Background: an optimization exercise with open tools, aiming at small area. Do not read the settings as production practice.
Only simulation tests tie the RTL to the original design; equivalence was not proved.
Not every run is shown, and edits may drop behaviour that the tests do not exercise.
In every run shown here, the design's own scripts or RTL, not TritonCTS, make the clock network.
No driver is modelled on the clock port, so clock power and skew are understated where the tree is cut down; a real chip needs a root buffer or a tree.

$ cat flow/run.sh
#!/bin/bash
# Layout flow: the standard flow (standard.sh) with these changes:
#  - synthesis: the purely combinational modules of the design (mac8, dsel,
#    ctrl, hex_decoder) are taken from the hand-mapped cell netlists in
#    flow/cells.v instead of being synthesized from their RTL bodies; the
#    registers stay in the RTL and are inferred as in the standard synthesis.
#    Yosys's full-adder extraction is off and ABC uses an area script.
#  - ports are buffered with sky130_fd_sc_hd__buf_1.
#  - clock tree: the clock port drives two clkbuf_8, each driving half of
#    the register clock pins, grouped by position (flow/n_buf.tcl, run in
#    place of TritonCTS).
set -euo pipefail
here=$(pwd)
python3 - "$FLOW_DESIGN" flow/cells.v design_cells.v > swap_modules.log 2>&1 <<'PY'
import re, sys
src = open(sys.argv[1]).read()
cells = open(sys.argv[2]).read()
for m in re.finditer(r'^\s*module\s+(\w+)\b.*?^\s*endmodule\b', cells, re.S | re.M):
    name = m.group(1)
    mm = re.search(r'^\s*module\s+' + name + r'\b.*?^\s*endmodule\b', src, re.S | re.M)
    assert mm, "module %s not found" % name
    src = src[:mm.start()] + "\n" + m.group(0) + "\n" + src[mm.end():]
    print("replaced", name)
open(sys.argv[3], 'w').write(src)
PY
cp flow/abc_area_deep.script abc_area_deep.script
{
  head -n 1 synth_recipe.tcl
  cat <<TCL
proc abc {args} {
  set i [lsearch -exact \$args -script]
  if {\$i >= 0} { set args [lreplace \$args [expr {\$i+1}] [expr {\$i+1}] $here/abc_area_deep.script] }
  set j [lsearch -exact \$args -D]
  if {\$j >= 0} { set args [lreplace \$args \$j [expr {\$j+1}]] }
  yosys abc {*}\$args
}
TCL
  tail -n +2 synth_recipe.tcl
} > my_synth.tcl
export CLKBUF_CELL=sky130_fd_sc_hd__clkbuf_8 CLKBUF_COUNT=2
bash standard.sh VERILOG_FILES="$here/design_cells.v" ADDER_MAP_FILE= SYNTH_SCRIPT="$here/my_synth.tcl" \
  BUFFER_PORTS_ARGS="-inputs -outputs -buffer_cell sky130_fd_sc_hd__buf_1" \
  PRE_CTS_TCL="$here/flow/n_buf.tcl" \
  finish > standard_flow.log 2>&1
$ cat flow/abc_area_deep.script
strash
&get -n
&deepsyn -T 30
&put
dch
map -a
topo
$ cat flow/cells.v
module mac8(m, n, kn, yn);
    input [7:0] m, n, kn;
    output [7:0] yn;
    wire ppn1;
    wire ppn3;
    wire ppn5;
    wire ppn7;
    wire ppn9;
    wire ppn11;
    wire ppn13;
    wire ppn15;
    wire ppn17;
    wire ppn19;
    wire ppn21;
    wire ppn23;
    wire ppn25;
    wire ppn27;
    wire ppn29;
    wire ppn31;
    wire ppn33;
    wire ppn35;
    wire ppn37;
    wire ppn39;
    wire ppn41;
    wire ppn43;
    wire ppn45;
    wire ppn47;
    wire ppn49;
    wire ppn51;
    wire ppn53;
    wire ppn55;
    wire ppn57;
    wire ppn59;
    wire ppn61;
    wire ppn63;
    wire ppn65;
    wire ppn67;
    wire ppn69;
    wire ppn71;
    wire s73;
    wire c74;
    wire s77;
    wire c78;
    wire s80;
    wire c81;
    wire s84;
    wire c85;
    wire s87;
    wire c88;
    wire s90;
    wire c91;
    wire s94;
    wire c95;
    wire s97;
    wire c98;
    wire s100;
    wire c101;
    wire s103;
    wire c104;
    wire s107;
    wire c108;
    wire s110;
    wire c111;
    wire s113;
    wire c114;
    wire s116;
    wire c117;
    wire s119;
    wire c120;
    wire s123;
    wire c124;
    wire s126;
    wire c127;
    wire s129;
    wire c130;
    wire s132;
    wire c133;
    wire s135;
    wire c136;
    wire s138;
    wire c139;
    wire s142;
    wire c143;
    wire s145;
    wire c146;
    wire s148;
    wire c149;
    wire s151;
    wire c152;
    wire s154;
    wire c155;
    wire s157;
    wire c158;
    wire s160;
    wire c161;
    wire x164;
    wire x166;
    wire x168;
    wire x170;
    wire x172;
    wire x174;
    wire x176;
    wire x178;
    wire x180;
    wire x182;
    wire x184;
    wire x186;
    wire x188;
    wire x190;
    sky130_fd_sc_hd__nand2_1 g2 (.A(m[0]), .B(n[0]), .Y(ppn1));
    sky130_fd_sc_hd__nand2_1 g4 (.A(m[1]), .B(n[0]), .Y(ppn3));
    sky130_fd_sc_hd__nand2_1 g6 (.A(m[2]), .B(n[0]), .Y(ppn5));
    sky130_fd_sc_hd__nand2_1 g8 (.A(m[3]), .B(n[0]), .Y(ppn7));
    sky130_fd_sc_hd__nand2_1 g10 (.A(m[4]), .B(n[0]), .Y(ppn9));
    sky130_fd_sc_hd__nand2_1 g12 (.A(m[5]), .B(n[0]), .Y(ppn11));
    sky130_fd_sc_hd__nand2_1 g14 (.A(m[6]), .B(n[0]), .Y(ppn13));
    sky130_fd_sc_hd__nand2_1 g16 (.A(m[7]), .B(n[0]), .Y(ppn15));
    sky130_fd_sc_hd__nand2_1 g18 (.A(m[0]), .B(n[1]), .Y(ppn17));
    sky130_fd_sc_hd__nand2_1 g20 (.A(m[1]), .B(n[1]), .Y(ppn19));
    sky130_fd_sc_hd__nand2_1 g22 (.A(m[2]), .B(n[1]), .Y(ppn21));
    sky130_fd_sc_hd__nand2_1 g24 (.A(m[3]), .B(n[1]), .Y(ppn23));
    sky130_fd_sc_hd__nand2_1 g26 (.A(m[4]), .B(n[1]), .Y(ppn25));
    sky130_fd_sc_hd__nand2_1 g28 (.A(m[5]), .B(n[1]), .Y(ppn27));
    sky130_fd_sc_hd__nand2_1 g30 (.A(m[6]), .B(n[1]), .Y(ppn29));
    sky130_fd_sc_hd__nand2_1 g32 (.A(m[0]), .B(n[2]), .Y(ppn31));
    sky130_fd_sc_hd__nand2_1 g34 (.A(m[1]), .B(n[2]), .Y(ppn33));
    sky130_fd_sc_hd__nand2_1 g36 (.A(m[2]), .B(n[2]), .Y(ppn35));
    sky130_fd_sc_hd__nand2_1 g38 (.A(m[3]), .B(n[2]), .Y(ppn37));
    sky130_fd_sc_hd__nand2_1 g40 (.A(m[4]), .B(n[2]), .Y(ppn39));
    sky130_fd_sc_hd__nand2_1 g42 (.A(m[5]), .B(n[2]), .Y(ppn41));
    sky130_fd_sc_hd__nand2_1 g44 (.A(m[0]), .B(n[3]), .Y(ppn43));
    sky130_fd_sc_hd__nand2_1 g46 (.A(m[1]), .B(n[3]), .Y(ppn45));
    sky130_fd_sc_hd__nand2_1 g48 (.A(m[2]), .B(n[3]), .Y(ppn47));
    sky130_fd_sc_hd__nand2_1 g50 (.A(m[3]), .B(n[3]), .Y(ppn49));
    sky130_fd_sc_hd__nand2_1 g52 (.A(m[4]), .B(n[3]), .Y(ppn51));
    sky130_fd_sc_hd__nand2_1 g54 (.A(m[0]), .B(n[4]), .Y(ppn53));
    sky130_fd_sc_hd__nand2_1 g56 (.A(m[1]), .B(n[4]), .Y(ppn55));
    sky130_fd_sc_hd__nand2_1 g58 (.A(m[2]), .B(n[4]), .Y(ppn57));
    sky130_fd_sc_hd__nand2_1 g60 (.A(m[3]), .B(n[4]), .Y(ppn59));
    sky130_fd_sc_hd__nand2_1 g62 (.A(m[0]), .B(n[5]), .Y(ppn61));
    sky130_fd_sc_hd__nand2_1 g64 (.A(m[1]), .B(n[5]), .Y(ppn63));
    sky130_fd_sc_hd__nand2_1 g66 (.A(m[2]), .B(n[5]), .Y(ppn65));
    sky130_fd_sc_hd__nand2_1 g68 (.A(m[0]), .B(n[6]), .Y(ppn67));
    sky130_fd_sc_hd__nand2_1 g70 (.A(m[1]), .B(n[6]), .Y(ppn69));
    sky130_fd_sc_hd__nand2_1 g72 (.A(m[0]), .B(n[7]), .Y(ppn71));
    sky130_fd_sc_hd__xnor2_1 g75 (.A(ppn1), .B(kn[0]), .Y(s73));
    sky130_fd_sc_hd__or2_1 g76 (.A(ppn1), .B(kn[0]), .X(c74));
    assign yn[0] = s73;
    sky130_fd_sc_hd__fa_1 g79 (.A(ppn3), .B(ppn17), .CIN(kn[1]), .COUT(c78), .SUM(s77));
    sky130_fd_sc_hd__xnor2_1 g82 (.A(c74), .B(s77), .Y(s80));
    sky130_fd_sc_hd__or2_1 g83 (.A(c74), .B(s77), .X(c81));
    assign yn[1] = s80;
    sky130_fd_sc_hd__fa_1 g86 (.A(ppn5), .B(ppn19), .CIN(ppn31), .COUT(c85), .SUM(s84));
    sky130_fd_sc_hd__fa_1 g89 (.A(kn[2]), .B(c78), .CIN(c81), .COUT(c88), .SUM(s87));
    sky130_fd_sc_hd__xnor2_1 g92 (.A(s84), .B(s87), .Y(s90));
    sky130_fd_sc_hd__or2_1 g93 (.A(s84), .B(s87), .X(c91));
    assign yn[2] = s90;
    sky130_fd_sc_hd__fa_1 g96 (.A(ppn7), .B(ppn21), .CIN(ppn33), .COUT(c95), .SUM(s94));
    sky130_fd_sc_hd__fa_1 g99 (.A(ppn43), .B(kn[3]), .CIN(c85), .COUT(c98), .SUM(s97));
    sky130_fd_sc_hd__fa_1 g102 (.A(c88), .B(c91), .CIN(s94), .COUT(c101), .SUM(s100));
    sky130_fd_sc_hd__xnor2_1 g105 (.A(s97), .B(s100), .Y(s103));
    sky130_fd_sc_hd__or2_1 g106 (.A(s97), .B(s100), .X(c104));
    assign yn[3] = s103;
    sky130_fd_sc_hd__fa_1 g109 (.A(ppn9), .B(ppn23), .CIN(ppn35), .COUT(c108), .SUM(s107));
    sky130_fd_sc_hd__fa_1 g112 (.A(ppn45), .B(ppn53), .CIN(kn[4]), .COUT(c111), .SUM(s110));
    sky130_fd_sc_hd__fa_1 g115 (.A(c95), .B(c98), .CIN(c101), .COUT(c114), .SUM(s113));
    sky130_fd_sc_hd__fa_1 g118 (.A(c104), .B(s107), .CIN(s110), .COUT(c117), .SUM(s116));
    sky130_fd_sc_hd__xnor2_1 g121 (.A(s113), .B(s116), .Y(s119));
    sky130_fd_sc_hd__or2_1 g122 (.A(s113), .B(s116), .X(c120));
    assign yn[4] = s119;
    sky130_fd_sc_hd__fa_1 g125 (.A(ppn11), .B(ppn25), .CIN(ppn37), .COUT(c124), .SUM(s123));
    sky130_fd_sc_hd__fa_1 g128 (.A(ppn47), .B(ppn55), .CIN(ppn61), .COUT(c127), .SUM(s126));
    sky130_fd_sc_hd__fa_1 g131 (.A(kn[5]), .B(c108), .CIN(c111), .COUT(c130), .SUM(s129));
    sky130_fd_sc_hd__fa_1 g134 (.A(c114), .B(c117), .CIN(c120), .COUT(c133), .SUM(s132));
    sky130_fd_sc_hd__fa_1 g137 (.A(s123), .B(s126), .CIN(s129), .COUT(c136), .SUM(s135));
    sky130_fd_sc_hd__xnor2_1 g140 (.A(s132), .B(s135), .Y(s138));
    sky130_fd_sc_hd__or2_1 g141 (.A(s132), .B(s135), .X(c139));
    assign yn[5] = s138;
    sky130_fd_sc_hd__fa_1 g144 (.A(ppn13), .B(ppn27), .CIN(ppn39), .COUT(c143), .SUM(s142));
    sky130_fd_sc_hd__fa_1 g147 (.A(ppn49), .B(ppn57), .CIN(ppn63), .COUT(c146), .SUM(s145));
    sky130_fd_sc_hd__fa_1 g150 (.A(ppn67), .B(kn[6]), .CIN(c124), .COUT(c149), .SUM(s148));
    sky130_fd_sc_hd__fa_1 g153 (.A(c127), .B(c130), .CIN(c133), .COUT(c152), .SUM(s151));
    sky130_fd_sc_hd__fa_1 g156 (.A(c136), .B(c139), .CIN(s142), .COUT(c155), .SUM(s154));
    sky130_fd_sc_hd__fa_1 g159 (.A(s145), .B(s148), .CIN(s151), .COUT(c158), .SUM(s157));
    sky130_fd_sc_hd__xnor2_1 g162 (.A(s154), .B(s157), .Y(s160));
    sky130_fd_sc_hd__or2_1 g163 (.A(s154), .B(s157), .X(c161));
    assign yn[6] = s160;
    sky130_fd_sc_hd__xor2_1 g165 (.A(ppn15), .B(ppn29), .X(x164));
    sky130_fd_sc_hd__xor2_1 g167 (.A(ppn41), .B(ppn51), .X(x166));
    sky130_fd_sc_hd__xor2_1 g169 (.A(ppn59), .B(ppn65), .X(x168));
    sky130_fd_sc_hd__xor2_1 g171 (.A(ppn69), .B(ppn71), .X(x170));
    sky130_fd_sc_hd__xor2_1 g173 (.A(kn[7]), .B(c143), .X(x172));
    sky130_fd_sc_hd__xor2_1 g175 (.A(c146), .B(c149), .X(x174));
    sky130_fd_sc_hd__xor2_1 g177 (.A(c152), .B(c155), .X(x176));
    sky130_fd_sc_hd__xor2_1 g179 (.A(c158), .B(c161), .X(x178));
    sky130_fd_sc_hd__xor2_1 g181 (.A(x164), .B(x166), .X(x180));
    sky130_fd_sc_hd__xor2_1 g183 (.A(x168), .B(x170), .X(x182));
    sky130_fd_sc_hd__xor2_1 g185 (.A(x172), .B(x174), .X(x184));
    sky130_fd_sc_hd__xor2_1 g187 (.A(x176), .B(x178), .X(x186));
    sky130_fd_sc_hd__xor2_1 g189 (.A(x180), .B(x182), .X(x188));
    sky130_fd_sc_hd__xor2_1 g191 (.A(x184), .B(x186), .X(x190));
    sky130_fd_sc_hd__xnor2_1 g192 (.A(x188), .B(x190), .Y(yn[7]));
endmodule
module dsel(data_in, a, b, c, r, mac_n, ld_a, ldx_n, a_hold, bx, bx_n, ks, ks_n, lr_n, hr, a_d, b_next, k_n, r_d);
    input [7:0] data_in, a, b, c, r, mac_n;
    input ld_a, ldx_n, a_hold, bx, bx_n, ks, ks_n, lr_n, hr;
    output [7:0] a_d, b_next, k_n, r_d;
    wire [7:0] at;
    sky130_fd_sc_hd__nor2_1 gt0 (.A(ldx_n), .B(mac_n[0]), .Y(at[0]));
    sky130_fd_sc_hd__a221o_1 ga0 (.A1(ld_a), .A2(data_in[0]), .B1(a_hold), .B2(a[0]), .C1(at[0]), .X(a_d[0]));
    sky130_fd_sc_hd__a22o_1 gb0 (.A1(data_in[0]), .A2(bx), .B1(b[0]), .B2(bx_n), .X(b_next[0]));
    sky130_fd_sc_hd__a22oi_1 gk0 (.A1(c[0]), .A2(ks), .B1(b[0]), .B2(ks_n), .Y(k_n[0]));
    sky130_fd_sc_hd__a2bb2o_1 gr0 (.A1_N(lr_n), .A2_N(mac_n[0]), .B1(r[0]), .B2(hr), .X(r_d[0]));
    sky130_fd_sc_hd__nor2_1 gt1 (.A(ldx_n), .B(mac_n[1]), .Y(at[1]));
    sky130_fd_sc_hd__a221o_1 ga1 (.A1(ld_a), .A2(data_in[1]), .B1(a_hold), .B2(a[1]), .C1(at[1]), .X(a_d[1]));
    sky130_fd_sc_hd__a22o_1 gb1 (.A1(data_in[1]), .A2(bx), .B1(b[1]), .B2(bx_n), .X(b_next[1]));
    sky130_fd_sc_hd__a22oi_1 gk1 (.A1(c[1]), .A2(ks), .B1(b[1]), .B2(ks_n), .Y(k_n[1]));
    sky130_fd_sc_hd__a2bb2o_1 gr1 (.A1_N(lr_n), .A2_N(mac_n[1]), .B1(r[1]), .B2(hr), .X(r_d[1]));
    sky130_fd_sc_hd__nor2_1 gt2 (.A(ldx_n), .B(mac_n[2]), .Y(at[2]));
    sky130_fd_sc_hd__a221o_1 ga2 (.A1(ld_a), .A2(data_in[2]), .B1(a_hold), .B2(a[2]), .C1(at[2]), .X(a_d[2]));
    sky130_fd_sc_hd__a22o_1 gb2 (.A1(data_in[2]), .A2(bx), .B1(b[2]), .B2(bx_n), .X(b_next[2]));
    sky130_fd_sc_hd__a22oi_1 gk2 (.A1(c[2]), .A2(ks), .B1(b[2]), .B2(ks_n), .Y(k_n[2]));
    sky130_fd_sc_hd__a2bb2o_1 gr2 (.A1_N(lr_n), .A2_N(mac_n[2]), .B1(r[2]), .B2(hr), .X(r_d[2]));
    sky130_fd_sc_hd__nor2_1 gt3 (.A(ldx_n), .B(mac_n[3]), .Y(at[3]));
    sky130_fd_sc_hd__a221o_1 ga3 (.A1(ld_a), .A2(data_in[3]), .B1(a_hold), .B2(a[3]), .C1(at[3]), .X(a_d[3]));
    sky130_fd_sc_hd__a22o_1 gb3 (.A1(data_in[3]), .A2(bx), .B1(b[3]), .B2(bx_n), .X(b_next[3]));
    sky130_fd_sc_hd__a22oi_1 gk3 (.A1(c[3]), .A2(ks), .B1(b[3]), .B2(ks_n), .Y(k_n[3]));
    sky130_fd_sc_hd__a2bb2o_1 gr3 (.A1_N(lr_n), .A2_N(mac_n[3]), .B1(r[3]), .B2(hr), .X(r_d[3]));
    sky130_fd_sc_hd__nor2_1 gt4 (.A(ldx_n), .B(mac_n[4]), .Y(at[4]));
    sky130_fd_sc_hd__a221o_1 ga4 (.A1(ld_a), .A2(data_in[4]), .B1(a_hold), .B2(a[4]), .C1(at[4]), .X(a_d[4]));
    sky130_fd_sc_hd__a22o_1 gb4 (.A1(data_in[4]), .A2(bx), .B1(b[4]), .B2(bx_n), .X(b_next[4]));
    sky130_fd_sc_hd__a22oi_1 gk4 (.A1(c[4]), .A2(ks), .B1(b[4]), .B2(ks_n), .Y(k_n[4]));
    sky130_fd_sc_hd__a2bb2o_1 gr4 (.A1_N(lr_n), .A2_N(mac_n[4]), .B1(r[4]), .B2(hr), .X(r_d[4]));
    sky130_fd_sc_hd__nor2_1 gt5 (.A(ldx_n), .B(mac_n[5]), .Y(at[5]));
    sky130_fd_sc_hd__a221o_1 ga5 (.A1(ld_a), .A2(data_in[5]), .B1(a_hold), .B2(a[5]), .C1(at[5]), .X(a_d[5]));
    sky130_fd_sc_hd__a22o_1 gb5 (.A1(data_in[5]), .A2(bx), .B1(b[5]), .B2(bx_n), .X(b_next[5]));
    sky130_fd_sc_hd__a22oi_1 gk5 (.A1(c[5]), .A2(ks), .B1(b[5]), .B2(ks_n), .Y(k_n[5]));
    sky130_fd_sc_hd__a2bb2o_1 gr5 (.A1_N(lr_n), .A2_N(mac_n[5]), .B1(r[5]), .B2(hr), .X(r_d[5]));
    sky130_fd_sc_hd__nor2_1 gt6 (.A(ldx_n), .B(mac_n[6]), .Y(at[6]));
    sky130_fd_sc_hd__a221o_1 ga6 (.A1(ld_a), .A2(data_in[6]), .B1(a_hold), .B2(a[6]), .C1(at[6]), .X(a_d[6]));
    sky130_fd_sc_hd__a22o_1 gb6 (.A1(data_in[6]), .A2(bx), .B1(b[6]), .B2(bx_n), .X(b_next[6]));
    sky130_fd_sc_hd__a22oi_1 gk6 (.A1(c[6]), .A2(ks), .B1(b[6]), .B2(ks_n), .Y(k_n[6]));
    sky130_fd_sc_hd__a2bb2o_1 gr6 (.A1_N(lr_n), .A2_N(mac_n[6]), .B1(r[6]), .B2(hr), .X(r_d[6]));
    sky130_fd_sc_hd__nor2_1 gt7 (.A(ldx_n), .B(mac_n[7]), .Y(at[7]));
    sky130_fd_sc_hd__a221o_1 ga7 (.A1(ld_a), .A2(data_in[7]), .B1(a_hold), .B2(a[7]), .C1(at[7]), .X(a_d[7]));
    sky130_fd_sc_hd__a22o_1 gb7 (.A1(data_in[7]), .A2(bx), .B1(b[7]), .B2(bx_n), .X(b_next[7]));
    sky130_fd_sc_hd__a22oi_1 gk7 (.A1(c[7]), .A2(ks), .B1(b[7]), .B2(ks_n), .Y(k_n[7]));
    sky130_fd_sc_hd__a2bb2o_1 gr7 (.A1_N(lr_n), .A2_N(mac_n[7]), .B1(r[7]), .B2(hr), .X(r_d[7]));
endmodule

module ctrl(state, go_n, resetn, state_next, ld_a, ldx_n, a_hold, bx, bx_n, c_en, ks, ks_n, lr_n, hr);
  input [3:0] state;
  wire [3:0] state;
  input go_n;
  wire go_n;
  input resetn;
  wire resetn;
  output [3:0] state_next;
  wire [3:0] state_next;
  output ld_a;
  wire ld_a;
  output ldx_n;
  wire ldx_n;
  output a_hold;
  wire a_hold;
  output bx;
  wire bx;
  output bx_n;
  wire bx_n;
  output c_en;
  wire c_en;
  output ks;
  wire ks;
  output ks_n;
  wire ks_n;
  output lr_n;
  wire lr_n;
  output hr;
  wire hr;
  wire _00_;
  wire _01_;
  wire _02_;
  wire _03_;
  wire _04_;
  wire _05_;
  wire _06_;
  wire _07_;
  wire _08_;
  wire _09_;
  wire _10_;
  wire _11_;
  wire _12_;
  wire _13_;
  wire _14_;
  wire _15_;
  wire _16_;
  wire _17_;
  sky130_fd_sc_hd__clkinv_1 _18_ (
    .A(state[3]),
    .Y(ks_n)
  );
  sky130_fd_sc_hd__clkinv_1 _19_ (
    .A(state[1]),
    .Y(_00_)
  );
  sky130_fd_sc_hd__clkinv_1 _20_ (
    .A(go_n),
    .Y(_01_)
  );
  sky130_fd_sc_hd__nand2_1 _21_ (
    .A(ks_n),
    .B(_01_),
    .Y(_02_)
  );
  sky130_fd_sc_hd__nand2_1 _22_ (
    .A(_02_),
    .B(state[0]),
    .Y(_03_)
  );
  sky130_fd_sc_hd__nor2_1 _23_ (
    .A(_00_),
    .B(_03_),
    .Y(_04_)
  );
  sky130_fd_sc_hd__clkinv_1 _24_ (
    .A(_04_),
    .Y(_05_)
  );
  sky130_fd_sc_hd__nand2_1 _25_ (
    .A(_05_),
    .B(resetn),
    .Y(_06_)
  );
  sky130_fd_sc_hd__a21oi_1 _26_ (
    .A1(_00_),
    .A2(_03_),
    .B1(_06_),
    .Y(state_next[1])
  );
  sky130_fd_sc_hd__clkinv_1 _27_ (
    .A(state[2]),
    .Y(_07_)
  );
  sky130_fd_sc_hd__or2_2 _28_ (
    .A(state[0]),
    .B(ks_n),
    .X(_08_)
  );
  sky130_fd_sc_hd__nor3_1 _29_ (
    .A(state[1]),
    .B(_07_),
    .C(_08_),
    .Y(_09_)
  );
  sky130_fd_sc_hd__nand2_1 _30_ (
    .A(_09_),
    .B(resetn),
    .Y(lr_n)
  );
  sky130_fd_sc_hd__clkinv_1 _31_ (
    .A(_09_),
    .Y(_10_)
  );
  sky130_fd_sc_hd__nand2_1 _32_ (
    .A(_10_),
    .B(resetn),
    .Y(_11_)
  );
  sky130_fd_sc_hd__a21oi_1 _33_ (
    .A1(_02_),
    .A2(_08_),
    .B1(_11_),
    .Y(state_next[0])
  );
  sky130_fd_sc_hd__nor2_1 _34_ (
    .A(state[3]),
    .B(state[0]),
    .Y(_12_)
  );
  sky130_fd_sc_hd__nand2_1 _35_ (
    .A(_12_),
    .B(_00_),
    .Y(_13_)
  );
  sky130_fd_sc_hd__nor2_1 _36_ (
    .A(_07_),
    .B(_13_),
    .Y(c_en)
  );
  sky130_fd_sc_hd__clkinv_1 _37_ (
    .A(_12_),
    .Y(_14_)
  );
  sky130_fd_sc_hd__nor2_1 _38_ (
    .A(_01_),
    .B(_07_),
    .Y(_15_)
  );
  sky130_fd_sc_hd__nor3_1 _39_ (
    .A(_00_),
    .B(_14_),
    .C(_15_),
    .Y(bx)
  );
  sky130_fd_sc_hd__nand2_1 _40_ (
    .A(bx),
    .B(state[2]),
    .Y(ldx_n)
  );
  sky130_fd_sc_hd__clkinv_1 _41_ (
    .A(bx),
    .Y(bx_n)
  );
  sky130_fd_sc_hd__nor2_1 _42_ (
    .A(state[2]),
    .B(_13_),
    .Y(ld_a)
  );
  sky130_fd_sc_hd__a21oi_1 _43_ (
    .A1(bx),
    .A2(state[2]),
    .B1(ld_a),
    .Y(a_hold)
  );
  sky130_fd_sc_hd__clkinv_1 _44_ (
    .A(_11_),
    .Y(hr)
  );
  sky130_fd_sc_hd__o21ai_0 _45_ (
    .A1(_07_),
    .A2(_05_),
    .B1(hr),
    .Y(_16_)
  );
  sky130_fd_sc_hd__nand4_1 _46_ (
    .A(_04_),
    .B(ks_n),
    .C(state[2]),
    .D(resetn),
    .Y(_17_)
  );
  sky130_fd_sc_hd__o21ai_0 _47_ (
    .A1(ks_n),
    .A2(_16_),
    .B1(_17_),
    .Y(state_next[3])
  );
  sky130_fd_sc_hd__a21oi_1 _48_ (
    .A1(_07_),
    .A2(_05_),
    .B1(_16_),
    .Y(state_next[2])
  );
  assign ks = state[3];
endmodule

module hex_decoder(hex_digit, segments);
  input [3:0] hex_digit;
  wire [3:0] hex_digit;
  output [6:0] segments;
  wire [6:0] segments;
  wire _00_;
  wire _01_;
  wire _02_;
  wire _03_;
  wire _04_;
  wire _05_;
  wire _06_;
  wire _07_;
  wire _08_;
  wire _09_;
  wire _10_;
  wire _11_;
  wire _12_;
  wire _13_;
  wire _14_;
  wire _15_;
  wire _16_;
  wire _17_;
  wire _18_;
  wire _19_;
  wire _20_;
  sky130_fd_sc_hd__clkinv_1 _21_ (
    .A(hex_digit[2]),
    .Y(_00_)
  );
  sky130_fd_sc_hd__nor2_1 _22_ (
    .A(hex_digit[1]),
    .B(_00_),
    .Y(_01_)
  );
  sky130_fd_sc_hd__clkinv_1 _23_ (
    .A(hex_digit[3]),
    .Y(_02_)
  );
  sky130_fd_sc_hd__nand2_1 _24_ (
    .A(_01_),
    .B(_02_),
    .Y(_03_)
  );
  sky130_fd_sc_hd__clkinv_1 _25_ (
    .A(hex_digit[1]),
    .Y(_04_)
  );
  sky130_fd_sc_hd__nor2_1 _26_ (
    .A(hex_digit[2]),
    .B(_04_),
    .Y(_05_)
  );
  sky130_fd_sc_hd__o22ai_1 _27_ (
    .A1(hex_digit[0]),
    .A2(_02_),
    .B1(_01_),
    .B2(_05_),
    .Y(_06_)
  );
  sky130_fd_sc_hd__clkinv_1 _28_ (
    .A(_06_),
    .Y(_07_)
  );
  sky130_fd_sc_hd__o22ai_1 _29_ (
    .A1(hex_digit[0]),
    .A2(_03_),
    .B1(hex_digit[2]),
    .B2(_07_),
    .Y(_08_)
  );
  sky130_fd_sc_hd__clkinv_1 _30_ (
    .A(hex_digit[0]),
    .Y(_09_)
  );
  sky130_fd_sc_hd__a21oi_1 _31_ (
    .A1(_09_),
    .A2(hex_digit[2]),
    .B1(hex_digit[3]),
    .Y(_10_)
  );
  sky130_fd_sc_hd__clkinv_1 _32_ (
    .A(_10_),
    .Y(_11_)
  );
  sky130_fd_sc_hd__clkinv_1 _33_ (
    .A(_01_),
    .Y(_12_)
  );
  sky130_fd_sc_hd__nor2_1 _34_ (
    .A(hex_digit[0]),
    .B(_05_),
    .Y(_13_)
  );
  sky130_fd_sc_hd__a21oi_1 _35_ (
    .A1(_11_),
    .A2(_12_),
    .B1(_13_),
    .Y(_14_)
  );
  sky130_fd_sc_hd__nand2_1 _36_ (
    .A(_14_),
    .B(_03_),
    .Y(_15_)
  );
  sky130_fd_sc_hd__clkinv_1 _37_ (
    .A(_15_),
    .Y(segments[5])
  );
  sky130_fd_sc_hd__nor2_1 _38_ (
    .A(_08_),
    .B(segments[5]),
    .Y(segments[1])
  );
  sky130_fd_sc_hd__nor2_1 _39_ (
    .A(_00_),
    .B(_02_),
    .Y(_16_)
  );
  sky130_fd_sc_hd__a21oi_1 _40_ (
    .A1(hex_digit[1]),
    .A2(hex_digit[3]),
    .B1(_09_),
    .Y(_17_)
  );
  sky130_fd_sc_hd__nor2_1 _41_ (
    .A(_01_),
    .B(_17_),
    .Y(_18_)
  );
  sky130_fd_sc_hd__nor2_1 _42_ (
    .A(_16_),
    .B(_18_),
    .Y(segments[4])
  );
  sky130_fd_sc_hd__o22ai_1 _43_ (
    .A1(hex_digit[0]),
    .A2(_03_),
    .B1(_13_),
    .B2(_07_),
    .Y(segments[3])
  );
  sky130_fd_sc_hd__a21oi_1 _44_ (
    .A1(_12_),
    .A2(_11_),
    .B1(_07_),
    .Y(segments[6])
  );
  sky130_fd_sc_hd__nor2_1 _45_ (
    .A(_16_),
    .B(segments[5]),
    .Y(_19_)
  );
  sky130_fd_sc_hd__nor2_1 _46_ (
    .A(_17_),
    .B(_19_),
    .Y(segments[2])
  );
  sky130_fd_sc_hd__nand2_1 _47_ (
    .A(_08_),
    .B(_14_),
    .Y(_20_)
  );
  sky130_fd_sc_hd__o21ai_0 _48_ (
    .A1(_10_),
    .A2(_06_),
    .B1(_20_),
    .Y(segments[0])
  );
endmodule
$ cat flow/n_buf.tcl
# Clock tree of one level: the clock port drives CLKBUF_COUNT clock buffers
# (cell CLKBUF_CELL); the register clock pins are split into that many groups
# of near-equal size by position (k-means), and each group is driven by one
# buffer placed at the group's centroid. Used in place of TritonCTS.
proc clock_tree_synthesis {args} {
  set master_name $::env(CLKBUF_CELL)
  set nbuf $::env(CLKBUF_COUNT)
  set block [ord::get_db_block]
  set master [[ord::get_db] findMaster $master_name]
  set clk_net [[$block findBTerm CLOCK_50] getNet]
  set pts {}
  foreach it [$clk_net getITerms] {
    set bb [[$it getInst] getBBox]
    lappend pts [list $it [expr {([$bb xMin] + [$bb xMax]) / 2.0}] [expr {([$bb yMin] + [$bb yMax]) / 2.0}]]
  }
  set n [llength $pts]
  # seed centres along x, then balanced k-means (each group gets at most ceil(n/k))
  set sorted [lsort -real -index 1 $pts]
  set cap [expr {int(ceil(double($n) / $nbuf))}]
  set centres {}
  for {set g 0} {$g < $nbuf} {incr g} {
    set p [lindex $sorted [expr {int(($g + 0.5) * $n / $nbuf)}]]
    lappend centres [list [lindex $p 1] [lindex $p 2]]
  }
  for {set iter 0} {$iter < 20} {incr iter} {
    # assign greedily by distance, respecting capacity
    set pairs {}
    set i 0
    foreach p $pts {
      set g 0
      foreach c $centres {
        set d [expr {abs([lindex $p 1] - [lindex $c 0]) + abs([lindex $p 2] - [lindex $c 1])}]
        lappend pairs [list $d $i $g]
        incr g
      }
      incr i
    }
    set pairs [lsort -real -index 0 $pairs]
    set assign [lrepeat $n -1]
    set count [lrepeat $nbuf 0]
    foreach pr $pairs {
      lassign $pr d i g
      if {[lindex $assign $i] >= 0 || [lindex $count $g] >= $cap} continue
      lset assign $i $g
      lset count $g [expr {[lindex $count $g] + 1}]
    }
    set newc {}
    for {set g 0} {$g < $nbuf} {incr g} {
      set sx 0.0; set sy 0.0; set k 0
      for {set i 0} {$i < $n} {incr i} {
        if {[lindex $assign $i] == $g} {
          set p [lindex $pts $i]
          set sx [expr {$sx + [lindex $p 1]}]; set sy [expr {$sy + [lindex $p 2]}]; incr k
        }
      }
      if {$k > 0} { lappend newc [list [expr {$sx / $k}] [expr {$sy / $k}]] } else { lappend newc [lindex $centres $g] }
    }
    set centres $newc
  }
  $clk_net setSigType CLOCK
  for {set g 0} {$g < $nbuf} {incr g} {
    set buf [odb::dbInst_create $block $master clkbuf_$g]
    set net [odb::dbNet_create $block clknet_$g]
    $net setSigType CLOCK
    [$buf findITerm A] connect $clk_net
    [$buf findITerm X] connect $net
    set c [lindex $centres $g]
    $buf setLocation [expr {int([lindex $c 0])}] [expr {int([lindex $c 1])}]
    $buf setPlacementStatus PLACED
    set k 0
    for {set i 0} {$i < $n} {incr i} {
      if {[lindex $assign $i] == $g} {
        set it [lindex [lindex $pts $i] 0]
        $it disconnect
        $it connect $net
        incr k
      }
    }
    puts "clock buffer clkbuf_$g ($master_name) drives $k clock pins"
  }
}
$ cat standard.sh
#!/bin/bash
# synth_recipe.tcl (not shown) runs the flow's synth.tcl, then flattens the netlist and writes it again
# the make line also repeats each setting of config.mk as NAME=value (left out here)
make -C /OpenROAD-flow-scripts/flow DESIGN_CONFIG=/design/flow/config.mk WORK_HOME=/design/flow/orfs CLKGATE_MAP_FILE= SYNTH_SCRIPT=/design/flow/synth_recipe.tcl "${@:-finish}"
$ cat config.mk
export PLATFORM = sky130hd
export DESIGN_NAME = fpga_top
export DESIGN_NICKNAME = fpga_top
export VERILOG_FILES = /design/flow/design.v
export SDC_FILE = /design/flow/constraint.sdc
export NUM_CORES = 4
export LEC_CHECK = 0
export ABC_AREA = 1
export CAP_MARGIN = 20
export CORE_MARGIN = 2
export CORE_UTILIZATION = 65
export PLACE_DENSITY = 0.75
export SLEW_MARGIN = 20
$ cat constraint.sdc
create_clock -name core_clock -period 10.0 [get_ports {CLOCK_50}]
set_input_delay 2.0000 -clock core_clock [delete_from_list [all_inputs] [get_ports {CLOCK_50}]]
set_output_delay 2.0000 -clock core_clock [all_outputs]
set_load 0.01 [all_outputs]
$ cat design.v
module fpga_top(SW, KEY, CLOCK_50, LEDR, HEX0, HEX1);
    input [9:0] SW;
    input [3:0] KEY;
    input CLOCK_50;
    output [9:0] LEDR;
    output [6:0] HEX0, HEX1;
    wire [7:0] data_result;
    quad_core u0(
        .clk(CLOCK_50),
        .resetn(KEY[0]),
        .go_n(KEY[1]),
        .data_in(SW[7:0]),
        .data_result(data_result)
    );
    assign LEDR[9:0] = {2'b00, data_result};
    hex_decoder H0(.hex_digit(data_result[3:0]), .segments(HEX0));
    hex_decoder H1(.hex_digit(data_result[7:4]), .segments(HEX1));
endmodule
module quad_core(
    input clk,
    input resetn,
    input go_n,
    input [7:0] data_in,
    output reg [7:0] data_result
    );
    reg [3:0] state;
    reg [7:0] a, b, c;
    wire [3:0] state_next;
    wire ld_a, ldx_n, a_hold, bx, bx_n, c_en, ks, ks_n, lr_n, hr;
    ctrl C0(
        .state(state), .go_n(go_n), .resetn(resetn),
        .state_next(state_next),
        .ld_a(ld_a), .ldx_n(ldx_n), .a_hold(a_hold), .bx(bx), .bx_n(bx_n), .c_en(c_en),
        .ks(ks), .ks_n(ks_n), .lr_n(lr_n), .hr(hr)
    );
    wire [7:0] mac_n;      
    wire [7:0] a_d, b_next, k_n, r_d;
    dsel S0(
        .data_in(data_in), .a(a), .b(b), .c(c), .r(data_result), .mac_n(mac_n),
        .ld_a(ld_a), .ldx_n(ldx_n), .a_hold(a_hold), .bx(bx), .bx_n(bx_n), .ks(ks), .ks_n(ks_n),
        .lr_n(lr_n), .hr(hr),
        .a_d(a_d), .b_next(b_next), .k_n(k_n), .r_d(r_d)
    );
    mac8 M0(.m(a), .n(b_next), .kn(k_n), .yn(mac_n));
    always @(posedge clk) begin
        state <= state_next;
        a <= a_d;
        b <= b_next;
        if (c_en)
            c <= data_in;
        data_result <= r_d;
    end
endmodule
module ctrl(
    input  [3:0] state,
    input        go_n,
    input        resetn,
    output [3:0] state_next,
    output       ld_a,       
    output       ldx_n,      
    output       a_hold,     
    output       bx,         
    output       bx_n,
    output       c_en,       
    output       ks,         
    output       ks_n,
    output       lr_n,       
    output       hr          
    );
    wire go      = ~go_n;
    wire advance = state[3] | (state[0] ^ go);
    wire last    = (state == 4'd12);
    wire ld_x    = (state == 4'd6) & go;
    assign state_next = (!resetn || (advance && last)) ? 4'd0 :
                        advance ? state + 4'd1 : state;
    assign ld_a = (state == 4'd0);
    assign ldx_n  = ~ld_x;
    assign a_hold = ~ld_a & ~ld_x;
    assign bx   = (state == 4'd2) | ld_x;
    assign bx_n = ~bx;
    assign c_en = (state == 4'd4);
    assign ks   = state[3];
    assign ks_n = ~state[3];
    assign lr_n = ~(last & resetn);
    assign hr   = ~last & resetn;
endmodule
module dsel(
    input  [7:0] data_in, a, b, c, r, mac_n,
    input        ld_a, ldx_n, a_hold, bx, bx_n, ks, ks_n, lr_n, hr,
    output [7:0] a_d, b_next, k_n, r_d
    );
    assign a_d    = (data_in & {8{ld_a}}) | (a & {8{a_hold}}) | (~mac_n & {8{~ldx_n}});
    assign b_next = (data_in & {8{bx}}) | (b & {8{bx_n}});
    assign k_n    = ~((c & {8{ks}}) | (b & {8{ks_n}}));
    assign r_d    = (~mac_n & {8{~lr_n}}) | (r & {8{hr}});
endmodule
module mac8(m, n, kn, yn);
    input [7:0] m, n, kn;
    output [7:0] yn;
    assign yn = ~(m * n + ~kn);
endmodule
module hex_decoder(hex_digit, segments);
    input [3:0] hex_digit;
    output [6:0] segments;
    localparam [15:0] SEG0 = 16'h2812,
                      SEG1 = 16'hd860,
                      SEG2 = 16'hd004,
                      SEG3 = 16'h8692,
                      SEG4 = 16'h02ba,
                      SEG5 = 16'h208e,
                      SEG6 = 16'h1083;
    assign segments = {SEG6[hex_digit], SEG5[hex_digit], SEG4[hex_digit],
                       SEG3[hex_digit], SEG2[hex_digit], SEG1[hex_digit],
                       SEG0[hex_digit]};
endmodule
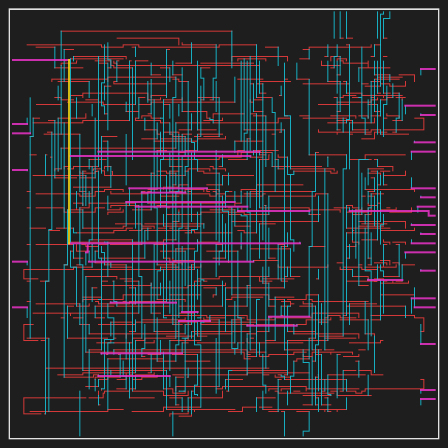
Figure 1: run 1, routed metal, one color a layer.
color	layer	wire length
red	met1	2200 µm
cyan	met2	2250 µm
yellow	met4	27.2 µm
magenta	met3	313 µm

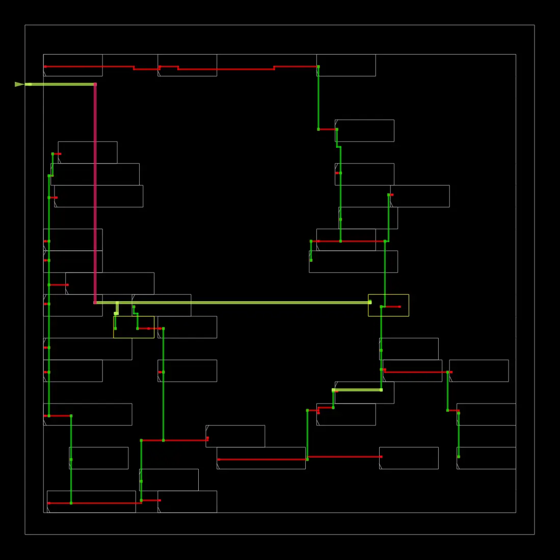
Figure 2: run 1, clock routing.
worst-case clock skew: 0.0132 ns
sequential cell count: 36

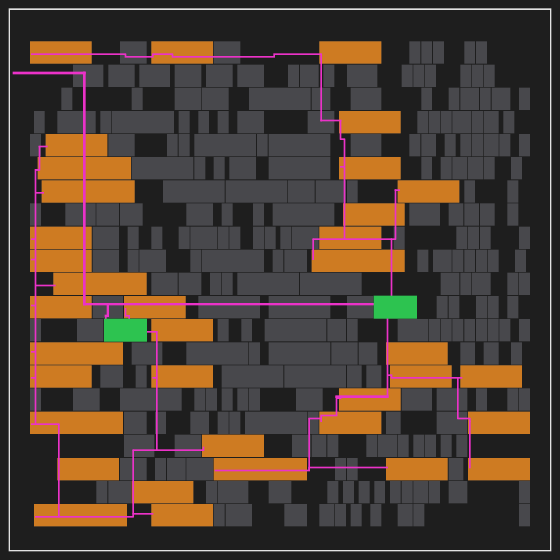
Figure 3: run 1, clock distribution.
[orange] flip-flops | count: 36
[green] cells driving clock nets | count: 2
[magenta] clock wires | length: 339 µm
routed clock nets	3
flops lie	widely spread
insertion delay to the later sink of the worst-skew pair: 0.16 ns

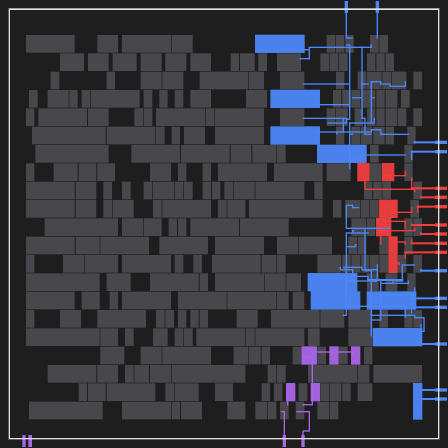
Figure 4: run 1, wires at chosen ports, followed through buffers.
color	port	direction	edge	end cells	buffers	wire
purple	KEY	input	bottom	5	2	30.0 µm
red	HEX0	output	right	7	7	61.6 µm
blue	LEDR	output	8 right, 2 top	10	8	269 µm

==> flow_summary_export.csv, run 1 <==
group,metric,value,unit
outcome,status,"finished clean",
route,totalWireLength,4.79,mm
cells_and_area,final_core_util,74.4,%
timing,final.setup.tns,0,ns
route,wire_per_inst,14.4,µm
route,met1Wirelength,2.20,mm
cells_and_area,commonest_non_fill_non_tap_cell_in_the_layout,"nand2_1",
hold_path,min_to,"u0.state[1]$_DFF_P_",
yosys,ys_warnings,1,
setup_path,count_of_cell_instances_traversed_by_the_critical_path,26,
floorplan,die-height,63.5,µm
yosys,post-synth-top-count-cell,"nand2_1",
floorplan,starting_density_of_the_core,68.4,%
hold_path,hold_start,"u0.state[1]$_DFF_P_",
route,dr.pass1.iters,4,
hold_path,hold_depth,2,
cells_and_area,fraction_of_area_in_multi_input_gates,55.8,%
place,place_congestion,0.830,
timing,timing.max_slew.rel_slack,42.1,%
clocking,cts.hold.buffers_added,0,
clocking,cts_setup_buffers,0,
setup_path,r2r_end,"u0.a[7]$_DFF_P_",
setup_path,criticalPathCategory,"in -> reg",
setup_path,critPathMaxStageDelay,0.51,ns
setup_path,setup.worst_path.start,"KEY[1]",
yosys,synth-async-reset-ratio,0,%
yosys,syn-mean-instance-area,9.13,µm²
yosys,yosysTopAreaCell,"dfxtp_1",
yosys,mux_cell_area_share_after_synthesis,0,%
route,route.met2.wl,2.25,mm
setup_path,endpoint,"u0.a[7]$_DFF_P_",
global_routing,globalRouteOverflowTotal,0,
yosys,yosysSeqAreaShare,34.8,%
yosys,ys_types,21,
setup_path,critical_path.n_buffers_inverters,4,
cells_and_area,stdcell_area,0.00250,mm²
setup_path,reg2regPathDepth,25,
yosys,count_of_flip_flops_with_a_built_in_enable_after_synthesis,8,
yosys,synth_common_cells,"49 x nand2_1, 31 x nor2_1, 28 x dfxtp_1, 25 x clkinv_1, 21 x fa_1",
timing,worst-slew-pin-transition,0.869,ns
place,place.detailed.instances,330,
Figure 5. Wire density map (run 1).
The die is cut into 13 by 13 equal tiles; dark purple is low, yellow is high, scaled to the fullest tile. Values are wire area over tile area, all layers added.
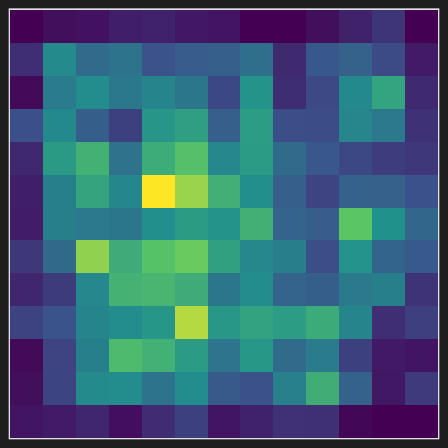

==> run 2: changes to the inputs <==
--- a/config.mk
+++ b/config.mk
@@ -10,4 +10,4 @@
 export CORE_MARGIN = 2
-export CORE_UTILIZATION = 65
-export PLACE_DENSITY = 0.75
+export CORE_UTILIZATION = 80
+export PLACE_DENSITY = 0.9
 export SLEW_MARGIN = 20
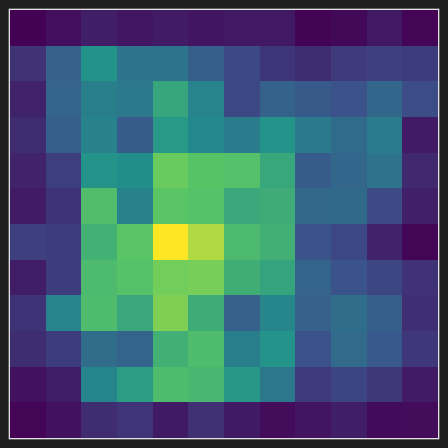
Figure 6: run 2, wire density map.
The die is cut into 12 by 12 equal tiles; dark purple is low, yellow is high, scaled to the fullest tile. Values are wire area over tile area, all layers added.
tiles over half the peak	26%
densest ninth of the die	middle
nearly empty tiles	3.5%
fullest tile	0.94
mean over tiles	0.31
WL final: 5.80 mm
detail-routed net length per standard cell: 18.3 µm

==> flow_summary_export.csv, run 2 <==
group,metric,value,unit
clocking,cts.hold.buffers_added,0,
place,place_congestion,0.907,
route,route.met2.wl,2.82,mm
setup_path,reg2regPathDepth,25,
global_routing,grtUsageMet2,63.5,%
cells_and_area,seq_share,32.2,%
timing,timing.max_slew.rel_slack,52.5,%
setup_path,count_of_cell_instances_traversed_by_the_critical_path,26,
global_routing,globalRouteOverflowTotal,0,
yosys,ys_types,21,
setup_path,endpoint,"u0.a[7]$_DFF_P_",
clocking,cts_setup_buffers,0,
yosys,post-synth-top-count-cell,"nand2_1",
timing,worst-slew-pin-transition,0.712,ns
route,ant_nets,0,
setup_path,critical_path.n_buffers_inverters,4,
hold_path,min_to,"u0.a[7]$_DFF_P_",
setup_path,critical-path-top-cell-by-count,"fa_1",
floorplan,starting_density_of_the_core,84.2,%
setup_path,setup.worst_path.start,"KEY[1]",
cells_and_area,final_core_util,90.8,%
cells_and_area,n_all_inverters,25,
cells_and_area,stdcell_area,0.00248,mm²
setup_path,criticalPathCategory,"in -> reg",
cells_and_area,commonest_non_fill_non_tap_cell_in_the_layout,"nand2_1",
place,place.detailed.instances,315,
cells_and_area,fraction_of_area_in_multi_input_gates,56.2,%
yosys,yosysSeqAreaShare,34.8,%
cells_and_area,diodes,0,
route,met1Wirelength,1.99,mm
floorplan,boundaryPins,39,
route,dr.pass1.iters,6,
outcome,status,"finished clean",
cells_and_area,proportion_of_layout_cells_with_a_drive_suffix_above_1,1.40,%
yosys,yosysTopAreaCell,"dfxtp_1",
yosys,count_of_flip_flops_with_a_built_in_enable_after_synthesis,8,
cells_and_area,layout.sequential_cells,36,
setup_path,cp_max_fo,11,
yosys,syn-mean-instance-area,9.13,µm²
yosys,synth_common_cells,"49 x nand2_1, 31 x nor2_1, 28 x dfxtp_1, 25 x clkinv_1, 21 x fa_1",
setup_path,r2r_end,"u0.a[7]$_DFF_P_",
floorplan,die-height,57.6,µm
yosys,synth-async-reset-ratio,0,%
floorplan,well_tap_count,31,
yosys,ys_warnings,1,
hold_path,hold_depth,1,
setup_path,critPathMaxStageDelay,0.54,ns
timing,final.setup.tns,0,ns
yosys,mux_cell_area_share_after_synthesis,0,%
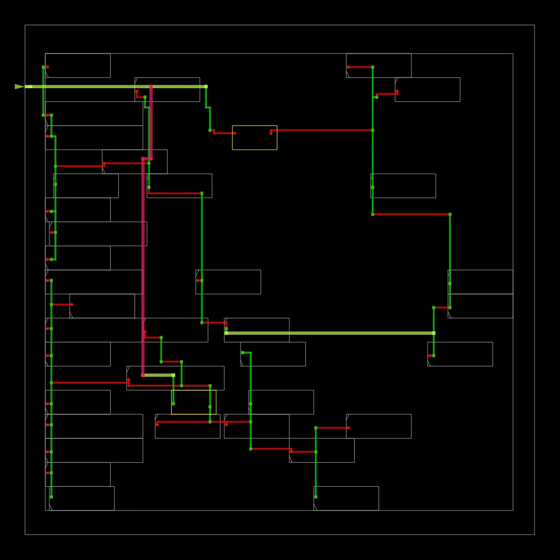
Figure 7: run 2, clock routing.
insertion delay to the later sink of the worst-skew pair: 0.17 ns
worst-case clock skew: 0.0142 ns

Figure 8. Routed metal, one color a layer (run 2).
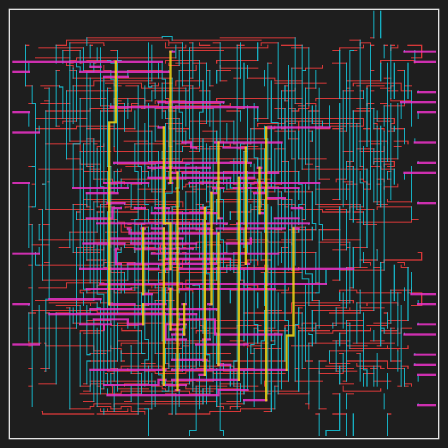

==> run 3: changes to the inputs <==
--- a/config.mk
+++ b/config.mk
@@ -10,4 +10,3 @@
 export CORE_MARGIN = 2
-export CORE_UTILIZATION = 80
-export PLACE_DENSITY = 0.9
+export CORE_UTILIZATION = 40
 export SLEW_MARGIN = 20
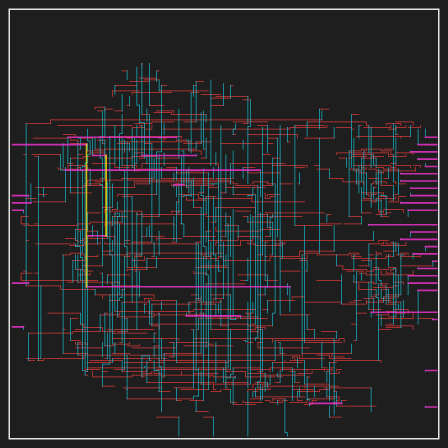
Figure 9: run 3, routed metal, one color a layer.
color	layer	wire length
cyan	met2	2340 µm
yellow	met4	41.5 µm
magenta	met3	273 µm
red	met1	2380 µm
detail-routed net length per standard cell: 14.0 µm
vias after detailed routing: 1830
total global routing track utilization: 17.0%
WL final: 5.03 mm

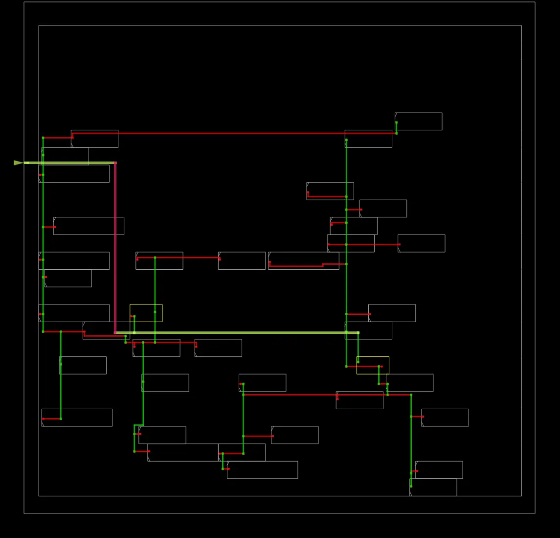
Figure 10: run 3, clock routing.
worst-case clock skew: 0.00811 ns

==> flow_summary_export.csv, run 3 <==
group,metric,value,unit
yosys,synth_common_cells,"49 x nand2_1, 31 x nor2_1, 28 x dfxtp_1, 25 x clkinv_1, 21 x fa_1",
yosys,syn-mean-instance-area,9.13,µm²
cells_and_area,fraction_of_area_in_multi_input_gates,54.9,%
setup_path,endpoint,"u0.a[7]$_DFF_P_",
timing,timing.max_slew.rel_slack,47.1,%
cells_and_area,layout.sequential_cells,36,
yosys,ys_ff_latch,36,
clocking,cts.hold.buffers_added,0,
timing,finalWorstSetupSlack,0.998,ns
cells_and_area,n_all_inverters,25,
timing,worst-slew-pin-transition,0.790,ns
global_routing,grtUsageMet2,29.5,%
place,place_congestion,0.823,
setup_path,r2r_end,"u0.a[7]$_DFF_P_",
floorplan,boundaryPins,39,
setup_path,count_of_cell_instances_traversed_by_the_critical_path,26,
yosys,yosysSeqAreaShare,34.8,%
clocking,cts_setup_buffers,0,
timing,final.setup.tns,0,ns
yosys,ys_types,21,
yosys,count_of_flip_flops_with_a_built_in_enable_after_synthesis,8,
yosys,yosysTopAreaCell,"dfxtp_1",
yosys,mux_cell_area_share_after_synthesis,0,%
cells_and_area,commonest_non_fill_non_tap_cell_in_the_layout,"nand2_1",
yosys,ys_warnings,1,
route,detailedRoute.firstIterationViolations,113,
cells_and_area,stdcell_area,0.00254,mm²
route,ant_nets,0,
route,dr.pass1.iters,4,
route,met1Wirelength,2.38,mm
floorplan,die-height,79.8,µm
setup_path,critical_path.n_buffers_inverters,4,
yosys,synthAdderAreaFrac,18.3,%
cells_and_area,final_core_util,45.9,%
setup_path,reg2regPathDepth,25,
cells_and_area,seq_share,31.5,%
hold_path,hold_depth,1,
setup_path,cp_max_fo,8,
yosys,post-synth-top-count-cell,"nand2_1",
outcome,status,"finished clean",
setup_path,critPathMaxStageDelay,0.51,ns
global_routing,globalRouteOverflowTotal,0,
cells_and_area,proportion_of_layout_cells_with_a_drive_suffix_above_1,1.74,%
floorplan,well_tap_count,72,
setup_path,criticalPathCategory,"in -> reg",
place,place.detailed.instances,357,
hold_path,min_to,"u0.a[7]$_DFF_P_",
Figure 11. Clock distribution (run 3).
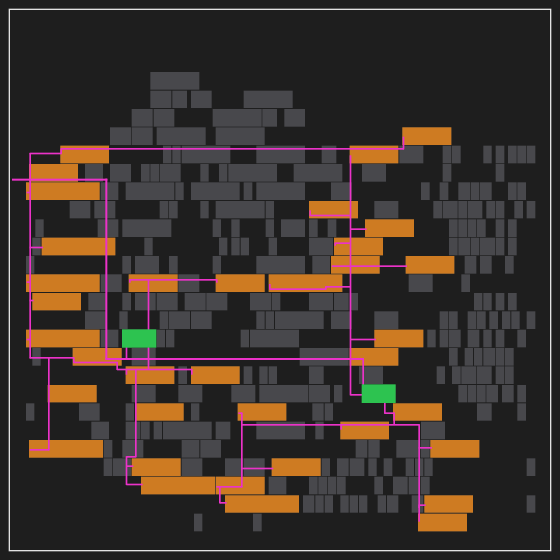

==> run 4: changes to the inputs <==
--- a/design.v
+++ b/design.v
@@ -39,3 +39,4 @@
         .data_in(data_in), .a(a), .b(b), .c(c), .r(data_result), .mac_n(mac_n),
-        .ld_a(ld_a), .ldx_n(ldx_n), .a_hold(a_hold), .bx(bx), .bx_n(bx_n), .ks(ks), .ks_n(ks_n),
+        .ld_a(ld_a), .ldx_n(ldx_n), .a_hold(a_hold), .bx(bx), .bx_n(bx_n),
+        .ks(ks), .ks_n(ks_n),
         .lr_n(lr_n), .hr(hr),
@@ -69,18 +70,18 @@
     );
-    wire go      = ~go_n;
-    wire advance = state[3] | (state[0] ^ go);
-    wire last    = (state == 4'd12);
-    wire ld_x    = (state == 4'd6) & go;
-    assign state_next = (!resetn || (advance && last)) ? 4'd0 :
-                        advance ? state + 4'd1 : state;
-    assign ld_a = (state == 4'd0);
-    assign ldx_n  = ~ld_x;
-    assign a_hold = ~ld_a & ~ld_x;
-    assign bx   = (state == 4'd2) | ld_x;
-    assign bx_n = ~bx;
-    assign c_en = (state == 4'd4);
-    assign ks   = state[3];
-    assign ks_n = ~state[3];
-    assign lr_n = ~(last & resetn);
-    assign hr   = ~last & resetn;
+  wire go = ~go_n;
+  wire nx0_w = (~state[3] & go) | (~state[2] & state[3]) | (~state[1] & state[3]);
+  wire nx1_w = (state[0] & state[3]) | (~state[0] & state[1] & ~state[3]) | (state[0] & ~state[1] & ~go) | (state[0] & state[1] & go);
+  wire nx2_w = (state[2] & ~state[3]) | (state[0] & state[1] & state[3]) | (state[0] & state[1] & ~go);
+  wire nx3_w = (state[0] & state[3]) | (~state[1] & state[3]) | (state[0] & state[1] & state[2] & ~go);
+  wire ld_a_w = (~state[0] & ~state[1] & ~state[2]);
+  wire ldx_w = (~state[0] & state[1] & state[2] & ~state[3] & go);
+  wire bx_w = (~state[0] & state[1] & ~state[2]) | (~state[0] & state[1] & ~state[3] & go);
+  wire c_en_w = (~state[0] & ~state[1] & state[2] & ~state[3]);
+  wire last_w = (~state[0] & state[1] & state[3]);
+  wire ksr_w = (state[3]);
+  assign ld_a = ld_a_w; assign ldx_n = ~ldx_w; assign a_hold = ~ld_a_w & ~ldx_w;
+  assign bx = bx_w; assign bx_n = ~bx_w; assign c_en = c_en_w; assign ks = ksr_w; assign ks_n = ~ksr_w;
+  assign lr_n = ~(last_w & resetn); assign hr = ~last_w & resetn;
+  wire [3:0] nx = {nx3_w, nx2_w, nx1_w, nx0_w};
+  assign state_next = resetn ? nx : 4'd0;
 endmodule
--- a/flow/cells.v
+++ b/flow/cells.v
@@ -291,9 +291,3 @@
   wire _11_;
-  wire _12_;
-  wire _13_;
-  wire _14_;
-  wire _15_;
-  wire _16_;
-  wire _17_;
-  sky130_fd_sc_hd__clkinv_1 _18_ (
+  sky130_fd_sc_hd__clkinv_1 _12_ (
     .A(state[3]),
@@ -301,106 +295,121 @@
   );
-  sky130_fd_sc_hd__clkinv_1 _19_ (
-    .A(state[1]),
+  sky130_fd_sc_hd__clkinv_1 _13_ (
+    .A(resetn),
     .Y(_00_)
   );
-  sky130_fd_sc_hd__clkinv_1 _20_ (
-    .A(go_n),
+  sky130_fd_sc_hd__clkinv_1 _14_ (
+    .A(state[0]),
     .Y(_01_)
   );
-  sky130_fd_sc_hd__nand2_1 _21_ (
-    .A(ks_n),
-    .B(_01_),
+  sky130_fd_sc_hd__nor2_1 _15_ (
+    .A(state[3]),
+    .B(go_n),
     .Y(_02_)
   );
-  sky130_fd_sc_hd__nand2_1 _22_ (
-    .A(_02_),
-    .B(state[0]),
+  sky130_fd_sc_hd__nor2_1 _16_ (
+    .A(_01_),
+    .B(_02_),
     .Y(_03_)
   );
-  sky130_fd_sc_hd__nor2_1 _23_ (
-    .A(_00_),
-    .B(_03_),
+  sky130_fd_sc_hd__a22oi_1 _17_ (
+    .A1(state[2]),
+    .A2(ks_n),
+    .B1(_03_),
+    .B2(state[1]),
     .Y(_04_)
   );
-  sky130_fd_sc_hd__clkinv_1 _24_ (
-    .A(_04_),
+  sky130_fd_sc_hd__nor2_1 _18_ (
+    .A(_00_),
+    .B(_04_),
+    .Y(state_next[2])
+  );
+  sky130_fd_sc_hd__clkinv_1 _19_ (
+    .A(state[1]),
     .Y(_05_)
   );
-  sky130_fd_sc_hd__nand2_1 _25_ (
-    .A(_05_),
-    .B(resetn),
+  sky130_fd_sc_hd__nor4_1 _20_ (
+    .A(state[3]),
+    .B(_05_),
+    .C(_01_),
+    .D(_02_),
     .Y(_06_)
   );
-  sky130_fd_sc_hd__a21oi_1 _26_ (
-    .A1(_00_),
-    .A2(_03_),
-    .B1(_06_),
+  sky130_fd_sc_hd__a21oi_1 _21_ (
+    .A1(ks_n),
+    .A2(state[1]),
+    .B1(_03_),
+    .Y(_07_)
+  );
+  sky130_fd_sc_hd__nor3_1 _22_ (
+    .A(_00_),
+    .B(_06_),
+    .C(_07_),
     .Y(state_next[1])
   );
-  sky130_fd_sc_hd__clkinv_1 _27_ (
+  sky130_fd_sc_hd__clkinv_1 _23_ (
     .A(state[2]),
-    .Y(_07_)
-  );
-  sky130_fd_sc_hd__or2_2 _28_ (
-    .A(state[0]),
-    .B(ks_n),
-    .X(_08_)
+    .Y(_08_)
   );
-  sky130_fd_sc_hd__nor3_1 _29_ (
-    .A(state[1]),
-    .B(_07_),
-    .C(_08_),
+  sky130_fd_sc_hd__nor2_1 _24_ (
+    .A(_08_),
+    .B(_02_),
     .Y(_09_)
   );
-  sky130_fd_sc_hd__nand2_1 _30_ (
-    .A(_09_),
-    .B(resetn),
-    .Y(lr_n)
+  sky130_fd_sc_hd__a221oi_1 _25_ (
+    .A1(ks_n),
+    .A2(go_n),
+    .B1(_09_),
+    .B2(state[1]),
+    .C1(_00_),
+    .Y(state_next[0])
   );
-  sky130_fd_sc_hd__clkinv_1 _31_ (
-    .A(_09_),
+  sky130_fd_sc_hd__nor3_1 _26_ (
+    .A(state[0]),
+    .B(ks_n),
+    .C(_05_),
     .Y(_10_)
   );
-  sky130_fd_sc_hd__nand2_1 _32_ (
+  sky130_fd_sc_hd__nand2_1 _27_ (
     .A(_10_),
     .B(resetn),
-    .Y(_11_)
+    .Y(lr_n)
   );
-  sky130_fd_sc_hd__a21oi_1 _33_ (
-    .A1(_02_),
-    .A2(_08_),
-    .B1(_11_),
-    .Y(state_next[0])
+  sky130_fd_sc_hd__nor3_1 _28_ (
+    .A(state[2]),
+    .B(state[1]),
+    .C(state[0]),
+    .Y(ld_a)
   );
-  sky130_fd_sc_hd__nor2_1 _34_ (
+  sky130_fd_sc_hd__nor4_1 _29_ (
     .A(state[3]),
-    .B(state[0]),
-    .Y(_12_)
-  );
-  sky130_fd_sc_hd__nand2_1 _35_ (
-    .A(_12_),
-    .B(_00_),
-    .Y(_13_)
-  );
-  sky130_fd_sc_hd__nor2_1 _36_ (
-    .A(_07_),
-    .B(_13_),
+    .B(state[1]),
+    .C(state[0]),
+    .D(_08_),
     .Y(c_en)
   );
-  sky130_fd_sc_hd__clkinv_1 _37_ (
-    .A(_12_),
-    .Y(_14_)
+  sky130_fd_sc_hd__nor2_1 _30_ (
+    .A(_00_),
+    .B(_10_),
+    .Y(hr)
   );
-  sky130_fd_sc_hd__nor2_1 _38_ (
-    .A(_01_),
-    .B(_07_),
-    .Y(_15_)
+  sky130_fd_sc_hd__a31oi_1 _31_ (
+    .A1(_03_),
+    .A2(state[2]),
+    .A3(state[1]),
+    .B1(state[3]),
+    .Y(_11_)
   );
-  sky130_fd_sc_hd__nor3_1 _39_ (
+  sky130_fd_sc_hd__nor3_1 _32_ (
     .A(_00_),
-    .B(_14_),
-    .C(_15_),
+    .B(_10_),
+    .C(_11_),
+    .Y(state_next[3])
+  );
+  sky130_fd_sc_hd__nor3_1 _33_ (
+    .A(_05_),
+    .B(state[0]),
+    .C(_09_),
     .Y(bx)
   );
-  sky130_fd_sc_hd__nand2_1 _40_ (
+  sky130_fd_sc_hd__nand2_1 _34_ (
     .A(bx),
@@ -409,3 +418,3 @@
   );
-  sky130_fd_sc_hd__clkinv_1 _41_ (
+  sky130_fd_sc_hd__clkinv_1 _35_ (
     .A(bx),
@@ -413,8 +422,3 @@
   );
-  sky130_fd_sc_hd__nor2_1 _42_ (
-    .A(state[2]),
-    .B(_13_),
-    .Y(ld_a)
-  );
-  sky130_fd_sc_hd__a21oi_1 _43_ (
+  sky130_fd_sc_hd__a21oi_1 _36_ (
     .A1(bx),
@@ -424,31 +428,2 @@
   );
-  sky130_fd_sc_hd__clkinv_1 _44_ (
-    .A(_11_),
-    .Y(hr)
-  );
-  sky130_fd_sc_hd__o21ai_0 _45_ (
-    .A1(_07_),
-    .A2(_05_),
-    .B1(hr),
-    .Y(_16_)
-  );
-  sky130_fd_sc_hd__nand4_1 _46_ (
-    .A(_04_),
-    .B(ks_n),
-    .C(state[2]),
-    .D(resetn),
-    .Y(_17_)
-  );
-  sky130_fd_sc_hd__o21ai_0 _47_ (
-    .A1(ks_n),
-    .A2(_16_),
-    .B1(_17_),
-    .Y(state_next[3])
-  );
-  sky130_fd_sc_hd__a21oi_1 _48_ (
-    .A1(_07_),
-    .A2(_05_),
-    .B1(_16_),
-    .Y(state_next[2])
-  );
   assign ks = state[3];
@@ -475,10 +450,3 @@
   wire _13_;
-  wire _14_;
-  wire _15_;
-  wire _16_;
-  wire _17_;
-  wire _18_;
-  wire _19_;
-  wire _20_;
-  sky130_fd_sc_hd__clkinv_1 _21_ (
+  sky130_fd_sc_hd__clkinv_1 _14_ (
     .A(hex_digit[2]),
@@ -486,13 +454,14 @@
   );
-  sky130_fd_sc_hd__nor2_1 _22_ (
+  sky130_fd_sc_hd__nor3_1 _15_ (
     .A(hex_digit[1]),
-    .B(_00_),
+    .B(hex_digit[3]),
+    .C(_00_),
     .Y(_01_)
   );
-  sky130_fd_sc_hd__clkinv_1 _23_ (
-    .A(hex_digit[3]),
+  sky130_fd_sc_hd__clkinv_1 _16_ (
+    .A(hex_digit[1]),
     .Y(_02_)
   );
-  sky130_fd_sc_hd__nand2_1 _24_ (
-    .A(_01_),
+  sky130_fd_sc_hd__nor2_1 _17_ (
+    .A(hex_digit[2]),
     .B(_02_),
@@ -500,126 +469,98 @@
   );
-  sky130_fd_sc_hd__clkinv_1 _25_ (
-    .A(hex_digit[1]),
+  sky130_fd_sc_hd__nor2_1 _18_ (
+    .A(hex_digit[0]),
+    .B(_03_),
     .Y(_04_)
   );
-  sky130_fd_sc_hd__nor2_1 _26_ (
-    .A(hex_digit[2]),
-    .B(_04_),
+  sky130_fd_sc_hd__clkinv_1 _19_ (
+    .A(hex_digit[3]),
     .Y(_05_)
   );
-  sky130_fd_sc_hd__o22ai_1 _27_ (
-    .A1(hex_digit[0]),
-    .A2(_02_),
-    .B1(_01_),
-    .B2(_05_),
+  sky130_fd_sc_hd__nor2_1 _20_ (
+    .A(hex_digit[1]),
+    .B(_00_),
     .Y(_06_)
   );
-  sky130_fd_sc_hd__clkinv_1 _28_ (
-    .A(_06_),
+  sky130_fd_sc_hd__nor2_1 _21_ (
+    .A(_05_),
+    .B(_06_),
     .Y(_07_)
   );
-  sky130_fd_sc_hd__o22ai_1 _29_ (
+  sky130_fd_sc_hd__nor3_1 _22_ (
+    .A(_01_),
+    .B(_04_),
+    .C(_07_),
+    .Y(segments[5])
+  );
+  sky130_fd_sc_hd__o22ai_1 _23_ (
     .A1(hex_digit[0]),
-    .A2(_03_),
-    .B1(hex_digit[2]),
-    .B2(_07_),
+    .A2(_05_),
+    .B1(_06_),
+    .B2(_03_),
     .Y(_08_)
   );
-  sky130_fd_sc_hd__clkinv_1 _30_ (
-    .A(hex_digit[0]),
+  sky130_fd_sc_hd__clkinv_1 _24_ (
+    .A(_08_),
     .Y(_09_)
   );
-  sky130_fd_sc_hd__a21oi_1 _31_ (
-    .A1(_09_),
-    .A2(hex_digit[2]),
-    .B1(hex_digit[3]),
+  sky130_fd_sc_hd__clkinv_1 _25_ (
+    .A(hex_digit[0]),
     .Y(_10_)
   );
-  sky130_fd_sc_hd__clkinv_1 _32_ (
-    .A(_10_),
+  sky130_fd_sc_hd__nand2_1 _26_ (
+    .A(_01_),
+    .B(_10_),
     .Y(_11_)
   );
-  sky130_fd_sc_hd__clkinv_1 _33_ (
-    .A(_01_),
+  sky130_fd_sc_hd__o21ai_0 _27_ (
+    .A1(_04_),
+    .A2(_09_),
+    .B1(_11_),
+    .Y(segments[3])
+  );
+  sky130_fd_sc_hd__nand2_1 _28_ (
+    .A(segments[3]),
+    .B(_02_),
     .Y(_12_)
   );
-  sky130_fd_sc_hd__nor2_1 _34_ (
-    .A(hex_digit[0]),
-    .B(_05_),
+  sky130_fd_sc_hd__nor2_1 _29_ (
+    .A(_05_),
+    .B(_09_),
     .Y(_13_)
   );
-  sky130_fd_sc_hd__a21oi_1 _35_ (
-    .A1(_11_),
-    .A2(_12_),
+  sky130_fd_sc_hd__a21oi_1 _30_ (
+    .A1(_12_),
+    .A2(_05_),
     .B1(_13_),
-    .Y(_14_)
-  );
-  sky130_fd_sc_hd__nand2_1 _36_ (
-    .A(_14_),
-    .B(_03_),
-    .Y(_15_)
-  );
-  sky130_fd_sc_hd__clkinv_1 _37_ (
-    .A(_15_),
-    .Y(segments[5])
+    .Y(segments[0])
   );
-  sky130_fd_sc_hd__nor2_1 _38_ (
-    .A(_08_),
-    .B(segments[5]),
+  sky130_fd_sc_hd__a221oi_1 _31_ (
+    .A1(_10_),
+    .A2(_00_),
+    .B1(segments[3]),
+    .B2(_02_),
+    .C1(segments[5]),
     .Y(segments[1])
   );
-  sky130_fd_sc_hd__nor2_1 _39_ (
-    .A(_00_),
-    .B(_02_),
-    .Y(_16_)
-  );
-  sky130_fd_sc_hd__a21oi_1 _40_ (
-    .A1(hex_digit[1]),
-    .A2(hex_digit[3]),
-    .B1(_09_),
-    .Y(_17_)
-  );
-  sky130_fd_sc_hd__nor2_1 _41_ (
-    .A(_01_),
-    .B(_17_),
-    .Y(_18_)
-  );
-  sky130_fd_sc_hd__nor2_1 _42_ (
-    .A(_16_),
-    .B(_18_),
-    .Y(segments[4])
-  );
-  sky130_fd_sc_hd__o22ai_1 _43_ (
-    .A1(hex_digit[0]),
-    .A2(_03_),
-    .B1(_13_),
-    .B2(_07_),
-    .Y(segments[3])
-  );
-  sky130_fd_sc_hd__a21oi_1 _44_ (
-    .A1(_12_),
-    .A2(_11_),
+  sky130_fd_sc_hd__a311oi_1 _32_ (
+    .A1(_10_),
+    .A2(hex_digit[2]),
+    .A3(_05_),
     .B1(_07_),
+    .C1(_09_),
     .Y(segments[6])
   );
-  sky130_fd_sc_hd__nor2_1 _45_ (
-    .A(_16_),
-    .B(segments[5]),
-    .Y(_19_)
-  );
-  sky130_fd_sc_hd__nor2_1 _46_ (
-    .A(_17_),
-    .B(_19_),
-    .Y(segments[2])
-  );
-  sky130_fd_sc_hd__nand2_1 _47_ (
-    .A(_08_),
-    .B(_14_),
-    .Y(_20_)
+  sky130_fd_sc_hd__o21ai_0 _33_ (
+    .A1(_10_),
+    .A2(hex_digit[3]),
+    .B1(_12_),
+    .Y(segments[4])
   );
-  sky130_fd_sc_hd__o21ai_0 _48_ (
+  sky130_fd_sc_hd__a32o_1 _34_ (
     .A1(_10_),
-    .A2(_06_),
-    .B1(_20_),
-    .Y(segments[0])
+    .A2(_05_),
+    .A3(_03_),
+    .B1(_13_),
+    .B2(hex_digit[2]),
+    .X(segments[2])
   );
--- a/config.mk
+++ b/config.mk
@@ -8,5 +8,6 @@
 export ABC_AREA = 1
-export CAP_MARGIN = 20
+export CAP_MARGIN = 0
 export CORE_MARGIN = 2
-export CORE_UTILIZATION = 40
-export SLEW_MARGIN = 20
+export CORE_UTILIZATION = 65
+export PLACE_DENSITY = 0.75
+export SLEW_MARGIN = 0
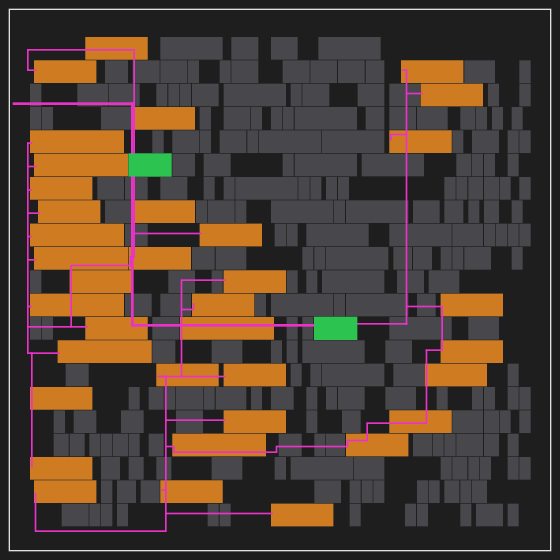
Figure 12: run 4, clock distribution.
[orange] flip-flops | count: 36
[green] cells driving clock nets | count: 2
[magenta] clock wires | length: 361 µm
flops lie	widely spread
routed clock nets	3
worst-case clock skew: 0.0185 ns

==> flow_summary_export.csv, run 4 <==
group,metric,value,unit
hold_path,min_path_type,"reg -> reg",
yosys,post-synth-top-count-cell,"nand2_1",
cells_and_area,final_core_util,73.9,%
yosys,syn-mean-instance-area,9.73,µm²
global_routing,globalRouteOverflowTotal,0,
yosys,ys_types,24,
cells_and_area,n_all_inverters,16,
place,place.detailed.instances,311,
floorplan,well_tap_count,46,
clocking,cts.hold.buffers_added,0,
setup_path,cp_max_fo,11,
route,dr.pass1.iters,8,
timing,final.setup.tns,0,ns
yosys,synth_xor_area_share,8.53,%
global_routing,grtUsageMet2,43.6,%
yosys,synth_common_cells,"42 x nand2_1, 28 x dfxtp_1, 23 x nor2_1, 21 x fa_1, 16 x clkinv_1",
timing,timing.max_slew.rel_slack,27.2,%
clocking,cts_setup_buffers,0,
floorplan,boundaryPins,39,
cells_and_area,seq_share,32.5,%
setup_path,critPathMaxStageDelay,0.52,ns
cells_and_area,fraction_of_area_in_multi_input_gates,56.2,%
yosys,ys_warnings,1,
yosys,yosysSeqAreaShare,35.5,%
setup_path,count_of_cell_instances_traversed_by_the_critical_path,26,
setup_path,reg2regPathDepth,25,
cells_and_area,commonest_non_fill_non_tap_cell_in_the_layout,"nand2_1",
cells_and_area,proportion_of_layout_cells_with_a_drive_suffix_above_1,1.50,%
place,place_congestion,0.916,
setup_path,criticalPathCategory,"in -> reg",
global_routing,global_route_wire_length_before_repair,8.45,mm
floorplan,die-height,62.9,µm
outcome,status,"finished clean",
yosys,count_of_flip_flops_with_a_built_in_enable_after_synthesis,8,
yosys,ys_ff_latch,36,
cells_and_area,num-multi-input-gates,179,
yosys,yosysTopAreaCell,"dfxtp_1",
route,ant_nets,0,
setup_path,critical_path.slowest_cell,"fa_1",
cells_and_area,fillCellCount,255,
route,detailedRoute.firstIterationViolations,94,
cells_and_area,stdcell_area,0.00247,mm²
yosys,mux_cell_area_share_after_synthesis,0,%
setup_path,cp_top_family,"adder cells",
route,route.vias.total,1857,
setup_path,r2r_end,"u0.a[7]$_DFF_P_",
setup_path,critical_path.n_buffers_inverters,3,
route,met1Wirelength,2.22,mm
cells_and_area,layout.sequential_cells,36,
hold_path,hold_depth,1,
timing,worst-slew-pin-transition,1.08,ns
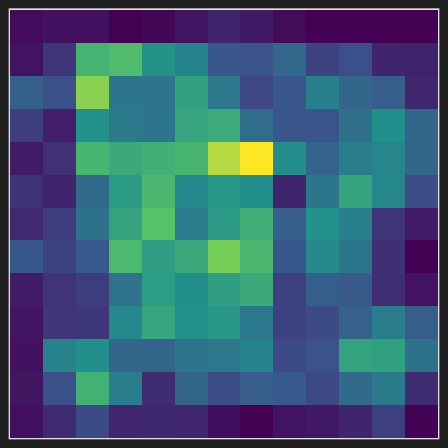
Figure 13: run 4, wire density map.
The die is cut into 13 by 13 equal tiles; dark purple is low, yellow is high, scaled to the fullest tile. Values are wire area over tile area, all layers added.
emptiest ninth of the die	top right
tiles over half the peak	21%
nearly empty tiles	5.3%
fullest tile	0.60
mean over tiles	0.19
densest ninth of the die	middle
WL final: 4.79 mm
total global routing track utilization: 26.0%
detail-routed net length per standard cell: 15.3 µm

Figure 14. Wires at chosen ports, followed through buffers (run 4).
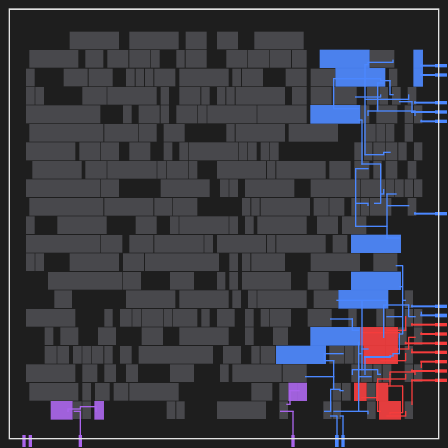

==> run 5: changes to the inputs <==
--- a/config.mk
+++ b/config.mk
@@ -8,6 +8,7 @@
 export ABC_AREA = 1
-export CAP_MARGIN = 0
+export CAP_MARGIN = 20
 export CORE_MARGIN = 2
 export CORE_UTILIZATION = 65
+export GPL_TIMING_DRIVEN = 0
 export PLACE_DENSITY = 0.75
-export SLEW_MARGIN = 0
+export SLEW_MARGIN = 20
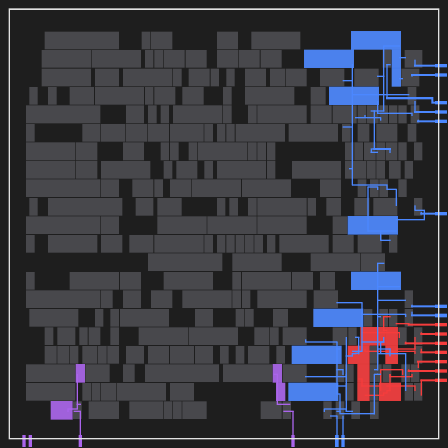
Figure 15: run 5, wires at chosen ports, followed through buffers.
color	port	direction	edge	end cells	buffers	wire
red	HEX0	output	right	7	7	75.7 µm
purple	KEY	input	bottom	4	2	23.4 µm
blue	LEDR	output	8 right, 2 bottom	10	10	265 µm
count of input and output buffers: 32
total I/O pin count: 39

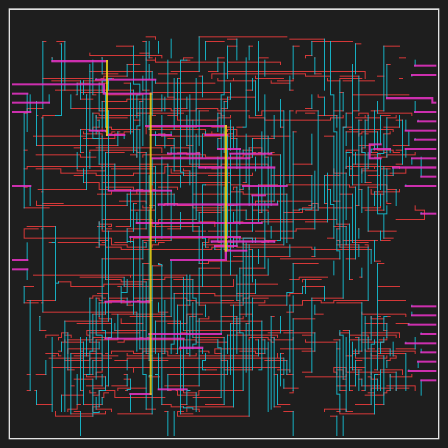
Figure 16: run 5, routed metal, one color a layer.
color	layer	wire length
yellow	met4	73.4 µm
magenta	met3	335 µm
cyan	met2	2250 µm
red	met1	2130 µm
total global routing track utilization: 26.3%
WL final: 4.79 mm
detail-routed net length per standard cell: 15.2 µm
vias after detailed routing: 1893

==> flow_summary_export.csv, run 5 <==
group,metric,value,unit
outcome,status,"finished clean",
global_routing,globalRouteOverflowTotal,0,
setup_path,cp_max_fo,11,
route,detailedRoute.firstIterationViolations,96,
yosys,synth_common_cells,"42 x nand2_1, 28 x dfxtp_1, 23 x nor2_1, 21 x fa_1, 16 x clkinv_1",
route,dr.pass1.iters,4,
setup_path,critical_path.n_buffers_inverters,2,
timing,worst-slew-pin-transition,1.09,ns
setup_path,count_of_cell_instances_traversed_by_the_critical_path,25,
global_routing,global_route_wire_length_before_repair,8.49,mm
timing,worst_case_clock_skew,0.0104,ns
floorplan,well_tap_count,46,
yosys,ys_ff_latch,36,
yosys,syn-mean-instance-area,9.73,µm²
clocking,cts_setup_buffers,0,
setup_path,cp_top_family,"adder cells",
setup_path,criticalPathCategory,"in -> reg",
setup_path,reg2regPathDepth,24,
yosys,yosysTopAreaCell,"dfxtp_1",
route,ant_nets,0,
cells_and_area,final_core_util,74.5,%
cells_and_area,n_all_inverters,16,
setup_path,critical_path.slowest_cell,"nor3_2",
yosys,post-synth-top-count-cell,"nand2_1",
route,met1Wirelength,2.13,mm
cells_and_area,seq_share,32.2,%
cells_and_area,fraction_of_area_in_multi_input_gates,56.2,%
yosys,count_of_flip_flops_with_a_built_in_enable_after_synthesis,8,
yosys,yosysSeqAreaShare,35.5,%
timing,timing.max_slew.rel_slack,26.7,%
yosys,mux_cell_area_share_after_synthesis,0,%
clocking,cts.hold.buffers_added,0,
yosys,ys_warnings,1,
cells_and_area,proportion_of_layout_cells_with_a_drive_suffix_above_1,2.61,%
Figure 17. Clock routing (run 5).
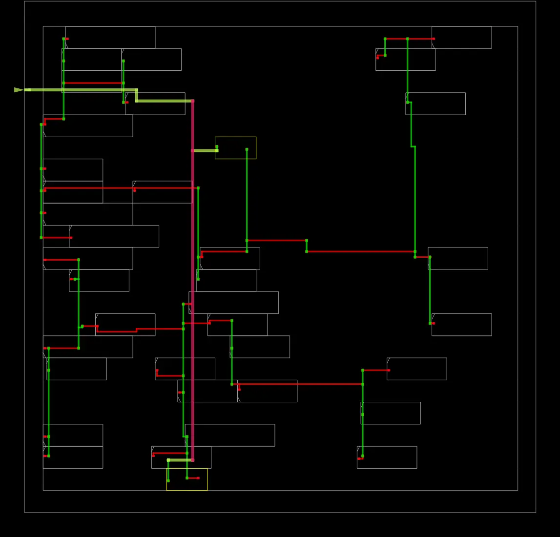

==> run 6: changes to the inputs <==
--- a/config.mk
+++ b/config.mk
@@ -11,3 +11,2 @@
 export CORE_UTILIZATION = 65
-export GPL_TIMING_DRIVEN = 0
 export PLACE_DENSITY = 0.75
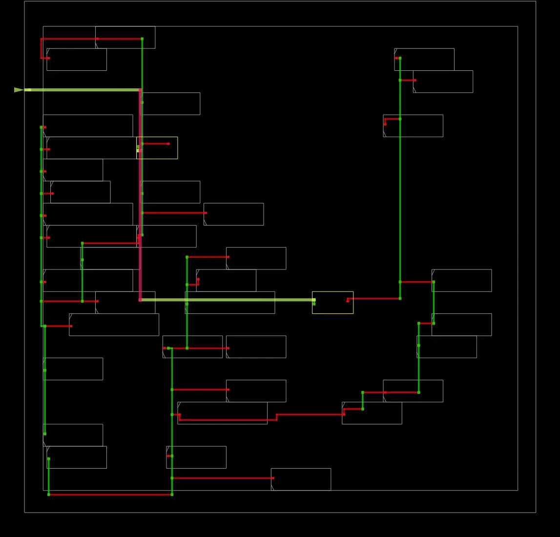
Figure 18: run 6, clock routing.

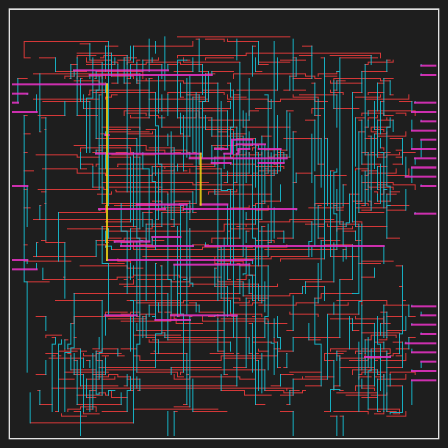
Figure 19: run 6, routed metal, one color a layer.
color	layer	wire length
yellow	met4	33.3 µm
cyan	met2	2220 µm
magenta	met3	318 µm
red	met1	2220 µm

==> flow_summary_export.csv, run 6 <==
group,metric,value,unit
global_routing,globalRouteOverflowTotal,0,
outcome,status,"finished clean",
yosys,mux_cell_area_share_after_synthesis,0,%
cells_and_area,n_all_inverters,16,
route,dr.pass1.iters,8,
setup_path,cp_top_family,"adder cells",
yosys,post-synth-top-count-cell,"nand2_1",
yosys,syn-mean-instance-area,9.73,µm²
yosys,yosysTopAreaCell,"dfxtp_1",
cells_and_area,fraction_of_area_in_multi_input_gates,56.2,%
route,detailedRoute.firstIterationViolations,94,
timing,worst-slew-pin-transition,1.08,ns
route,met1Wirelength,2.22,mm
yosys,ys_ff_latch,36,
yosys,synth_common_cells,"42 x nand2_1, 28 x dfxtp_1, 23 x nor2_1, 21 x fa_1, 16 x clkinv_1",
clocking,cts_setup_buffers,0,
timing,worst_case_clock_skew,0.0185,ns
setup_path,count_of_cell_instances_traversed_by_the_critical_path,26,
timing,timing.max_slew.rel_slack,27.2,%
setup_path,criticalPathCategory,"in -> reg",
cells_and_area,final_core_util,73.9,%
setup_path,reg2regPathDepth,25,
cells_and_area,seq_share,32.5,%
yosys,yosysSeqAreaShare,35.5,%
route,totalWireLength,4.79,mm
floorplan,well_tap_count,46,
global_routing,global_route_wire_length_before_repair,8.45,mm
place,buffer_ports.inserted,32,
floorplan,boundaryPins,39,
route,ant_nets,0,
global_routing,global_route.usage.total,26.0,%
==> run 7: changes to the inputs <==
--- a/flow/run.sh
+++ b/flow/run.sh
@@ -40,3 +40,3 @@
 export CLKBUF_CELL=sky130_fd_sc_hd__clkbuf_8 CLKBUF_COUNT=2
-bash standard.sh VERILOG_FILES="$here/design_cells.v" ADDER_MAP_FILE= SYNTH_SCRIPT="$here/my_synth.tcl" \
+bash standard.sh VERILOG_FILES="$here/design_cells.v" ADDER_MAP_FILE= SYNTH_INSBUF=0 SYNTH_SCRIPT="$here/my_synth.tcl" \
   BUFFER_PORTS_ARGS="-inputs -outputs -buffer_cell sky130_fd_sc_hd__buf_1" \
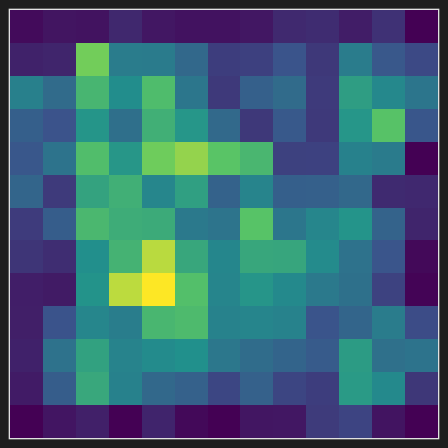
Figure 20: run 7, wire density map.
The die is cut into 13 by 13 equal tiles; dark purple is low, yellow is high, scaled to the fullest tile. Values are wire area over tile area, all layers added.
tiles over half the peak	23%
densest ninth of the die	middle
nearly empty tiles	4.1%
fullest tile	0.57
mean over tiles	0.20
vias after detailed routing: 1872
detail-routed net length per standard cell: 15.3 µm
total global routing track utilization: 26.5%
WL final: 4.79 mm

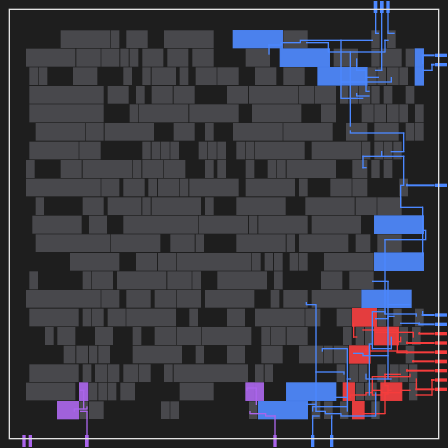
Figure 21: run 7, wires at chosen ports, followed through buffers.
color	port	direction	edge	end cells	buffers	wire
purple	KEY	input	bottom	4	2	21.5 µm
blue	LEDR	output	5 right, 3 top, 2 bottom	10	8	287 µm
red	HEX0	output	right	7	7	85.5 µm

==> flow_summary_export.csv, run 7 <==
group,metric,value,unit
floorplan,well_tap_count,46,
yosys,mux_cell_area_share_after_synthesis,0,%
yosys,yosysTopAreaCell,"dfxtp_1",
place,buffer_ports.inserted,32,
outcome,status,"finished clean",
clocking,cts_setup_buffers,0,
route,met1Wirelength,2.16,mm
yosys,ys_ff_latch,36,
yosys,syn-mean-instance-area,9.75,µm²
yosys,post-synth-top-count-cell,"nand2_1",
cells_and_area,n_all_inverters,16,
floorplan,boundaryPins,39,
cells_and_area,final_core_util,73.9,%
route,detailedRoute.firstIterationViolations,93,
global_routing,globalRouteOverflowTotal,0,
setup_path,criticalPathCategory,"in -> reg",
yosys,yosysSeqAreaShare,35.7,%
global_routing,global_route_wire_length_before_repair,8.45,mm
timing,worst_case_clock_skew,0.0109,ns
setup_path,count_of_cell_instances_traversed_by_the_critical_path,26,
setup_path,cp_top_family,"adder cells",
route,dr.pass1.iters,4,
cells_and_area,fraction_of_area_in_multi_input_gates,56.2,%
Figure 22. Clock routing (run 7).
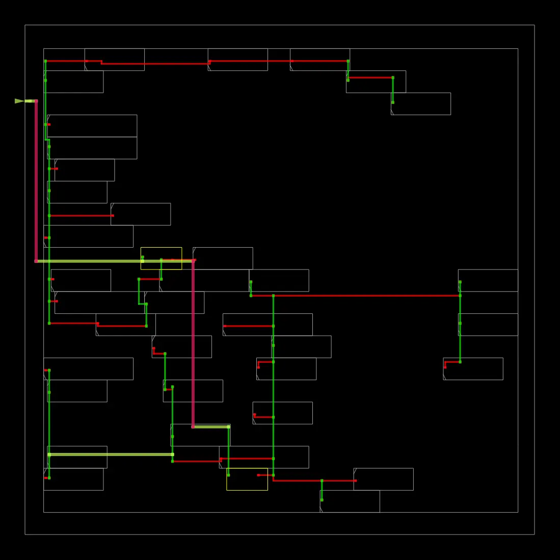

==> run 8: changes to the inputs <==
--- a/config.mk
+++ b/config.mk
@@ -11,2 +11,3 @@
 export CORE_UTILIZATION = 65
+export GPL_TIMING_DRIVEN = 0
 export PLACE_DENSITY = 0.75
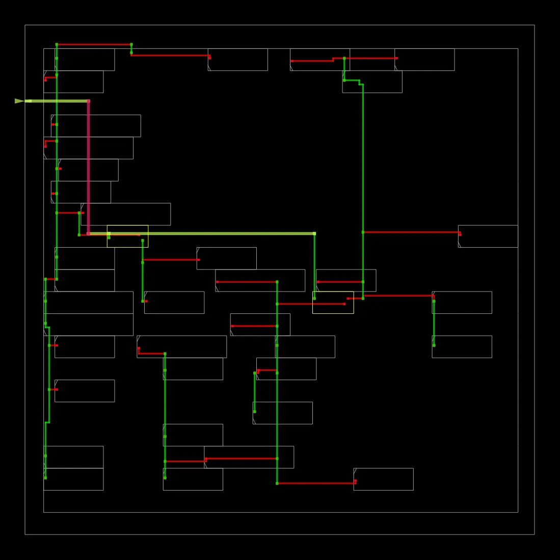
Figure 23: run 8, clock routing.
worst-case clock skew: 0.0160 ns

==> flow_summary_export.csv, run 8 <==
group,metric,value,unit
yosys,yosysTopAreaCell,"dfxtp_1",
route,route.vias.total,1878,
global_routing,global_route_wire_length_before_repair,8.66,mm
route,totalWireLength,4.89,mm
place,buffer_ports.inserted,32,
cells_and_area,n_all_inverters,16,
yosys,yosysSeqAreaShare,35.7,%
floorplan,boundaryPins,39,
route,met1Wirelength,2.35,mm
route,dr.pass1.iters,4,
yosys,mux_cell_area_share_after_synthesis,0,%
global_routing,global_route.usage.total,27.0,%
cells_and_area,final_core_util,74.0,%
yosys,post-synth-top-count-cell,"nand2_1",
clocking,cts_setup_buffers,0,
hold_path,hold_start,"u0.a[7]$_DFF_P_",
yosys,syn-mean-instance-area,9.75,µm²
global_routing,globalRouteOverflowTotal,0,
setup_path,criticalPathCategory,"in -> reg",
setup_path,count_of_cell_instances_traversed_by_the_critical_path,25,
outcome,status,"finished clean",
timing,worst-slew-pin-transition,1.07,ns
route,wire_per_inst,15.7,µm
setup_path,cp_top_family,"adder cells",
floorplan,well_tap_count,46,
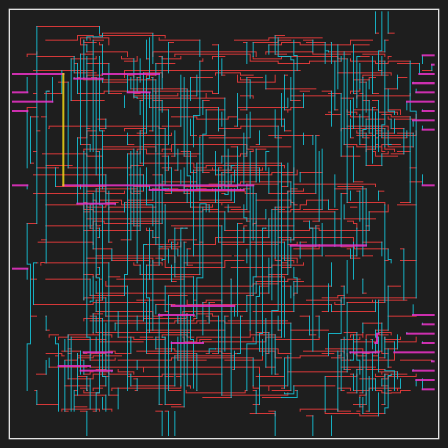
Figure 24: run 8, routed metal, one color a layer.
color	layer	wire length
magenta	met3	178 µm
yellow	met4	16.3 µm
cyan	met2	2350 µm
red	met1	2350 µm

Figure 25. Wires at chosen ports, followed through buffers (run 8).
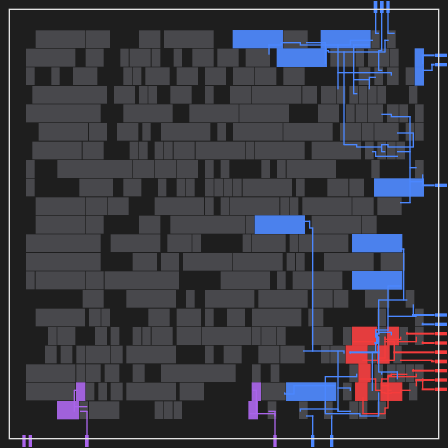

==> run 9: changes to the inputs <==
--- a/design.v
+++ b/design.v
@@ -28,3 +28,3 @@
     wire [3:0] state_next;
-    wire ld_a, ldx_n, a_hold, bx, bx_n, c_en, ks, ks_n, lr_n, hr;
+    wire ld_a, ldx_n, a_hold, bx, bx_n, c_en, c_en_n, ks, ks_n, lr_n, hr;
     ctrl C0(
@@ -32,3 +32,3 @@
         .state_next(state_next),
-        .ld_a(ld_a), .ldx_n(ldx_n), .a_hold(a_hold), .bx(bx), .bx_n(bx_n), .c_en(c_en),
+        .ld_a(ld_a), .ldx_n(ldx_n), .a_hold(a_hold), .bx(bx), .bx_n(bx_n), .c_en(c_en), .c_en_n(c_en_n),
         .ks(ks), .ks_n(ks_n), .lr_n(lr_n), .hr(hr)
@@ -36,3 +36,3 @@
     wire [7:0] mac_n;      
-    wire [7:0] a_d, b_next, k_n, r_d;
+    wire [7:0] a_d, b_next, c_d, k_n, r_d;
     dsel S0(
@@ -40,5 +40,5 @@
         .ld_a(ld_a), .ldx_n(ldx_n), .a_hold(a_hold), .bx(bx), .bx_n(bx_n),
-        .ks(ks), .ks_n(ks_n),
+        .c_en(c_en), .c_en_n(c_en_n), .ks(ks), .ks_n(ks_n),
         .lr_n(lr_n), .hr(hr),
-        .a_d(a_d), .b_next(b_next), .k_n(k_n), .r_d(r_d)
+        .a_d(a_d), .b_next(b_next), .c_d(c_d), .k_n(k_n), .r_d(r_d)
     );
@@ -49,4 +49,3 @@
         b <= b_next;
-        if (c_en)
-            c <= data_in;
+        c <= c_d;
         data_result <= r_d;
@@ -65,2 +64,3 @@
     output       c_en,       
+    output       c_en_n,
     output       ks,         
@@ -82,3 +82,3 @@
   assign ld_a = ld_a_w; assign ldx_n = ~ldx_w; assign a_hold = ~ld_a_w & ~ldx_w;
-  assign bx = bx_w; assign bx_n = ~bx_w; assign c_en = c_en_w; assign ks = ksr_w; assign ks_n = ~ksr_w;
+  assign bx = bx_w; assign bx_n = ~bx_w; assign c_en = c_en_w; assign c_en_n = ~c_en_w; assign ks = ksr_w; assign ks_n = ~ksr_w;
   assign lr_n = ~(last_w & resetn); assign hr = ~last_w & resetn;
@@ -89,4 +89,4 @@
     input  [7:0] data_in, a, b, c, r, mac_n,
-    input        ld_a, ldx_n, a_hold, bx, bx_n, ks, ks_n, lr_n, hr,
-    output [7:0] a_d, b_next, k_n, r_d
+    input        ld_a, ldx_n, a_hold, bx, bx_n, c_en, c_en_n, ks, ks_n, lr_n, hr,
+    output [7:0] a_d, b_next, c_d, k_n, r_d
     );
@@ -94,3 +94,4 @@
     assign b_next = (data_in & {8{bx}}) | (b & {8{bx_n}});
-    assign k_n    = ~((c & {8{ks}}) | (b & {8{ks_n}}));
+    assign c_d    = (data_in & {8{c_en}}) | (c & {8{c_en_n}});
+    assign k_n    = ~((c_d & {8{ks}}) | (b & {8{ks_n}}));
     assign r_d    = (~mac_n & {8{~lr_n}}) | (r & {8{hr}});
--- a/flow/run.sh
+++ b/flow/run.sh
@@ -40,3 +40,3 @@
 export CLKBUF_CELL=sky130_fd_sc_hd__clkbuf_8 CLKBUF_COUNT=2
-bash standard.sh VERILOG_FILES="$here/design_cells.v" ADDER_MAP_FILE= SYNTH_INSBUF=0 SYNTH_SCRIPT="$here/my_synth.tcl" \
+bash standard.sh VERILOG_FILES="$here/design_cells.v" ADDER_MAP_FILE= SYNTH_SCRIPT="$here/my_synth.tcl" \
   BUFFER_PORTS_ARGS="-inputs -outputs -buffer_cell sky130_fd_sc_hd__buf_1" \
--- a/flow/cells.v
+++ b/flow/cells.v
@@ -203,6 +203,6 @@
 endmodule
-module dsel(data_in, a, b, c, r, mac_n, ld_a, ldx_n, a_hold, bx, bx_n, ks, ks_n, lr_n, hr, a_d, b_next, k_n, r_d);
+module dsel(data_in, a, b, c, r, mac_n, ld_a, ldx_n, a_hold, bx, bx_n, c_en, c_en_n, ks, ks_n, lr_n, hr, a_d, b_next, c_d, k_n, r_d);
     input [7:0] data_in, a, b, c, r, mac_n;
-    input ld_a, ldx_n, a_hold, bx, bx_n, ks, ks_n, lr_n, hr;
-    output [7:0] a_d, b_next, k_n, r_d;
+    input ld_a, ldx_n, a_hold, bx, bx_n, c_en, c_en_n, ks, ks_n, lr_n, hr;
+    output [7:0] a_d, b_next, c_d, k_n, r_d;
     wire [7:0] at;
@@ -211,3 +211,4 @@
     sky130_fd_sc_hd__a22o_1 gb0 (.A1(data_in[0]), .A2(bx), .B1(b[0]), .B2(bx_n), .X(b_next[0]));
-    sky130_fd_sc_hd__a22oi_1 gk0 (.A1(c[0]), .A2(ks), .B1(b[0]), .B2(ks_n), .Y(k_n[0]));
+    sky130_fd_sc_hd__a22o_1 gc0 (.A1(data_in[0]), .A2(c_en), .B1(c[0]), .B2(c_en_n), .X(c_d[0]));
+    sky130_fd_sc_hd__a22oi_1 gk0 (.A1(c_d[0]), .A2(ks), .B1(b[0]), .B2(ks_n), .Y(k_n[0]));
     sky130_fd_sc_hd__a2bb2o_1 gr0 (.A1_N(lr_n), .A2_N(mac_n[0]), .B1(r[0]), .B2(hr), .X(r_d[0]));
@@ -216,3 +217,4 @@
     sky130_fd_sc_hd__a22o_1 gb1 (.A1(data_in[1]), .A2(bx), .B1(b[1]), .B2(bx_n), .X(b_next[1]));
-    sky130_fd_sc_hd__a22oi_1 gk1 (.A1(c[1]), .A2(ks), .B1(b[1]), .B2(ks_n), .Y(k_n[1]));
+    sky130_fd_sc_hd__a22o_1 gc1 (.A1(data_in[1]), .A2(c_en), .B1(c[1]), .B2(c_en_n), .X(c_d[1]));
+    sky130_fd_sc_hd__a22oi_1 gk1 (.A1(c_d[1]), .A2(ks), .B1(b[1]), .B2(ks_n), .Y(k_n[1]));
     sky130_fd_sc_hd__a2bb2o_1 gr1 (.A1_N(lr_n), .A2_N(mac_n[1]), .B1(r[1]), .B2(hr), .X(r_d[1]));
@@ -221,3 +223,4 @@
     sky130_fd_sc_hd__a22o_1 gb2 (.A1(data_in[2]), .A2(bx), .B1(b[2]), .B2(bx_n), .X(b_next[2]));
-    sky130_fd_sc_hd__a22oi_1 gk2 (.A1(c[2]), .A2(ks), .B1(b[2]), .B2(ks_n), .Y(k_n[2]));
+    sky130_fd_sc_hd__a22o_1 gc2 (.A1(data_in[2]), .A2(c_en), .B1(c[2]), .B2(c_en_n), .X(c_d[2]));
+    sky130_fd_sc_hd__a22oi_1 gk2 (.A1(c_d[2]), .A2(ks), .B1(b[2]), .B2(ks_n), .Y(k_n[2]));
     sky130_fd_sc_hd__a2bb2o_1 gr2 (.A1_N(lr_n), .A2_N(mac_n[2]), .B1(r[2]), .B2(hr), .X(r_d[2]));
@@ -226,3 +229,4 @@
     sky130_fd_sc_hd__a22o_1 gb3 (.A1(data_in[3]), .A2(bx), .B1(b[3]), .B2(bx_n), .X(b_next[3]));
-    sky130_fd_sc_hd__a22oi_1 gk3 (.A1(c[3]), .A2(ks), .B1(b[3]), .B2(ks_n), .Y(k_n[3]));
+    sky130_fd_sc_hd__a22o_1 gc3 (.A1(data_in[3]), .A2(c_en), .B1(c[3]), .B2(c_en_n), .X(c_d[3]));
+    sky130_fd_sc_hd__a22oi_1 gk3 (.A1(c_d[3]), .A2(ks), .B1(b[3]), .B2(ks_n), .Y(k_n[3]));
     sky130_fd_sc_hd__a2bb2o_1 gr3 (.A1_N(lr_n), .A2_N(mac_n[3]), .B1(r[3]), .B2(hr), .X(r_d[3]));
@@ -231,3 +235,4 @@
     sky130_fd_sc_hd__a22o_1 gb4 (.A1(data_in[4]), .A2(bx), .B1(b[4]), .B2(bx_n), .X(b_next[4]));
-    sky130_fd_sc_hd__a22oi_1 gk4 (.A1(c[4]), .A2(ks), .B1(b[4]), .B2(ks_n), .Y(k_n[4]));
+    sky130_fd_sc_hd__a22o_1 gc4 (.A1(data_in[4]), .A2(c_en), .B1(c[4]), .B2(c_en_n), .X(c_d[4]));
+    sky130_fd_sc_hd__a22oi_1 gk4 (.A1(c_d[4]), .A2(ks), .B1(b[4]), .B2(ks_n), .Y(k_n[4]));
     sky130_fd_sc_hd__a2bb2o_1 gr4 (.A1_N(lr_n), .A2_N(mac_n[4]), .B1(r[4]), .B2(hr), .X(r_d[4]));
@@ -236,3 +241,4 @@
     sky130_fd_sc_hd__a22o_1 gb5 (.A1(data_in[5]), .A2(bx), .B1(b[5]), .B2(bx_n), .X(b_next[5]));
-    sky130_fd_sc_hd__a22oi_1 gk5 (.A1(c[5]), .A2(ks), .B1(b[5]), .B2(ks_n), .Y(k_n[5]));
+    sky130_fd_sc_hd__a22o_1 gc5 (.A1(data_in[5]), .A2(c_en), .B1(c[5]), .B2(c_en_n), .X(c_d[5]));
+    sky130_fd_sc_hd__a22oi_1 gk5 (.A1(c_d[5]), .A2(ks), .B1(b[5]), .B2(ks_n), .Y(k_n[5]));
     sky130_fd_sc_hd__a2bb2o_1 gr5 (.A1_N(lr_n), .A2_N(mac_n[5]), .B1(r[5]), .B2(hr), .X(r_d[5]));
@@ -241,3 +247,4 @@
     sky130_fd_sc_hd__a22o_1 gb6 (.A1(data_in[6]), .A2(bx), .B1(b[6]), .B2(bx_n), .X(b_next[6]));
-    sky130_fd_sc_hd__a22oi_1 gk6 (.A1(c[6]), .A2(ks), .B1(b[6]), .B2(ks_n), .Y(k_n[6]));
+    sky130_fd_sc_hd__a22o_1 gc6 (.A1(data_in[6]), .A2(c_en), .B1(c[6]), .B2(c_en_n), .X(c_d[6]));
+    sky130_fd_sc_hd__a22oi_1 gk6 (.A1(c_d[6]), .A2(ks), .B1(b[6]), .B2(ks_n), .Y(k_n[6]));
     sky130_fd_sc_hd__a2bb2o_1 gr6 (.A1_N(lr_n), .A2_N(mac_n[6]), .B1(r[6]), .B2(hr), .X(r_d[6]));
@@ -246,3 +253,4 @@
     sky130_fd_sc_hd__a22o_1 gb7 (.A1(data_in[7]), .A2(bx), .B1(b[7]), .B2(bx_n), .X(b_next[7]));
-    sky130_fd_sc_hd__a22oi_1 gk7 (.A1(c[7]), .A2(ks), .B1(b[7]), .B2(ks_n), .Y(k_n[7]));
+    sky130_fd_sc_hd__a22o_1 gc7 (.A1(data_in[7]), .A2(c_en), .B1(c[7]), .B2(c_en_n), .X(c_d[7]));
+    sky130_fd_sc_hd__a22oi_1 gk7 (.A1(c_d[7]), .A2(ks), .B1(b[7]), .B2(ks_n), .Y(k_n[7]));
     sky130_fd_sc_hd__a2bb2o_1 gr7 (.A1_N(lr_n), .A2_N(mac_n[7]), .B1(r[7]), .B2(hr), .X(r_d[7]));
@@ -250,3 +258,3 @@
 
-module ctrl(state, go_n, resetn, state_next, ld_a, ldx_n, a_hold, bx, bx_n, c_en, ks, ks_n, lr_n, hr);
+module ctrl(state, go_n, resetn, state_next, ld_a, ldx_n, a_hold, bx, bx_n, c_en, c_en_n, ks, ks_n, lr_n, hr);
   input [3:0] state;
@@ -271,2 +279,4 @@
   wire c_en;
+  output c_en_n;
+  wire c_en_n;
   output ks;
@@ -366,2 +376,23 @@
   sky130_fd_sc_hd__nor3_1 _26_ (
+    .A(_05_),
+    .B(state[0]),
+    .C(_09_),
+    .Y(bx)
+  );
+  sky130_fd_sc_hd__nand2_1 _27_ (
+    .A(bx),
+    .B(state[2]),
+    .Y(ldx_n)
+  );
+  sky130_fd_sc_hd__clkinv_1 _28_ (
+    .A(bx),
+    .Y(bx_n)
+  );
+  sky130_fd_sc_hd__nor3_1 _29_ (
+    .A(state[2]),
+    .B(state[1]),
+    .C(state[0]),
+    .Y(ld_a)
+  );
+  sky130_fd_sc_hd__nor3_1 _30_ (
     .A(state[0]),
@@ -371,3 +402,3 @@
   );
-  sky130_fd_sc_hd__nand2_1 _27_ (
+  sky130_fd_sc_hd__nand2_1 _31_ (
     .A(_10_),
@@ -376,9 +407,8 @@
   );
-  sky130_fd_sc_hd__nor3_1 _28_ (
-    .A(state[2]),
-    .B(state[1]),
-    .C(state[0]),
-    .Y(ld_a)
+  sky130_fd_sc_hd__nor2_1 _32_ (
+    .A(_00_),
+    .B(_10_),
+    .Y(hr)
   );
-  sky130_fd_sc_hd__nor4_1 _29_ (
+  sky130_fd_sc_hd__nor4_1 _33_ (
     .A(state[3]),
@@ -389,8 +419,3 @@
   );
-  sky130_fd_sc_hd__nor2_1 _30_ (
-    .A(_00_),
-    .B(_10_),
-    .Y(hr)
-  );
-  sky130_fd_sc_hd__a31oi_1 _31_ (
+  sky130_fd_sc_hd__a31oi_1 _34_ (
     .A1(_03_),
@@ -401,3 +426,3 @@
   );
-  sky130_fd_sc_hd__nor3_1 _32_ (
+  sky130_fd_sc_hd__nor3_1 _35_ (
     .A(_00_),
@@ -407,17 +432,2 @@
   );
-  sky130_fd_sc_hd__nor3_1 _33_ (
-    .A(_05_),
-    .B(state[0]),
-    .C(_09_),
-    .Y(bx)
-  );
-  sky130_fd_sc_hd__nand2_1 _34_ (
-    .A(bx),
-    .B(state[2]),
-    .Y(ldx_n)
-  );
-  sky130_fd_sc_hd__clkinv_1 _35_ (
-    .A(bx),
-    .Y(bx_n)
-  );
   sky130_fd_sc_hd__a21oi_1 _36_ (
@@ -428,2 +438,6 @@
   );
+  sky130_fd_sc_hd__clkinv_1 _37_ (
+    .A(c_en),
+    .Y(c_en_n)
+  );
   assign ks = state[3];
--- a/config.mk
+++ b/config.mk
@@ -11,3 +11,2 @@
 export CORE_UTILIZATION = 65
-export GPL_TIMING_DRIVEN = 0
 export PLACE_DENSITY = 0.75
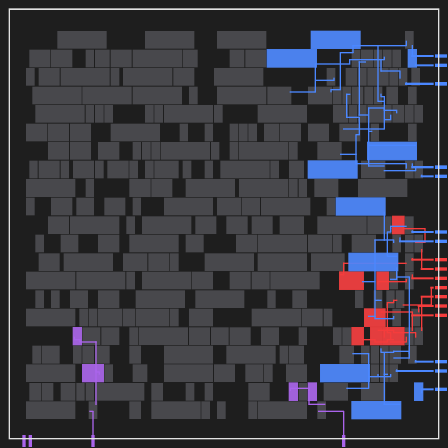
Figure 26: run 9, wires at chosen ports, followed through buffers.
color	port	direction	edge	end cells	buffers	wire
purple	KEY	input	bottom	4	2	33.3 µm
blue	LEDR	output	right	10	8	248 µm
red	HEX0	output	right	7	7	84.3 µm

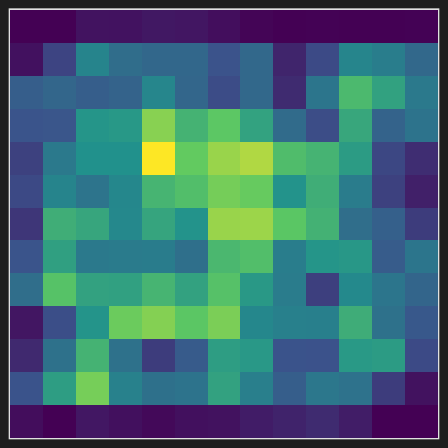
Figure 27: run 9, wire density map.
The die is cut into 13 by 13 equal tiles; dark purple is low, yellow is high, scaled to the fullest tile. Values are wire area over tile area, all layers added.
nearly empty tiles	6.5%
densest ninth of the die	middle
tiles over half the peak	33%
mean over tiles	0.21

==> flow_summary_export.csv, run 9 <==
group,metric,value,unit
floorplan,boundaryPins,39,
yosys,syn-mean-instance-area,9.35,µm²
timing,finalWorstSetupSlack,0.964,ns
yosys,yosysTopAreaCell,"dfxtp_1",
cells_and_area,layout.sequential_cells,36,
setup_path,critPathMaxStageDelay,0.51,ns
outcome,status,"finished clean",
floorplan,die-height,62.9,µm
setup_path,count_of_cell_instances_traversed_by_the_critical_path,26,
setup_path,cp_top_family,"adder cells",
hold_path,hold_depth,1,
yosys,mux_cell_area_share_after_synthesis,0,%
global_routing,global_route_wire_length_before_repair,8.98,mm
cells_and_area,num-multi-input-gates,187,
yosys,post-synth-top-count-cell,"nand2_1",
route,route.vias.total,1922,
route,totalWireLength,5.23,mm
setup_path,r2r_end,"u0.a[7]$_DFF_P_",
floorplan,well_tap_count,46,
setup_path,reg2regPathDepth,25,
global_routing,global_route.usage.total,27.7,%
setup_path,criticalPathCategory,"in -> reg",
timing,worst_case_clock_skew,0.0129,ns
cells_and_area,final_core_util,74.0,%
global_routing,grtUsageMet2,48.0,%
yosys,yosysSeqAreaShare,32.0,%
timing,worst-slew-pin-transition,1.06,ns
route,met1Wirelength,2.26,mm
hold_path,hold_start,"u0.c[4]$_DFF_P_",
route,drc,0,
route,wire_per_inst,16.2,µm
place,buffer_ports.inserted,32,
route,dr.pass1.iters,4,
cells_and_area,n_all_inverters,17,
Figure 28. Routed metal, one color a layer (run 9).
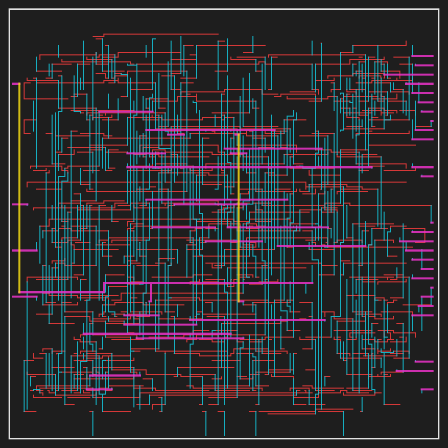

==> run 10: changes to the inputs <==
--- a/flow/run.sh
+++ b/flow/run.sh
@@ -40,3 +40,3 @@
 export CLKBUF_CELL=sky130_fd_sc_hd__clkbuf_8 CLKBUF_COUNT=2
-bash standard.sh VERILOG_FILES="$here/design_cells.v" ADDER_MAP_FILE= SYNTH_SCRIPT="$here/my_synth.tcl" \
+bash standard.sh VERILOG_FILES="$here/design_cells.v" ADDER_MAP_FILE= SYNTH_INSBUF=0 SYNTH_SCRIPT="$here/my_synth.tcl" \
   BUFFER_PORTS_ARGS="-inputs -outputs -buffer_cell sky130_fd_sc_hd__buf_1" \
--- a/config.mk
+++ b/config.mk
@@ -11,2 +11,3 @@
 export CORE_UTILIZATION = 65
+export GPL_TIMING_DRIVEN = 0
 export PLACE_DENSITY = 0.75
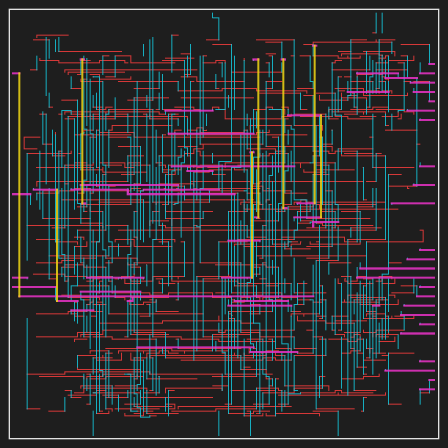
Figure 29: run 10, routed metal, one color a layer.
color	layer	wire length
yellow	met4	171 µm
cyan	met2	2470 µm
red	met1	2260 µm
magenta	met3	347 µm
total global routing track utilization: 28.0%
WL final: 5.25 mm
detail-routed net length per standard cell: 16.3 µm

==> flow_summary_export.csv, run 10 <==
group,metric,value,unit
setup_path,count_of_cell_instances_traversed_by_the_critical_path,25,
yosys,yosysSeqAreaShare,32.2,%
cells_and_area,layout.sequential_cells,36,
floorplan,die-height,62.7,µm
timing,final.setup.tns,0,ns
floorplan,starting_density_of_the_core,67.6,%
floorplan,well_tap_count,46,
outcome,status,"finished clean",
place,buffer_ports.inserted,32,
setup_path,r2r_end,"u0.a[7]$_DFF_P_",
hold_path,hold_depth,1,
global_routing,grtUsageMet2,48.0,%
cells_and_area,final_core_util,74.5,%
cells_and_area,num-multi-input-gates,187,
global_routing,global_route_wire_length_before_repair,8.88,mm
yosys,synth_common_cells,"42 x nand2_1, 36 x dfxtp_1, 23 x nor2_1, 21 x fa_1, 17 x clkinv_1",
route,dr.pass1.iters,4,
timing,worst-slew-pin-transition,0.759,ns
yosys,post-synth-top-count-cell,"nand2_1",
yosys,mux_cell_area_share_after_synthesis,0,%
setup_path,cp_top_family,"adder cells",
route,met1Wirelength,2.26,mm
setup_path,reg2regPathDepth,24,
floorplan,boundaryPins,39,
setup_path,critPathMaxStageDelay,0.57,ns
cells_and_area,n_all_inverters,17,
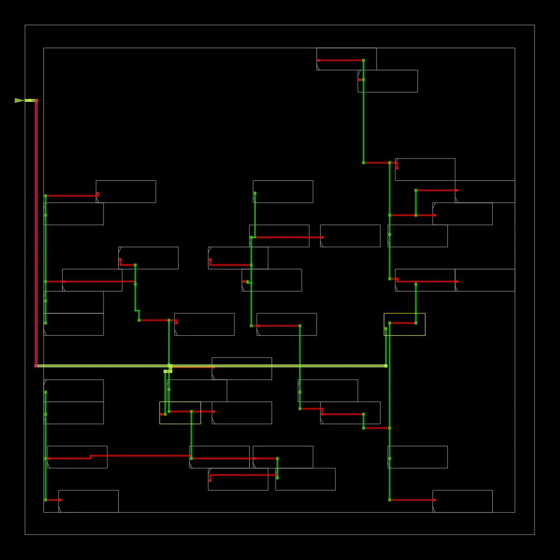
Figure 30: run 10, clock routing.
worst-case clock skew: 0.00741 ns

Figure 31. Wires at chosen ports, followed through buffers (run 10).
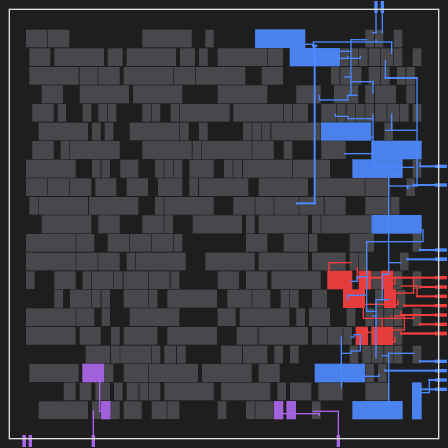

==> run 11: changes to the inputs <==
--- a/config.mk
+++ b/config.mk
@@ -8,3 +8,3 @@
 export ABC_AREA = 1
-export CAP_MARGIN = 20
+export CAP_MARGIN = 0
 export CORE_MARGIN = 2
@@ -13,2 +13,2 @@
 export PLACE_DENSITY = 0.75
-export SLEW_MARGIN = 20
+export SLEW_MARGIN = 0
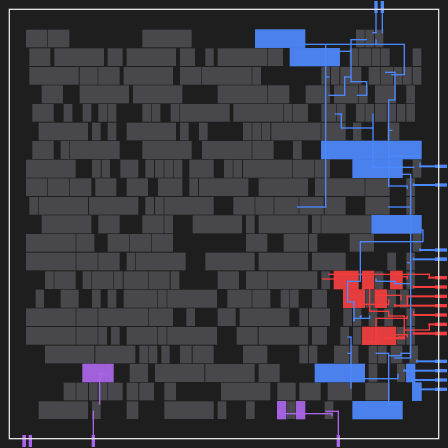
Figure 32: run 11, wires at chosen ports, followed through buffers.
color	port	direction	edge	end cells	buffers	wire
red	HEX0	output	right	7	7	83.2 µm
blue	LEDR	output	8 right, 2 top	10	8	252 µm
purple	KEY	input	bottom	4	2	22.8 µm

==> flow_summary_export.csv, run 11 <==
group,metric,value,unit
timing,worst_case_clock_skew,0.00764,ns
timing,final.setup.tns,0,ns
yosys,mux_cell_area_share_after_synthesis,0,%
flow_run,maxCapViolCount,0,
setup_path,register_to_register_setup_slack,1.58,ns
outcome,status,"finished clean",
global_routing,grtUsageMet2,49.3,%
setup_path,critPathMaxStageDelay,0.51,ns
setup_path,reg2regPathDepth,22,
timing,worst-slew-pin-transition,1.19,ns
floorplan,boundaryPins,39,
place,pre_cts_ws,-0.224,ns
setup_path,r2r_end,"u0.a[7]$_DFF_P_",
yosys,synth_common_cells,"42 x nand2_1, 36 x dfxtp_1, 23 x nor2_1, 21 x fa_1, 17 x clkinv_1",
route,dr.pass1.iters,5,
route,met1Wirelength,2.29,mm
yosys,post-synth-top-count-cell,"nand2_1",
floorplan,die-height,62.7,µm
floorplan,well_tap_count,46,
floorplan,starting_density_of_the_core,67.6,%
route,wire_per_inst,16.4,µm
route,totalWireLength,5.25,mm
cells_and_area,n_all_inverters,17,
cells_and_area,final_core_util,74.4,%
global_routing,global_route_wire_length_before_repair,8.90,mm
cells_and_area,num-multi-input-gates,187,
place,place_hpwl,3.94,mm
setup_path,crit_path_dat,9.38,ns
yosys,yosysSeqAreaShare,32.2,%
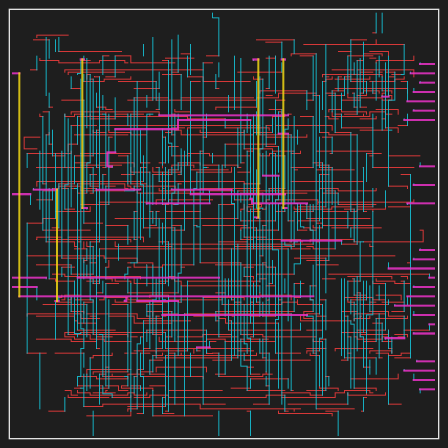
Figure 33: run 11, routed metal, one color a layer.
color	layer	wire length
red	met1	2290 µm
yellow	met4	116 µm
magenta	met3	293 µm
cyan	met2	2540 µm

==> run 12: changes to the inputs <==
--- a/flow/run.sh
+++ b/flow/run.sh
@@ -6,3 +6,4 @@
 #    registers stay in the RTL and are inferred as in the standard synthesis.
-#    Yosys's full-adder extraction is off and ABC uses an area script.
+#    Yosys's full-adder extraction and pass-through buffering are off and
+#    ABC uses an area script.
 #  - ports are buffered with sky130_fd_sc_hd__buf_1.
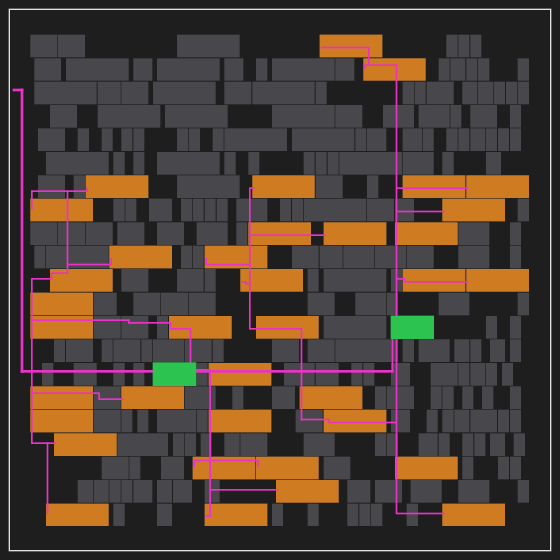
Figure 34: run 12, clock distribution.
[orange] flip-flops | count: 36
[green] cells driving clock nets | count: 2
[magenta] clock wires | length: 369 µm
routed clock nets	3
insertion delay to the later sink of the worst-skew pair: 0.16 ns

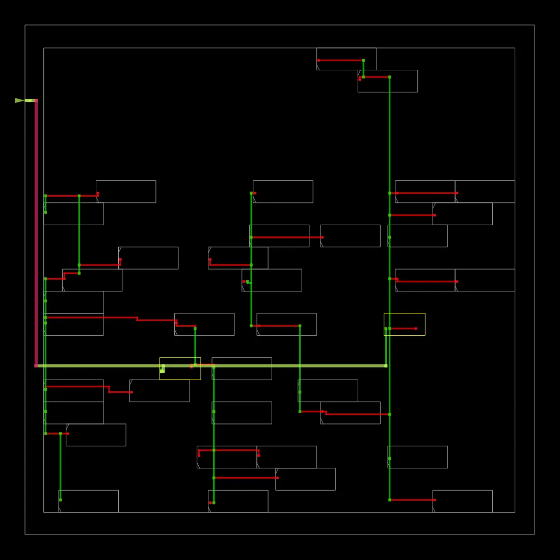
Figure 35: run 12, clock routing.
worst-case clock skew: 0.00764 ns

==> flow_summary_export.csv, run 12 <==
group,metric,value,unit
outcome,status,"finished clean",
global_routing,grtUsageMet2,49.3,%
yosys,synth_compound_gate_area_share,21.9,%
timing,layout_min_cycle_time,9.32,ns
place,place_hpwl,3.94,mm
yosys,yosys-top-cells-area,"dfxtp_1 32%, fa_1 19%, nand2_1 7.0%, a22o_1 6.3%, xor2_1 5.5%",
cells_and_area,fillCellCount,266,
timing,timing.max_slew.rel_slack,20.1,%
floorplan,die-height,62.7,µm
yosys,mux_cell_area_share_after_synthesis,0,%
setup_path,register_to_register_setup_slack,1.58,ns
cells_and_area,final_core_util,74.4,%
setup_path,critPathMaxStageDelay,0.51,ns
floorplan,boundaryPins,39,
yosys,synth_xor_area_share,8.61,%
yosys,post-synth-top-count-cell,"nand2_1",
cells_and_area,area_growth,10.1,%
setup_path,r2r_end,"u0.a[7]$_DFF_P_",
global_routing,global_route_wire_length_before_repair,8.90,mm
yosys,count_of_flip_flops_with_a_built_in_enable_after_synthesis,0,
floorplan,well_tap_count,46,
yosys,dominantRegCellSynth,"dfxtp_1",
yosys,yosysTopAreaCell,"dfxtp_1",
yosys,synth_common_cells,"42 x nand2_1, 36 x dfxtp_1, 23 x nor2_1, 21 x fa_1, 17 x clkinv_1",
cells_and_area,n_all_inverters,17,
floorplan,fp.dieArea,0.00393,mm²
flow_run,maxCapViolCount,0,
timing,worst-slew-pin-transition,1.19,ns
cells_and_area,non_filler_instance_count_after_layout,320,
yosys,yosysSeqAreaShare,32.2,%
cells_and_area,num-multi-input-gates,187,
place,buffer_ports.inserted,32,
yosys,synth-async-reset-ratio,0,%
setup_path,cp-end-kind,"flip-flop",
timing,final.setup.tns,0,ns
setup_path,cp_max_fo,11,
route,totalWireLength,5.25,mm
setup_path,crit_path_dat,9.38,ns
route,detailedRoute.firstIterationViolations,126,
hold_path,min_path_type,"reg -> reg",
timing,finalHoldWorstSlack,0.485,ns
route,met3_wire_len,292,µm
clocking,cts.hold.buffers_added,0,
yosys,post-synth-top-area-fraction,32.2,%
route,met1Wirelength,2.29,mm
floorplan,starting_density_of_the_core,67.6,%
route,wire_per_inst,16.4,µm
route,dr.pass1.iters,5,
place,pre_cts_ws,-0.224,ns
setup_path,reg2regPathDepth,22,
floorplan,fp-row-count,21,
timing,drv_slew,0,
Figure 36. Wire density map (run 12).
The die is cut into 13 by 13 equal tiles; dark purple is low, yellow is high, scaled to the fullest tile. Values are wire area over tile area, all layers added.
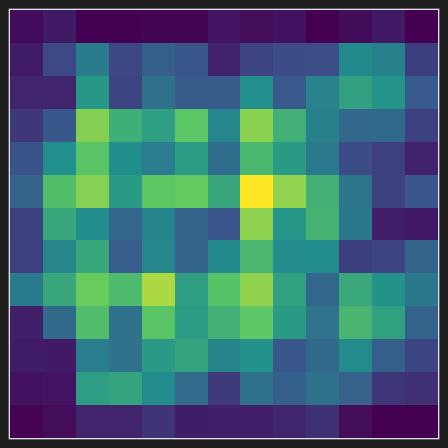

==> run 13: changes to the inputs <==
--- a/design.v
+++ b/design.v
@@ -26,5 +26,5 @@
     reg [3:0] state;
-    reg [7:0] a, b, c;
+    reg [7:0] a, p, q;
     wire [3:0] state_next;
-    wire ld_a, ldx_n, a_hold, bx, bx_n, c_en, c_en_n, ks, ks_n, lr_n, hr;
+    wire ld_a, ldx_n, a_hold, shp, shp_n, shq, lr_n, hr;
     ctrl C0(
@@ -32,15 +32,14 @@
         .state_next(state_next),
-        .ld_a(ld_a), .ldx_n(ldx_n), .a_hold(a_hold), .bx(bx), .bx_n(bx_n), .c_en(c_en), .c_en_n(c_en_n),
-        .ks(ks), .ks_n(ks_n), .lr_n(lr_n), .hr(hr)
+        .ld_a(ld_a), .ldx_n(ldx_n), .a_hold(a_hold),
+        .shp(shp), .shp_n(shp_n), .shq(shq), .lr_n(lr_n), .hr(hr)
     );
     wire [7:0] mac_n;      
-    wire [7:0] a_d, b_next, c_d, k_n, r_d;
+    wire [7:0] a_d, p_next, p_n, r_d;
     dsel S0(
-        .data_in(data_in), .a(a), .b(b), .c(c), .r(data_result), .mac_n(mac_n),
-        .ld_a(ld_a), .ldx_n(ldx_n), .a_hold(a_hold), .bx(bx), .bx_n(bx_n),
-        .c_en(c_en), .c_en_n(c_en_n), .ks(ks), .ks_n(ks_n),
-        .lr_n(lr_n), .hr(hr),
-        .a_d(a_d), .b_next(b_next), .c_d(c_d), .k_n(k_n), .r_d(r_d)
+        .data_in(data_in), .a(a), .p(p), .q(q), .r(data_result), .mac_n(mac_n),
+        .ld_a(ld_a), .ldx_n(ldx_n), .a_hold(a_hold),
+        .shp(shp), .shp_n(shp_n), .lr_n(lr_n), .hr(hr),
+        .a_d(a_d), .p_next(p_next), .p_n(p_n), .r_d(r_d)
     );
-    mac8 M0(.m(a), .n(b_next), .kn(k_n), .yn(mac_n));
+    mac8 M0(.m(a), .n(p_next), .kn(q), .yn(mac_n));
     always @(posedge clk) begin
@@ -48,4 +47,5 @@
         a <= a_d;
-        b <= b_next;
-        c <= c_d;
+        p <= p_next;
+        if (shq)
+            q <= p_n;
         data_result <= r_d;
@@ -61,8 +61,5 @@
     output       a_hold,     
-    output       bx,         
-    output       bx_n,
-    output       c_en,       
-    output       c_en_n,
-    output       ks,         
-    output       ks_n,
+    output       shp,        
+    output       shp_n,
+    output       shq,        
     output       lr_n,       
@@ -77,8 +74,7 @@
   wire ldx_w = (~state[0] & state[1] & state[2] & ~state[3] & go);
-  wire bx_w = (~state[0] & state[1] & ~state[2]) | (~state[0] & state[1] & ~state[3] & go);
-  wire c_en_w = (~state[0] & ~state[1] & state[2] & ~state[3]);
+  wire shp_w = (~state[0] & state[1] & ~state[3] & go) | (~state[0] & state[2] & ~state[3] & go);
+  wire shq_w = (~state[0] & state[2] & ~state[3] & go);
   wire last_w = (~state[0] & state[1] & state[3]);
-  wire ksr_w = (state[3]);
   assign ld_a = ld_a_w; assign ldx_n = ~ldx_w; assign a_hold = ~ld_a_w & ~ldx_w;
-  assign bx = bx_w; assign bx_n = ~bx_w; assign c_en = c_en_w; assign c_en_n = ~c_en_w; assign ks = ksr_w; assign ks_n = ~ksr_w;
+  assign shp = shp_w; assign shp_n = ~shp_w; assign shq = shq_w;
   assign lr_n = ~(last_w & resetn); assign hr = ~last_w & resetn;
@@ -88,10 +84,9 @@
 module dsel(
-    input  [7:0] data_in, a, b, c, r, mac_n,
-    input        ld_a, ldx_n, a_hold, bx, bx_n, c_en, c_en_n, ks, ks_n, lr_n, hr,
-    output [7:0] a_d, b_next, c_d, k_n, r_d
+    input  [7:0] data_in, a, p, q, r, mac_n,
+    input        ld_a, ldx_n, a_hold, shp, shp_n, lr_n, hr,
+    output [7:0] a_d, p_next, p_n, r_d
     );
     assign a_d    = (data_in & {8{ld_a}}) | (a & {8{a_hold}}) | (~mac_n & {8{~ldx_n}});
-    assign b_next = (data_in & {8{bx}}) | (b & {8{bx_n}});
-    assign c_d    = (data_in & {8{c_en}}) | (c & {8{c_en_n}});
-    assign k_n    = ~((c_d & {8{ks}}) | (b & {8{ks_n}}));
+    assign p_next = (data_in & {8{shp}}) | (p & {8{shp_n}});
+    assign p_n    = ~p;
     assign r_d    = (~mac_n & {8{~lr_n}}) | (r & {8{hr}});
--- a/flow/cells.v
+++ b/flow/cells.v
@@ -203,6 +203,6 @@
 endmodule
-module dsel(data_in, a, b, c, r, mac_n, ld_a, ldx_n, a_hold, bx, bx_n, c_en, c_en_n, ks, ks_n, lr_n, hr, a_d, b_next, c_d, k_n, r_d);
-    input [7:0] data_in, a, b, c, r, mac_n;
-    input ld_a, ldx_n, a_hold, bx, bx_n, c_en, c_en_n, ks, ks_n, lr_n, hr;
-    output [7:0] a_d, b_next, c_d, k_n, r_d;
+module dsel(data_in, a, p, q, r, mac_n, ld_a, ldx_n, a_hold, shp, shp_n, lr_n, hr, a_d, p_next, p_n, r_d);
+    input [7:0] data_in, a, p, q, r, mac_n;
+    input ld_a, ldx_n, a_hold, shp, shp_n, lr_n, hr;
+    output [7:0] a_d, p_next, p_n, r_d;
     wire [7:0] at;
@@ -210,5 +210,4 @@
     sky130_fd_sc_hd__a221o_1 ga0 (.A1(ld_a), .A2(data_in[0]), .B1(a_hold), .B2(a[0]), .C1(at[0]), .X(a_d[0]));
-    sky130_fd_sc_hd__a22o_1 gb0 (.A1(data_in[0]), .A2(bx), .B1(b[0]), .B2(bx_n), .X(b_next[0]));
-    sky130_fd_sc_hd__a22o_1 gc0 (.A1(data_in[0]), .A2(c_en), .B1(c[0]), .B2(c_en_n), .X(c_d[0]));
-    sky130_fd_sc_hd__a22oi_1 gk0 (.A1(c_d[0]), .A2(ks), .B1(b[0]), .B2(ks_n), .Y(k_n[0]));
+    sky130_fd_sc_hd__a22o_1 gp0 (.A1(data_in[0]), .A2(shp), .B1(p[0]), .B2(shp_n), .X(p_next[0]));
+    sky130_fd_sc_hd__inv_1 gq0 (.A(p[0]), .Y(p_n[0]));
     sky130_fd_sc_hd__a2bb2o_1 gr0 (.A1_N(lr_n), .A2_N(mac_n[0]), .B1(r[0]), .B2(hr), .X(r_d[0]));
@@ -216,5 +215,4 @@
     sky130_fd_sc_hd__a221o_1 ga1 (.A1(ld_a), .A2(data_in[1]), .B1(a_hold), .B2(a[1]), .C1(at[1]), .X(a_d[1]));
-    sky130_fd_sc_hd__a22o_1 gb1 (.A1(data_in[1]), .A2(bx), .B1(b[1]), .B2(bx_n), .X(b_next[1]));
-    sky130_fd_sc_hd__a22o_1 gc1 (.A1(data_in[1]), .A2(c_en), .B1(c[1]), .B2(c_en_n), .X(c_d[1]));
-    sky130_fd_sc_hd__a22oi_1 gk1 (.A1(c_d[1]), .A2(ks), .B1(b[1]), .B2(ks_n), .Y(k_n[1]));
+    sky130_fd_sc_hd__a22o_1 gp1 (.A1(data_in[1]), .A2(shp), .B1(p[1]), .B2(shp_n), .X(p_next[1]));
+    sky130_fd_sc_hd__inv_1 gq1 (.A(p[1]), .Y(p_n[1]));
     sky130_fd_sc_hd__a2bb2o_1 gr1 (.A1_N(lr_n), .A2_N(mac_n[1]), .B1(r[1]), .B2(hr), .X(r_d[1]));
@@ -222,5 +220,4 @@
     sky130_fd_sc_hd__a221o_1 ga2 (.A1(ld_a), .A2(data_in[2]), .B1(a_hold), .B2(a[2]), .C1(at[2]), .X(a_d[2]));
-    sky130_fd_sc_hd__a22o_1 gb2 (.A1(data_in[2]), .A2(bx), .B1(b[2]), .B2(bx_n), .X(b_next[2]));
-    sky130_fd_sc_hd__a22o_1 gc2 (.A1(data_in[2]), .A2(c_en), .B1(c[2]), .B2(c_en_n), .X(c_d[2]));
-    sky130_fd_sc_hd__a22oi_1 gk2 (.A1(c_d[2]), .A2(ks), .B1(b[2]), .B2(ks_n), .Y(k_n[2]));
+    sky130_fd_sc_hd__a22o_1 gp2 (.A1(data_in[2]), .A2(shp), .B1(p[2]), .B2(shp_n), .X(p_next[2]));
+    sky130_fd_sc_hd__inv_1 gq2 (.A(p[2]), .Y(p_n[2]));
     sky130_fd_sc_hd__a2bb2o_1 gr2 (.A1_N(lr_n), .A2_N(mac_n[2]), .B1(r[2]), .B2(hr), .X(r_d[2]));
@@ -228,5 +225,4 @@
     sky130_fd_sc_hd__a221o_1 ga3 (.A1(ld_a), .A2(data_in[3]), .B1(a_hold), .B2(a[3]), .C1(at[3]), .X(a_d[3]));
-    sky130_fd_sc_hd__a22o_1 gb3 (.A1(data_in[3]), .A2(bx), .B1(b[3]), .B2(bx_n), .X(b_next[3]));
-    sky130_fd_sc_hd__a22o_1 gc3 (.A1(data_in[3]), .A2(c_en), .B1(c[3]), .B2(c_en_n), .X(c_d[3]));
-    sky130_fd_sc_hd__a22oi_1 gk3 (.A1(c_d[3]), .A2(ks), .B1(b[3]), .B2(ks_n), .Y(k_n[3]));
+    sky130_fd_sc_hd__a22o_1 gp3 (.A1(data_in[3]), .A2(shp), .B1(p[3]), .B2(shp_n), .X(p_next[3]));
+    sky130_fd_sc_hd__inv_1 gq3 (.A(p[3]), .Y(p_n[3]));
     sky130_fd_sc_hd__a2bb2o_1 gr3 (.A1_N(lr_n), .A2_N(mac_n[3]), .B1(r[3]), .B2(hr), .X(r_d[3]));
@@ -234,5 +230,4 @@
     sky130_fd_sc_hd__a221o_1 ga4 (.A1(ld_a), .A2(data_in[4]), .B1(a_hold), .B2(a[4]), .C1(at[4]), .X(a_d[4]));
-    sky130_fd_sc_hd__a22o_1 gb4 (.A1(data_in[4]), .A2(bx), .B1(b[4]), .B2(bx_n), .X(b_next[4]));
-    sky130_fd_sc_hd__a22o_1 gc4 (.A1(data_in[4]), .A2(c_en), .B1(c[4]), .B2(c_en_n), .X(c_d[4]));
-    sky130_fd_sc_hd__a22oi_1 gk4 (.A1(c_d[4]), .A2(ks), .B1(b[4]), .B2(ks_n), .Y(k_n[4]));
+    sky130_fd_sc_hd__a22o_1 gp4 (.A1(data_in[4]), .A2(shp), .B1(p[4]), .B2(shp_n), .X(p_next[4]));
+    sky130_fd_sc_hd__inv_1 gq4 (.A(p[4]), .Y(p_n[4]));
     sky130_fd_sc_hd__a2bb2o_1 gr4 (.A1_N(lr_n), .A2_N(mac_n[4]), .B1(r[4]), .B2(hr), .X(r_d[4]));
@@ -240,5 +235,4 @@
     sky130_fd_sc_hd__a221o_1 ga5 (.A1(ld_a), .A2(data_in[5]), .B1(a_hold), .B2(a[5]), .C1(at[5]), .X(a_d[5]));
-    sky130_fd_sc_hd__a22o_1 gb5 (.A1(data_in[5]), .A2(bx), .B1(b[5]), .B2(bx_n), .X(b_next[5]));
-    sky130_fd_sc_hd__a22o_1 gc5 (.A1(data_in[5]), .A2(c_en), .B1(c[5]), .B2(c_en_n), .X(c_d[5]));
-    sky130_fd_sc_hd__a22oi_1 gk5 (.A1(c_d[5]), .A2(ks), .B1(b[5]), .B2(ks_n), .Y(k_n[5]));
+    sky130_fd_sc_hd__a22o_1 gp5 (.A1(data_in[5]), .A2(shp), .B1(p[5]), .B2(shp_n), .X(p_next[5]));
+    sky130_fd_sc_hd__inv_1 gq5 (.A(p[5]), .Y(p_n[5]));
     sky130_fd_sc_hd__a2bb2o_1 gr5 (.A1_N(lr_n), .A2_N(mac_n[5]), .B1(r[5]), .B2(hr), .X(r_d[5]));
@@ -246,5 +240,4 @@
     sky130_fd_sc_hd__a221o_1 ga6 (.A1(ld_a), .A2(data_in[6]), .B1(a_hold), .B2(a[6]), .C1(at[6]), .X(a_d[6]));
-    sky130_fd_sc_hd__a22o_1 gb6 (.A1(data_in[6]), .A2(bx), .B1(b[6]), .B2(bx_n), .X(b_next[6]));
-    sky130_fd_sc_hd__a22o_1 gc6 (.A1(data_in[6]), .A2(c_en), .B1(c[6]), .B2(c_en_n), .X(c_d[6]));
-    sky130_fd_sc_hd__a22oi_1 gk6 (.A1(c_d[6]), .A2(ks), .B1(b[6]), .B2(ks_n), .Y(k_n[6]));
+    sky130_fd_sc_hd__a22o_1 gp6 (.A1(data_in[6]), .A2(shp), .B1(p[6]), .B2(shp_n), .X(p_next[6]));
+    sky130_fd_sc_hd__inv_1 gq6 (.A(p[6]), .Y(p_n[6]));
     sky130_fd_sc_hd__a2bb2o_1 gr6 (.A1_N(lr_n), .A2_N(mac_n[6]), .B1(r[6]), .B2(hr), .X(r_d[6]));
@@ -252,5 +245,4 @@
     sky130_fd_sc_hd__a221o_1 ga7 (.A1(ld_a), .A2(data_in[7]), .B1(a_hold), .B2(a[7]), .C1(at[7]), .X(a_d[7]));
-    sky130_fd_sc_hd__a22o_1 gb7 (.A1(data_in[7]), .A2(bx), .B1(b[7]), .B2(bx_n), .X(b_next[7]));
-    sky130_fd_sc_hd__a22o_1 gc7 (.A1(data_in[7]), .A2(c_en), .B1(c[7]), .B2(c_en_n), .X(c_d[7]));
-    sky130_fd_sc_hd__a22oi_1 gk7 (.A1(c_d[7]), .A2(ks), .B1(b[7]), .B2(ks_n), .Y(k_n[7]));
+    sky130_fd_sc_hd__a22o_1 gp7 (.A1(data_in[7]), .A2(shp), .B1(p[7]), .B2(shp_n), .X(p_next[7]));
+    sky130_fd_sc_hd__inv_1 gq7 (.A(p[7]), .Y(p_n[7]));
     sky130_fd_sc_hd__a2bb2o_1 gr7 (.A1_N(lr_n), .A2_N(mac_n[7]), .B1(r[7]), .B2(hr), .X(r_d[7]));
@@ -258,3 +250,3 @@
 
-module ctrl(state, go_n, resetn, state_next, ld_a, ldx_n, a_hold, bx, bx_n, c_en, c_en_n, ks, ks_n, lr_n, hr);
+module ctrl(state, go_n, resetn, state_next, ld_a, ldx_n, a_hold, shp, shp_n, shq, lr_n, hr);
   input [3:0] state;
@@ -273,14 +265,8 @@
   wire a_hold;
-  output bx;
-  wire bx;
-  output bx_n;
-  wire bx_n;
-  output c_en;
-  wire c_en;
-  output c_en_n;
-  wire c_en_n;
-  output ks;
-  wire ks;
-  output ks_n;
-  wire ks_n;
+  output shp;
+  wire shp;
+  output shp_n;
+  wire shp_n;
+  output shq;
+  wire shq;
   output lr_n;
@@ -301,61 +287,49 @@
   wire _11_;
-  sky130_fd_sc_hd__clkinv_1 _12_ (
-    .A(state[3]),
-    .Y(ks_n)
-  );
-  sky130_fd_sc_hd__clkinv_1 _13_ (
-    .A(resetn),
+  wire _12_;
+  wire _13_;
+  sky130_fd_sc_hd__clkinv_1 _14_ (
+    .A(state[2]),
     .Y(_00_)
   );
-  sky130_fd_sc_hd__clkinv_1 _14_ (
-    .A(state[0]),
+  sky130_fd_sc_hd__clkinv_1 _15_ (
+    .A(resetn),
     .Y(_01_)
   );
-  sky130_fd_sc_hd__nor2_1 _15_ (
-    .A(state[3]),
-    .B(go_n),
+  sky130_fd_sc_hd__clkinv_1 _16_ (
+    .A(state[1]),
     .Y(_02_)
   );
-  sky130_fd_sc_hd__nor2_1 _16_ (
-    .A(_01_),
-    .B(_02_),
+  sky130_fd_sc_hd__nor2_1 _17_ (
+    .A(state[3]),
+    .B(go_n),
     .Y(_03_)
   );
-  sky130_fd_sc_hd__a22oi_1 _17_ (
-    .A1(state[2]),
-    .A2(ks_n),
-    .B1(_03_),
-    .B2(state[1]),
+  sky130_fd_sc_hd__clkinv_1 _18_ (
+    .A(_03_),
     .Y(_04_)
   );
-  sky130_fd_sc_hd__nor2_1 _18_ (
-    .A(_00_),
-    .B(_04_),
-    .Y(state_next[2])
-  );
-  sky130_fd_sc_hd__clkinv_1 _19_ (
-    .A(state[1]),
+  sky130_fd_sc_hd__nand2_1 _19_ (
+    .A(_04_),
+    .B(state[0]),
     .Y(_05_)
   );
-  sky130_fd_sc_hd__nor4_1 _20_ (
-    .A(state[3]),
-    .B(_05_),
-    .C(_01_),
-    .D(_02_),
+  sky130_fd_sc_hd__nor3_1 _20_ (
+    .A(_02_),
+    .B(_01_),
+    .C(_05_),
     .Y(_06_)
   );
-  sky130_fd_sc_hd__a21oi_1 _21_ (
-    .A1(ks_n),
-    .A2(state[1]),
-    .B1(_03_),
+  sky130_fd_sc_hd__clkinv_1 _21_ (
+    .A(_06_),
     .Y(_07_)
   );
-  sky130_fd_sc_hd__nor3_1 _22_ (
-    .A(_00_),
-    .B(_06_),
-    .C(_07_),
-    .Y(state_next[1])
+  sky130_fd_sc_hd__o31ai_1 _22_ (
+    .A1(_00_),
+    .A2(state[3]),
+    .A3(_01_),
+    .B1(_07_),
+    .Y(state_next[2])
   );
   sky130_fd_sc_hd__clkinv_1 _23_ (
-    .A(state[2]),
+    .A(state[3]),
     .Y(_08_)
@@ -363,69 +337,66 @@
   sky130_fd_sc_hd__nor2_1 _24_ (
-    .A(_08_),
-    .B(_02_),
+    .A(state[0]),
+    .B(_08_),
     .Y(_09_)
   );
-  sky130_fd_sc_hd__a221oi_1 _25_ (
-    .A1(ks_n),
-    .A2(go_n),
-    .B1(_09_),
-    .B2(state[1]),
-    .C1(_00_),
-    .Y(state_next[0])
+  sky130_fd_sc_hd__nand3_1 _25_ (
+    .A(_09_),
+    .B(state[1]),
+    .C(resetn),
+    .Y(lr_n)
   );
-  sky130_fd_sc_hd__nor3_1 _26_ (
-    .A(_05_),
-    .B(state[0]),
-    .C(_09_),
-    .Y(bx)
+  sky130_fd_sc_hd__nand2_1 _26_ (
+    .A(lr_n),
+    .B(resetn),
+    .Y(_10_)
   );
-  sky130_fd_sc_hd__nand2_1 _27_ (
-    .A(bx),
-    .B(state[2]),
-    .Y(ldx_n)
+  sky130_fd_sc_hd__a221oi_1 _27_ (
+    .A1(_02_),
+    .A2(_05_),
+    .B1(_06_),
+    .B2(_08_),
+    .C1(_10_),
+    .Y(state_next[1])
   );
-  sky130_fd_sc_hd__clkinv_1 _28_ (
-    .A(bx),
-    .Y(bx_n)
+  sky130_fd_sc_hd__o21ai_0 _28_ (
+    .A1(_00_),
+    .A2(_02_),
+    .B1(state[3]),
+    .Y(_11_)
   );
-  sky130_fd_sc_hd__nor3_1 _29_ (
-    .A(state[2]),
-    .B(state[1]),
-    .C(state[0]),
-    .Y(ld_a)
+  sky130_fd_sc_hd__a21oi_1 _29_ (
+    .A1(_11_),
+    .A2(_04_),
+    .B1(_01_),
+    .Y(state_next[0])
   );
   sky130_fd_sc_hd__nor3_1 _30_ (
-    .A(state[0]),
-    .B(ks_n),
-    .C(_05_),
-    .Y(_10_)
+    .A(state[2]),
+    .B(state[0]),
+    .C(state[1]),
+    .Y(ld_a)
   );
-  sky130_fd_sc_hd__nand2_1 _31_ (
+  sky130_fd_sc_hd__clkinv_1 _31_ (
     .A(_10_),
-    .B(resetn),
-    .Y(lr_n)
+    .Y(hr)
   );
   sky130_fd_sc_hd__nor2_1 _32_ (
-    .A(_00_),
-    .B(_10_),
-    .Y(hr)
+    .A(state[0]),
+    .B(_04_),
+    .Y(_12_)
   );
-  sky130_fd_sc_hd__nor4_1 _33_ (
-    .A(state[3]),
-    .B(state[1]),
-    .C(state[0]),
-    .D(_08_),
-    .Y(c_en)
-  );
-  sky130_fd_sc_hd__a31oi_1 _34_ (
-    .A1(_03_),
-    .A2(state[2]),
-    .A3(state[1]),
-    .B1(state[3]),
-    .Y(_11_)
+  sky130_fd_sc_hd__clkinv_1 _33_ (
+    .A(_12_),
+    .Y(_13_)
   );
-  sky130_fd_sc_hd__nor3_1 _35_ (
+  sky130_fd_sc_hd__nor2_1 _34_ (
     .A(_00_),
-    .B(_10_),
-    .C(_11_),
+    .B(_13_),
+    .Y(shq)
+  );
+  sky130_fd_sc_hd__o22ai_1 _35_ (
+    .A1(_08_),
+    .A2(_10_),
+    .B1(_00_),
+    .B2(_07_),
     .Y(state_next[3])
@@ -433,4 +404,19 @@
   sky130_fd_sc_hd__a21oi_1 _36_ (
-    .A1(bx),
-    .A2(state[2]),
+    .A1(_00_),
+    .A2(_02_),
+    .B1(_13_),
+    .Y(shp)
+  );
+  sky130_fd_sc_hd__nand2_1 _37_ (
+    .A(shq),
+    .B(state[1]),
+    .Y(ldx_n)
+  );
+  sky130_fd_sc_hd__clkinv_1 _38_ (
+    .A(shp),
+    .Y(shp_n)
+  );
+  sky130_fd_sc_hd__a21oi_1 _39_ (
+    .A1(shq),
+    .A2(state[1]),
     .B1(ld_a),
@@ -438,7 +424,2 @@
   );
-  sky130_fd_sc_hd__clkinv_1 _37_ (
-    .A(c_en),
-    .Y(c_en_n)
-  );
-  assign ks = state[3];
 endmodule
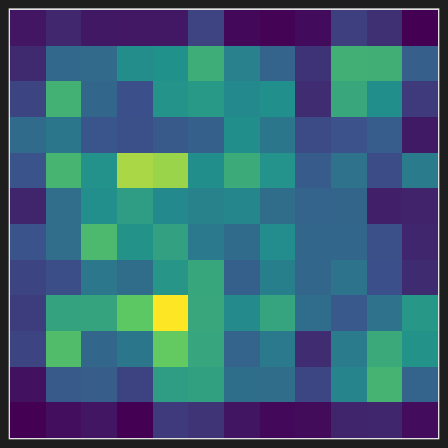
Figure 37: run 13, wire density map.
The die is cut into 12 by 12 equal tiles; dark purple is low, yellow is high, scaled to the fullest tile. Values are wire area over tile area, all layers added.
tiles over half the peak	24%
fullest tile	0.52
nearly empty tiles	2.8%
mean over tiles	0.18

==> flow_summary_export.csv, run 13 <==
group,metric,value,unit
outcome,status,"finished clean",
route,detailedRoute.firstIterationViolations,114,
yosys,synth_compound_gate_area_share,16.7,%
yosys,mux_cell_area_share_after_synthesis,0,%
route,drc,0,
route,wire_per_inst,14.4,µm
cells_and_area,n_all_inverters,27,
hold_path,min_path_type,"reg -> reg",
floorplan,boundaryPins,39,
yosys,synth_xor_area_share,8.71,%
setup_path,cp_max_fo,9,
yosys,yosysTopAreaCell,"dfxtp_1",
place,pre_cts_ws,0.147,ns
clocking,cts.hold.buffers_added,0,
global_routing,global_route_wire_length_before_repair,7.78,mm
yosys,ys_ff_latch,36,
yosys,yosysSeqAreaShare,36.2,%
cells_and_area,area_growth,9.62,%
floorplan,die-height,62.3,µm
setup_path,register_to_register_setup_slack,2.21,ns
setup_path,cp-end-kind,"flip-flop",
setup_path,reg2regPathDepth,26,
yosys,yosys-top-cells-area,"dfxtp_1 25%, fa_1 19%, edfxtp_1 11%, nand2_1 7.3%, xor2_1 5.5%",
timing,drv_slew,0,
cells_and_area,final_core_util,73.2,%
yosys,syn-mean-instance-area,9.58,µm²
setup_path,critPathMaxStageDelay,0.52,ns
timing,finalHoldWorstSlack,0.454,ns
yosys,dominantRegCellSynth,"dfxtp_1",
timing,worst-slew-pin-transition,1.00,ns
yosys,synth_common_cells,"43 x nand2_1, 28 x dfxtp_1, 22 x nor2_1, 21 x fa_1, 19 x clkinv_1",
cells_and_area,non_filler_instance_count_after_layout,312,
floorplan,well_tap_count,46,
yosys,post-synth-top-area-fraction,25.3,%
global_routing,antenna_found_initial,0,
timing,timing.max_slew.rel_slack,32.8,%
route,met3_wire_len,218,µm
floorplan,fp.dieArea,0.00389,mm²
route,totalWireLength,4.49,mm
cells_and_area,diodes,0,
global_routing,grtUsageMet2,44.0,%
yosys,post-synth-top-count-cell,"nand2_1",
setup_path,r2r_end,"u0.a[7]$_DFF_P_",
timing,final.setup.tns,0,ns
flow_run,maxCapViolCount,0,
route,dr.pass1.iters,4,
yosys,count_of_flip_flops_with_a_built_in_enable_after_synthesis,8,
yosys,synth-async-reset-ratio,0,%
cells_and_area,num-multi-input-gates,169,
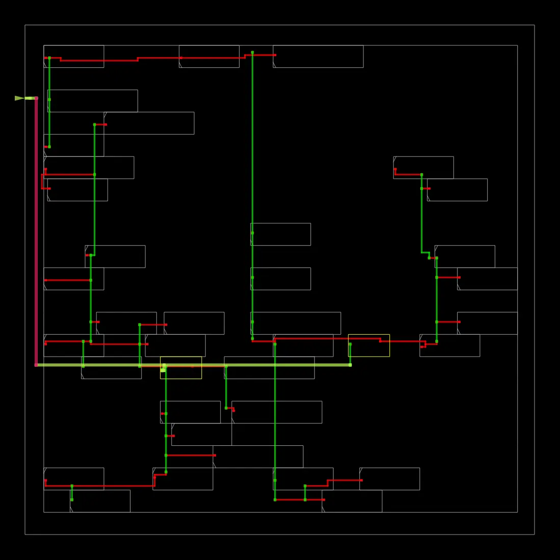
Figure 38: run 13, clock routing.
worst-case clock skew: 0.00642 ns

Figure 39. Clock distribution (run 13).
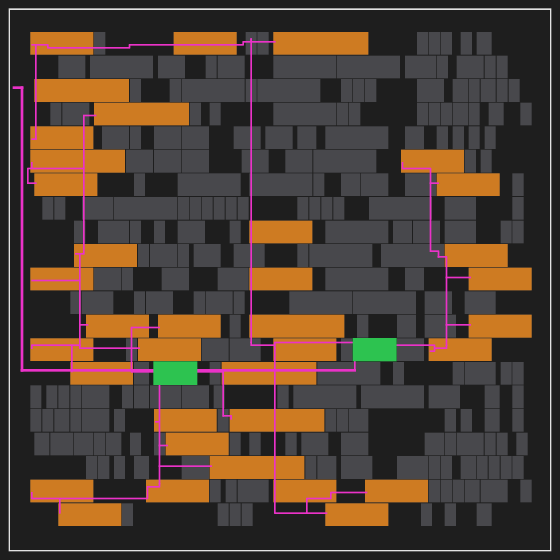

==> run 14: changes to the inputs <==
--- a/design.v
+++ b/design.v
@@ -36,3 +36,3 @@
     wire [7:0] mac_n;      
-    wire [7:0] a_d, p_next, p_n, r_d;
+    wire [7:0] a_d, p_next, r_d;
     dsel S0(
@@ -41,5 +41,5 @@
         .shp(shp), .shp_n(shp_n), .lr_n(lr_n), .hr(hr),
-        .a_d(a_d), .p_next(p_next), .p_n(p_n), .r_d(r_d)
+        .a_d(a_d), .p_next(p_next), .r_d(r_d)
     );
-    mac8 M0(.m(a), .n(p_next), .kn(q), .yn(mac_n));
+    mac8 M0(.m(a), .n(p_next), .k(q), .yn(mac_n));
     always @(posedge clk) begin
@@ -49,3 +49,3 @@
         if (shq)
-            q <= p_n;
+            q <= p;
         data_result <= r_d;
@@ -86,3 +86,3 @@
     input        ld_a, ldx_n, a_hold, shp, shp_n, lr_n, hr,
-    output [7:0] a_d, p_next, p_n, r_d
+    output [7:0] a_d, p_next, r_d
     );
@@ -90,9 +90,8 @@
     assign p_next = (data_in & {8{shp}}) | (p & {8{shp_n}});
-    assign p_n    = ~p;
     assign r_d    = (~mac_n & {8{~lr_n}}) | (r & {8{hr}});
 endmodule
-module mac8(m, n, kn, yn);
-    input [7:0] m, n, kn;
+module mac8(m, n, k, yn);
+    input [7:0] m, n, k;
     output [7:0] yn;
-    assign yn = ~(m * n + ~kn);
+    assign yn = ~(m * n + k);
 endmodule
--- a/flow/cells.v
+++ b/flow/cells.v
@@ -1,3 +1,3 @@
-module mac8(m, n, kn, yn);
-    input [7:0] m, n, kn;
+module mac8(m, n, k, yn);
+    input [7:0] m, n, k;
     output [7:0] yn;
@@ -39,14 +39,13 @@
     wire ppn71;
-    wire s73;
-    wire c74;
-    wire s77;
-    wire c78;
-    wire s80;
-    wire c81;
-    wire s84;
-    wire c85;
-    wire s87;
+    wire c73;
+    wire s76;
+    wire c77;
+    wire c79;
+    wire s82;
+    wire c83;
+    wire s85;
+    wire c86;
     wire c88;
-    wire s90;
-    wire c91;
+    wire s91;
+    wire c92;
     wire s94;
@@ -55,28 +54,27 @@
     wire c98;
-    wire s100;
-    wire c101;
+    wire c100;
     wire s103;
     wire c104;
-    wire s107;
-    wire c108;
-    wire s110;
-    wire c111;
-    wire s113;
-    wire c114;
-    wire s116;
-    wire c117;
-    wire s119;
-    wire c120;
-    wire s123;
-    wire c124;
-    wire s126;
-    wire c127;
-    wire s129;
-    wire c130;
-    wire s132;
+    wire s106;
+    wire c107;
+    wire s109;
+    wire c110;
+    wire s112;
+    wire c113;
+    wire c115;
+    wire s118;
+    wire c119;
+    wire s121;
+    wire c122;
+    wire s124;
+    wire c125;
+    wire s127;
+    wire c128;
+    wire s130;
+    wire c131;
     wire c133;
-    wire s135;
-    wire c136;
-    wire s138;
-    wire c139;
+    wire s136;
+    wire c137;
+    wire s139;
+    wire c140;
     wire s142;
@@ -89,22 +87,17 @@
     wire c152;
-    wire s154;
-    wire c155;
-    wire s157;
-    wire c158;
-    wire s160;
-    wire c161;
-    wire x164;
-    wire x166;
-    wire x168;
-    wire x170;
-    wire x172;
-    wire x174;
-    wire x176;
-    wire x178;
-    wire x180;
-    wire x182;
-    wire x184;
-    wire x186;
-    wire x188;
-    wire x190;
+    wire c154;
+    wire x157;
+    wire x159;
+    wire x161;
+    wire x163;
+    wire x165;
+    wire x167;
+    wire x169;
+    wire x171;
+    wire x173;
+    wire x175;
+    wire x177;
+    wire x179;
+    wire x181;
+    wire x183;
     sky130_fd_sc_hd__nand2_1 g2 (.A(m[0]), .B(n[0]), .Y(ppn1));
@@ -145,64 +138,57 @@
     sky130_fd_sc_hd__nand2_1 g72 (.A(m[0]), .B(n[7]), .Y(ppn71));
-    sky130_fd_sc_hd__xnor2_1 g75 (.A(ppn1), .B(kn[0]), .Y(s73));
-    sky130_fd_sc_hd__or2_1 g76 (.A(ppn1), .B(kn[0]), .X(c74));
-    assign yn[0] = s73;
-    sky130_fd_sc_hd__fa_1 g79 (.A(ppn3), .B(ppn17), .CIN(kn[1]), .COUT(c78), .SUM(s77));
-    sky130_fd_sc_hd__xnor2_1 g82 (.A(c74), .B(s77), .Y(s80));
-    sky130_fd_sc_hd__or2_1 g83 (.A(c74), .B(s77), .X(c81));
-    assign yn[1] = s80;
-    sky130_fd_sc_hd__fa_1 g86 (.A(ppn5), .B(ppn19), .CIN(ppn31), .COUT(c85), .SUM(s84));
-    sky130_fd_sc_hd__fa_1 g89 (.A(kn[2]), .B(c78), .CIN(c81), .COUT(c88), .SUM(s87));
-    sky130_fd_sc_hd__xnor2_1 g92 (.A(s84), .B(s87), .Y(s90));
-    sky130_fd_sc_hd__or2_1 g93 (.A(s84), .B(s87), .X(c91));
-    assign yn[2] = s90;
-    sky130_fd_sc_hd__fa_1 g96 (.A(ppn7), .B(ppn21), .CIN(ppn33), .COUT(c95), .SUM(s94));
-    sky130_fd_sc_hd__fa_1 g99 (.A(ppn43), .B(kn[3]), .CIN(c85), .COUT(c98), .SUM(s97));
-    sky130_fd_sc_hd__fa_1 g102 (.A(c88), .B(c91), .CIN(s94), .COUT(c101), .SUM(s100));
-    sky130_fd_sc_hd__xnor2_1 g105 (.A(s97), .B(s100), .Y(s103));
-    sky130_fd_sc_hd__or2_1 g106 (.A(s97), .B(s100), .X(c104));
-    assign yn[3] = s103;
-    sky130_fd_sc_hd__fa_1 g109 (.A(ppn9), .B(ppn23), .CIN(ppn35), .COUT(c108), .SUM(s107));
-    sky130_fd_sc_hd__fa_1 g112 (.A(ppn45), .B(ppn53), .CIN(kn[4]), .COUT(c111), .SUM(s110));
-    sky130_fd_sc_hd__fa_1 g115 (.A(c95), .B(c98), .CIN(c101), .COUT(c114), .SUM(s113));
-    sky130_fd_sc_hd__fa_1 g118 (.A(c104), .B(s107), .CIN(s110), .COUT(c117), .SUM(s116));
-    sky130_fd_sc_hd__xnor2_1 g121 (.A(s113), .B(s116), .Y(s119));
-    sky130_fd_sc_hd__or2_1 g122 (.A(s113), .B(s116), .X(c120));
-    assign yn[4] = s119;
-    sky130_fd_sc_hd__fa_1 g125 (.A(ppn11), .B(ppn25), .CIN(ppn37), .COUT(c124), .SUM(s123));
-    sky130_fd_sc_hd__fa_1 g128 (.A(ppn47), .B(ppn55), .CIN(ppn61), .COUT(c127), .SUM(s126));
-    sky130_fd_sc_hd__fa_1 g131 (.A(kn[5]), .B(c108), .CIN(c111), .COUT(c130), .SUM(s129));
-    sky130_fd_sc_hd__fa_1 g134 (.A(c114), .B(c117), .CIN(c120), .COUT(c133), .SUM(s132));
-    sky130_fd_sc_hd__fa_1 g137 (.A(s123), .B(s126), .CIN(s129), .COUT(c136), .SUM(s135));
-    sky130_fd_sc_hd__xnor2_1 g140 (.A(s132), .B(s135), .Y(s138));
-    sky130_fd_sc_hd__or2_1 g141 (.A(s132), .B(s135), .X(c139));
-    assign yn[5] = s138;
-    sky130_fd_sc_hd__fa_1 g144 (.A(ppn13), .B(ppn27), .CIN(ppn39), .COUT(c143), .SUM(s142));
-    sky130_fd_sc_hd__fa_1 g147 (.A(ppn49), .B(ppn57), .CIN(ppn63), .COUT(c146), .SUM(s145));
-    sky130_fd_sc_hd__fa_1 g150 (.A(ppn67), .B(kn[6]), .CIN(c124), .COUT(c149), .SUM(s148));
-    sky130_fd_sc_hd__fa_1 g153 (.A(c127), .B(c130), .CIN(c133), .COUT(c152), .SUM(s151));
-    sky130_fd_sc_hd__fa_1 g156 (.A(c136), .B(c139), .CIN(s142), .COUT(c155), .SUM(s154));
-    sky130_fd_sc_hd__fa_1 g159 (.A(s145), .B(s148), .CIN(s151), .COUT(c158), .SUM(s157));
-    sky130_fd_sc_hd__xnor2_1 g162 (.A(s154), .B(s157), .Y(s160));
-    sky130_fd_sc_hd__or2_1 g163 (.A(s154), .B(s157), .X(c161));
-    assign yn[6] = s160;
-    sky130_fd_sc_hd__xor2_1 g165 (.A(ppn15), .B(ppn29), .X(x164));
-    sky130_fd_sc_hd__xor2_1 g167 (.A(ppn41), .B(ppn51), .X(x166));
-    sky130_fd_sc_hd__xor2_1 g169 (.A(ppn59), .B(ppn65), .X(x168));
-    sky130_fd_sc_hd__xor2_1 g171 (.A(ppn69), .B(ppn71), .X(x170));
-    sky130_fd_sc_hd__xor2_1 g173 (.A(kn[7]), .B(c143), .X(x172));
-    sky130_fd_sc_hd__xor2_1 g175 (.A(c146), .B(c149), .X(x174));
-    sky130_fd_sc_hd__xor2_1 g177 (.A(c152), .B(c155), .X(x176));
-    sky130_fd_sc_hd__xor2_1 g179 (.A(c158), .B(c161), .X(x178));
-    sky130_fd_sc_hd__xor2_1 g181 (.A(x164), .B(x166), .X(x180));
-    sky130_fd_sc_hd__xor2_1 g183 (.A(x168), .B(x170), .X(x182));
-    sky130_fd_sc_hd__xor2_1 g185 (.A(x172), .B(x174), .X(x184));
-    sky130_fd_sc_hd__xor2_1 g187 (.A(x176), .B(x178), .X(x186));
-    sky130_fd_sc_hd__xor2_1 g189 (.A(x180), .B(x182), .X(x188));
-    sky130_fd_sc_hd__xor2_1 g191 (.A(x184), .B(x186), .X(x190));
-    sky130_fd_sc_hd__xnor2_1 g192 (.A(x188), .B(x190), .Y(yn[7]));
+    sky130_fd_sc_hd__xor2_1 g74 (.A(ppn1), .B(k[0]), .X(yn[0]));
+    sky130_fd_sc_hd__or2b_1 g75 (.A(ppn1), .B_N(k[0]), .X(c73));
+    sky130_fd_sc_hd__fa_1 g78 (.A(ppn3), .B(ppn17), .CIN(c73), .COUT(c77), .SUM(s76));
+    sky130_fd_sc_hd__xor2_1 g80 (.A(s76), .B(k[1]), .X(yn[1]));
+    sky130_fd_sc_hd__or2b_1 g81 (.A(s76), .B_N(k[1]), .X(c79));
+    sky130_fd_sc_hd__fa_1 g84 (.A(ppn5), .B(ppn19), .CIN(ppn31), .COUT(c83), .SUM(s82));
+    sky130_fd_sc_hd__fa_1 g87 (.A(c77), .B(c79), .CIN(s82), .COUT(c86), .SUM(s85));
+    sky130_fd_sc_hd__xor2_1 g89 (.A(s85), .B(k[2]), .X(yn[2]));
+    sky130_fd_sc_hd__or2b_1 g90 (.A(s85), .B_N(k[2]), .X(c88));
+    sky130_fd_sc_hd__fa_1 g93 (.A(ppn7), .B(ppn21), .CIN(ppn33), .COUT(c92), .SUM(s91));
+    sky130_fd_sc_hd__fa_1 g96 (.A(ppn43), .B(c83), .CIN(c86), .COUT(c95), .SUM(s94));
+    sky130_fd_sc_hd__fa_1 g99 (.A(c88), .B(s91), .CIN(s94), .COUT(c98), .SUM(s97));
+    sky130_fd_sc_hd__xor2_1 g101 (.A(s97), .B(k[3]), .X(yn[3]));
+    sky130_fd_sc_hd__or2b_1 g102 (.A(s97), .B_N(k[3]), .X(c100));
+    sky130_fd_sc_hd__fa_1 g105 (.A(ppn9), .B(ppn23), .CIN(ppn35), .COUT(c104), .SUM(s103));
+    sky130_fd_sc_hd__fa_1 g108 (.A(ppn45), .B(ppn53), .CIN(c92), .COUT(c107), .SUM(s106));
+    sky130_fd_sc_hd__fa_1 g111 (.A(c95), .B(c98), .CIN(c100), .COUT(c110), .SUM(s109));
+    sky130_fd_sc_hd__fa_1 g114 (.A(s103), .B(s106), .CIN(s109), .COUT(c113), .SUM(s112));
+    sky130_fd_sc_hd__xor2_1 g116 (.A(s112), .B(k[4]), .X(yn[4]));
+    sky130_fd_sc_hd__or2b_1 g117 (.A(s112), .B_N(k[4]), .X(c115));
+    sky130_fd_sc_hd__fa_1 g120 (.A(ppn11), .B(ppn25), .CIN(ppn37), .COUT(c119), .SUM(s118));
+    sky130_fd_sc_hd__fa_1 g123 (.A(ppn47), .B(ppn55), .CIN(ppn61), .COUT(c122), .SUM(s121));
+    sky130_fd_sc_hd__fa_1 g126 (.A(c104), .B(c107), .CIN(c110), .COUT(c125), .SUM(s124));
+    sky130_fd_sc_hd__fa_1 g129 (.A(c113), .B(c115), .CIN(s118), .COUT(c128), .SUM(s127));
+    sky130_fd_sc_hd__fa_1 g132 (.A(s121), .B(s124), .CIN(s127), .COUT(c131), .SUM(s130));
+    sky130_fd_sc_hd__xor2_1 g134 (.A(s130), .B(k[5]), .X(yn[5]));
+    sky130_fd_sc_hd__or2b_1 g135 (.A(s130), .B_N(k[5]), .X(c133));
+    sky130_fd_sc_hd__fa_1 g138 (.A(ppn13), .B(ppn27), .CIN(ppn39), .COUT(c137), .SUM(s136));
+    sky130_fd_sc_hd__fa_1 g141 (.A(ppn49), .B(ppn57), .CIN(ppn63), .COUT(c140), .SUM(s139));
+    sky130_fd_sc_hd__fa_1 g144 (.A(ppn67), .B(c119), .CIN(c122), .COUT(c143), .SUM(s142));
+    sky130_fd_sc_hd__fa_1 g147 (.A(c125), .B(c128), .CIN(c131), .COUT(c146), .SUM(s145));
+    sky130_fd_sc_hd__fa_1 g150 (.A(c133), .B(s136), .CIN(s139), .COUT(c149), .SUM(s148));
+    sky130_fd_sc_hd__fa_1 g153 (.A(s142), .B(s145), .CIN(s148), .COUT(c152), .SUM(s151));
+    sky130_fd_sc_hd__xor2_1 g155 (.A(s151), .B(k[6]), .X(yn[6]));
+    sky130_fd_sc_hd__or2b_1 g156 (.A(s151), .B_N(k[6]), .X(c154));
+    sky130_fd_sc_hd__xor2_1 g158 (.A(ppn15), .B(ppn29), .X(x157));
+    sky130_fd_sc_hd__xor2_1 g160 (.A(ppn41), .B(ppn51), .X(x159));
+    sky130_fd_sc_hd__xor2_1 g162 (.A(ppn59), .B(ppn65), .X(x161));
+    sky130_fd_sc_hd__xor2_1 g164 (.A(ppn69), .B(ppn71), .X(x163));
+    sky130_fd_sc_hd__xor2_1 g166 (.A(c137), .B(c140), .X(x165));
+    sky130_fd_sc_hd__xor2_1 g168 (.A(c143), .B(c146), .X(x167));
+    sky130_fd_sc_hd__xor2_1 g170 (.A(c149), .B(c152), .X(x169));
+    sky130_fd_sc_hd__xor2_1 g172 (.A(c154), .B(k[7]), .X(x171));
+    sky130_fd_sc_hd__xor2_1 g174 (.A(x157), .B(x159), .X(x173));
+    sky130_fd_sc_hd__xor2_1 g176 (.A(x161), .B(x163), .X(x175));
+    sky130_fd_sc_hd__xor2_1 g178 (.A(x165), .B(x167), .X(x177));
+    sky130_fd_sc_hd__xor2_1 g180 (.A(x169), .B(x171), .X(x179));
+    sky130_fd_sc_hd__xor2_1 g182 (.A(x173), .B(x175), .X(x181));
+    sky130_fd_sc_hd__xor2_1 g184 (.A(x177), .B(x179), .X(x183));
+    sky130_fd_sc_hd__xor2_1 g185 (.A(x181), .B(x183), .X(yn[7]));
 endmodule
-module dsel(data_in, a, p, q, r, mac_n, ld_a, ldx_n, a_hold, shp, shp_n, lr_n, hr, a_d, p_next, p_n, r_d);
+module dsel(data_in, a, p, q, r, mac_n, ld_a, ldx_n, a_hold, shp, shp_n, lr_n, hr, a_d, p_next, r_d);
     input [7:0] data_in, a, p, q, r, mac_n;
     input ld_a, ldx_n, a_hold, shp, shp_n, lr_n, hr;
-    output [7:0] a_d, p_next, p_n, r_d;
+    output [7:0] a_d, p_next, r_d;
     wire [7:0] at;
@@ -211,3 +197,2 @@
     sky130_fd_sc_hd__a22o_1 gp0 (.A1(data_in[0]), .A2(shp), .B1(p[0]), .B2(shp_n), .X(p_next[0]));
-    sky130_fd_sc_hd__inv_1 gq0 (.A(p[0]), .Y(p_n[0]));
     sky130_fd_sc_hd__a2bb2o_1 gr0 (.A1_N(lr_n), .A2_N(mac_n[0]), .B1(r[0]), .B2(hr), .X(r_d[0]));
@@ -216,3 +201,2 @@
     sky130_fd_sc_hd__a22o_1 gp1 (.A1(data_in[1]), .A2(shp), .B1(p[1]), .B2(shp_n), .X(p_next[1]));
-    sky130_fd_sc_hd__inv_1 gq1 (.A(p[1]), .Y(p_n[1]));
     sky130_fd_sc_hd__a2bb2o_1 gr1 (.A1_N(lr_n), .A2_N(mac_n[1]), .B1(r[1]), .B2(hr), .X(r_d[1]));
@@ -221,3 +205,2 @@
     sky130_fd_sc_hd__a22o_1 gp2 (.A1(data_in[2]), .A2(shp), .B1(p[2]), .B2(shp_n), .X(p_next[2]));
-    sky130_fd_sc_hd__inv_1 gq2 (.A(p[2]), .Y(p_n[2]));
     sky130_fd_sc_hd__a2bb2o_1 gr2 (.A1_N(lr_n), .A2_N(mac_n[2]), .B1(r[2]), .B2(hr), .X(r_d[2]));
@@ -226,3 +209,2 @@
     sky130_fd_sc_hd__a22o_1 gp3 (.A1(data_in[3]), .A2(shp), .B1(p[3]), .B2(shp_n), .X(p_next[3]));
-    sky130_fd_sc_hd__inv_1 gq3 (.A(p[3]), .Y(p_n[3]));
     sky130_fd_sc_hd__a2bb2o_1 gr3 (.A1_N(lr_n), .A2_N(mac_n[3]), .B1(r[3]), .B2(hr), .X(r_d[3]));
@@ -231,3 +213,2 @@
     sky130_fd_sc_hd__a22o_1 gp4 (.A1(data_in[4]), .A2(shp), .B1(p[4]), .B2(shp_n), .X(p_next[4]));
-    sky130_fd_sc_hd__inv_1 gq4 (.A(p[4]), .Y(p_n[4]));
     sky130_fd_sc_hd__a2bb2o_1 gr4 (.A1_N(lr_n), .A2_N(mac_n[4]), .B1(r[4]), .B2(hr), .X(r_d[4]));
@@ -236,3 +217,2 @@
     sky130_fd_sc_hd__a22o_1 gp5 (.A1(data_in[5]), .A2(shp), .B1(p[5]), .B2(shp_n), .X(p_next[5]));
-    sky130_fd_sc_hd__inv_1 gq5 (.A(p[5]), .Y(p_n[5]));
     sky130_fd_sc_hd__a2bb2o_1 gr5 (.A1_N(lr_n), .A2_N(mac_n[5]), .B1(r[5]), .B2(hr), .X(r_d[5]));
@@ -241,3 +221,2 @@
     sky130_fd_sc_hd__a22o_1 gp6 (.A1(data_in[6]), .A2(shp), .B1(p[6]), .B2(shp_n), .X(p_next[6]));
-    sky130_fd_sc_hd__inv_1 gq6 (.A(p[6]), .Y(p_n[6]));
     sky130_fd_sc_hd__a2bb2o_1 gr6 (.A1_N(lr_n), .A2_N(mac_n[6]), .B1(r[6]), .B2(hr), .X(r_d[6]));
@@ -246,6 +225,4 @@
     sky130_fd_sc_hd__a22o_1 gp7 (.A1(data_in[7]), .A2(shp), .B1(p[7]), .B2(shp_n), .X(p_next[7]));
-    sky130_fd_sc_hd__inv_1 gq7 (.A(p[7]), .Y(p_n[7]));
     sky130_fd_sc_hd__a2bb2o_1 gr7 (.A1_N(lr_n), .A2_N(mac_n[7]), .B1(r[7]), .B2(hr), .X(r_d[7]));
 endmodule
-
 module ctrl(state, go_n, resetn, state_next, ld_a, ldx_n, a_hold, shp, shp_n, shq, lr_n, hr);
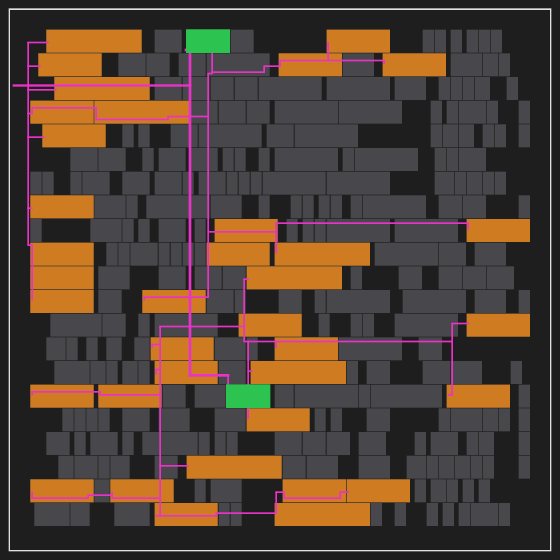
Figure 40: run 14, clock distribution.
[orange] flip-flops | count: 36
[magenta] clock wires | length: 371 µm
[green] cells driving clock nets | count: 2
routed clock nets	3
flops lie	widely spread

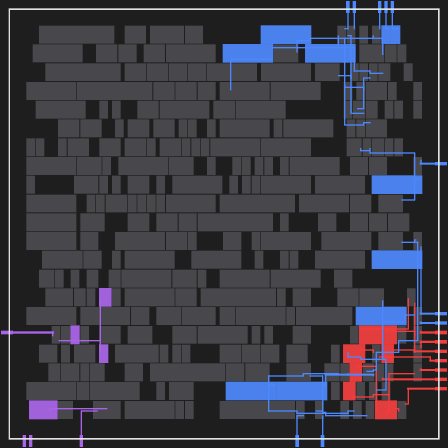
Figure 41: run 14, wires at chosen ports, followed through buffers.
color	port	direction	edge	end cells	buffers	wire
blue	LEDR	output	5 top, 3 right, 2 bottom	10	8	257 µm
red	HEX0	output	right	7	7	88.4 µm
purple	KEY	input	3 bottom, 1 left	4	2	34.2 µm

==> flow_summary_export.csv, run 14 <==
group,metric,value,unit
outcome,status,"failed layout checks",
outcome,layout.failed_checks,"negative setup slack",
global_routing,antenna_found_initial,0,
yosys,count_of_flip_flops_with_a_built_in_enable_after_synthesis,8,
timing,worst_case_clock_skew,0.00319,ns
yosys,synth_compound_gate_area_share,16.9,%
setup_path,r2r_end,"u0.a[7]$_DFF_P_",
place,pre_cts_ws,-0.728,ns
route,wire_per_inst,14.4,µm
cells_and_area,non_filler_instance_count_after_layout,321,
cells_and_area,area_growth,19.1,%
timing,finalHoldWorstSlack,0.448,ns
global_routing,grtUsageMet2,43.3,%
timing,finalWorstSetupSlack,-0.102,ns
hold_path,min_path_type,"reg -> reg",
yosys,synth-async-reset-ratio,0,%
flow_run,maxCapViolCount,0,
route,detailedRoute.firstIterationViolations,113,
timing,final.setup.tns,-0.201,ns
setup_path,cp_max_fo,3,
timing,drv_slew,0,
yosys,synth_common_cells,"43 x nand2_1, 28 x dfxtp_1, 22 x nor2_1, 22 x xor2_1, 21 x fa_1",
timing,worst-slew-pin-transition,0.983,ns
global_routing,global_route_wire_length_before_repair,7.10,mm
setup_path,register_to_register_setup_slack,1.40,ns
timing,report.final.setup_viol,2,
yosys,yosysSeqAreaShare,36.6,%
cells_and_area,num-multi-input-gates,169,
route,met3_wire_len,196,µm
Figure 42. Routed metal, one color a layer (run 14).
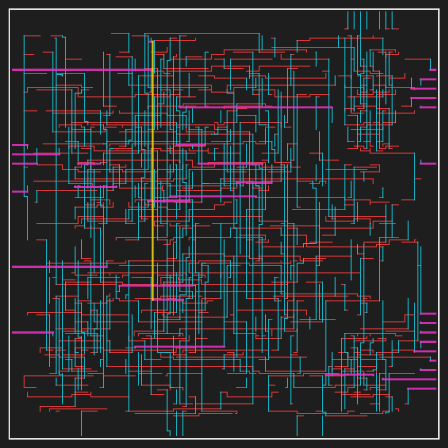

==> run 15: changes to the inputs <==
--- a/flow/cells.v
+++ b/flow/cells.v
@@ -39,11 +39,12 @@
     wire ppn71;
-    wire c73;
-    wire s76;
-    wire c77;
-    wire c79;
-    wire s82;
-    wire c83;
-    wire s85;
-    wire c86;
-    wire c88;
+    wire s73;
+    wire c74;
+    wire s77;
+    wire c78;
+    wire s81;
+    wire c82;
+    wire s84;
+    wire c85;
+    wire s88;
+    wire c89;
     wire s91;
@@ -52,20 +53,20 @@
     wire c95;
-    wire s97;
-    wire c98;
-    wire c100;
-    wire s103;
-    wire c104;
-    wire s106;
-    wire c107;
-    wire s109;
-    wire c110;
-    wire s112;
-    wire c113;
+    wire s98;
+    wire c99;
+    wire s101;
+    wire c102;
+    wire s104;
+    wire c105;
+    wire s107;
+    wire c108;
+    wire s111;
+    wire c112;
+    wire s114;
     wire c115;
-    wire s118;
-    wire c119;
-    wire s121;
-    wire c122;
-    wire s124;
-    wire c125;
+    wire s117;
+    wire c118;
+    wire s120;
+    wire c121;
+    wire s123;
+    wire c124;
     wire s127;
@@ -74,3 +75,4 @@
     wire c131;
-    wire c133;
+    wire s133;
+    wire c134;
     wire s136;
@@ -81,23 +83,28 @@
     wire c143;
-    wire s145;
-    wire c146;
-    wire s148;
-    wire c149;
-    wire s151;
-    wire c152;
-    wire c154;
-    wire x157;
-    wire x159;
-    wire x161;
-    wire x163;
-    wire x165;
-    wire x167;
-    wire x169;
-    wire x171;
-    wire x173;
-    wire x175;
-    wire x177;
-    wire x179;
-    wire x181;
-    wire x183;
+    wire s146;
+    wire c147;
+    wire s149;
+    wire c150;
+    wire s152;
+    wire c153;
+    wire s155;
+    wire c156;
+    wire s158;
+    wire c159;
+    wire s161;
+    wire c162;
+    wire x164;
+    wire x166;
+    wire x168;
+    wire x170;
+    wire x172;
+    wire x174;
+    wire x176;
+    wire x178;
+    wire x180;
+    wire x182;
+    wire x184;
+    wire x186;
+    wire x188;
+    wire x190;
     sky130_fd_sc_hd__nand2_1 g2 (.A(m[0]), .B(n[0]), .Y(ppn1));
@@ -138,52 +145,59 @@
     sky130_fd_sc_hd__nand2_1 g72 (.A(m[0]), .B(n[7]), .Y(ppn71));
-    sky130_fd_sc_hd__xor2_1 g74 (.A(ppn1), .B(k[0]), .X(yn[0]));
-    sky130_fd_sc_hd__or2b_1 g75 (.A(ppn1), .B_N(k[0]), .X(c73));
-    sky130_fd_sc_hd__fa_1 g78 (.A(ppn3), .B(ppn17), .CIN(c73), .COUT(c77), .SUM(s76));
-    sky130_fd_sc_hd__xor2_1 g80 (.A(s76), .B(k[1]), .X(yn[1]));
-    sky130_fd_sc_hd__or2b_1 g81 (.A(s76), .B_N(k[1]), .X(c79));
-    sky130_fd_sc_hd__fa_1 g84 (.A(ppn5), .B(ppn19), .CIN(ppn31), .COUT(c83), .SUM(s82));
-    sky130_fd_sc_hd__fa_1 g87 (.A(c77), .B(c79), .CIN(s82), .COUT(c86), .SUM(s85));
-    sky130_fd_sc_hd__xor2_1 g89 (.A(s85), .B(k[2]), .X(yn[2]));
-    sky130_fd_sc_hd__or2b_1 g90 (.A(s85), .B_N(k[2]), .X(c88));
-    sky130_fd_sc_hd__fa_1 g93 (.A(ppn7), .B(ppn21), .CIN(ppn33), .COUT(c92), .SUM(s91));
-    sky130_fd_sc_hd__fa_1 g96 (.A(ppn43), .B(c83), .CIN(c86), .COUT(c95), .SUM(s94));
-    sky130_fd_sc_hd__fa_1 g99 (.A(c88), .B(s91), .CIN(s94), .COUT(c98), .SUM(s97));
-    sky130_fd_sc_hd__xor2_1 g101 (.A(s97), .B(k[3]), .X(yn[3]));
-    sky130_fd_sc_hd__or2b_1 g102 (.A(s97), .B_N(k[3]), .X(c100));
-    sky130_fd_sc_hd__fa_1 g105 (.A(ppn9), .B(ppn23), .CIN(ppn35), .COUT(c104), .SUM(s103));
-    sky130_fd_sc_hd__fa_1 g108 (.A(ppn45), .B(ppn53), .CIN(c92), .COUT(c107), .SUM(s106));
-    sky130_fd_sc_hd__fa_1 g111 (.A(c95), .B(c98), .CIN(c100), .COUT(c110), .SUM(s109));
-    sky130_fd_sc_hd__fa_1 g114 (.A(s103), .B(s106), .CIN(s109), .COUT(c113), .SUM(s112));
-    sky130_fd_sc_hd__xor2_1 g116 (.A(s112), .B(k[4]), .X(yn[4]));
-    sky130_fd_sc_hd__or2b_1 g117 (.A(s112), .B_N(k[4]), .X(c115));
-    sky130_fd_sc_hd__fa_1 g120 (.A(ppn11), .B(ppn25), .CIN(ppn37), .COUT(c119), .SUM(s118));
-    sky130_fd_sc_hd__fa_1 g123 (.A(ppn47), .B(ppn55), .CIN(ppn61), .COUT(c122), .SUM(s121));
-    sky130_fd_sc_hd__fa_1 g126 (.A(c104), .B(c107), .CIN(c110), .COUT(c125), .SUM(s124));
-    sky130_fd_sc_hd__fa_1 g129 (.A(c113), .B(c115), .CIN(s118), .COUT(c128), .SUM(s127));
-    sky130_fd_sc_hd__fa_1 g132 (.A(s121), .B(s124), .CIN(s127), .COUT(c131), .SUM(s130));
-    sky130_fd_sc_hd__xor2_1 g134 (.A(s130), .B(k[5]), .X(yn[5]));
-    sky130_fd_sc_hd__or2b_1 g135 (.A(s130), .B_N(k[5]), .X(c133));
-    sky130_fd_sc_hd__fa_1 g138 (.A(ppn13), .B(ppn27), .CIN(ppn39), .COUT(c137), .SUM(s136));
-    sky130_fd_sc_hd__fa_1 g141 (.A(ppn49), .B(ppn57), .CIN(ppn63), .COUT(c140), .SUM(s139));
-    sky130_fd_sc_hd__fa_1 g144 (.A(ppn67), .B(c119), .CIN(c122), .COUT(c143), .SUM(s142));
-    sky130_fd_sc_hd__fa_1 g147 (.A(c125), .B(c128), .CIN(c131), .COUT(c146), .SUM(s145));
-    sky130_fd_sc_hd__fa_1 g150 (.A(c133), .B(s136), .CIN(s139), .COUT(c149), .SUM(s148));
-    sky130_fd_sc_hd__fa_1 g153 (.A(s142), .B(s145), .CIN(s148), .COUT(c152), .SUM(s151));
-    sky130_fd_sc_hd__xor2_1 g155 (.A(s151), .B(k[6]), .X(yn[6]));
-    sky130_fd_sc_hd__or2b_1 g156 (.A(s151), .B_N(k[6]), .X(c154));
-    sky130_fd_sc_hd__xor2_1 g158 (.A(ppn15), .B(ppn29), .X(x157));
-    sky130_fd_sc_hd__xor2_1 g160 (.A(ppn41), .B(ppn51), .X(x159));
-    sky130_fd_sc_hd__xor2_1 g162 (.A(ppn59), .B(ppn65), .X(x161));
-    sky130_fd_sc_hd__xor2_1 g164 (.A(ppn69), .B(ppn71), .X(x163));
-    sky130_fd_sc_hd__xor2_1 g166 (.A(c137), .B(c140), .X(x165));
-    sky130_fd_sc_hd__xor2_1 g168 (.A(c143), .B(c146), .X(x167));
-    sky130_fd_sc_hd__xor2_1 g170 (.A(c149), .B(c152), .X(x169));
-    sky130_fd_sc_hd__xor2_1 g172 (.A(c154), .B(k[7]), .X(x171));
-    sky130_fd_sc_hd__xor2_1 g174 (.A(x157), .B(x159), .X(x173));
-    sky130_fd_sc_hd__xor2_1 g176 (.A(x161), .B(x163), .X(x175));
-    sky130_fd_sc_hd__xor2_1 g178 (.A(x165), .B(x167), .X(x177));
-    sky130_fd_sc_hd__xor2_1 g180 (.A(x169), .B(x171), .X(x179));
-    sky130_fd_sc_hd__xor2_1 g182 (.A(x173), .B(x175), .X(x181));
-    sky130_fd_sc_hd__xor2_1 g184 (.A(x177), .B(x179), .X(x183));
-    sky130_fd_sc_hd__xor2_1 g185 (.A(x181), .B(x183), .X(yn[7]));
+    sky130_fd_sc_hd__xor2_1 g75 (.A(ppn1), .B(k[0]), .X(s73));
+    sky130_fd_sc_hd__or2b_1 g76 (.A(ppn1), .B_N(k[0]), .X(c74));
+    assign yn[0] = s73;
+    sky130_fd_sc_hd__xor2_1 g79 (.A(ppn3), .B(k[1]), .X(s77));
+    sky130_fd_sc_hd__or2b_1 g80 (.A(ppn3), .B_N(k[1]), .X(c78));
+    sky130_fd_sc_hd__fa_1 g83 (.A(ppn17), .B(c74), .CIN(s77), .COUT(c82), .SUM(s81));
+    assign yn[1] = s81;
+    sky130_fd_sc_hd__xor2_1 g86 (.A(ppn5), .B(k[2]), .X(s84));
+    sky130_fd_sc_hd__or2b_1 g87 (.A(ppn5), .B_N(k[2]), .X(c85));
+    sky130_fd_sc_hd__fa_1 g90 (.A(ppn19), .B(ppn31), .CIN(c78), .COUT(c89), .SUM(s88));
+    sky130_fd_sc_hd__fa_1 g93 (.A(s84), .B(c82), .CIN(s88), .COUT(c92), .SUM(s91));
+    assign yn[2] = s91;
+    sky130_fd_sc_hd__xor2_1 g96 (.A(ppn7), .B(k[3]), .X(s94));
+    sky130_fd_sc_hd__or2b_1 g97 (.A(ppn7), .B_N(k[3]), .X(c95));
+    sky130_fd_sc_hd__fa_1 g100 (.A(ppn21), .B(ppn33), .CIN(ppn43), .COUT(c99), .SUM(s98));
+    sky130_fd_sc_hd__fa_1 g103 (.A(c85), .B(s94), .CIN(s98), .COUT(c102), .SUM(s101));
+    sky130_fd_sc_hd__fa_1 g106 (.A(c89), .B(s101), .CIN(c92), .COUT(c105), .SUM(s104));
+    assign yn[3] = s104;
+    sky130_fd_sc_hd__xor2_1 g109 (.A(ppn9), .B(k[4]), .X(s107));
+    sky130_fd_sc_hd__or2b_1 g110 (.A(ppn9), .B_N(k[4]), .X(c108));
+    sky130_fd_sc_hd__fa_1 g113 (.A(ppn23), .B(ppn35), .CIN(ppn45), .COUT(c112), .SUM(s111));
+    sky130_fd_sc_hd__fa_1 g116 (.A(ppn53), .B(c95), .CIN(s107), .COUT(c115), .SUM(s114));
+    sky130_fd_sc_hd__fa_1 g119 (.A(c99), .B(s111), .CIN(s114), .COUT(c118), .SUM(s117));
+    sky130_fd_sc_hd__fa_1 g122 (.A(c102), .B(s117), .CIN(c105), .COUT(c121), .SUM(s120));
+    assign yn[4] = s120;
+    sky130_fd_sc_hd__xor2_1 g125 (.A(ppn11), .B(k[5]), .X(s123));
+    sky130_fd_sc_hd__or2b_1 g126 (.A(ppn11), .B_N(k[5]), .X(c124));
+    sky130_fd_sc_hd__fa_1 g129 (.A(ppn25), .B(ppn37), .CIN(ppn47), .COUT(c128), .SUM(s127));
+    sky130_fd_sc_hd__fa_1 g132 (.A(ppn55), .B(ppn61), .CIN(c108), .COUT(c131), .SUM(s130));
+    sky130_fd_sc_hd__fa_1 g135 (.A(s123), .B(c112), .CIN(s127), .COUT(c134), .SUM(s133));
+    sky130_fd_sc_hd__fa_1 g138 (.A(c115), .B(s130), .CIN(s133), .COUT(c137), .SUM(s136));
+    sky130_fd_sc_hd__fa_1 g141 (.A(c118), .B(s136), .CIN(c121), .COUT(c140), .SUM(s139));
+    assign yn[5] = s139;
+    sky130_fd_sc_hd__xor2_1 g144 (.A(ppn13), .B(k[6]), .X(s142));
+    sky130_fd_sc_hd__or2b_1 g145 (.A(ppn13), .B_N(k[6]), .X(c143));
+    sky130_fd_sc_hd__fa_1 g148 (.A(ppn27), .B(ppn39), .CIN(ppn49), .COUT(c147), .SUM(s146));
+    sky130_fd_sc_hd__fa_1 g151 (.A(ppn57), .B(ppn63), .CIN(ppn67), .COUT(c150), .SUM(s149));
+    sky130_fd_sc_hd__fa_1 g154 (.A(c124), .B(s142), .CIN(c128), .COUT(c153), .SUM(s152));
+    sky130_fd_sc_hd__fa_1 g157 (.A(s146), .B(s149), .CIN(c131), .COUT(c156), .SUM(s155));
+    sky130_fd_sc_hd__fa_1 g160 (.A(c134), .B(s152), .CIN(s155), .COUT(c159), .SUM(s158));
+    sky130_fd_sc_hd__fa_1 g163 (.A(c137), .B(s158), .CIN(c140), .COUT(c162), .SUM(s161));
+    assign yn[6] = s161;
+    sky130_fd_sc_hd__xor2_1 g165 (.A(k[7]), .B(ppn15), .X(x164));
+    sky130_fd_sc_hd__xor2_1 g167 (.A(ppn29), .B(ppn41), .X(x166));
+    sky130_fd_sc_hd__xor2_1 g169 (.A(ppn51), .B(ppn59), .X(x168));
+    sky130_fd_sc_hd__xor2_1 g171 (.A(ppn65), .B(ppn69), .X(x170));
+    sky130_fd_sc_hd__xor2_1 g173 (.A(ppn71), .B(x164), .X(x172));
+    sky130_fd_sc_hd__xor2_1 g175 (.A(x166), .B(x168), .X(x174));
+    sky130_fd_sc_hd__xor2_1 g177 (.A(x170), .B(c143), .X(x176));
+    sky130_fd_sc_hd__xor2_1 g179 (.A(c147), .B(c150), .X(x178));
+    sky130_fd_sc_hd__xor2_1 g181 (.A(x172), .B(x174), .X(x180));
+    sky130_fd_sc_hd__xor2_1 g183 (.A(x176), .B(x178), .X(x182));
+    sky130_fd_sc_hd__xor2_1 g185 (.A(x180), .B(x182), .X(x184));
+    sky130_fd_sc_hd__xor2_1 g187 (.A(c153), .B(x184), .X(x186));
+    sky130_fd_sc_hd__xor2_1 g189 (.A(c156), .B(x186), .X(x188));
+    sky130_fd_sc_hd__xor2_1 g191 (.A(x188), .B(c159), .X(x190));
+    sky130_fd_sc_hd__xor2_1 g192 (.A(x190), .B(c162), .X(yn[7]));
 endmodule
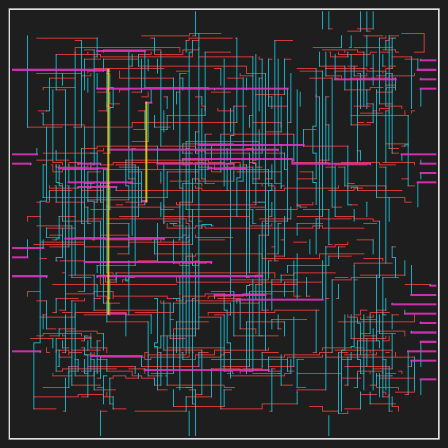
Figure 43: run 15, routed metal, one color a layer.
color	layer	wire length
cyan	met2	2160 µm
red	met1	1940 µm
magenta	met3	345 µm
yellow	met4	49.6 µm
vias after detailed routing: 1727
total global routing track utilization: 24.7%
WL final: 4.50 mm

==> flow_summary_export.csv, run 15 <==
group,metric,value,unit
timing,final.setup.tns,0,ns
yosys,synth_common_cells,"43 x nand2_1, 28 x dfxtp_1, 22 x nor2_1, 22 x xor2_1, 21 x fa_1",
route,detailedRoute.firstIterationViolations,99,
route,wire_per_inst,14.8,µm
cells_and_area,area_growth,9.54,%
global_routing,global_route_wire_length_before_repair,7.02,mm
place,pre_cts_ws,2.60,ns
timing,worst-slew-pin-transition,1.02,ns
cells_and_area,num-multi-input-gates,169,
timing,finalWorstSetupSlack,2.74,ns
yosys,count_of_flip_flops_with_a_built_in_enable_after_synthesis,8,
route,met3_wire_len,344,µm
yosys,yosysSeqAreaShare,36.6,%
yosys,synth-async-reset-ratio,0,%
yosys,synth_compound_gate_area_share,16.9,%
global_routing,grtUsageMet2,42.3,%
outcome,status,"finished clean",
setup_path,r2r_end,"u0.a[7]$_DFF_P_",
flow_run,maxCapViolCount,0,
timing,finalHoldWorstSlack,0.434,ns
timing,report.final.setup_viol,0,
global_routing,antenna_found_initial,0,
setup_path,register_to_register_setup_slack,4.28,ns
timing,drv_slew,0,
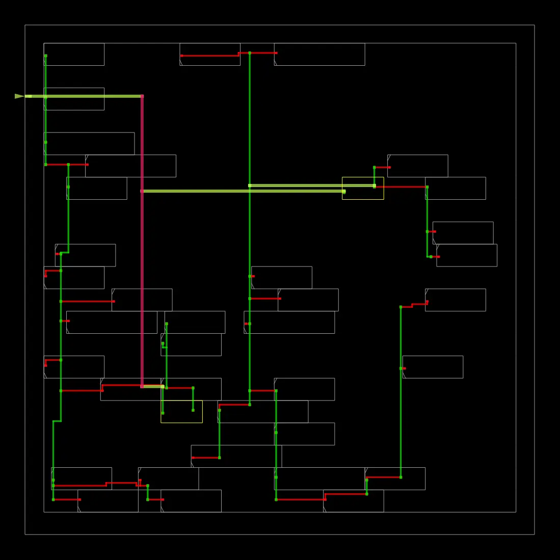
Figure 44: run 15, clock routing.
worst-case clock skew: 0.0124 ns
insertion delay to the later sink of the worst-skew pair: 0.17 ns

Figure 45. Wires at chosen ports, followed through buffers (run 15).
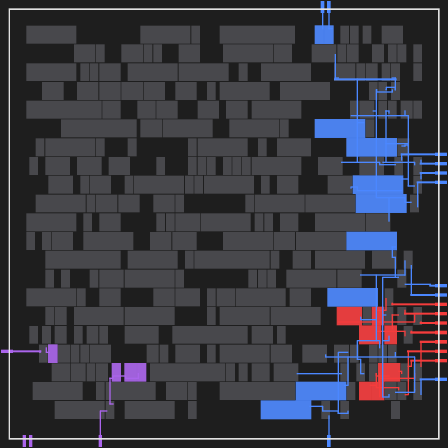

==> run 16: changes to the inputs <==
--- a/design.v
+++ b/design.v
@@ -67,17 +67,20 @@
     );
-  wire go = ~go_n;
-  wire nx0_w = (~state[3] & go) | (~state[2] & state[3]) | (~state[1] & state[3]);
-  wire nx1_w = (state[0] & state[3]) | (~state[0] & state[1] & ~state[3]) | (state[0] & ~state[1] & ~go) | (state[0] & state[1] & go);
-  wire nx2_w = (state[2] & ~state[3]) | (state[0] & state[1] & state[3]) | (state[0] & state[1] & ~go);
-  wire nx3_w = (state[0] & state[3]) | (~state[1] & state[3]) | (state[0] & state[1] & state[2] & ~go);
-  wire ld_a_w = (~state[0] & ~state[1] & ~state[2]);
-  wire ldx_w = (~state[0] & state[1] & state[2] & ~state[3] & go);
-  wire shp_w = (~state[0] & state[1] & ~state[3] & go) | (~state[0] & state[2] & ~state[3] & go);
-  wire shq_w = (~state[0] & state[2] & ~state[3] & go);
-  wire last_w = (~state[0] & state[1] & state[3]);
-  assign ld_a = ld_a_w; assign ldx_n = ~ldx_w; assign a_hold = ~ld_a_w & ~ldx_w;
-  assign shp = shp_w; assign shp_n = ~shp_w; assign shq = shq_w;
-  assign lr_n = ~(last_w & resetn); assign hr = ~last_w & resetn;
-  wire [3:0] nx = {nx3_w, nx2_w, nx1_w, nx0_w};
-  assign state_next = resetn ? nx : 4'd0;
+    wire s0 = state[0], s1 = state[1], s2 = state[2], s3 = state[3];
+    wire go = ~go_n;
+    wire u    = ~s3 & go & ~s0;           
+    wire ldx  = u & s2 & s1;              
+    wire last = s3 & s1 & ~s0;            
+    assign shq    = u & s2;               
+    assign shp    = u & (s2 | s1);        
+    assign shp_n  = ~shp;
+    assign ldx_n  = ~ldx;
+    assign ld_a   = ~s2 & ~s1 & ~s0;      
+    assign a_hold = ~ld_a & ~ldx;
+    assign lr_n   = ~(last & resetn);
+    assign hr     = ~last & resetn;
+    wire leave = s0 & go_n;
+    assign state_next[0] = resetn & (s3 ? ~(s2 & s1) : go);
+    assign state_next[1] = resetn & (s3 ? s0 : s1 ^ leave);
+    assign state_next[2] = resetn & (s3 ? (s1 & s0) : (s2 | (s1 & leave)));
+    assign state_next[3] = resetn & (s3 ? ~(s2 & s1 & ~s0) : (s2 & s1 & leave));
 endmodule
--- a/flow/run.sh
+++ b/flow/run.sh
@@ -40,3 +40,3 @@
 } > my_synth.tcl
-export CLKBUF_CELL=sky130_fd_sc_hd__clkbuf_8 CLKBUF_COUNT=2
+export CLKBUF_CELL=sky130_fd_sc_hd__clkbuf_16 CLKBUF_COUNT=1
 bash standard.sh VERILOG_FILES="$here/design_cells.v" ADDER_MAP_FILE= SYNTH_INSBUF=0 SYNTH_SCRIPT="$here/my_synth.tcl" \
--- a/flow/cells.v
+++ b/flow/cells.v
@@ -277,6 +277,3 @@
   wire _10_;
-  wire _11_;
-  wire _12_;
-  wire _13_;
-  sky130_fd_sc_hd__clkinv_1 _14_ (
+  sky130_fd_sc_hd__clkinv_1 _11_ (
     .A(state[2]),
@@ -284,119 +281,96 @@
   );
-  sky130_fd_sc_hd__clkinv_1 _15_ (
-    .A(resetn),
+  sky130_fd_sc_hd__clkinv_1 _12_ (
+    .A(state[0]),
     .Y(_01_)
   );
-  sky130_fd_sc_hd__clkinv_1 _16_ (
-    .A(state[1]),
+  sky130_fd_sc_hd__clkinv_1 _13_ (
+    .A(resetn),
     .Y(_02_)
   );
-  sky130_fd_sc_hd__nor2_1 _17_ (
-    .A(state[3]),
-    .B(go_n),
+  sky130_fd_sc_hd__nor2_1 _14_ (
+    .A(go_n),
+    .B(state[3]),
     .Y(_03_)
   );
-  sky130_fd_sc_hd__clkinv_1 _18_ (
-    .A(_03_),
+  sky130_fd_sc_hd__nor3_1 _15_ (
+    .A(_01_),
+    .B(_02_),
+    .C(_03_),
     .Y(_04_)
   );
-  sky130_fd_sc_hd__nand2_1 _19_ (
+  sky130_fd_sc_hd__nand2_1 _16_ (
     .A(_04_),
-    .B(state[0]),
+    .B(state[1]),
     .Y(_05_)
   );
-  sky130_fd_sc_hd__nor3_1 _20_ (
-    .A(_02_),
-    .B(_01_),
-    .C(_05_),
+  sky130_fd_sc_hd__clkinv_1 _17_ (
+    .A(state[1]),
     .Y(_06_)
   );
-  sky130_fd_sc_hd__clkinv_1 _21_ (
-    .A(_06_),
+  sky130_fd_sc_hd__o211ai_1 _18_ (
+    .A1(_06_),
+    .A2(_00_),
+    .B1(state[3]),
+    .C1(resetn),
     .Y(_07_)
   );
-  sky130_fd_sc_hd__o31ai_1 _22_ (
+  sky130_fd_sc_hd__o21ai_0 _19_ (
     .A1(_00_),
-    .A2(state[3]),
-    .A3(_01_),
+    .A2(_05_),
     .B1(_07_),
+    .Y(state_next[3])
+  );
+  sky130_fd_sc_hd__o31ai_1 _20_ (
+    .A1(_00_),
+    .A2(state[3]),
+    .A3(_02_),
+    .B1(_05_),
     .Y(state_next[2])
   );
-  sky130_fd_sc_hd__clkinv_1 _23_ (
+  sky130_fd_sc_hd__nor3_1 _21_ (
     .A(state[3]),
+    .B(_06_),
+    .C(_02_),
     .Y(_08_)
   );
-  sky130_fd_sc_hd__nor2_1 _24_ (
-    .A(state[0]),
-    .B(_08_),
-    .Y(_09_)
-  );
-  sky130_fd_sc_hd__nand3_1 _25_ (
-    .A(_09_),
-    .B(state[1]),
-    .C(resetn),
-    .Y(lr_n)
+  sky130_fd_sc_hd__xor2_1 _22_ (
+    .A(_08_),
+    .B(_04_),
+    .X(state_next[1])
   );
-  sky130_fd_sc_hd__nand2_1 _26_ (
-    .A(lr_n),
+  sky130_fd_sc_hd__nand2_1 _23_ (
+    .A(_03_),
     .B(resetn),
-    .Y(_10_)
-  );
-  sky130_fd_sc_hd__a221oi_1 _27_ (
-    .A1(_02_),
-    .A2(_05_),
-    .B1(_06_),
-    .B2(_08_),
-    .C1(_10_),
-    .Y(state_next[1])
-  );
-  sky130_fd_sc_hd__o21ai_0 _28_ (
-    .A1(_00_),
-    .A2(_02_),
-    .B1(state[3]),
-    .Y(_11_)
+    .Y(_09_)
   );
-  sky130_fd_sc_hd__a21oi_1 _29_ (
-    .A1(_11_),
-    .A2(_04_),
-    .B1(_01_),
+  sky130_fd_sc_hd__nand2_1 _24_ (
+    .A(_07_),
+    .B(_09_),
     .Y(state_next[0])
   );
-  sky130_fd_sc_hd__nor3_1 _30_ (
-    .A(state[2]),
-    .B(state[0]),
-    .C(state[1]),
-    .Y(ld_a)
-  );
-  sky130_fd_sc_hd__clkinv_1 _31_ (
-    .A(_10_),
+  sky130_fd_sc_hd__a31oi_1 _25_ (
+    .A1(_01_),
+    .A2(state[1]),
+    .A3(state[3]),
+    .B1(_02_),
     .Y(hr)
   );
-  sky130_fd_sc_hd__nor2_1 _32_ (
-    .A(state[0]),
-    .B(_04_),
-    .Y(_12_)
+  sky130_fd_sc_hd__nand4_1 _26_ (
+    .A(_01_),
+    .B(state[1]),
+    .C(state[3]),
+    .D(resetn),
+    .Y(lr_n)
   );
-  sky130_fd_sc_hd__clkinv_1 _33_ (
-    .A(_12_),
-    .Y(_13_)
+  sky130_fd_sc_hd__nand2_1 _27_ (
+    .A(_03_),
+    .B(_01_),
+    .Y(_10_)
   );
-  sky130_fd_sc_hd__nor2_1 _34_ (
+  sky130_fd_sc_hd__nor2_1 _28_ (
     .A(_00_),
-    .B(_13_),
+    .B(_10_),
     .Y(shq)
   );
-  sky130_fd_sc_hd__o22ai_1 _35_ (
-    .A1(_08_),
-    .A2(_10_),
-    .B1(_00_),
-    .B2(_07_),
-    .Y(state_next[3])
-  );
-  sky130_fd_sc_hd__a21oi_1 _36_ (
-    .A1(_00_),
-    .A2(_02_),
-    .B1(_13_),
-    .Y(shp)
-  );
-  sky130_fd_sc_hd__nand2_1 _37_ (
+  sky130_fd_sc_hd__nand2_1 _29_ (
     .A(shq),
@@ -405,7 +379,9 @@
   );
-  sky130_fd_sc_hd__clkinv_1 _38_ (
-    .A(shp),
-    .Y(shp_n)
+  sky130_fd_sc_hd__nor3_1 _30_ (
+    .A(state[1]),
+    .B(state[2]),
+    .C(state[0]),
+    .Y(ld_a)
   );
-  sky130_fd_sc_hd__a21oi_1 _39_ (
+  sky130_fd_sc_hd__a21oi_1 _31_ (
     .A1(shq),
@@ -415,2 +391,12 @@
   );
+  sky130_fd_sc_hd__a21oi_1 _32_ (
+    .A1(_06_),
+    .A2(_00_),
+    .B1(_10_),
+    .Y(shp)
+  );
+  sky130_fd_sc_hd__clkinv_1 _33_ (
+    .A(shp),
+    .Y(shp_n)
+  );
 endmodule
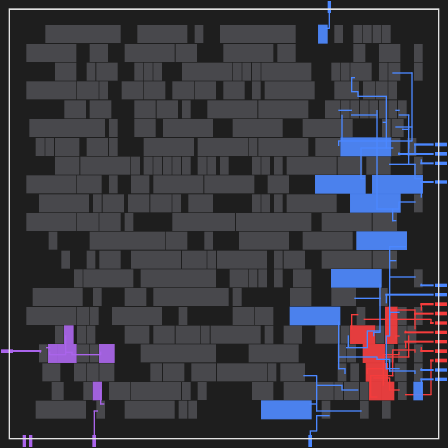
Figure 46: run 16, wires at chosen ports, followed through buffers.
color	port	direction	edge	end cells	buffers	wire
red	HEX0	output	right	7	7	82.6 µm
purple	KEY	input	3 bottom, 1 left	5	2	22.2 µm
blue	LEDR	output	8 right, 1 bottom, 1 top	10	8	232 µm

==> flow_summary_export.csv, run 16 <==
group,metric,value,unit
yosys,yosysSeqAreaShare,36.7,%
cells_and_area,area_growth,9.45,%
global_routing,antenna_found_initial,0,
outcome,status,"finished clean",
yosys,synth_common_cells,"45 x nand2_1, 28 x dfxtp_1, 23 x xor2_1, 21 x fa_1, 20 x nor2_1",
global_routing,global_route.usage.total,24.9,%
global_routing,global_route_wire_length_before_repair,7.05,mm
route,detailedRoute.firstIterationViolations,92,
timing,worst_case_clock_skew,0.0125,ns
timing,finalWorstSetupSlack,2.79,ns
setup_path,r2r_end,"u0.a[7]$_DFF_P_",
yosys,synth-simple-area-share,15.5,%
timing,worst-slew-pin-transition,1.03,ns
timing,final.setup.tns,0,ns
yosys,count_of_flip_flops_with_a_built_in_enable_after_synthesis,8,
global_routing,grtUsageMet2,45.7,%
timing,report.final.setup_viol,0,
flow_run,maxCapViolCount,0,
cells_and_area,top_area_cell_class,"multi-input combinational cells",
place,pre_cts_ws,2.65,ns
yosys,synth_compound_gate_area_share,16.7,%
global_routing,globalRouteOverflowTotal,0,
timing,drv_slew,0,
route,met3_wire_len,238,µm
clocking,worst_skew_pair.late_latency,0.18,ns
timing,finalHoldWorstSlack,0.451,ns
cells_and_area,num-multi-input-gates,170,
route,totalWireLength,4.45,mm
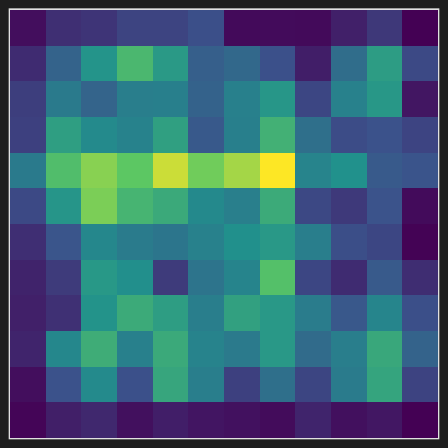
Figure 47: run 16, wire density map.
The die is cut into 12 by 12 equal tiles; dark purple is low, yellow is high, scaled to the fullest tile. Values are wire area over tile area, all layers added.
densest ninth of the die	middle
nearly empty tiles	2.8%
tiles over half the peak	25%
mean over tiles	0.19
fullest tile	0.54

Figure 48. Clock routing (run 16).
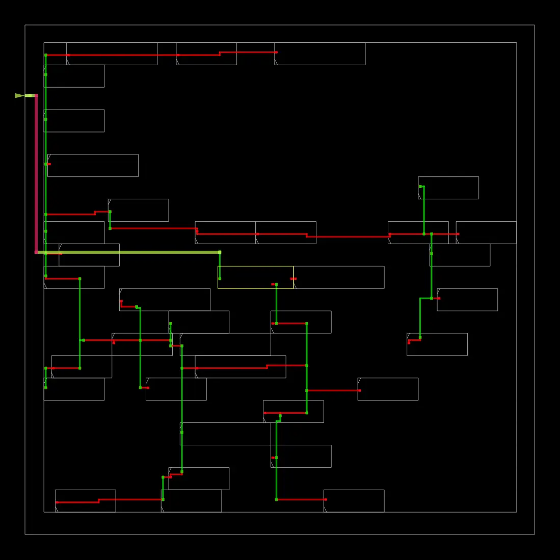

==> run 17: changes to the inputs <==
--- a/flow/run.sh
+++ b/flow/run.sh
@@ -40,3 +40,3 @@
 } > my_synth.tcl
-export CLKBUF_CELL=sky130_fd_sc_hd__clkbuf_16 CLKBUF_COUNT=1
+export CLKBUF_CELL=sky130_fd_sc_hd__clkbuf_8 CLKBUF_COUNT=2
 bash standard.sh VERILOG_FILES="$here/design_cells.v" ADDER_MAP_FILE= SYNTH_INSBUF=0 SYNTH_SCRIPT="$here/my_synth.tcl" \
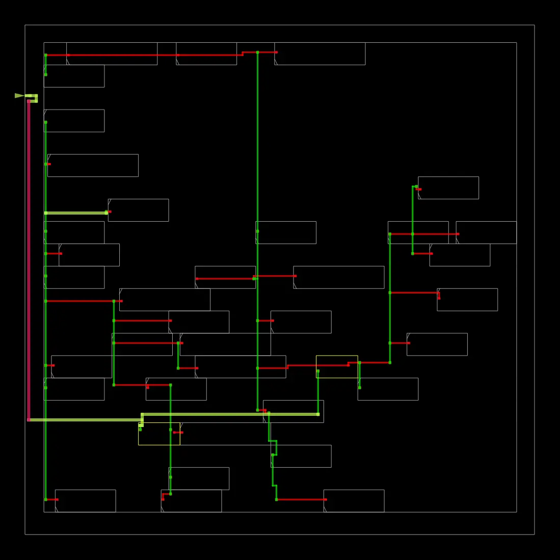
Figure 49: run 17, clock routing.
worst-case clock skew: 0.0124 ns
insertion delay to the later sink of the worst-skew pair: 0.16 ns

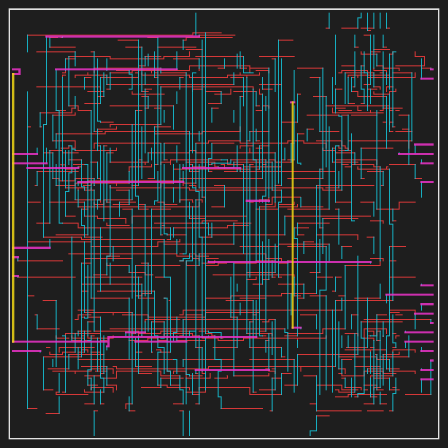
Figure 50: run 17, routed metal, one color a layer.
color	layer	wire length
red	met1	1970 µm
yellow	met4	71.4 µm
magenta	met3	215 µm
cyan	met2	2190 µm

==> flow_summary_export.csv, run 17 <==
group,metric,value,unit
outcome,status,"finished clean",
setup_path,r2r_end,"u0.a[7]$_DFF_P_",
floorplan,well_tap_count,46,
place,buffer_ports.inserted,32,
hold_path,min_to,"u0.q[7]$_DFFE_PP_",
route,met3_wire_len,215,µm
floorplan,starting_density_of_the_core,66.5,%
timing,finalHoldWorstSlack,0.447,ns
global_routing,global_route.usage.total,25.1,%
cells_and_area,area_growth,9.56,%
route,totalWireLength,4.44,mm
timing,finalWorstSetupSlack,2.80,ns
global_routing,globalRouteOverflowTotal,0,
global_routing,top_usage_layer,"met2",
floorplan,fp-row-count,21,
setup_path,cp_top_family,"adder cells",
setup_path,setup.worst_path.start,"KEY[1]",
cells_and_area,top_area_cell_class,"multi-input combinational cells",
timing,report.final.setup_viol,0,
global_routing,global_route_wire_length_before_repair,7.11,mm
timing,timing.max_slew.rel_slack,31.0,%
route,detailedRoute.firstIterationViolations,76,
global_routing,gr-usage-met3,1.24,%
floorplan,core_area,0.00328,mm²
yosys,synth-simple-area-share,15.5,%
yosys,syn-mean-instance-area,9.93,µm²
timing,worst-slew-pin-transition,1.03,ns
yosys,yosysSeqAreaShare,36.7,%
cells_and_area,multiInputGateArea,0.00133,mm²
yosys,post-synth-top-count-cell,"nand2_1",
yosys,synthAdderAreaFrac,19.2,%
global_routing,antenna_found_initial,0,
yosys,synth_common_cells,"45 x nand2_1, 28 x dfxtp_1, 23 x xor2_1, 21 x fa_1, 20 x nor2_1",
yosys,ys_ff_latch,36,
global_routing,grtUsageMet2,45.8,%
timing,drv_slew,0,
setup_path,crit_path_dat,7.26,ns
yosys,synth_compound_gate_area_share,16.7,%
place,pre_cts_ws,2.65,ns
flow_run,maxCapViolCount,0,
timing,fin_crit_sh,72.0,%
setup_path,critical_path.reg2reg.startpoint,"u0.state[3]$_DFF_P_",
timing,final.setup.tns,0,ns
cells_and_area,num-multi-input-gates,170,
Figure 51. Wire density map (run 17).
The die is cut into 12 by 12 equal tiles; dark purple is low, yellow is high, scaled to the fullest tile. Values are wire area over tile area, all layers added.
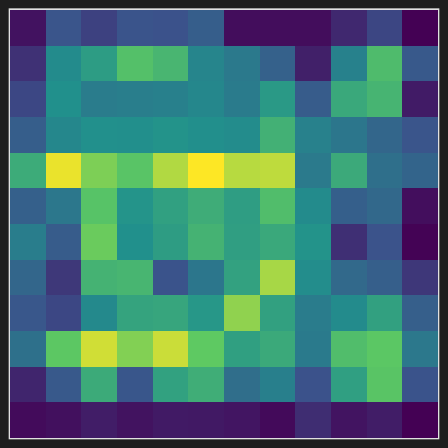

==> run 18: changes to the inputs <==
--- a/flow/run.sh
+++ b/flow/run.sh
@@ -41,3 +41,3 @@
 export CLKBUF_CELL=sky130_fd_sc_hd__clkbuf_8 CLKBUF_COUNT=2
-bash standard.sh VERILOG_FILES="$here/design_cells.v" ADDER_MAP_FILE= SYNTH_INSBUF=0 SYNTH_SCRIPT="$here/my_synth.tcl" \
+bash standard.sh VERILOG_FILES="$here/design_cells.v" ADDER_MAP_FILE= SYNTH_INSBUF=0 SKIP_REPAIR_TIE_FANOUT=1 SYNTH_SCRIPT="$here/my_synth.tcl" \
   BUFFER_PORTS_ARGS="-inputs -outputs -buffer_cell sky130_fd_sc_hd__buf_1" \
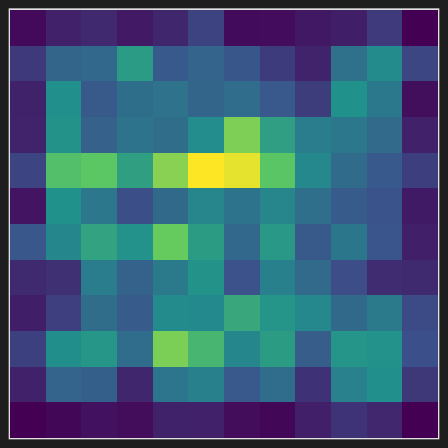
Figure 52: run 18, wire density map.
The die is cut into 12 by 12 equal tiles; dark purple is low, yellow is high, scaled to the fullest tile. Values are wire area over tile area, all layers added.
nearly empty tiles	3.5%
emptiest ninth of the die	bottom left
tiles over half the peak	18%
densest ninth of the die	middle
fullest tile	0.61
mean over tiles	0.20
detail-routed net length per standard cell: 15.8 µm
total global routing track utilization: 25.1%
WL final: 4.75 mm
vias after detailed routing: 1772

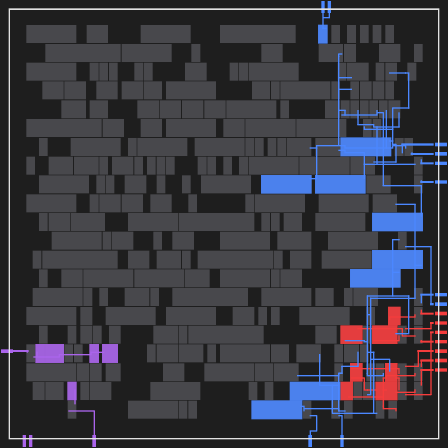
Figure 53: run 18, wires at chosen ports, followed through buffers.
color	port	direction	edge	end cells	buffers	wire
blue	LEDR	output	6 right, 2 bottom, 2 top	9	8	307 µm
red	HEX0	output	right	7	7	87.6 µm
purple	KEY	input	3 bottom, 1 left	5	2	23.0 µm

==> flow_summary_export.csv, run 18 <==
group,metric,value,unit
outcome,status,"finished clean",
yosys,ys_ff_latch,36,
global_routing,top_usage_layer,"met2",
hold_path,min_to,"u0.q[3]$_DFFE_PP_",
global_routing,gr-usage-met3,1.24,%
floorplan,starting_density_of_the_core,66.5,%
route,met3_wire_len,300,µm
setup_path,critical_path.reg2reg.startpoint,"u0.state[1]$_DFF_P_",
yosys,synth_compound_gate_area_share,16.7,%
floorplan,fp-row-count,21,
floorplan,core_area,0.00328,mm²
timing,finalHoldWorstSlack,0.438,ns
global_routing,grtUsageMet2,44.8,%
yosys,synthAdderAreaFrac,19.2,%
timing,report.final.setup_viol,0,
timing,finalWorstSetupSlack,2.75,ns
timing,fin_crit_sh,72.5,%
yosys,yosysSeqAreaShare,36.7,%
timing,worst_case_clock_skew,0.0170,ns
global_routing,global_route_wire_length_before_repair,7.14,mm
cells_and_area,top_area_cell_class,"multi-input combinational cells",
timing,final.setup.tns,0,ns
timing,drv_slew,0,
yosys,synth_common_cells,"45 x nand2_1, 28 x dfxtp_1, 23 x xor2_1, 21 x fa_1, 20 x nor2_1",
setup_path,setup.worst_path.start,"KEY[1]",
yosys,synth-simple-area-share,15.5,%
floorplan,well_tap_count,46,
global_routing,antenna_found_initial,0,
global_routing,globalRouteOverflowTotal,0,
cells_and_area,area_growth,9.39,%
==> run 19: changes to the inputs <==
--- a/flow/run.sh
+++ b/flow/run.sh
@@ -8,2 +8,3 @@
 #    ABC uses an area script.
+#  - the two constant outputs (LEDR[9:8]) share one tie cell.
 #  - ports are buffered with sky130_fd_sc_hd__buf_1.
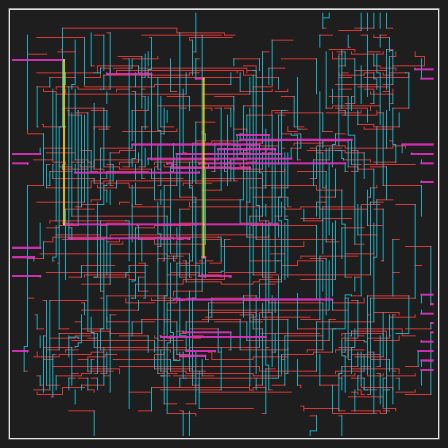
Figure 54: run 19, routed metal, one color a layer.
color	layer	wire length
red	met1	2050 µm
magenta	met3	301 µm
cyan	met2	2350 µm
yellow	met4	49.6 µm

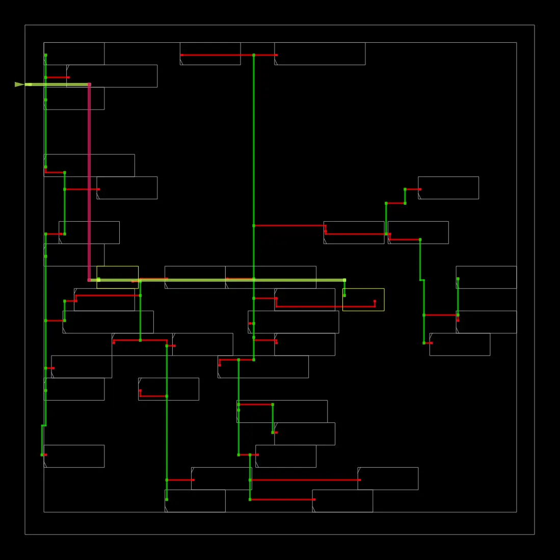
Figure 55: run 19, clock routing.
insertion delay to the later sink of the worst-skew pair: 0.17 ns

==> flow_summary_export.csv, run 19 <==
group,metric,value,unit
outcome,status,"finished clean",
global_routing,gr-usage-met3,1.24,%
timing,worst_case_clock_skew,0.0170,ns
timing,final.setup.tns,0,ns
global_routing,global_route.usage.total,25.1,%
floorplan,well_tap_count,46,
setup_path,critical_path.reg2reg.startpoint,"u0.state[1]$_DFF_P_",
yosys,synth_compound_gate_area_share,16.7,%
setup_path,critical_path.cell_chain,"buf_1, nor2_1, nand2_1, a21oi_1, clkinv_1, a22o_1, nand2_1, or2b_1, fa_1, fa_1, fa_1, fa_1, fa_1, fa_1, xor2_1, nor2_1, a221o_1",
floorplan,starting_density_of_the_core,66.5,%
global_routing,grtUsageMet2,44.8,%
global_routing,global_route_wire_length_before_repair,7.14,mm
yosys,yosysSeqAreaShare,36.7,%
hold_path,min_to,"u0.q[3]$_DFFE_PP_",
timing,drv_slew,0,
setup_path,setup.worst_path.start,"KEY[1]",
cells_and_area,area_growth,9.39,%
route,totalWireLength,4.75,mm
yosys,ys_ff_latch,36,
floorplan,core_area,0.00328,mm²
cells_and_area,top_area_cell_class,"multi-input combinational cells",
setup_path,endpoint,"u0.a[7]$_DFF_P_",
timing,fin_crit_sh,72.5,%
route,wire_per_inst,15.8,µm
yosys,synthAdderAreaFrac,19.2,%
yosys,synth_common_cells,"45 x nand2_1, 28 x dfxtp_1, 23 x xor2_1, 21 x fa_1, 20 x nor2_1",
timing,report.final.setup_viol,0,
global_routing,antenna_found_initial,0,
yosys,ys_warnings,1,

==> screenshots <==
Wire density map.
panel A
The die is cut into 13 by 13 equal tiles; dark purple is low, yellow is high, scaled to the fullest tile. Values are wire area over tile area, all layers added.
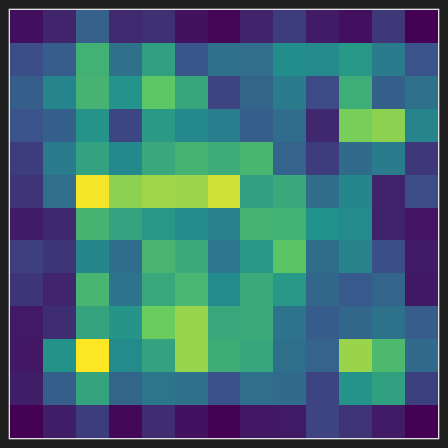
panel B
The die is cut into 13 by 13 equal tiles; dark purple is low, yellow is high, scaled to the fullest tile. Values are wire area over tile area, all layers added.
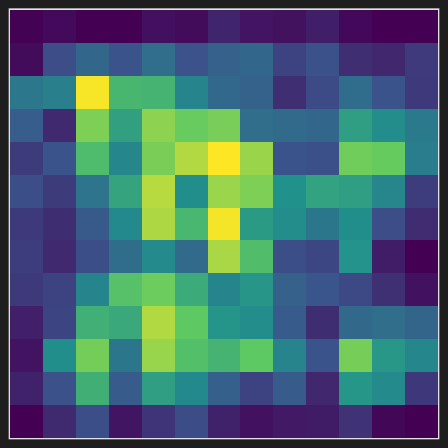
panel C
The die is cut into 12 by 12 equal tiles; dark purple is low, yellow is high, scaled to the fullest tile. Values are wire area over tile area, all layers added.
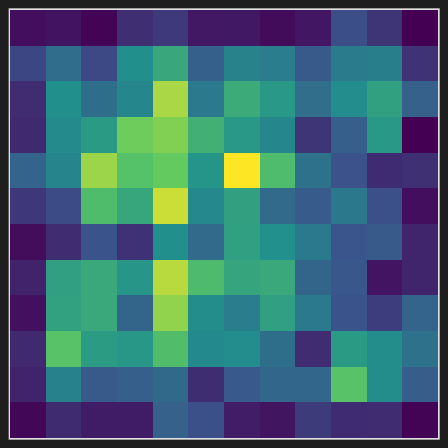
panel D
The die is cut into 12 by 12 equal tiles; dark purple is low, yellow is high, scaled to the fullest tile. Values are wire area over tile area, all layers added.
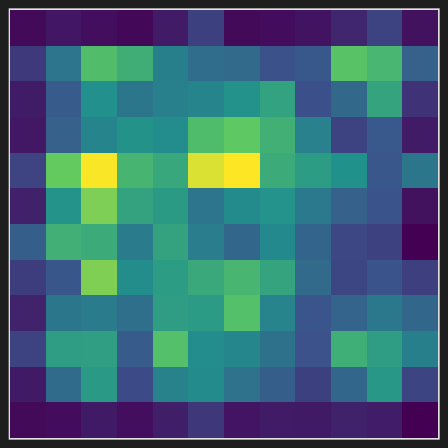
panel E
The die is cut into 13 by 13 equal tiles; dark purple is low, yellow is high, scaled to the fullest tile. Values are wire area over tile area, all layers added.
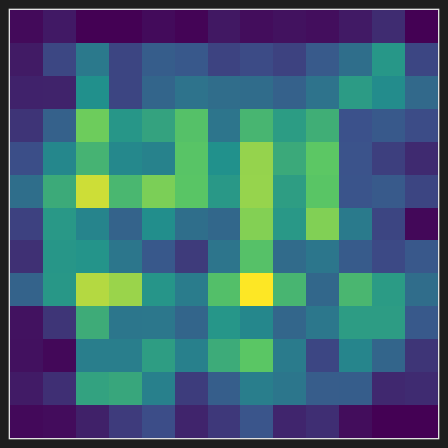
panel F
The die is cut into 16 by 16 equal tiles; dark purple is low, yellow is high, scaled to the fullest tile. Values are wire area over tile area, all layers added.
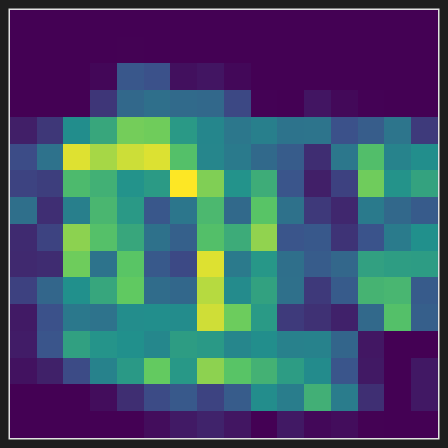
- run 8 = panel A
- run 14 = panel C
- run 15 = panel D
- run 10 = panel E
- run 5 = panel B
- run 3 = panel F

Key to panel E:
fullest tile	0.60
nearly empty tiles	3.6%
mean over tiles	0.22
tiles over half the peak	29%
densest ninth of the die	middle


==> layout pictures side by side <==
Clock distribution.
(a)
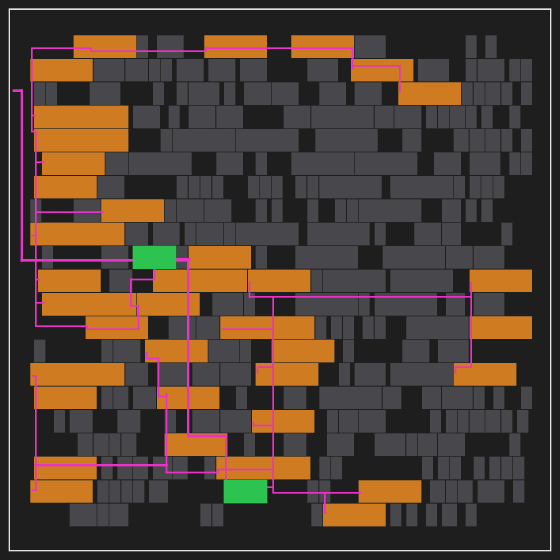
(b)
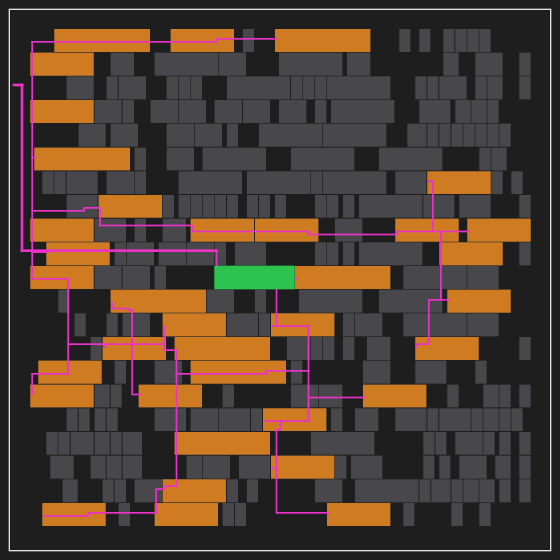
(c)
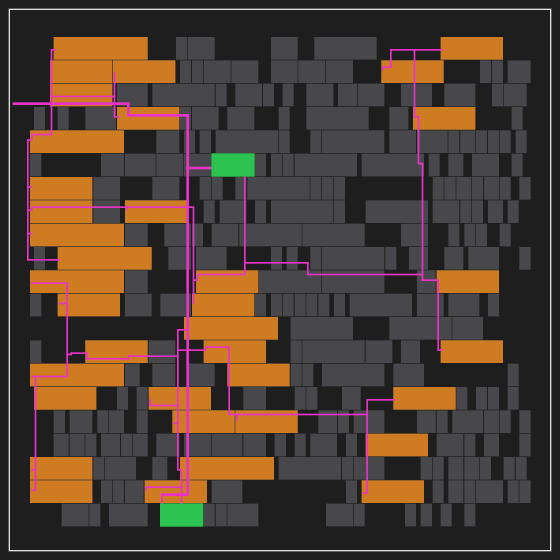
(d)
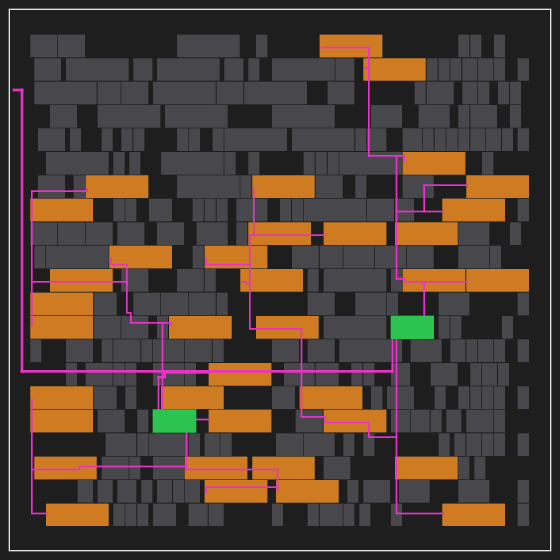
(e)
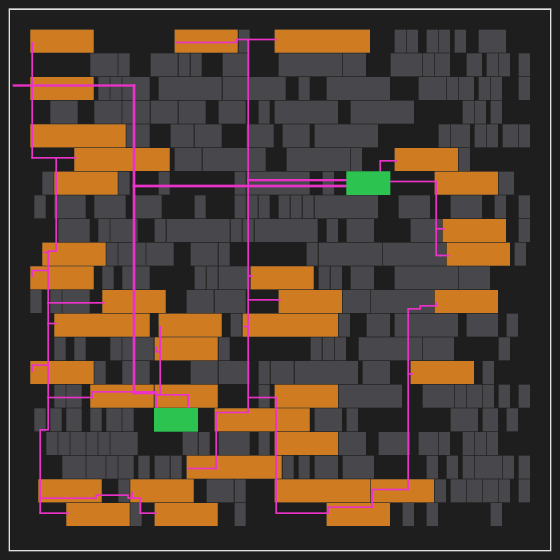
(f)
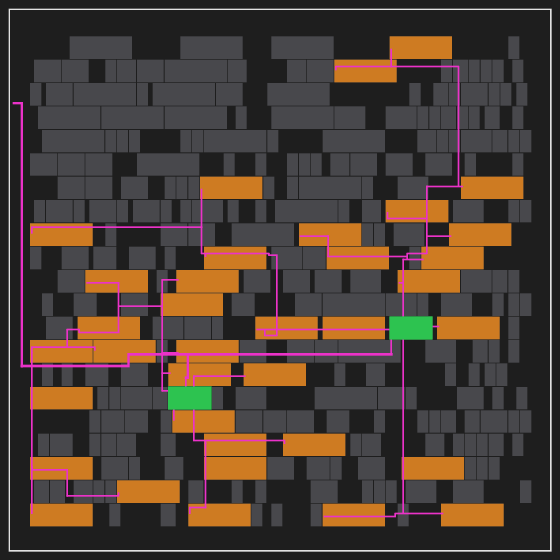
| picture | from |
|---|---|
| (d) | run 10 |
| (a) | run 7 |
| (c) | run 5 |
| (f) | run 9 |
| (e) | run 15 |
| (b) | run 16 |

Key to (f):
[magenta] clock wires | length: 394 µm
[green] cells driving clock nets | count: 2
[orange] flip-flops | count: 36
routed clock nets	3

-- static timing again, ports no longer ideal --
Ports are ideal in the flow. The routed layouts listed here were re-timed in OpenROAD.
Step 1: set_driving_cell puts a clkbuf_16 on CLOCK_50 and a buf_2 on each other input, an assumption about the parent block.
Step 2 adds t to the input delays and takes it off the output delays; t is the mean of the earliest and latest rising clock arrival at the registers after step 1. Input paths then give back, and output paths get back, about the clock's delay inside the block.
Slacks: ideal ports / drivers / drivers and shift; pairs: ideal ports / drivers.
run	t (ns)	setup slack, ns	hold slack, ns
run 1	0.193	1.141 / 1.158 / 0.966	0.499 / 0.499 / 0.499
run 2	0.199	0.999 / 0.995 / 0.796	0.511 / 0.511 / 0.511
run 3	0.206	0.998 / 1.013 / 0.807	0.504 / 0.504 / 0.504
run 4	0.197	1.073 / 1.088 / 0.891	0.522 / 0.522 / 0.522
run 5	0.201	0.683 / 0.701 / 0.500	0.527 / 0.527 / 0.527
run 6	0.197	1.073 / 1.088 / 0.891	0.522 / 0.522 / 0.522
run 7	0.193	1.136 / 1.152 / 0.960	0.502 / 0.502 / 0.502
run 8	0.193	0.681 / 0.695 / 0.502	0.512 / 0.512 / 0.512
run 9	0.201	0.964 / 0.981 / 0.781	0.486 / 0.486 / 0.486
run 10	0.200	0.428 / 0.447 / 0.247	0.483 / 0.483 / 0.483
run 11	0.197	0.676 / 0.693 / 0.496	0.485 / 0.485 / 0.485
run 12	0.197	0.676 / 0.693 / 0.496	0.485 / 0.485 / 0.485
run 13	0.196	0.672 / 0.687 / 0.492	0.454 / 0.454 / 0.454
run 14	0.199	-0.102 / -0.099 / -0.297	0.448 / 0.448 / 0.448
run 15	0.200	2.743 / 2.763 / 2.564	0.434 / 0.434 / 0.434
run 16	0.206	2.791 / 2.800 / 2.595	0.451 / 0.451 / 0.451
run 17	0.196	2.796 / 2.814 / 2.618	0.447 / 0.447 / 0.447
run 18	0.198	2.748 / 2.763 / 2.566	0.438 / 0.438 / 0.438
run 19	0.198	2.748 / 2.763 / 2.566	0.438 / 0.438 / 0.438
For run 2, which loses most, drivers alone change the setup slack by -0.004 ns; drivers and shift together by -0.203 ns.
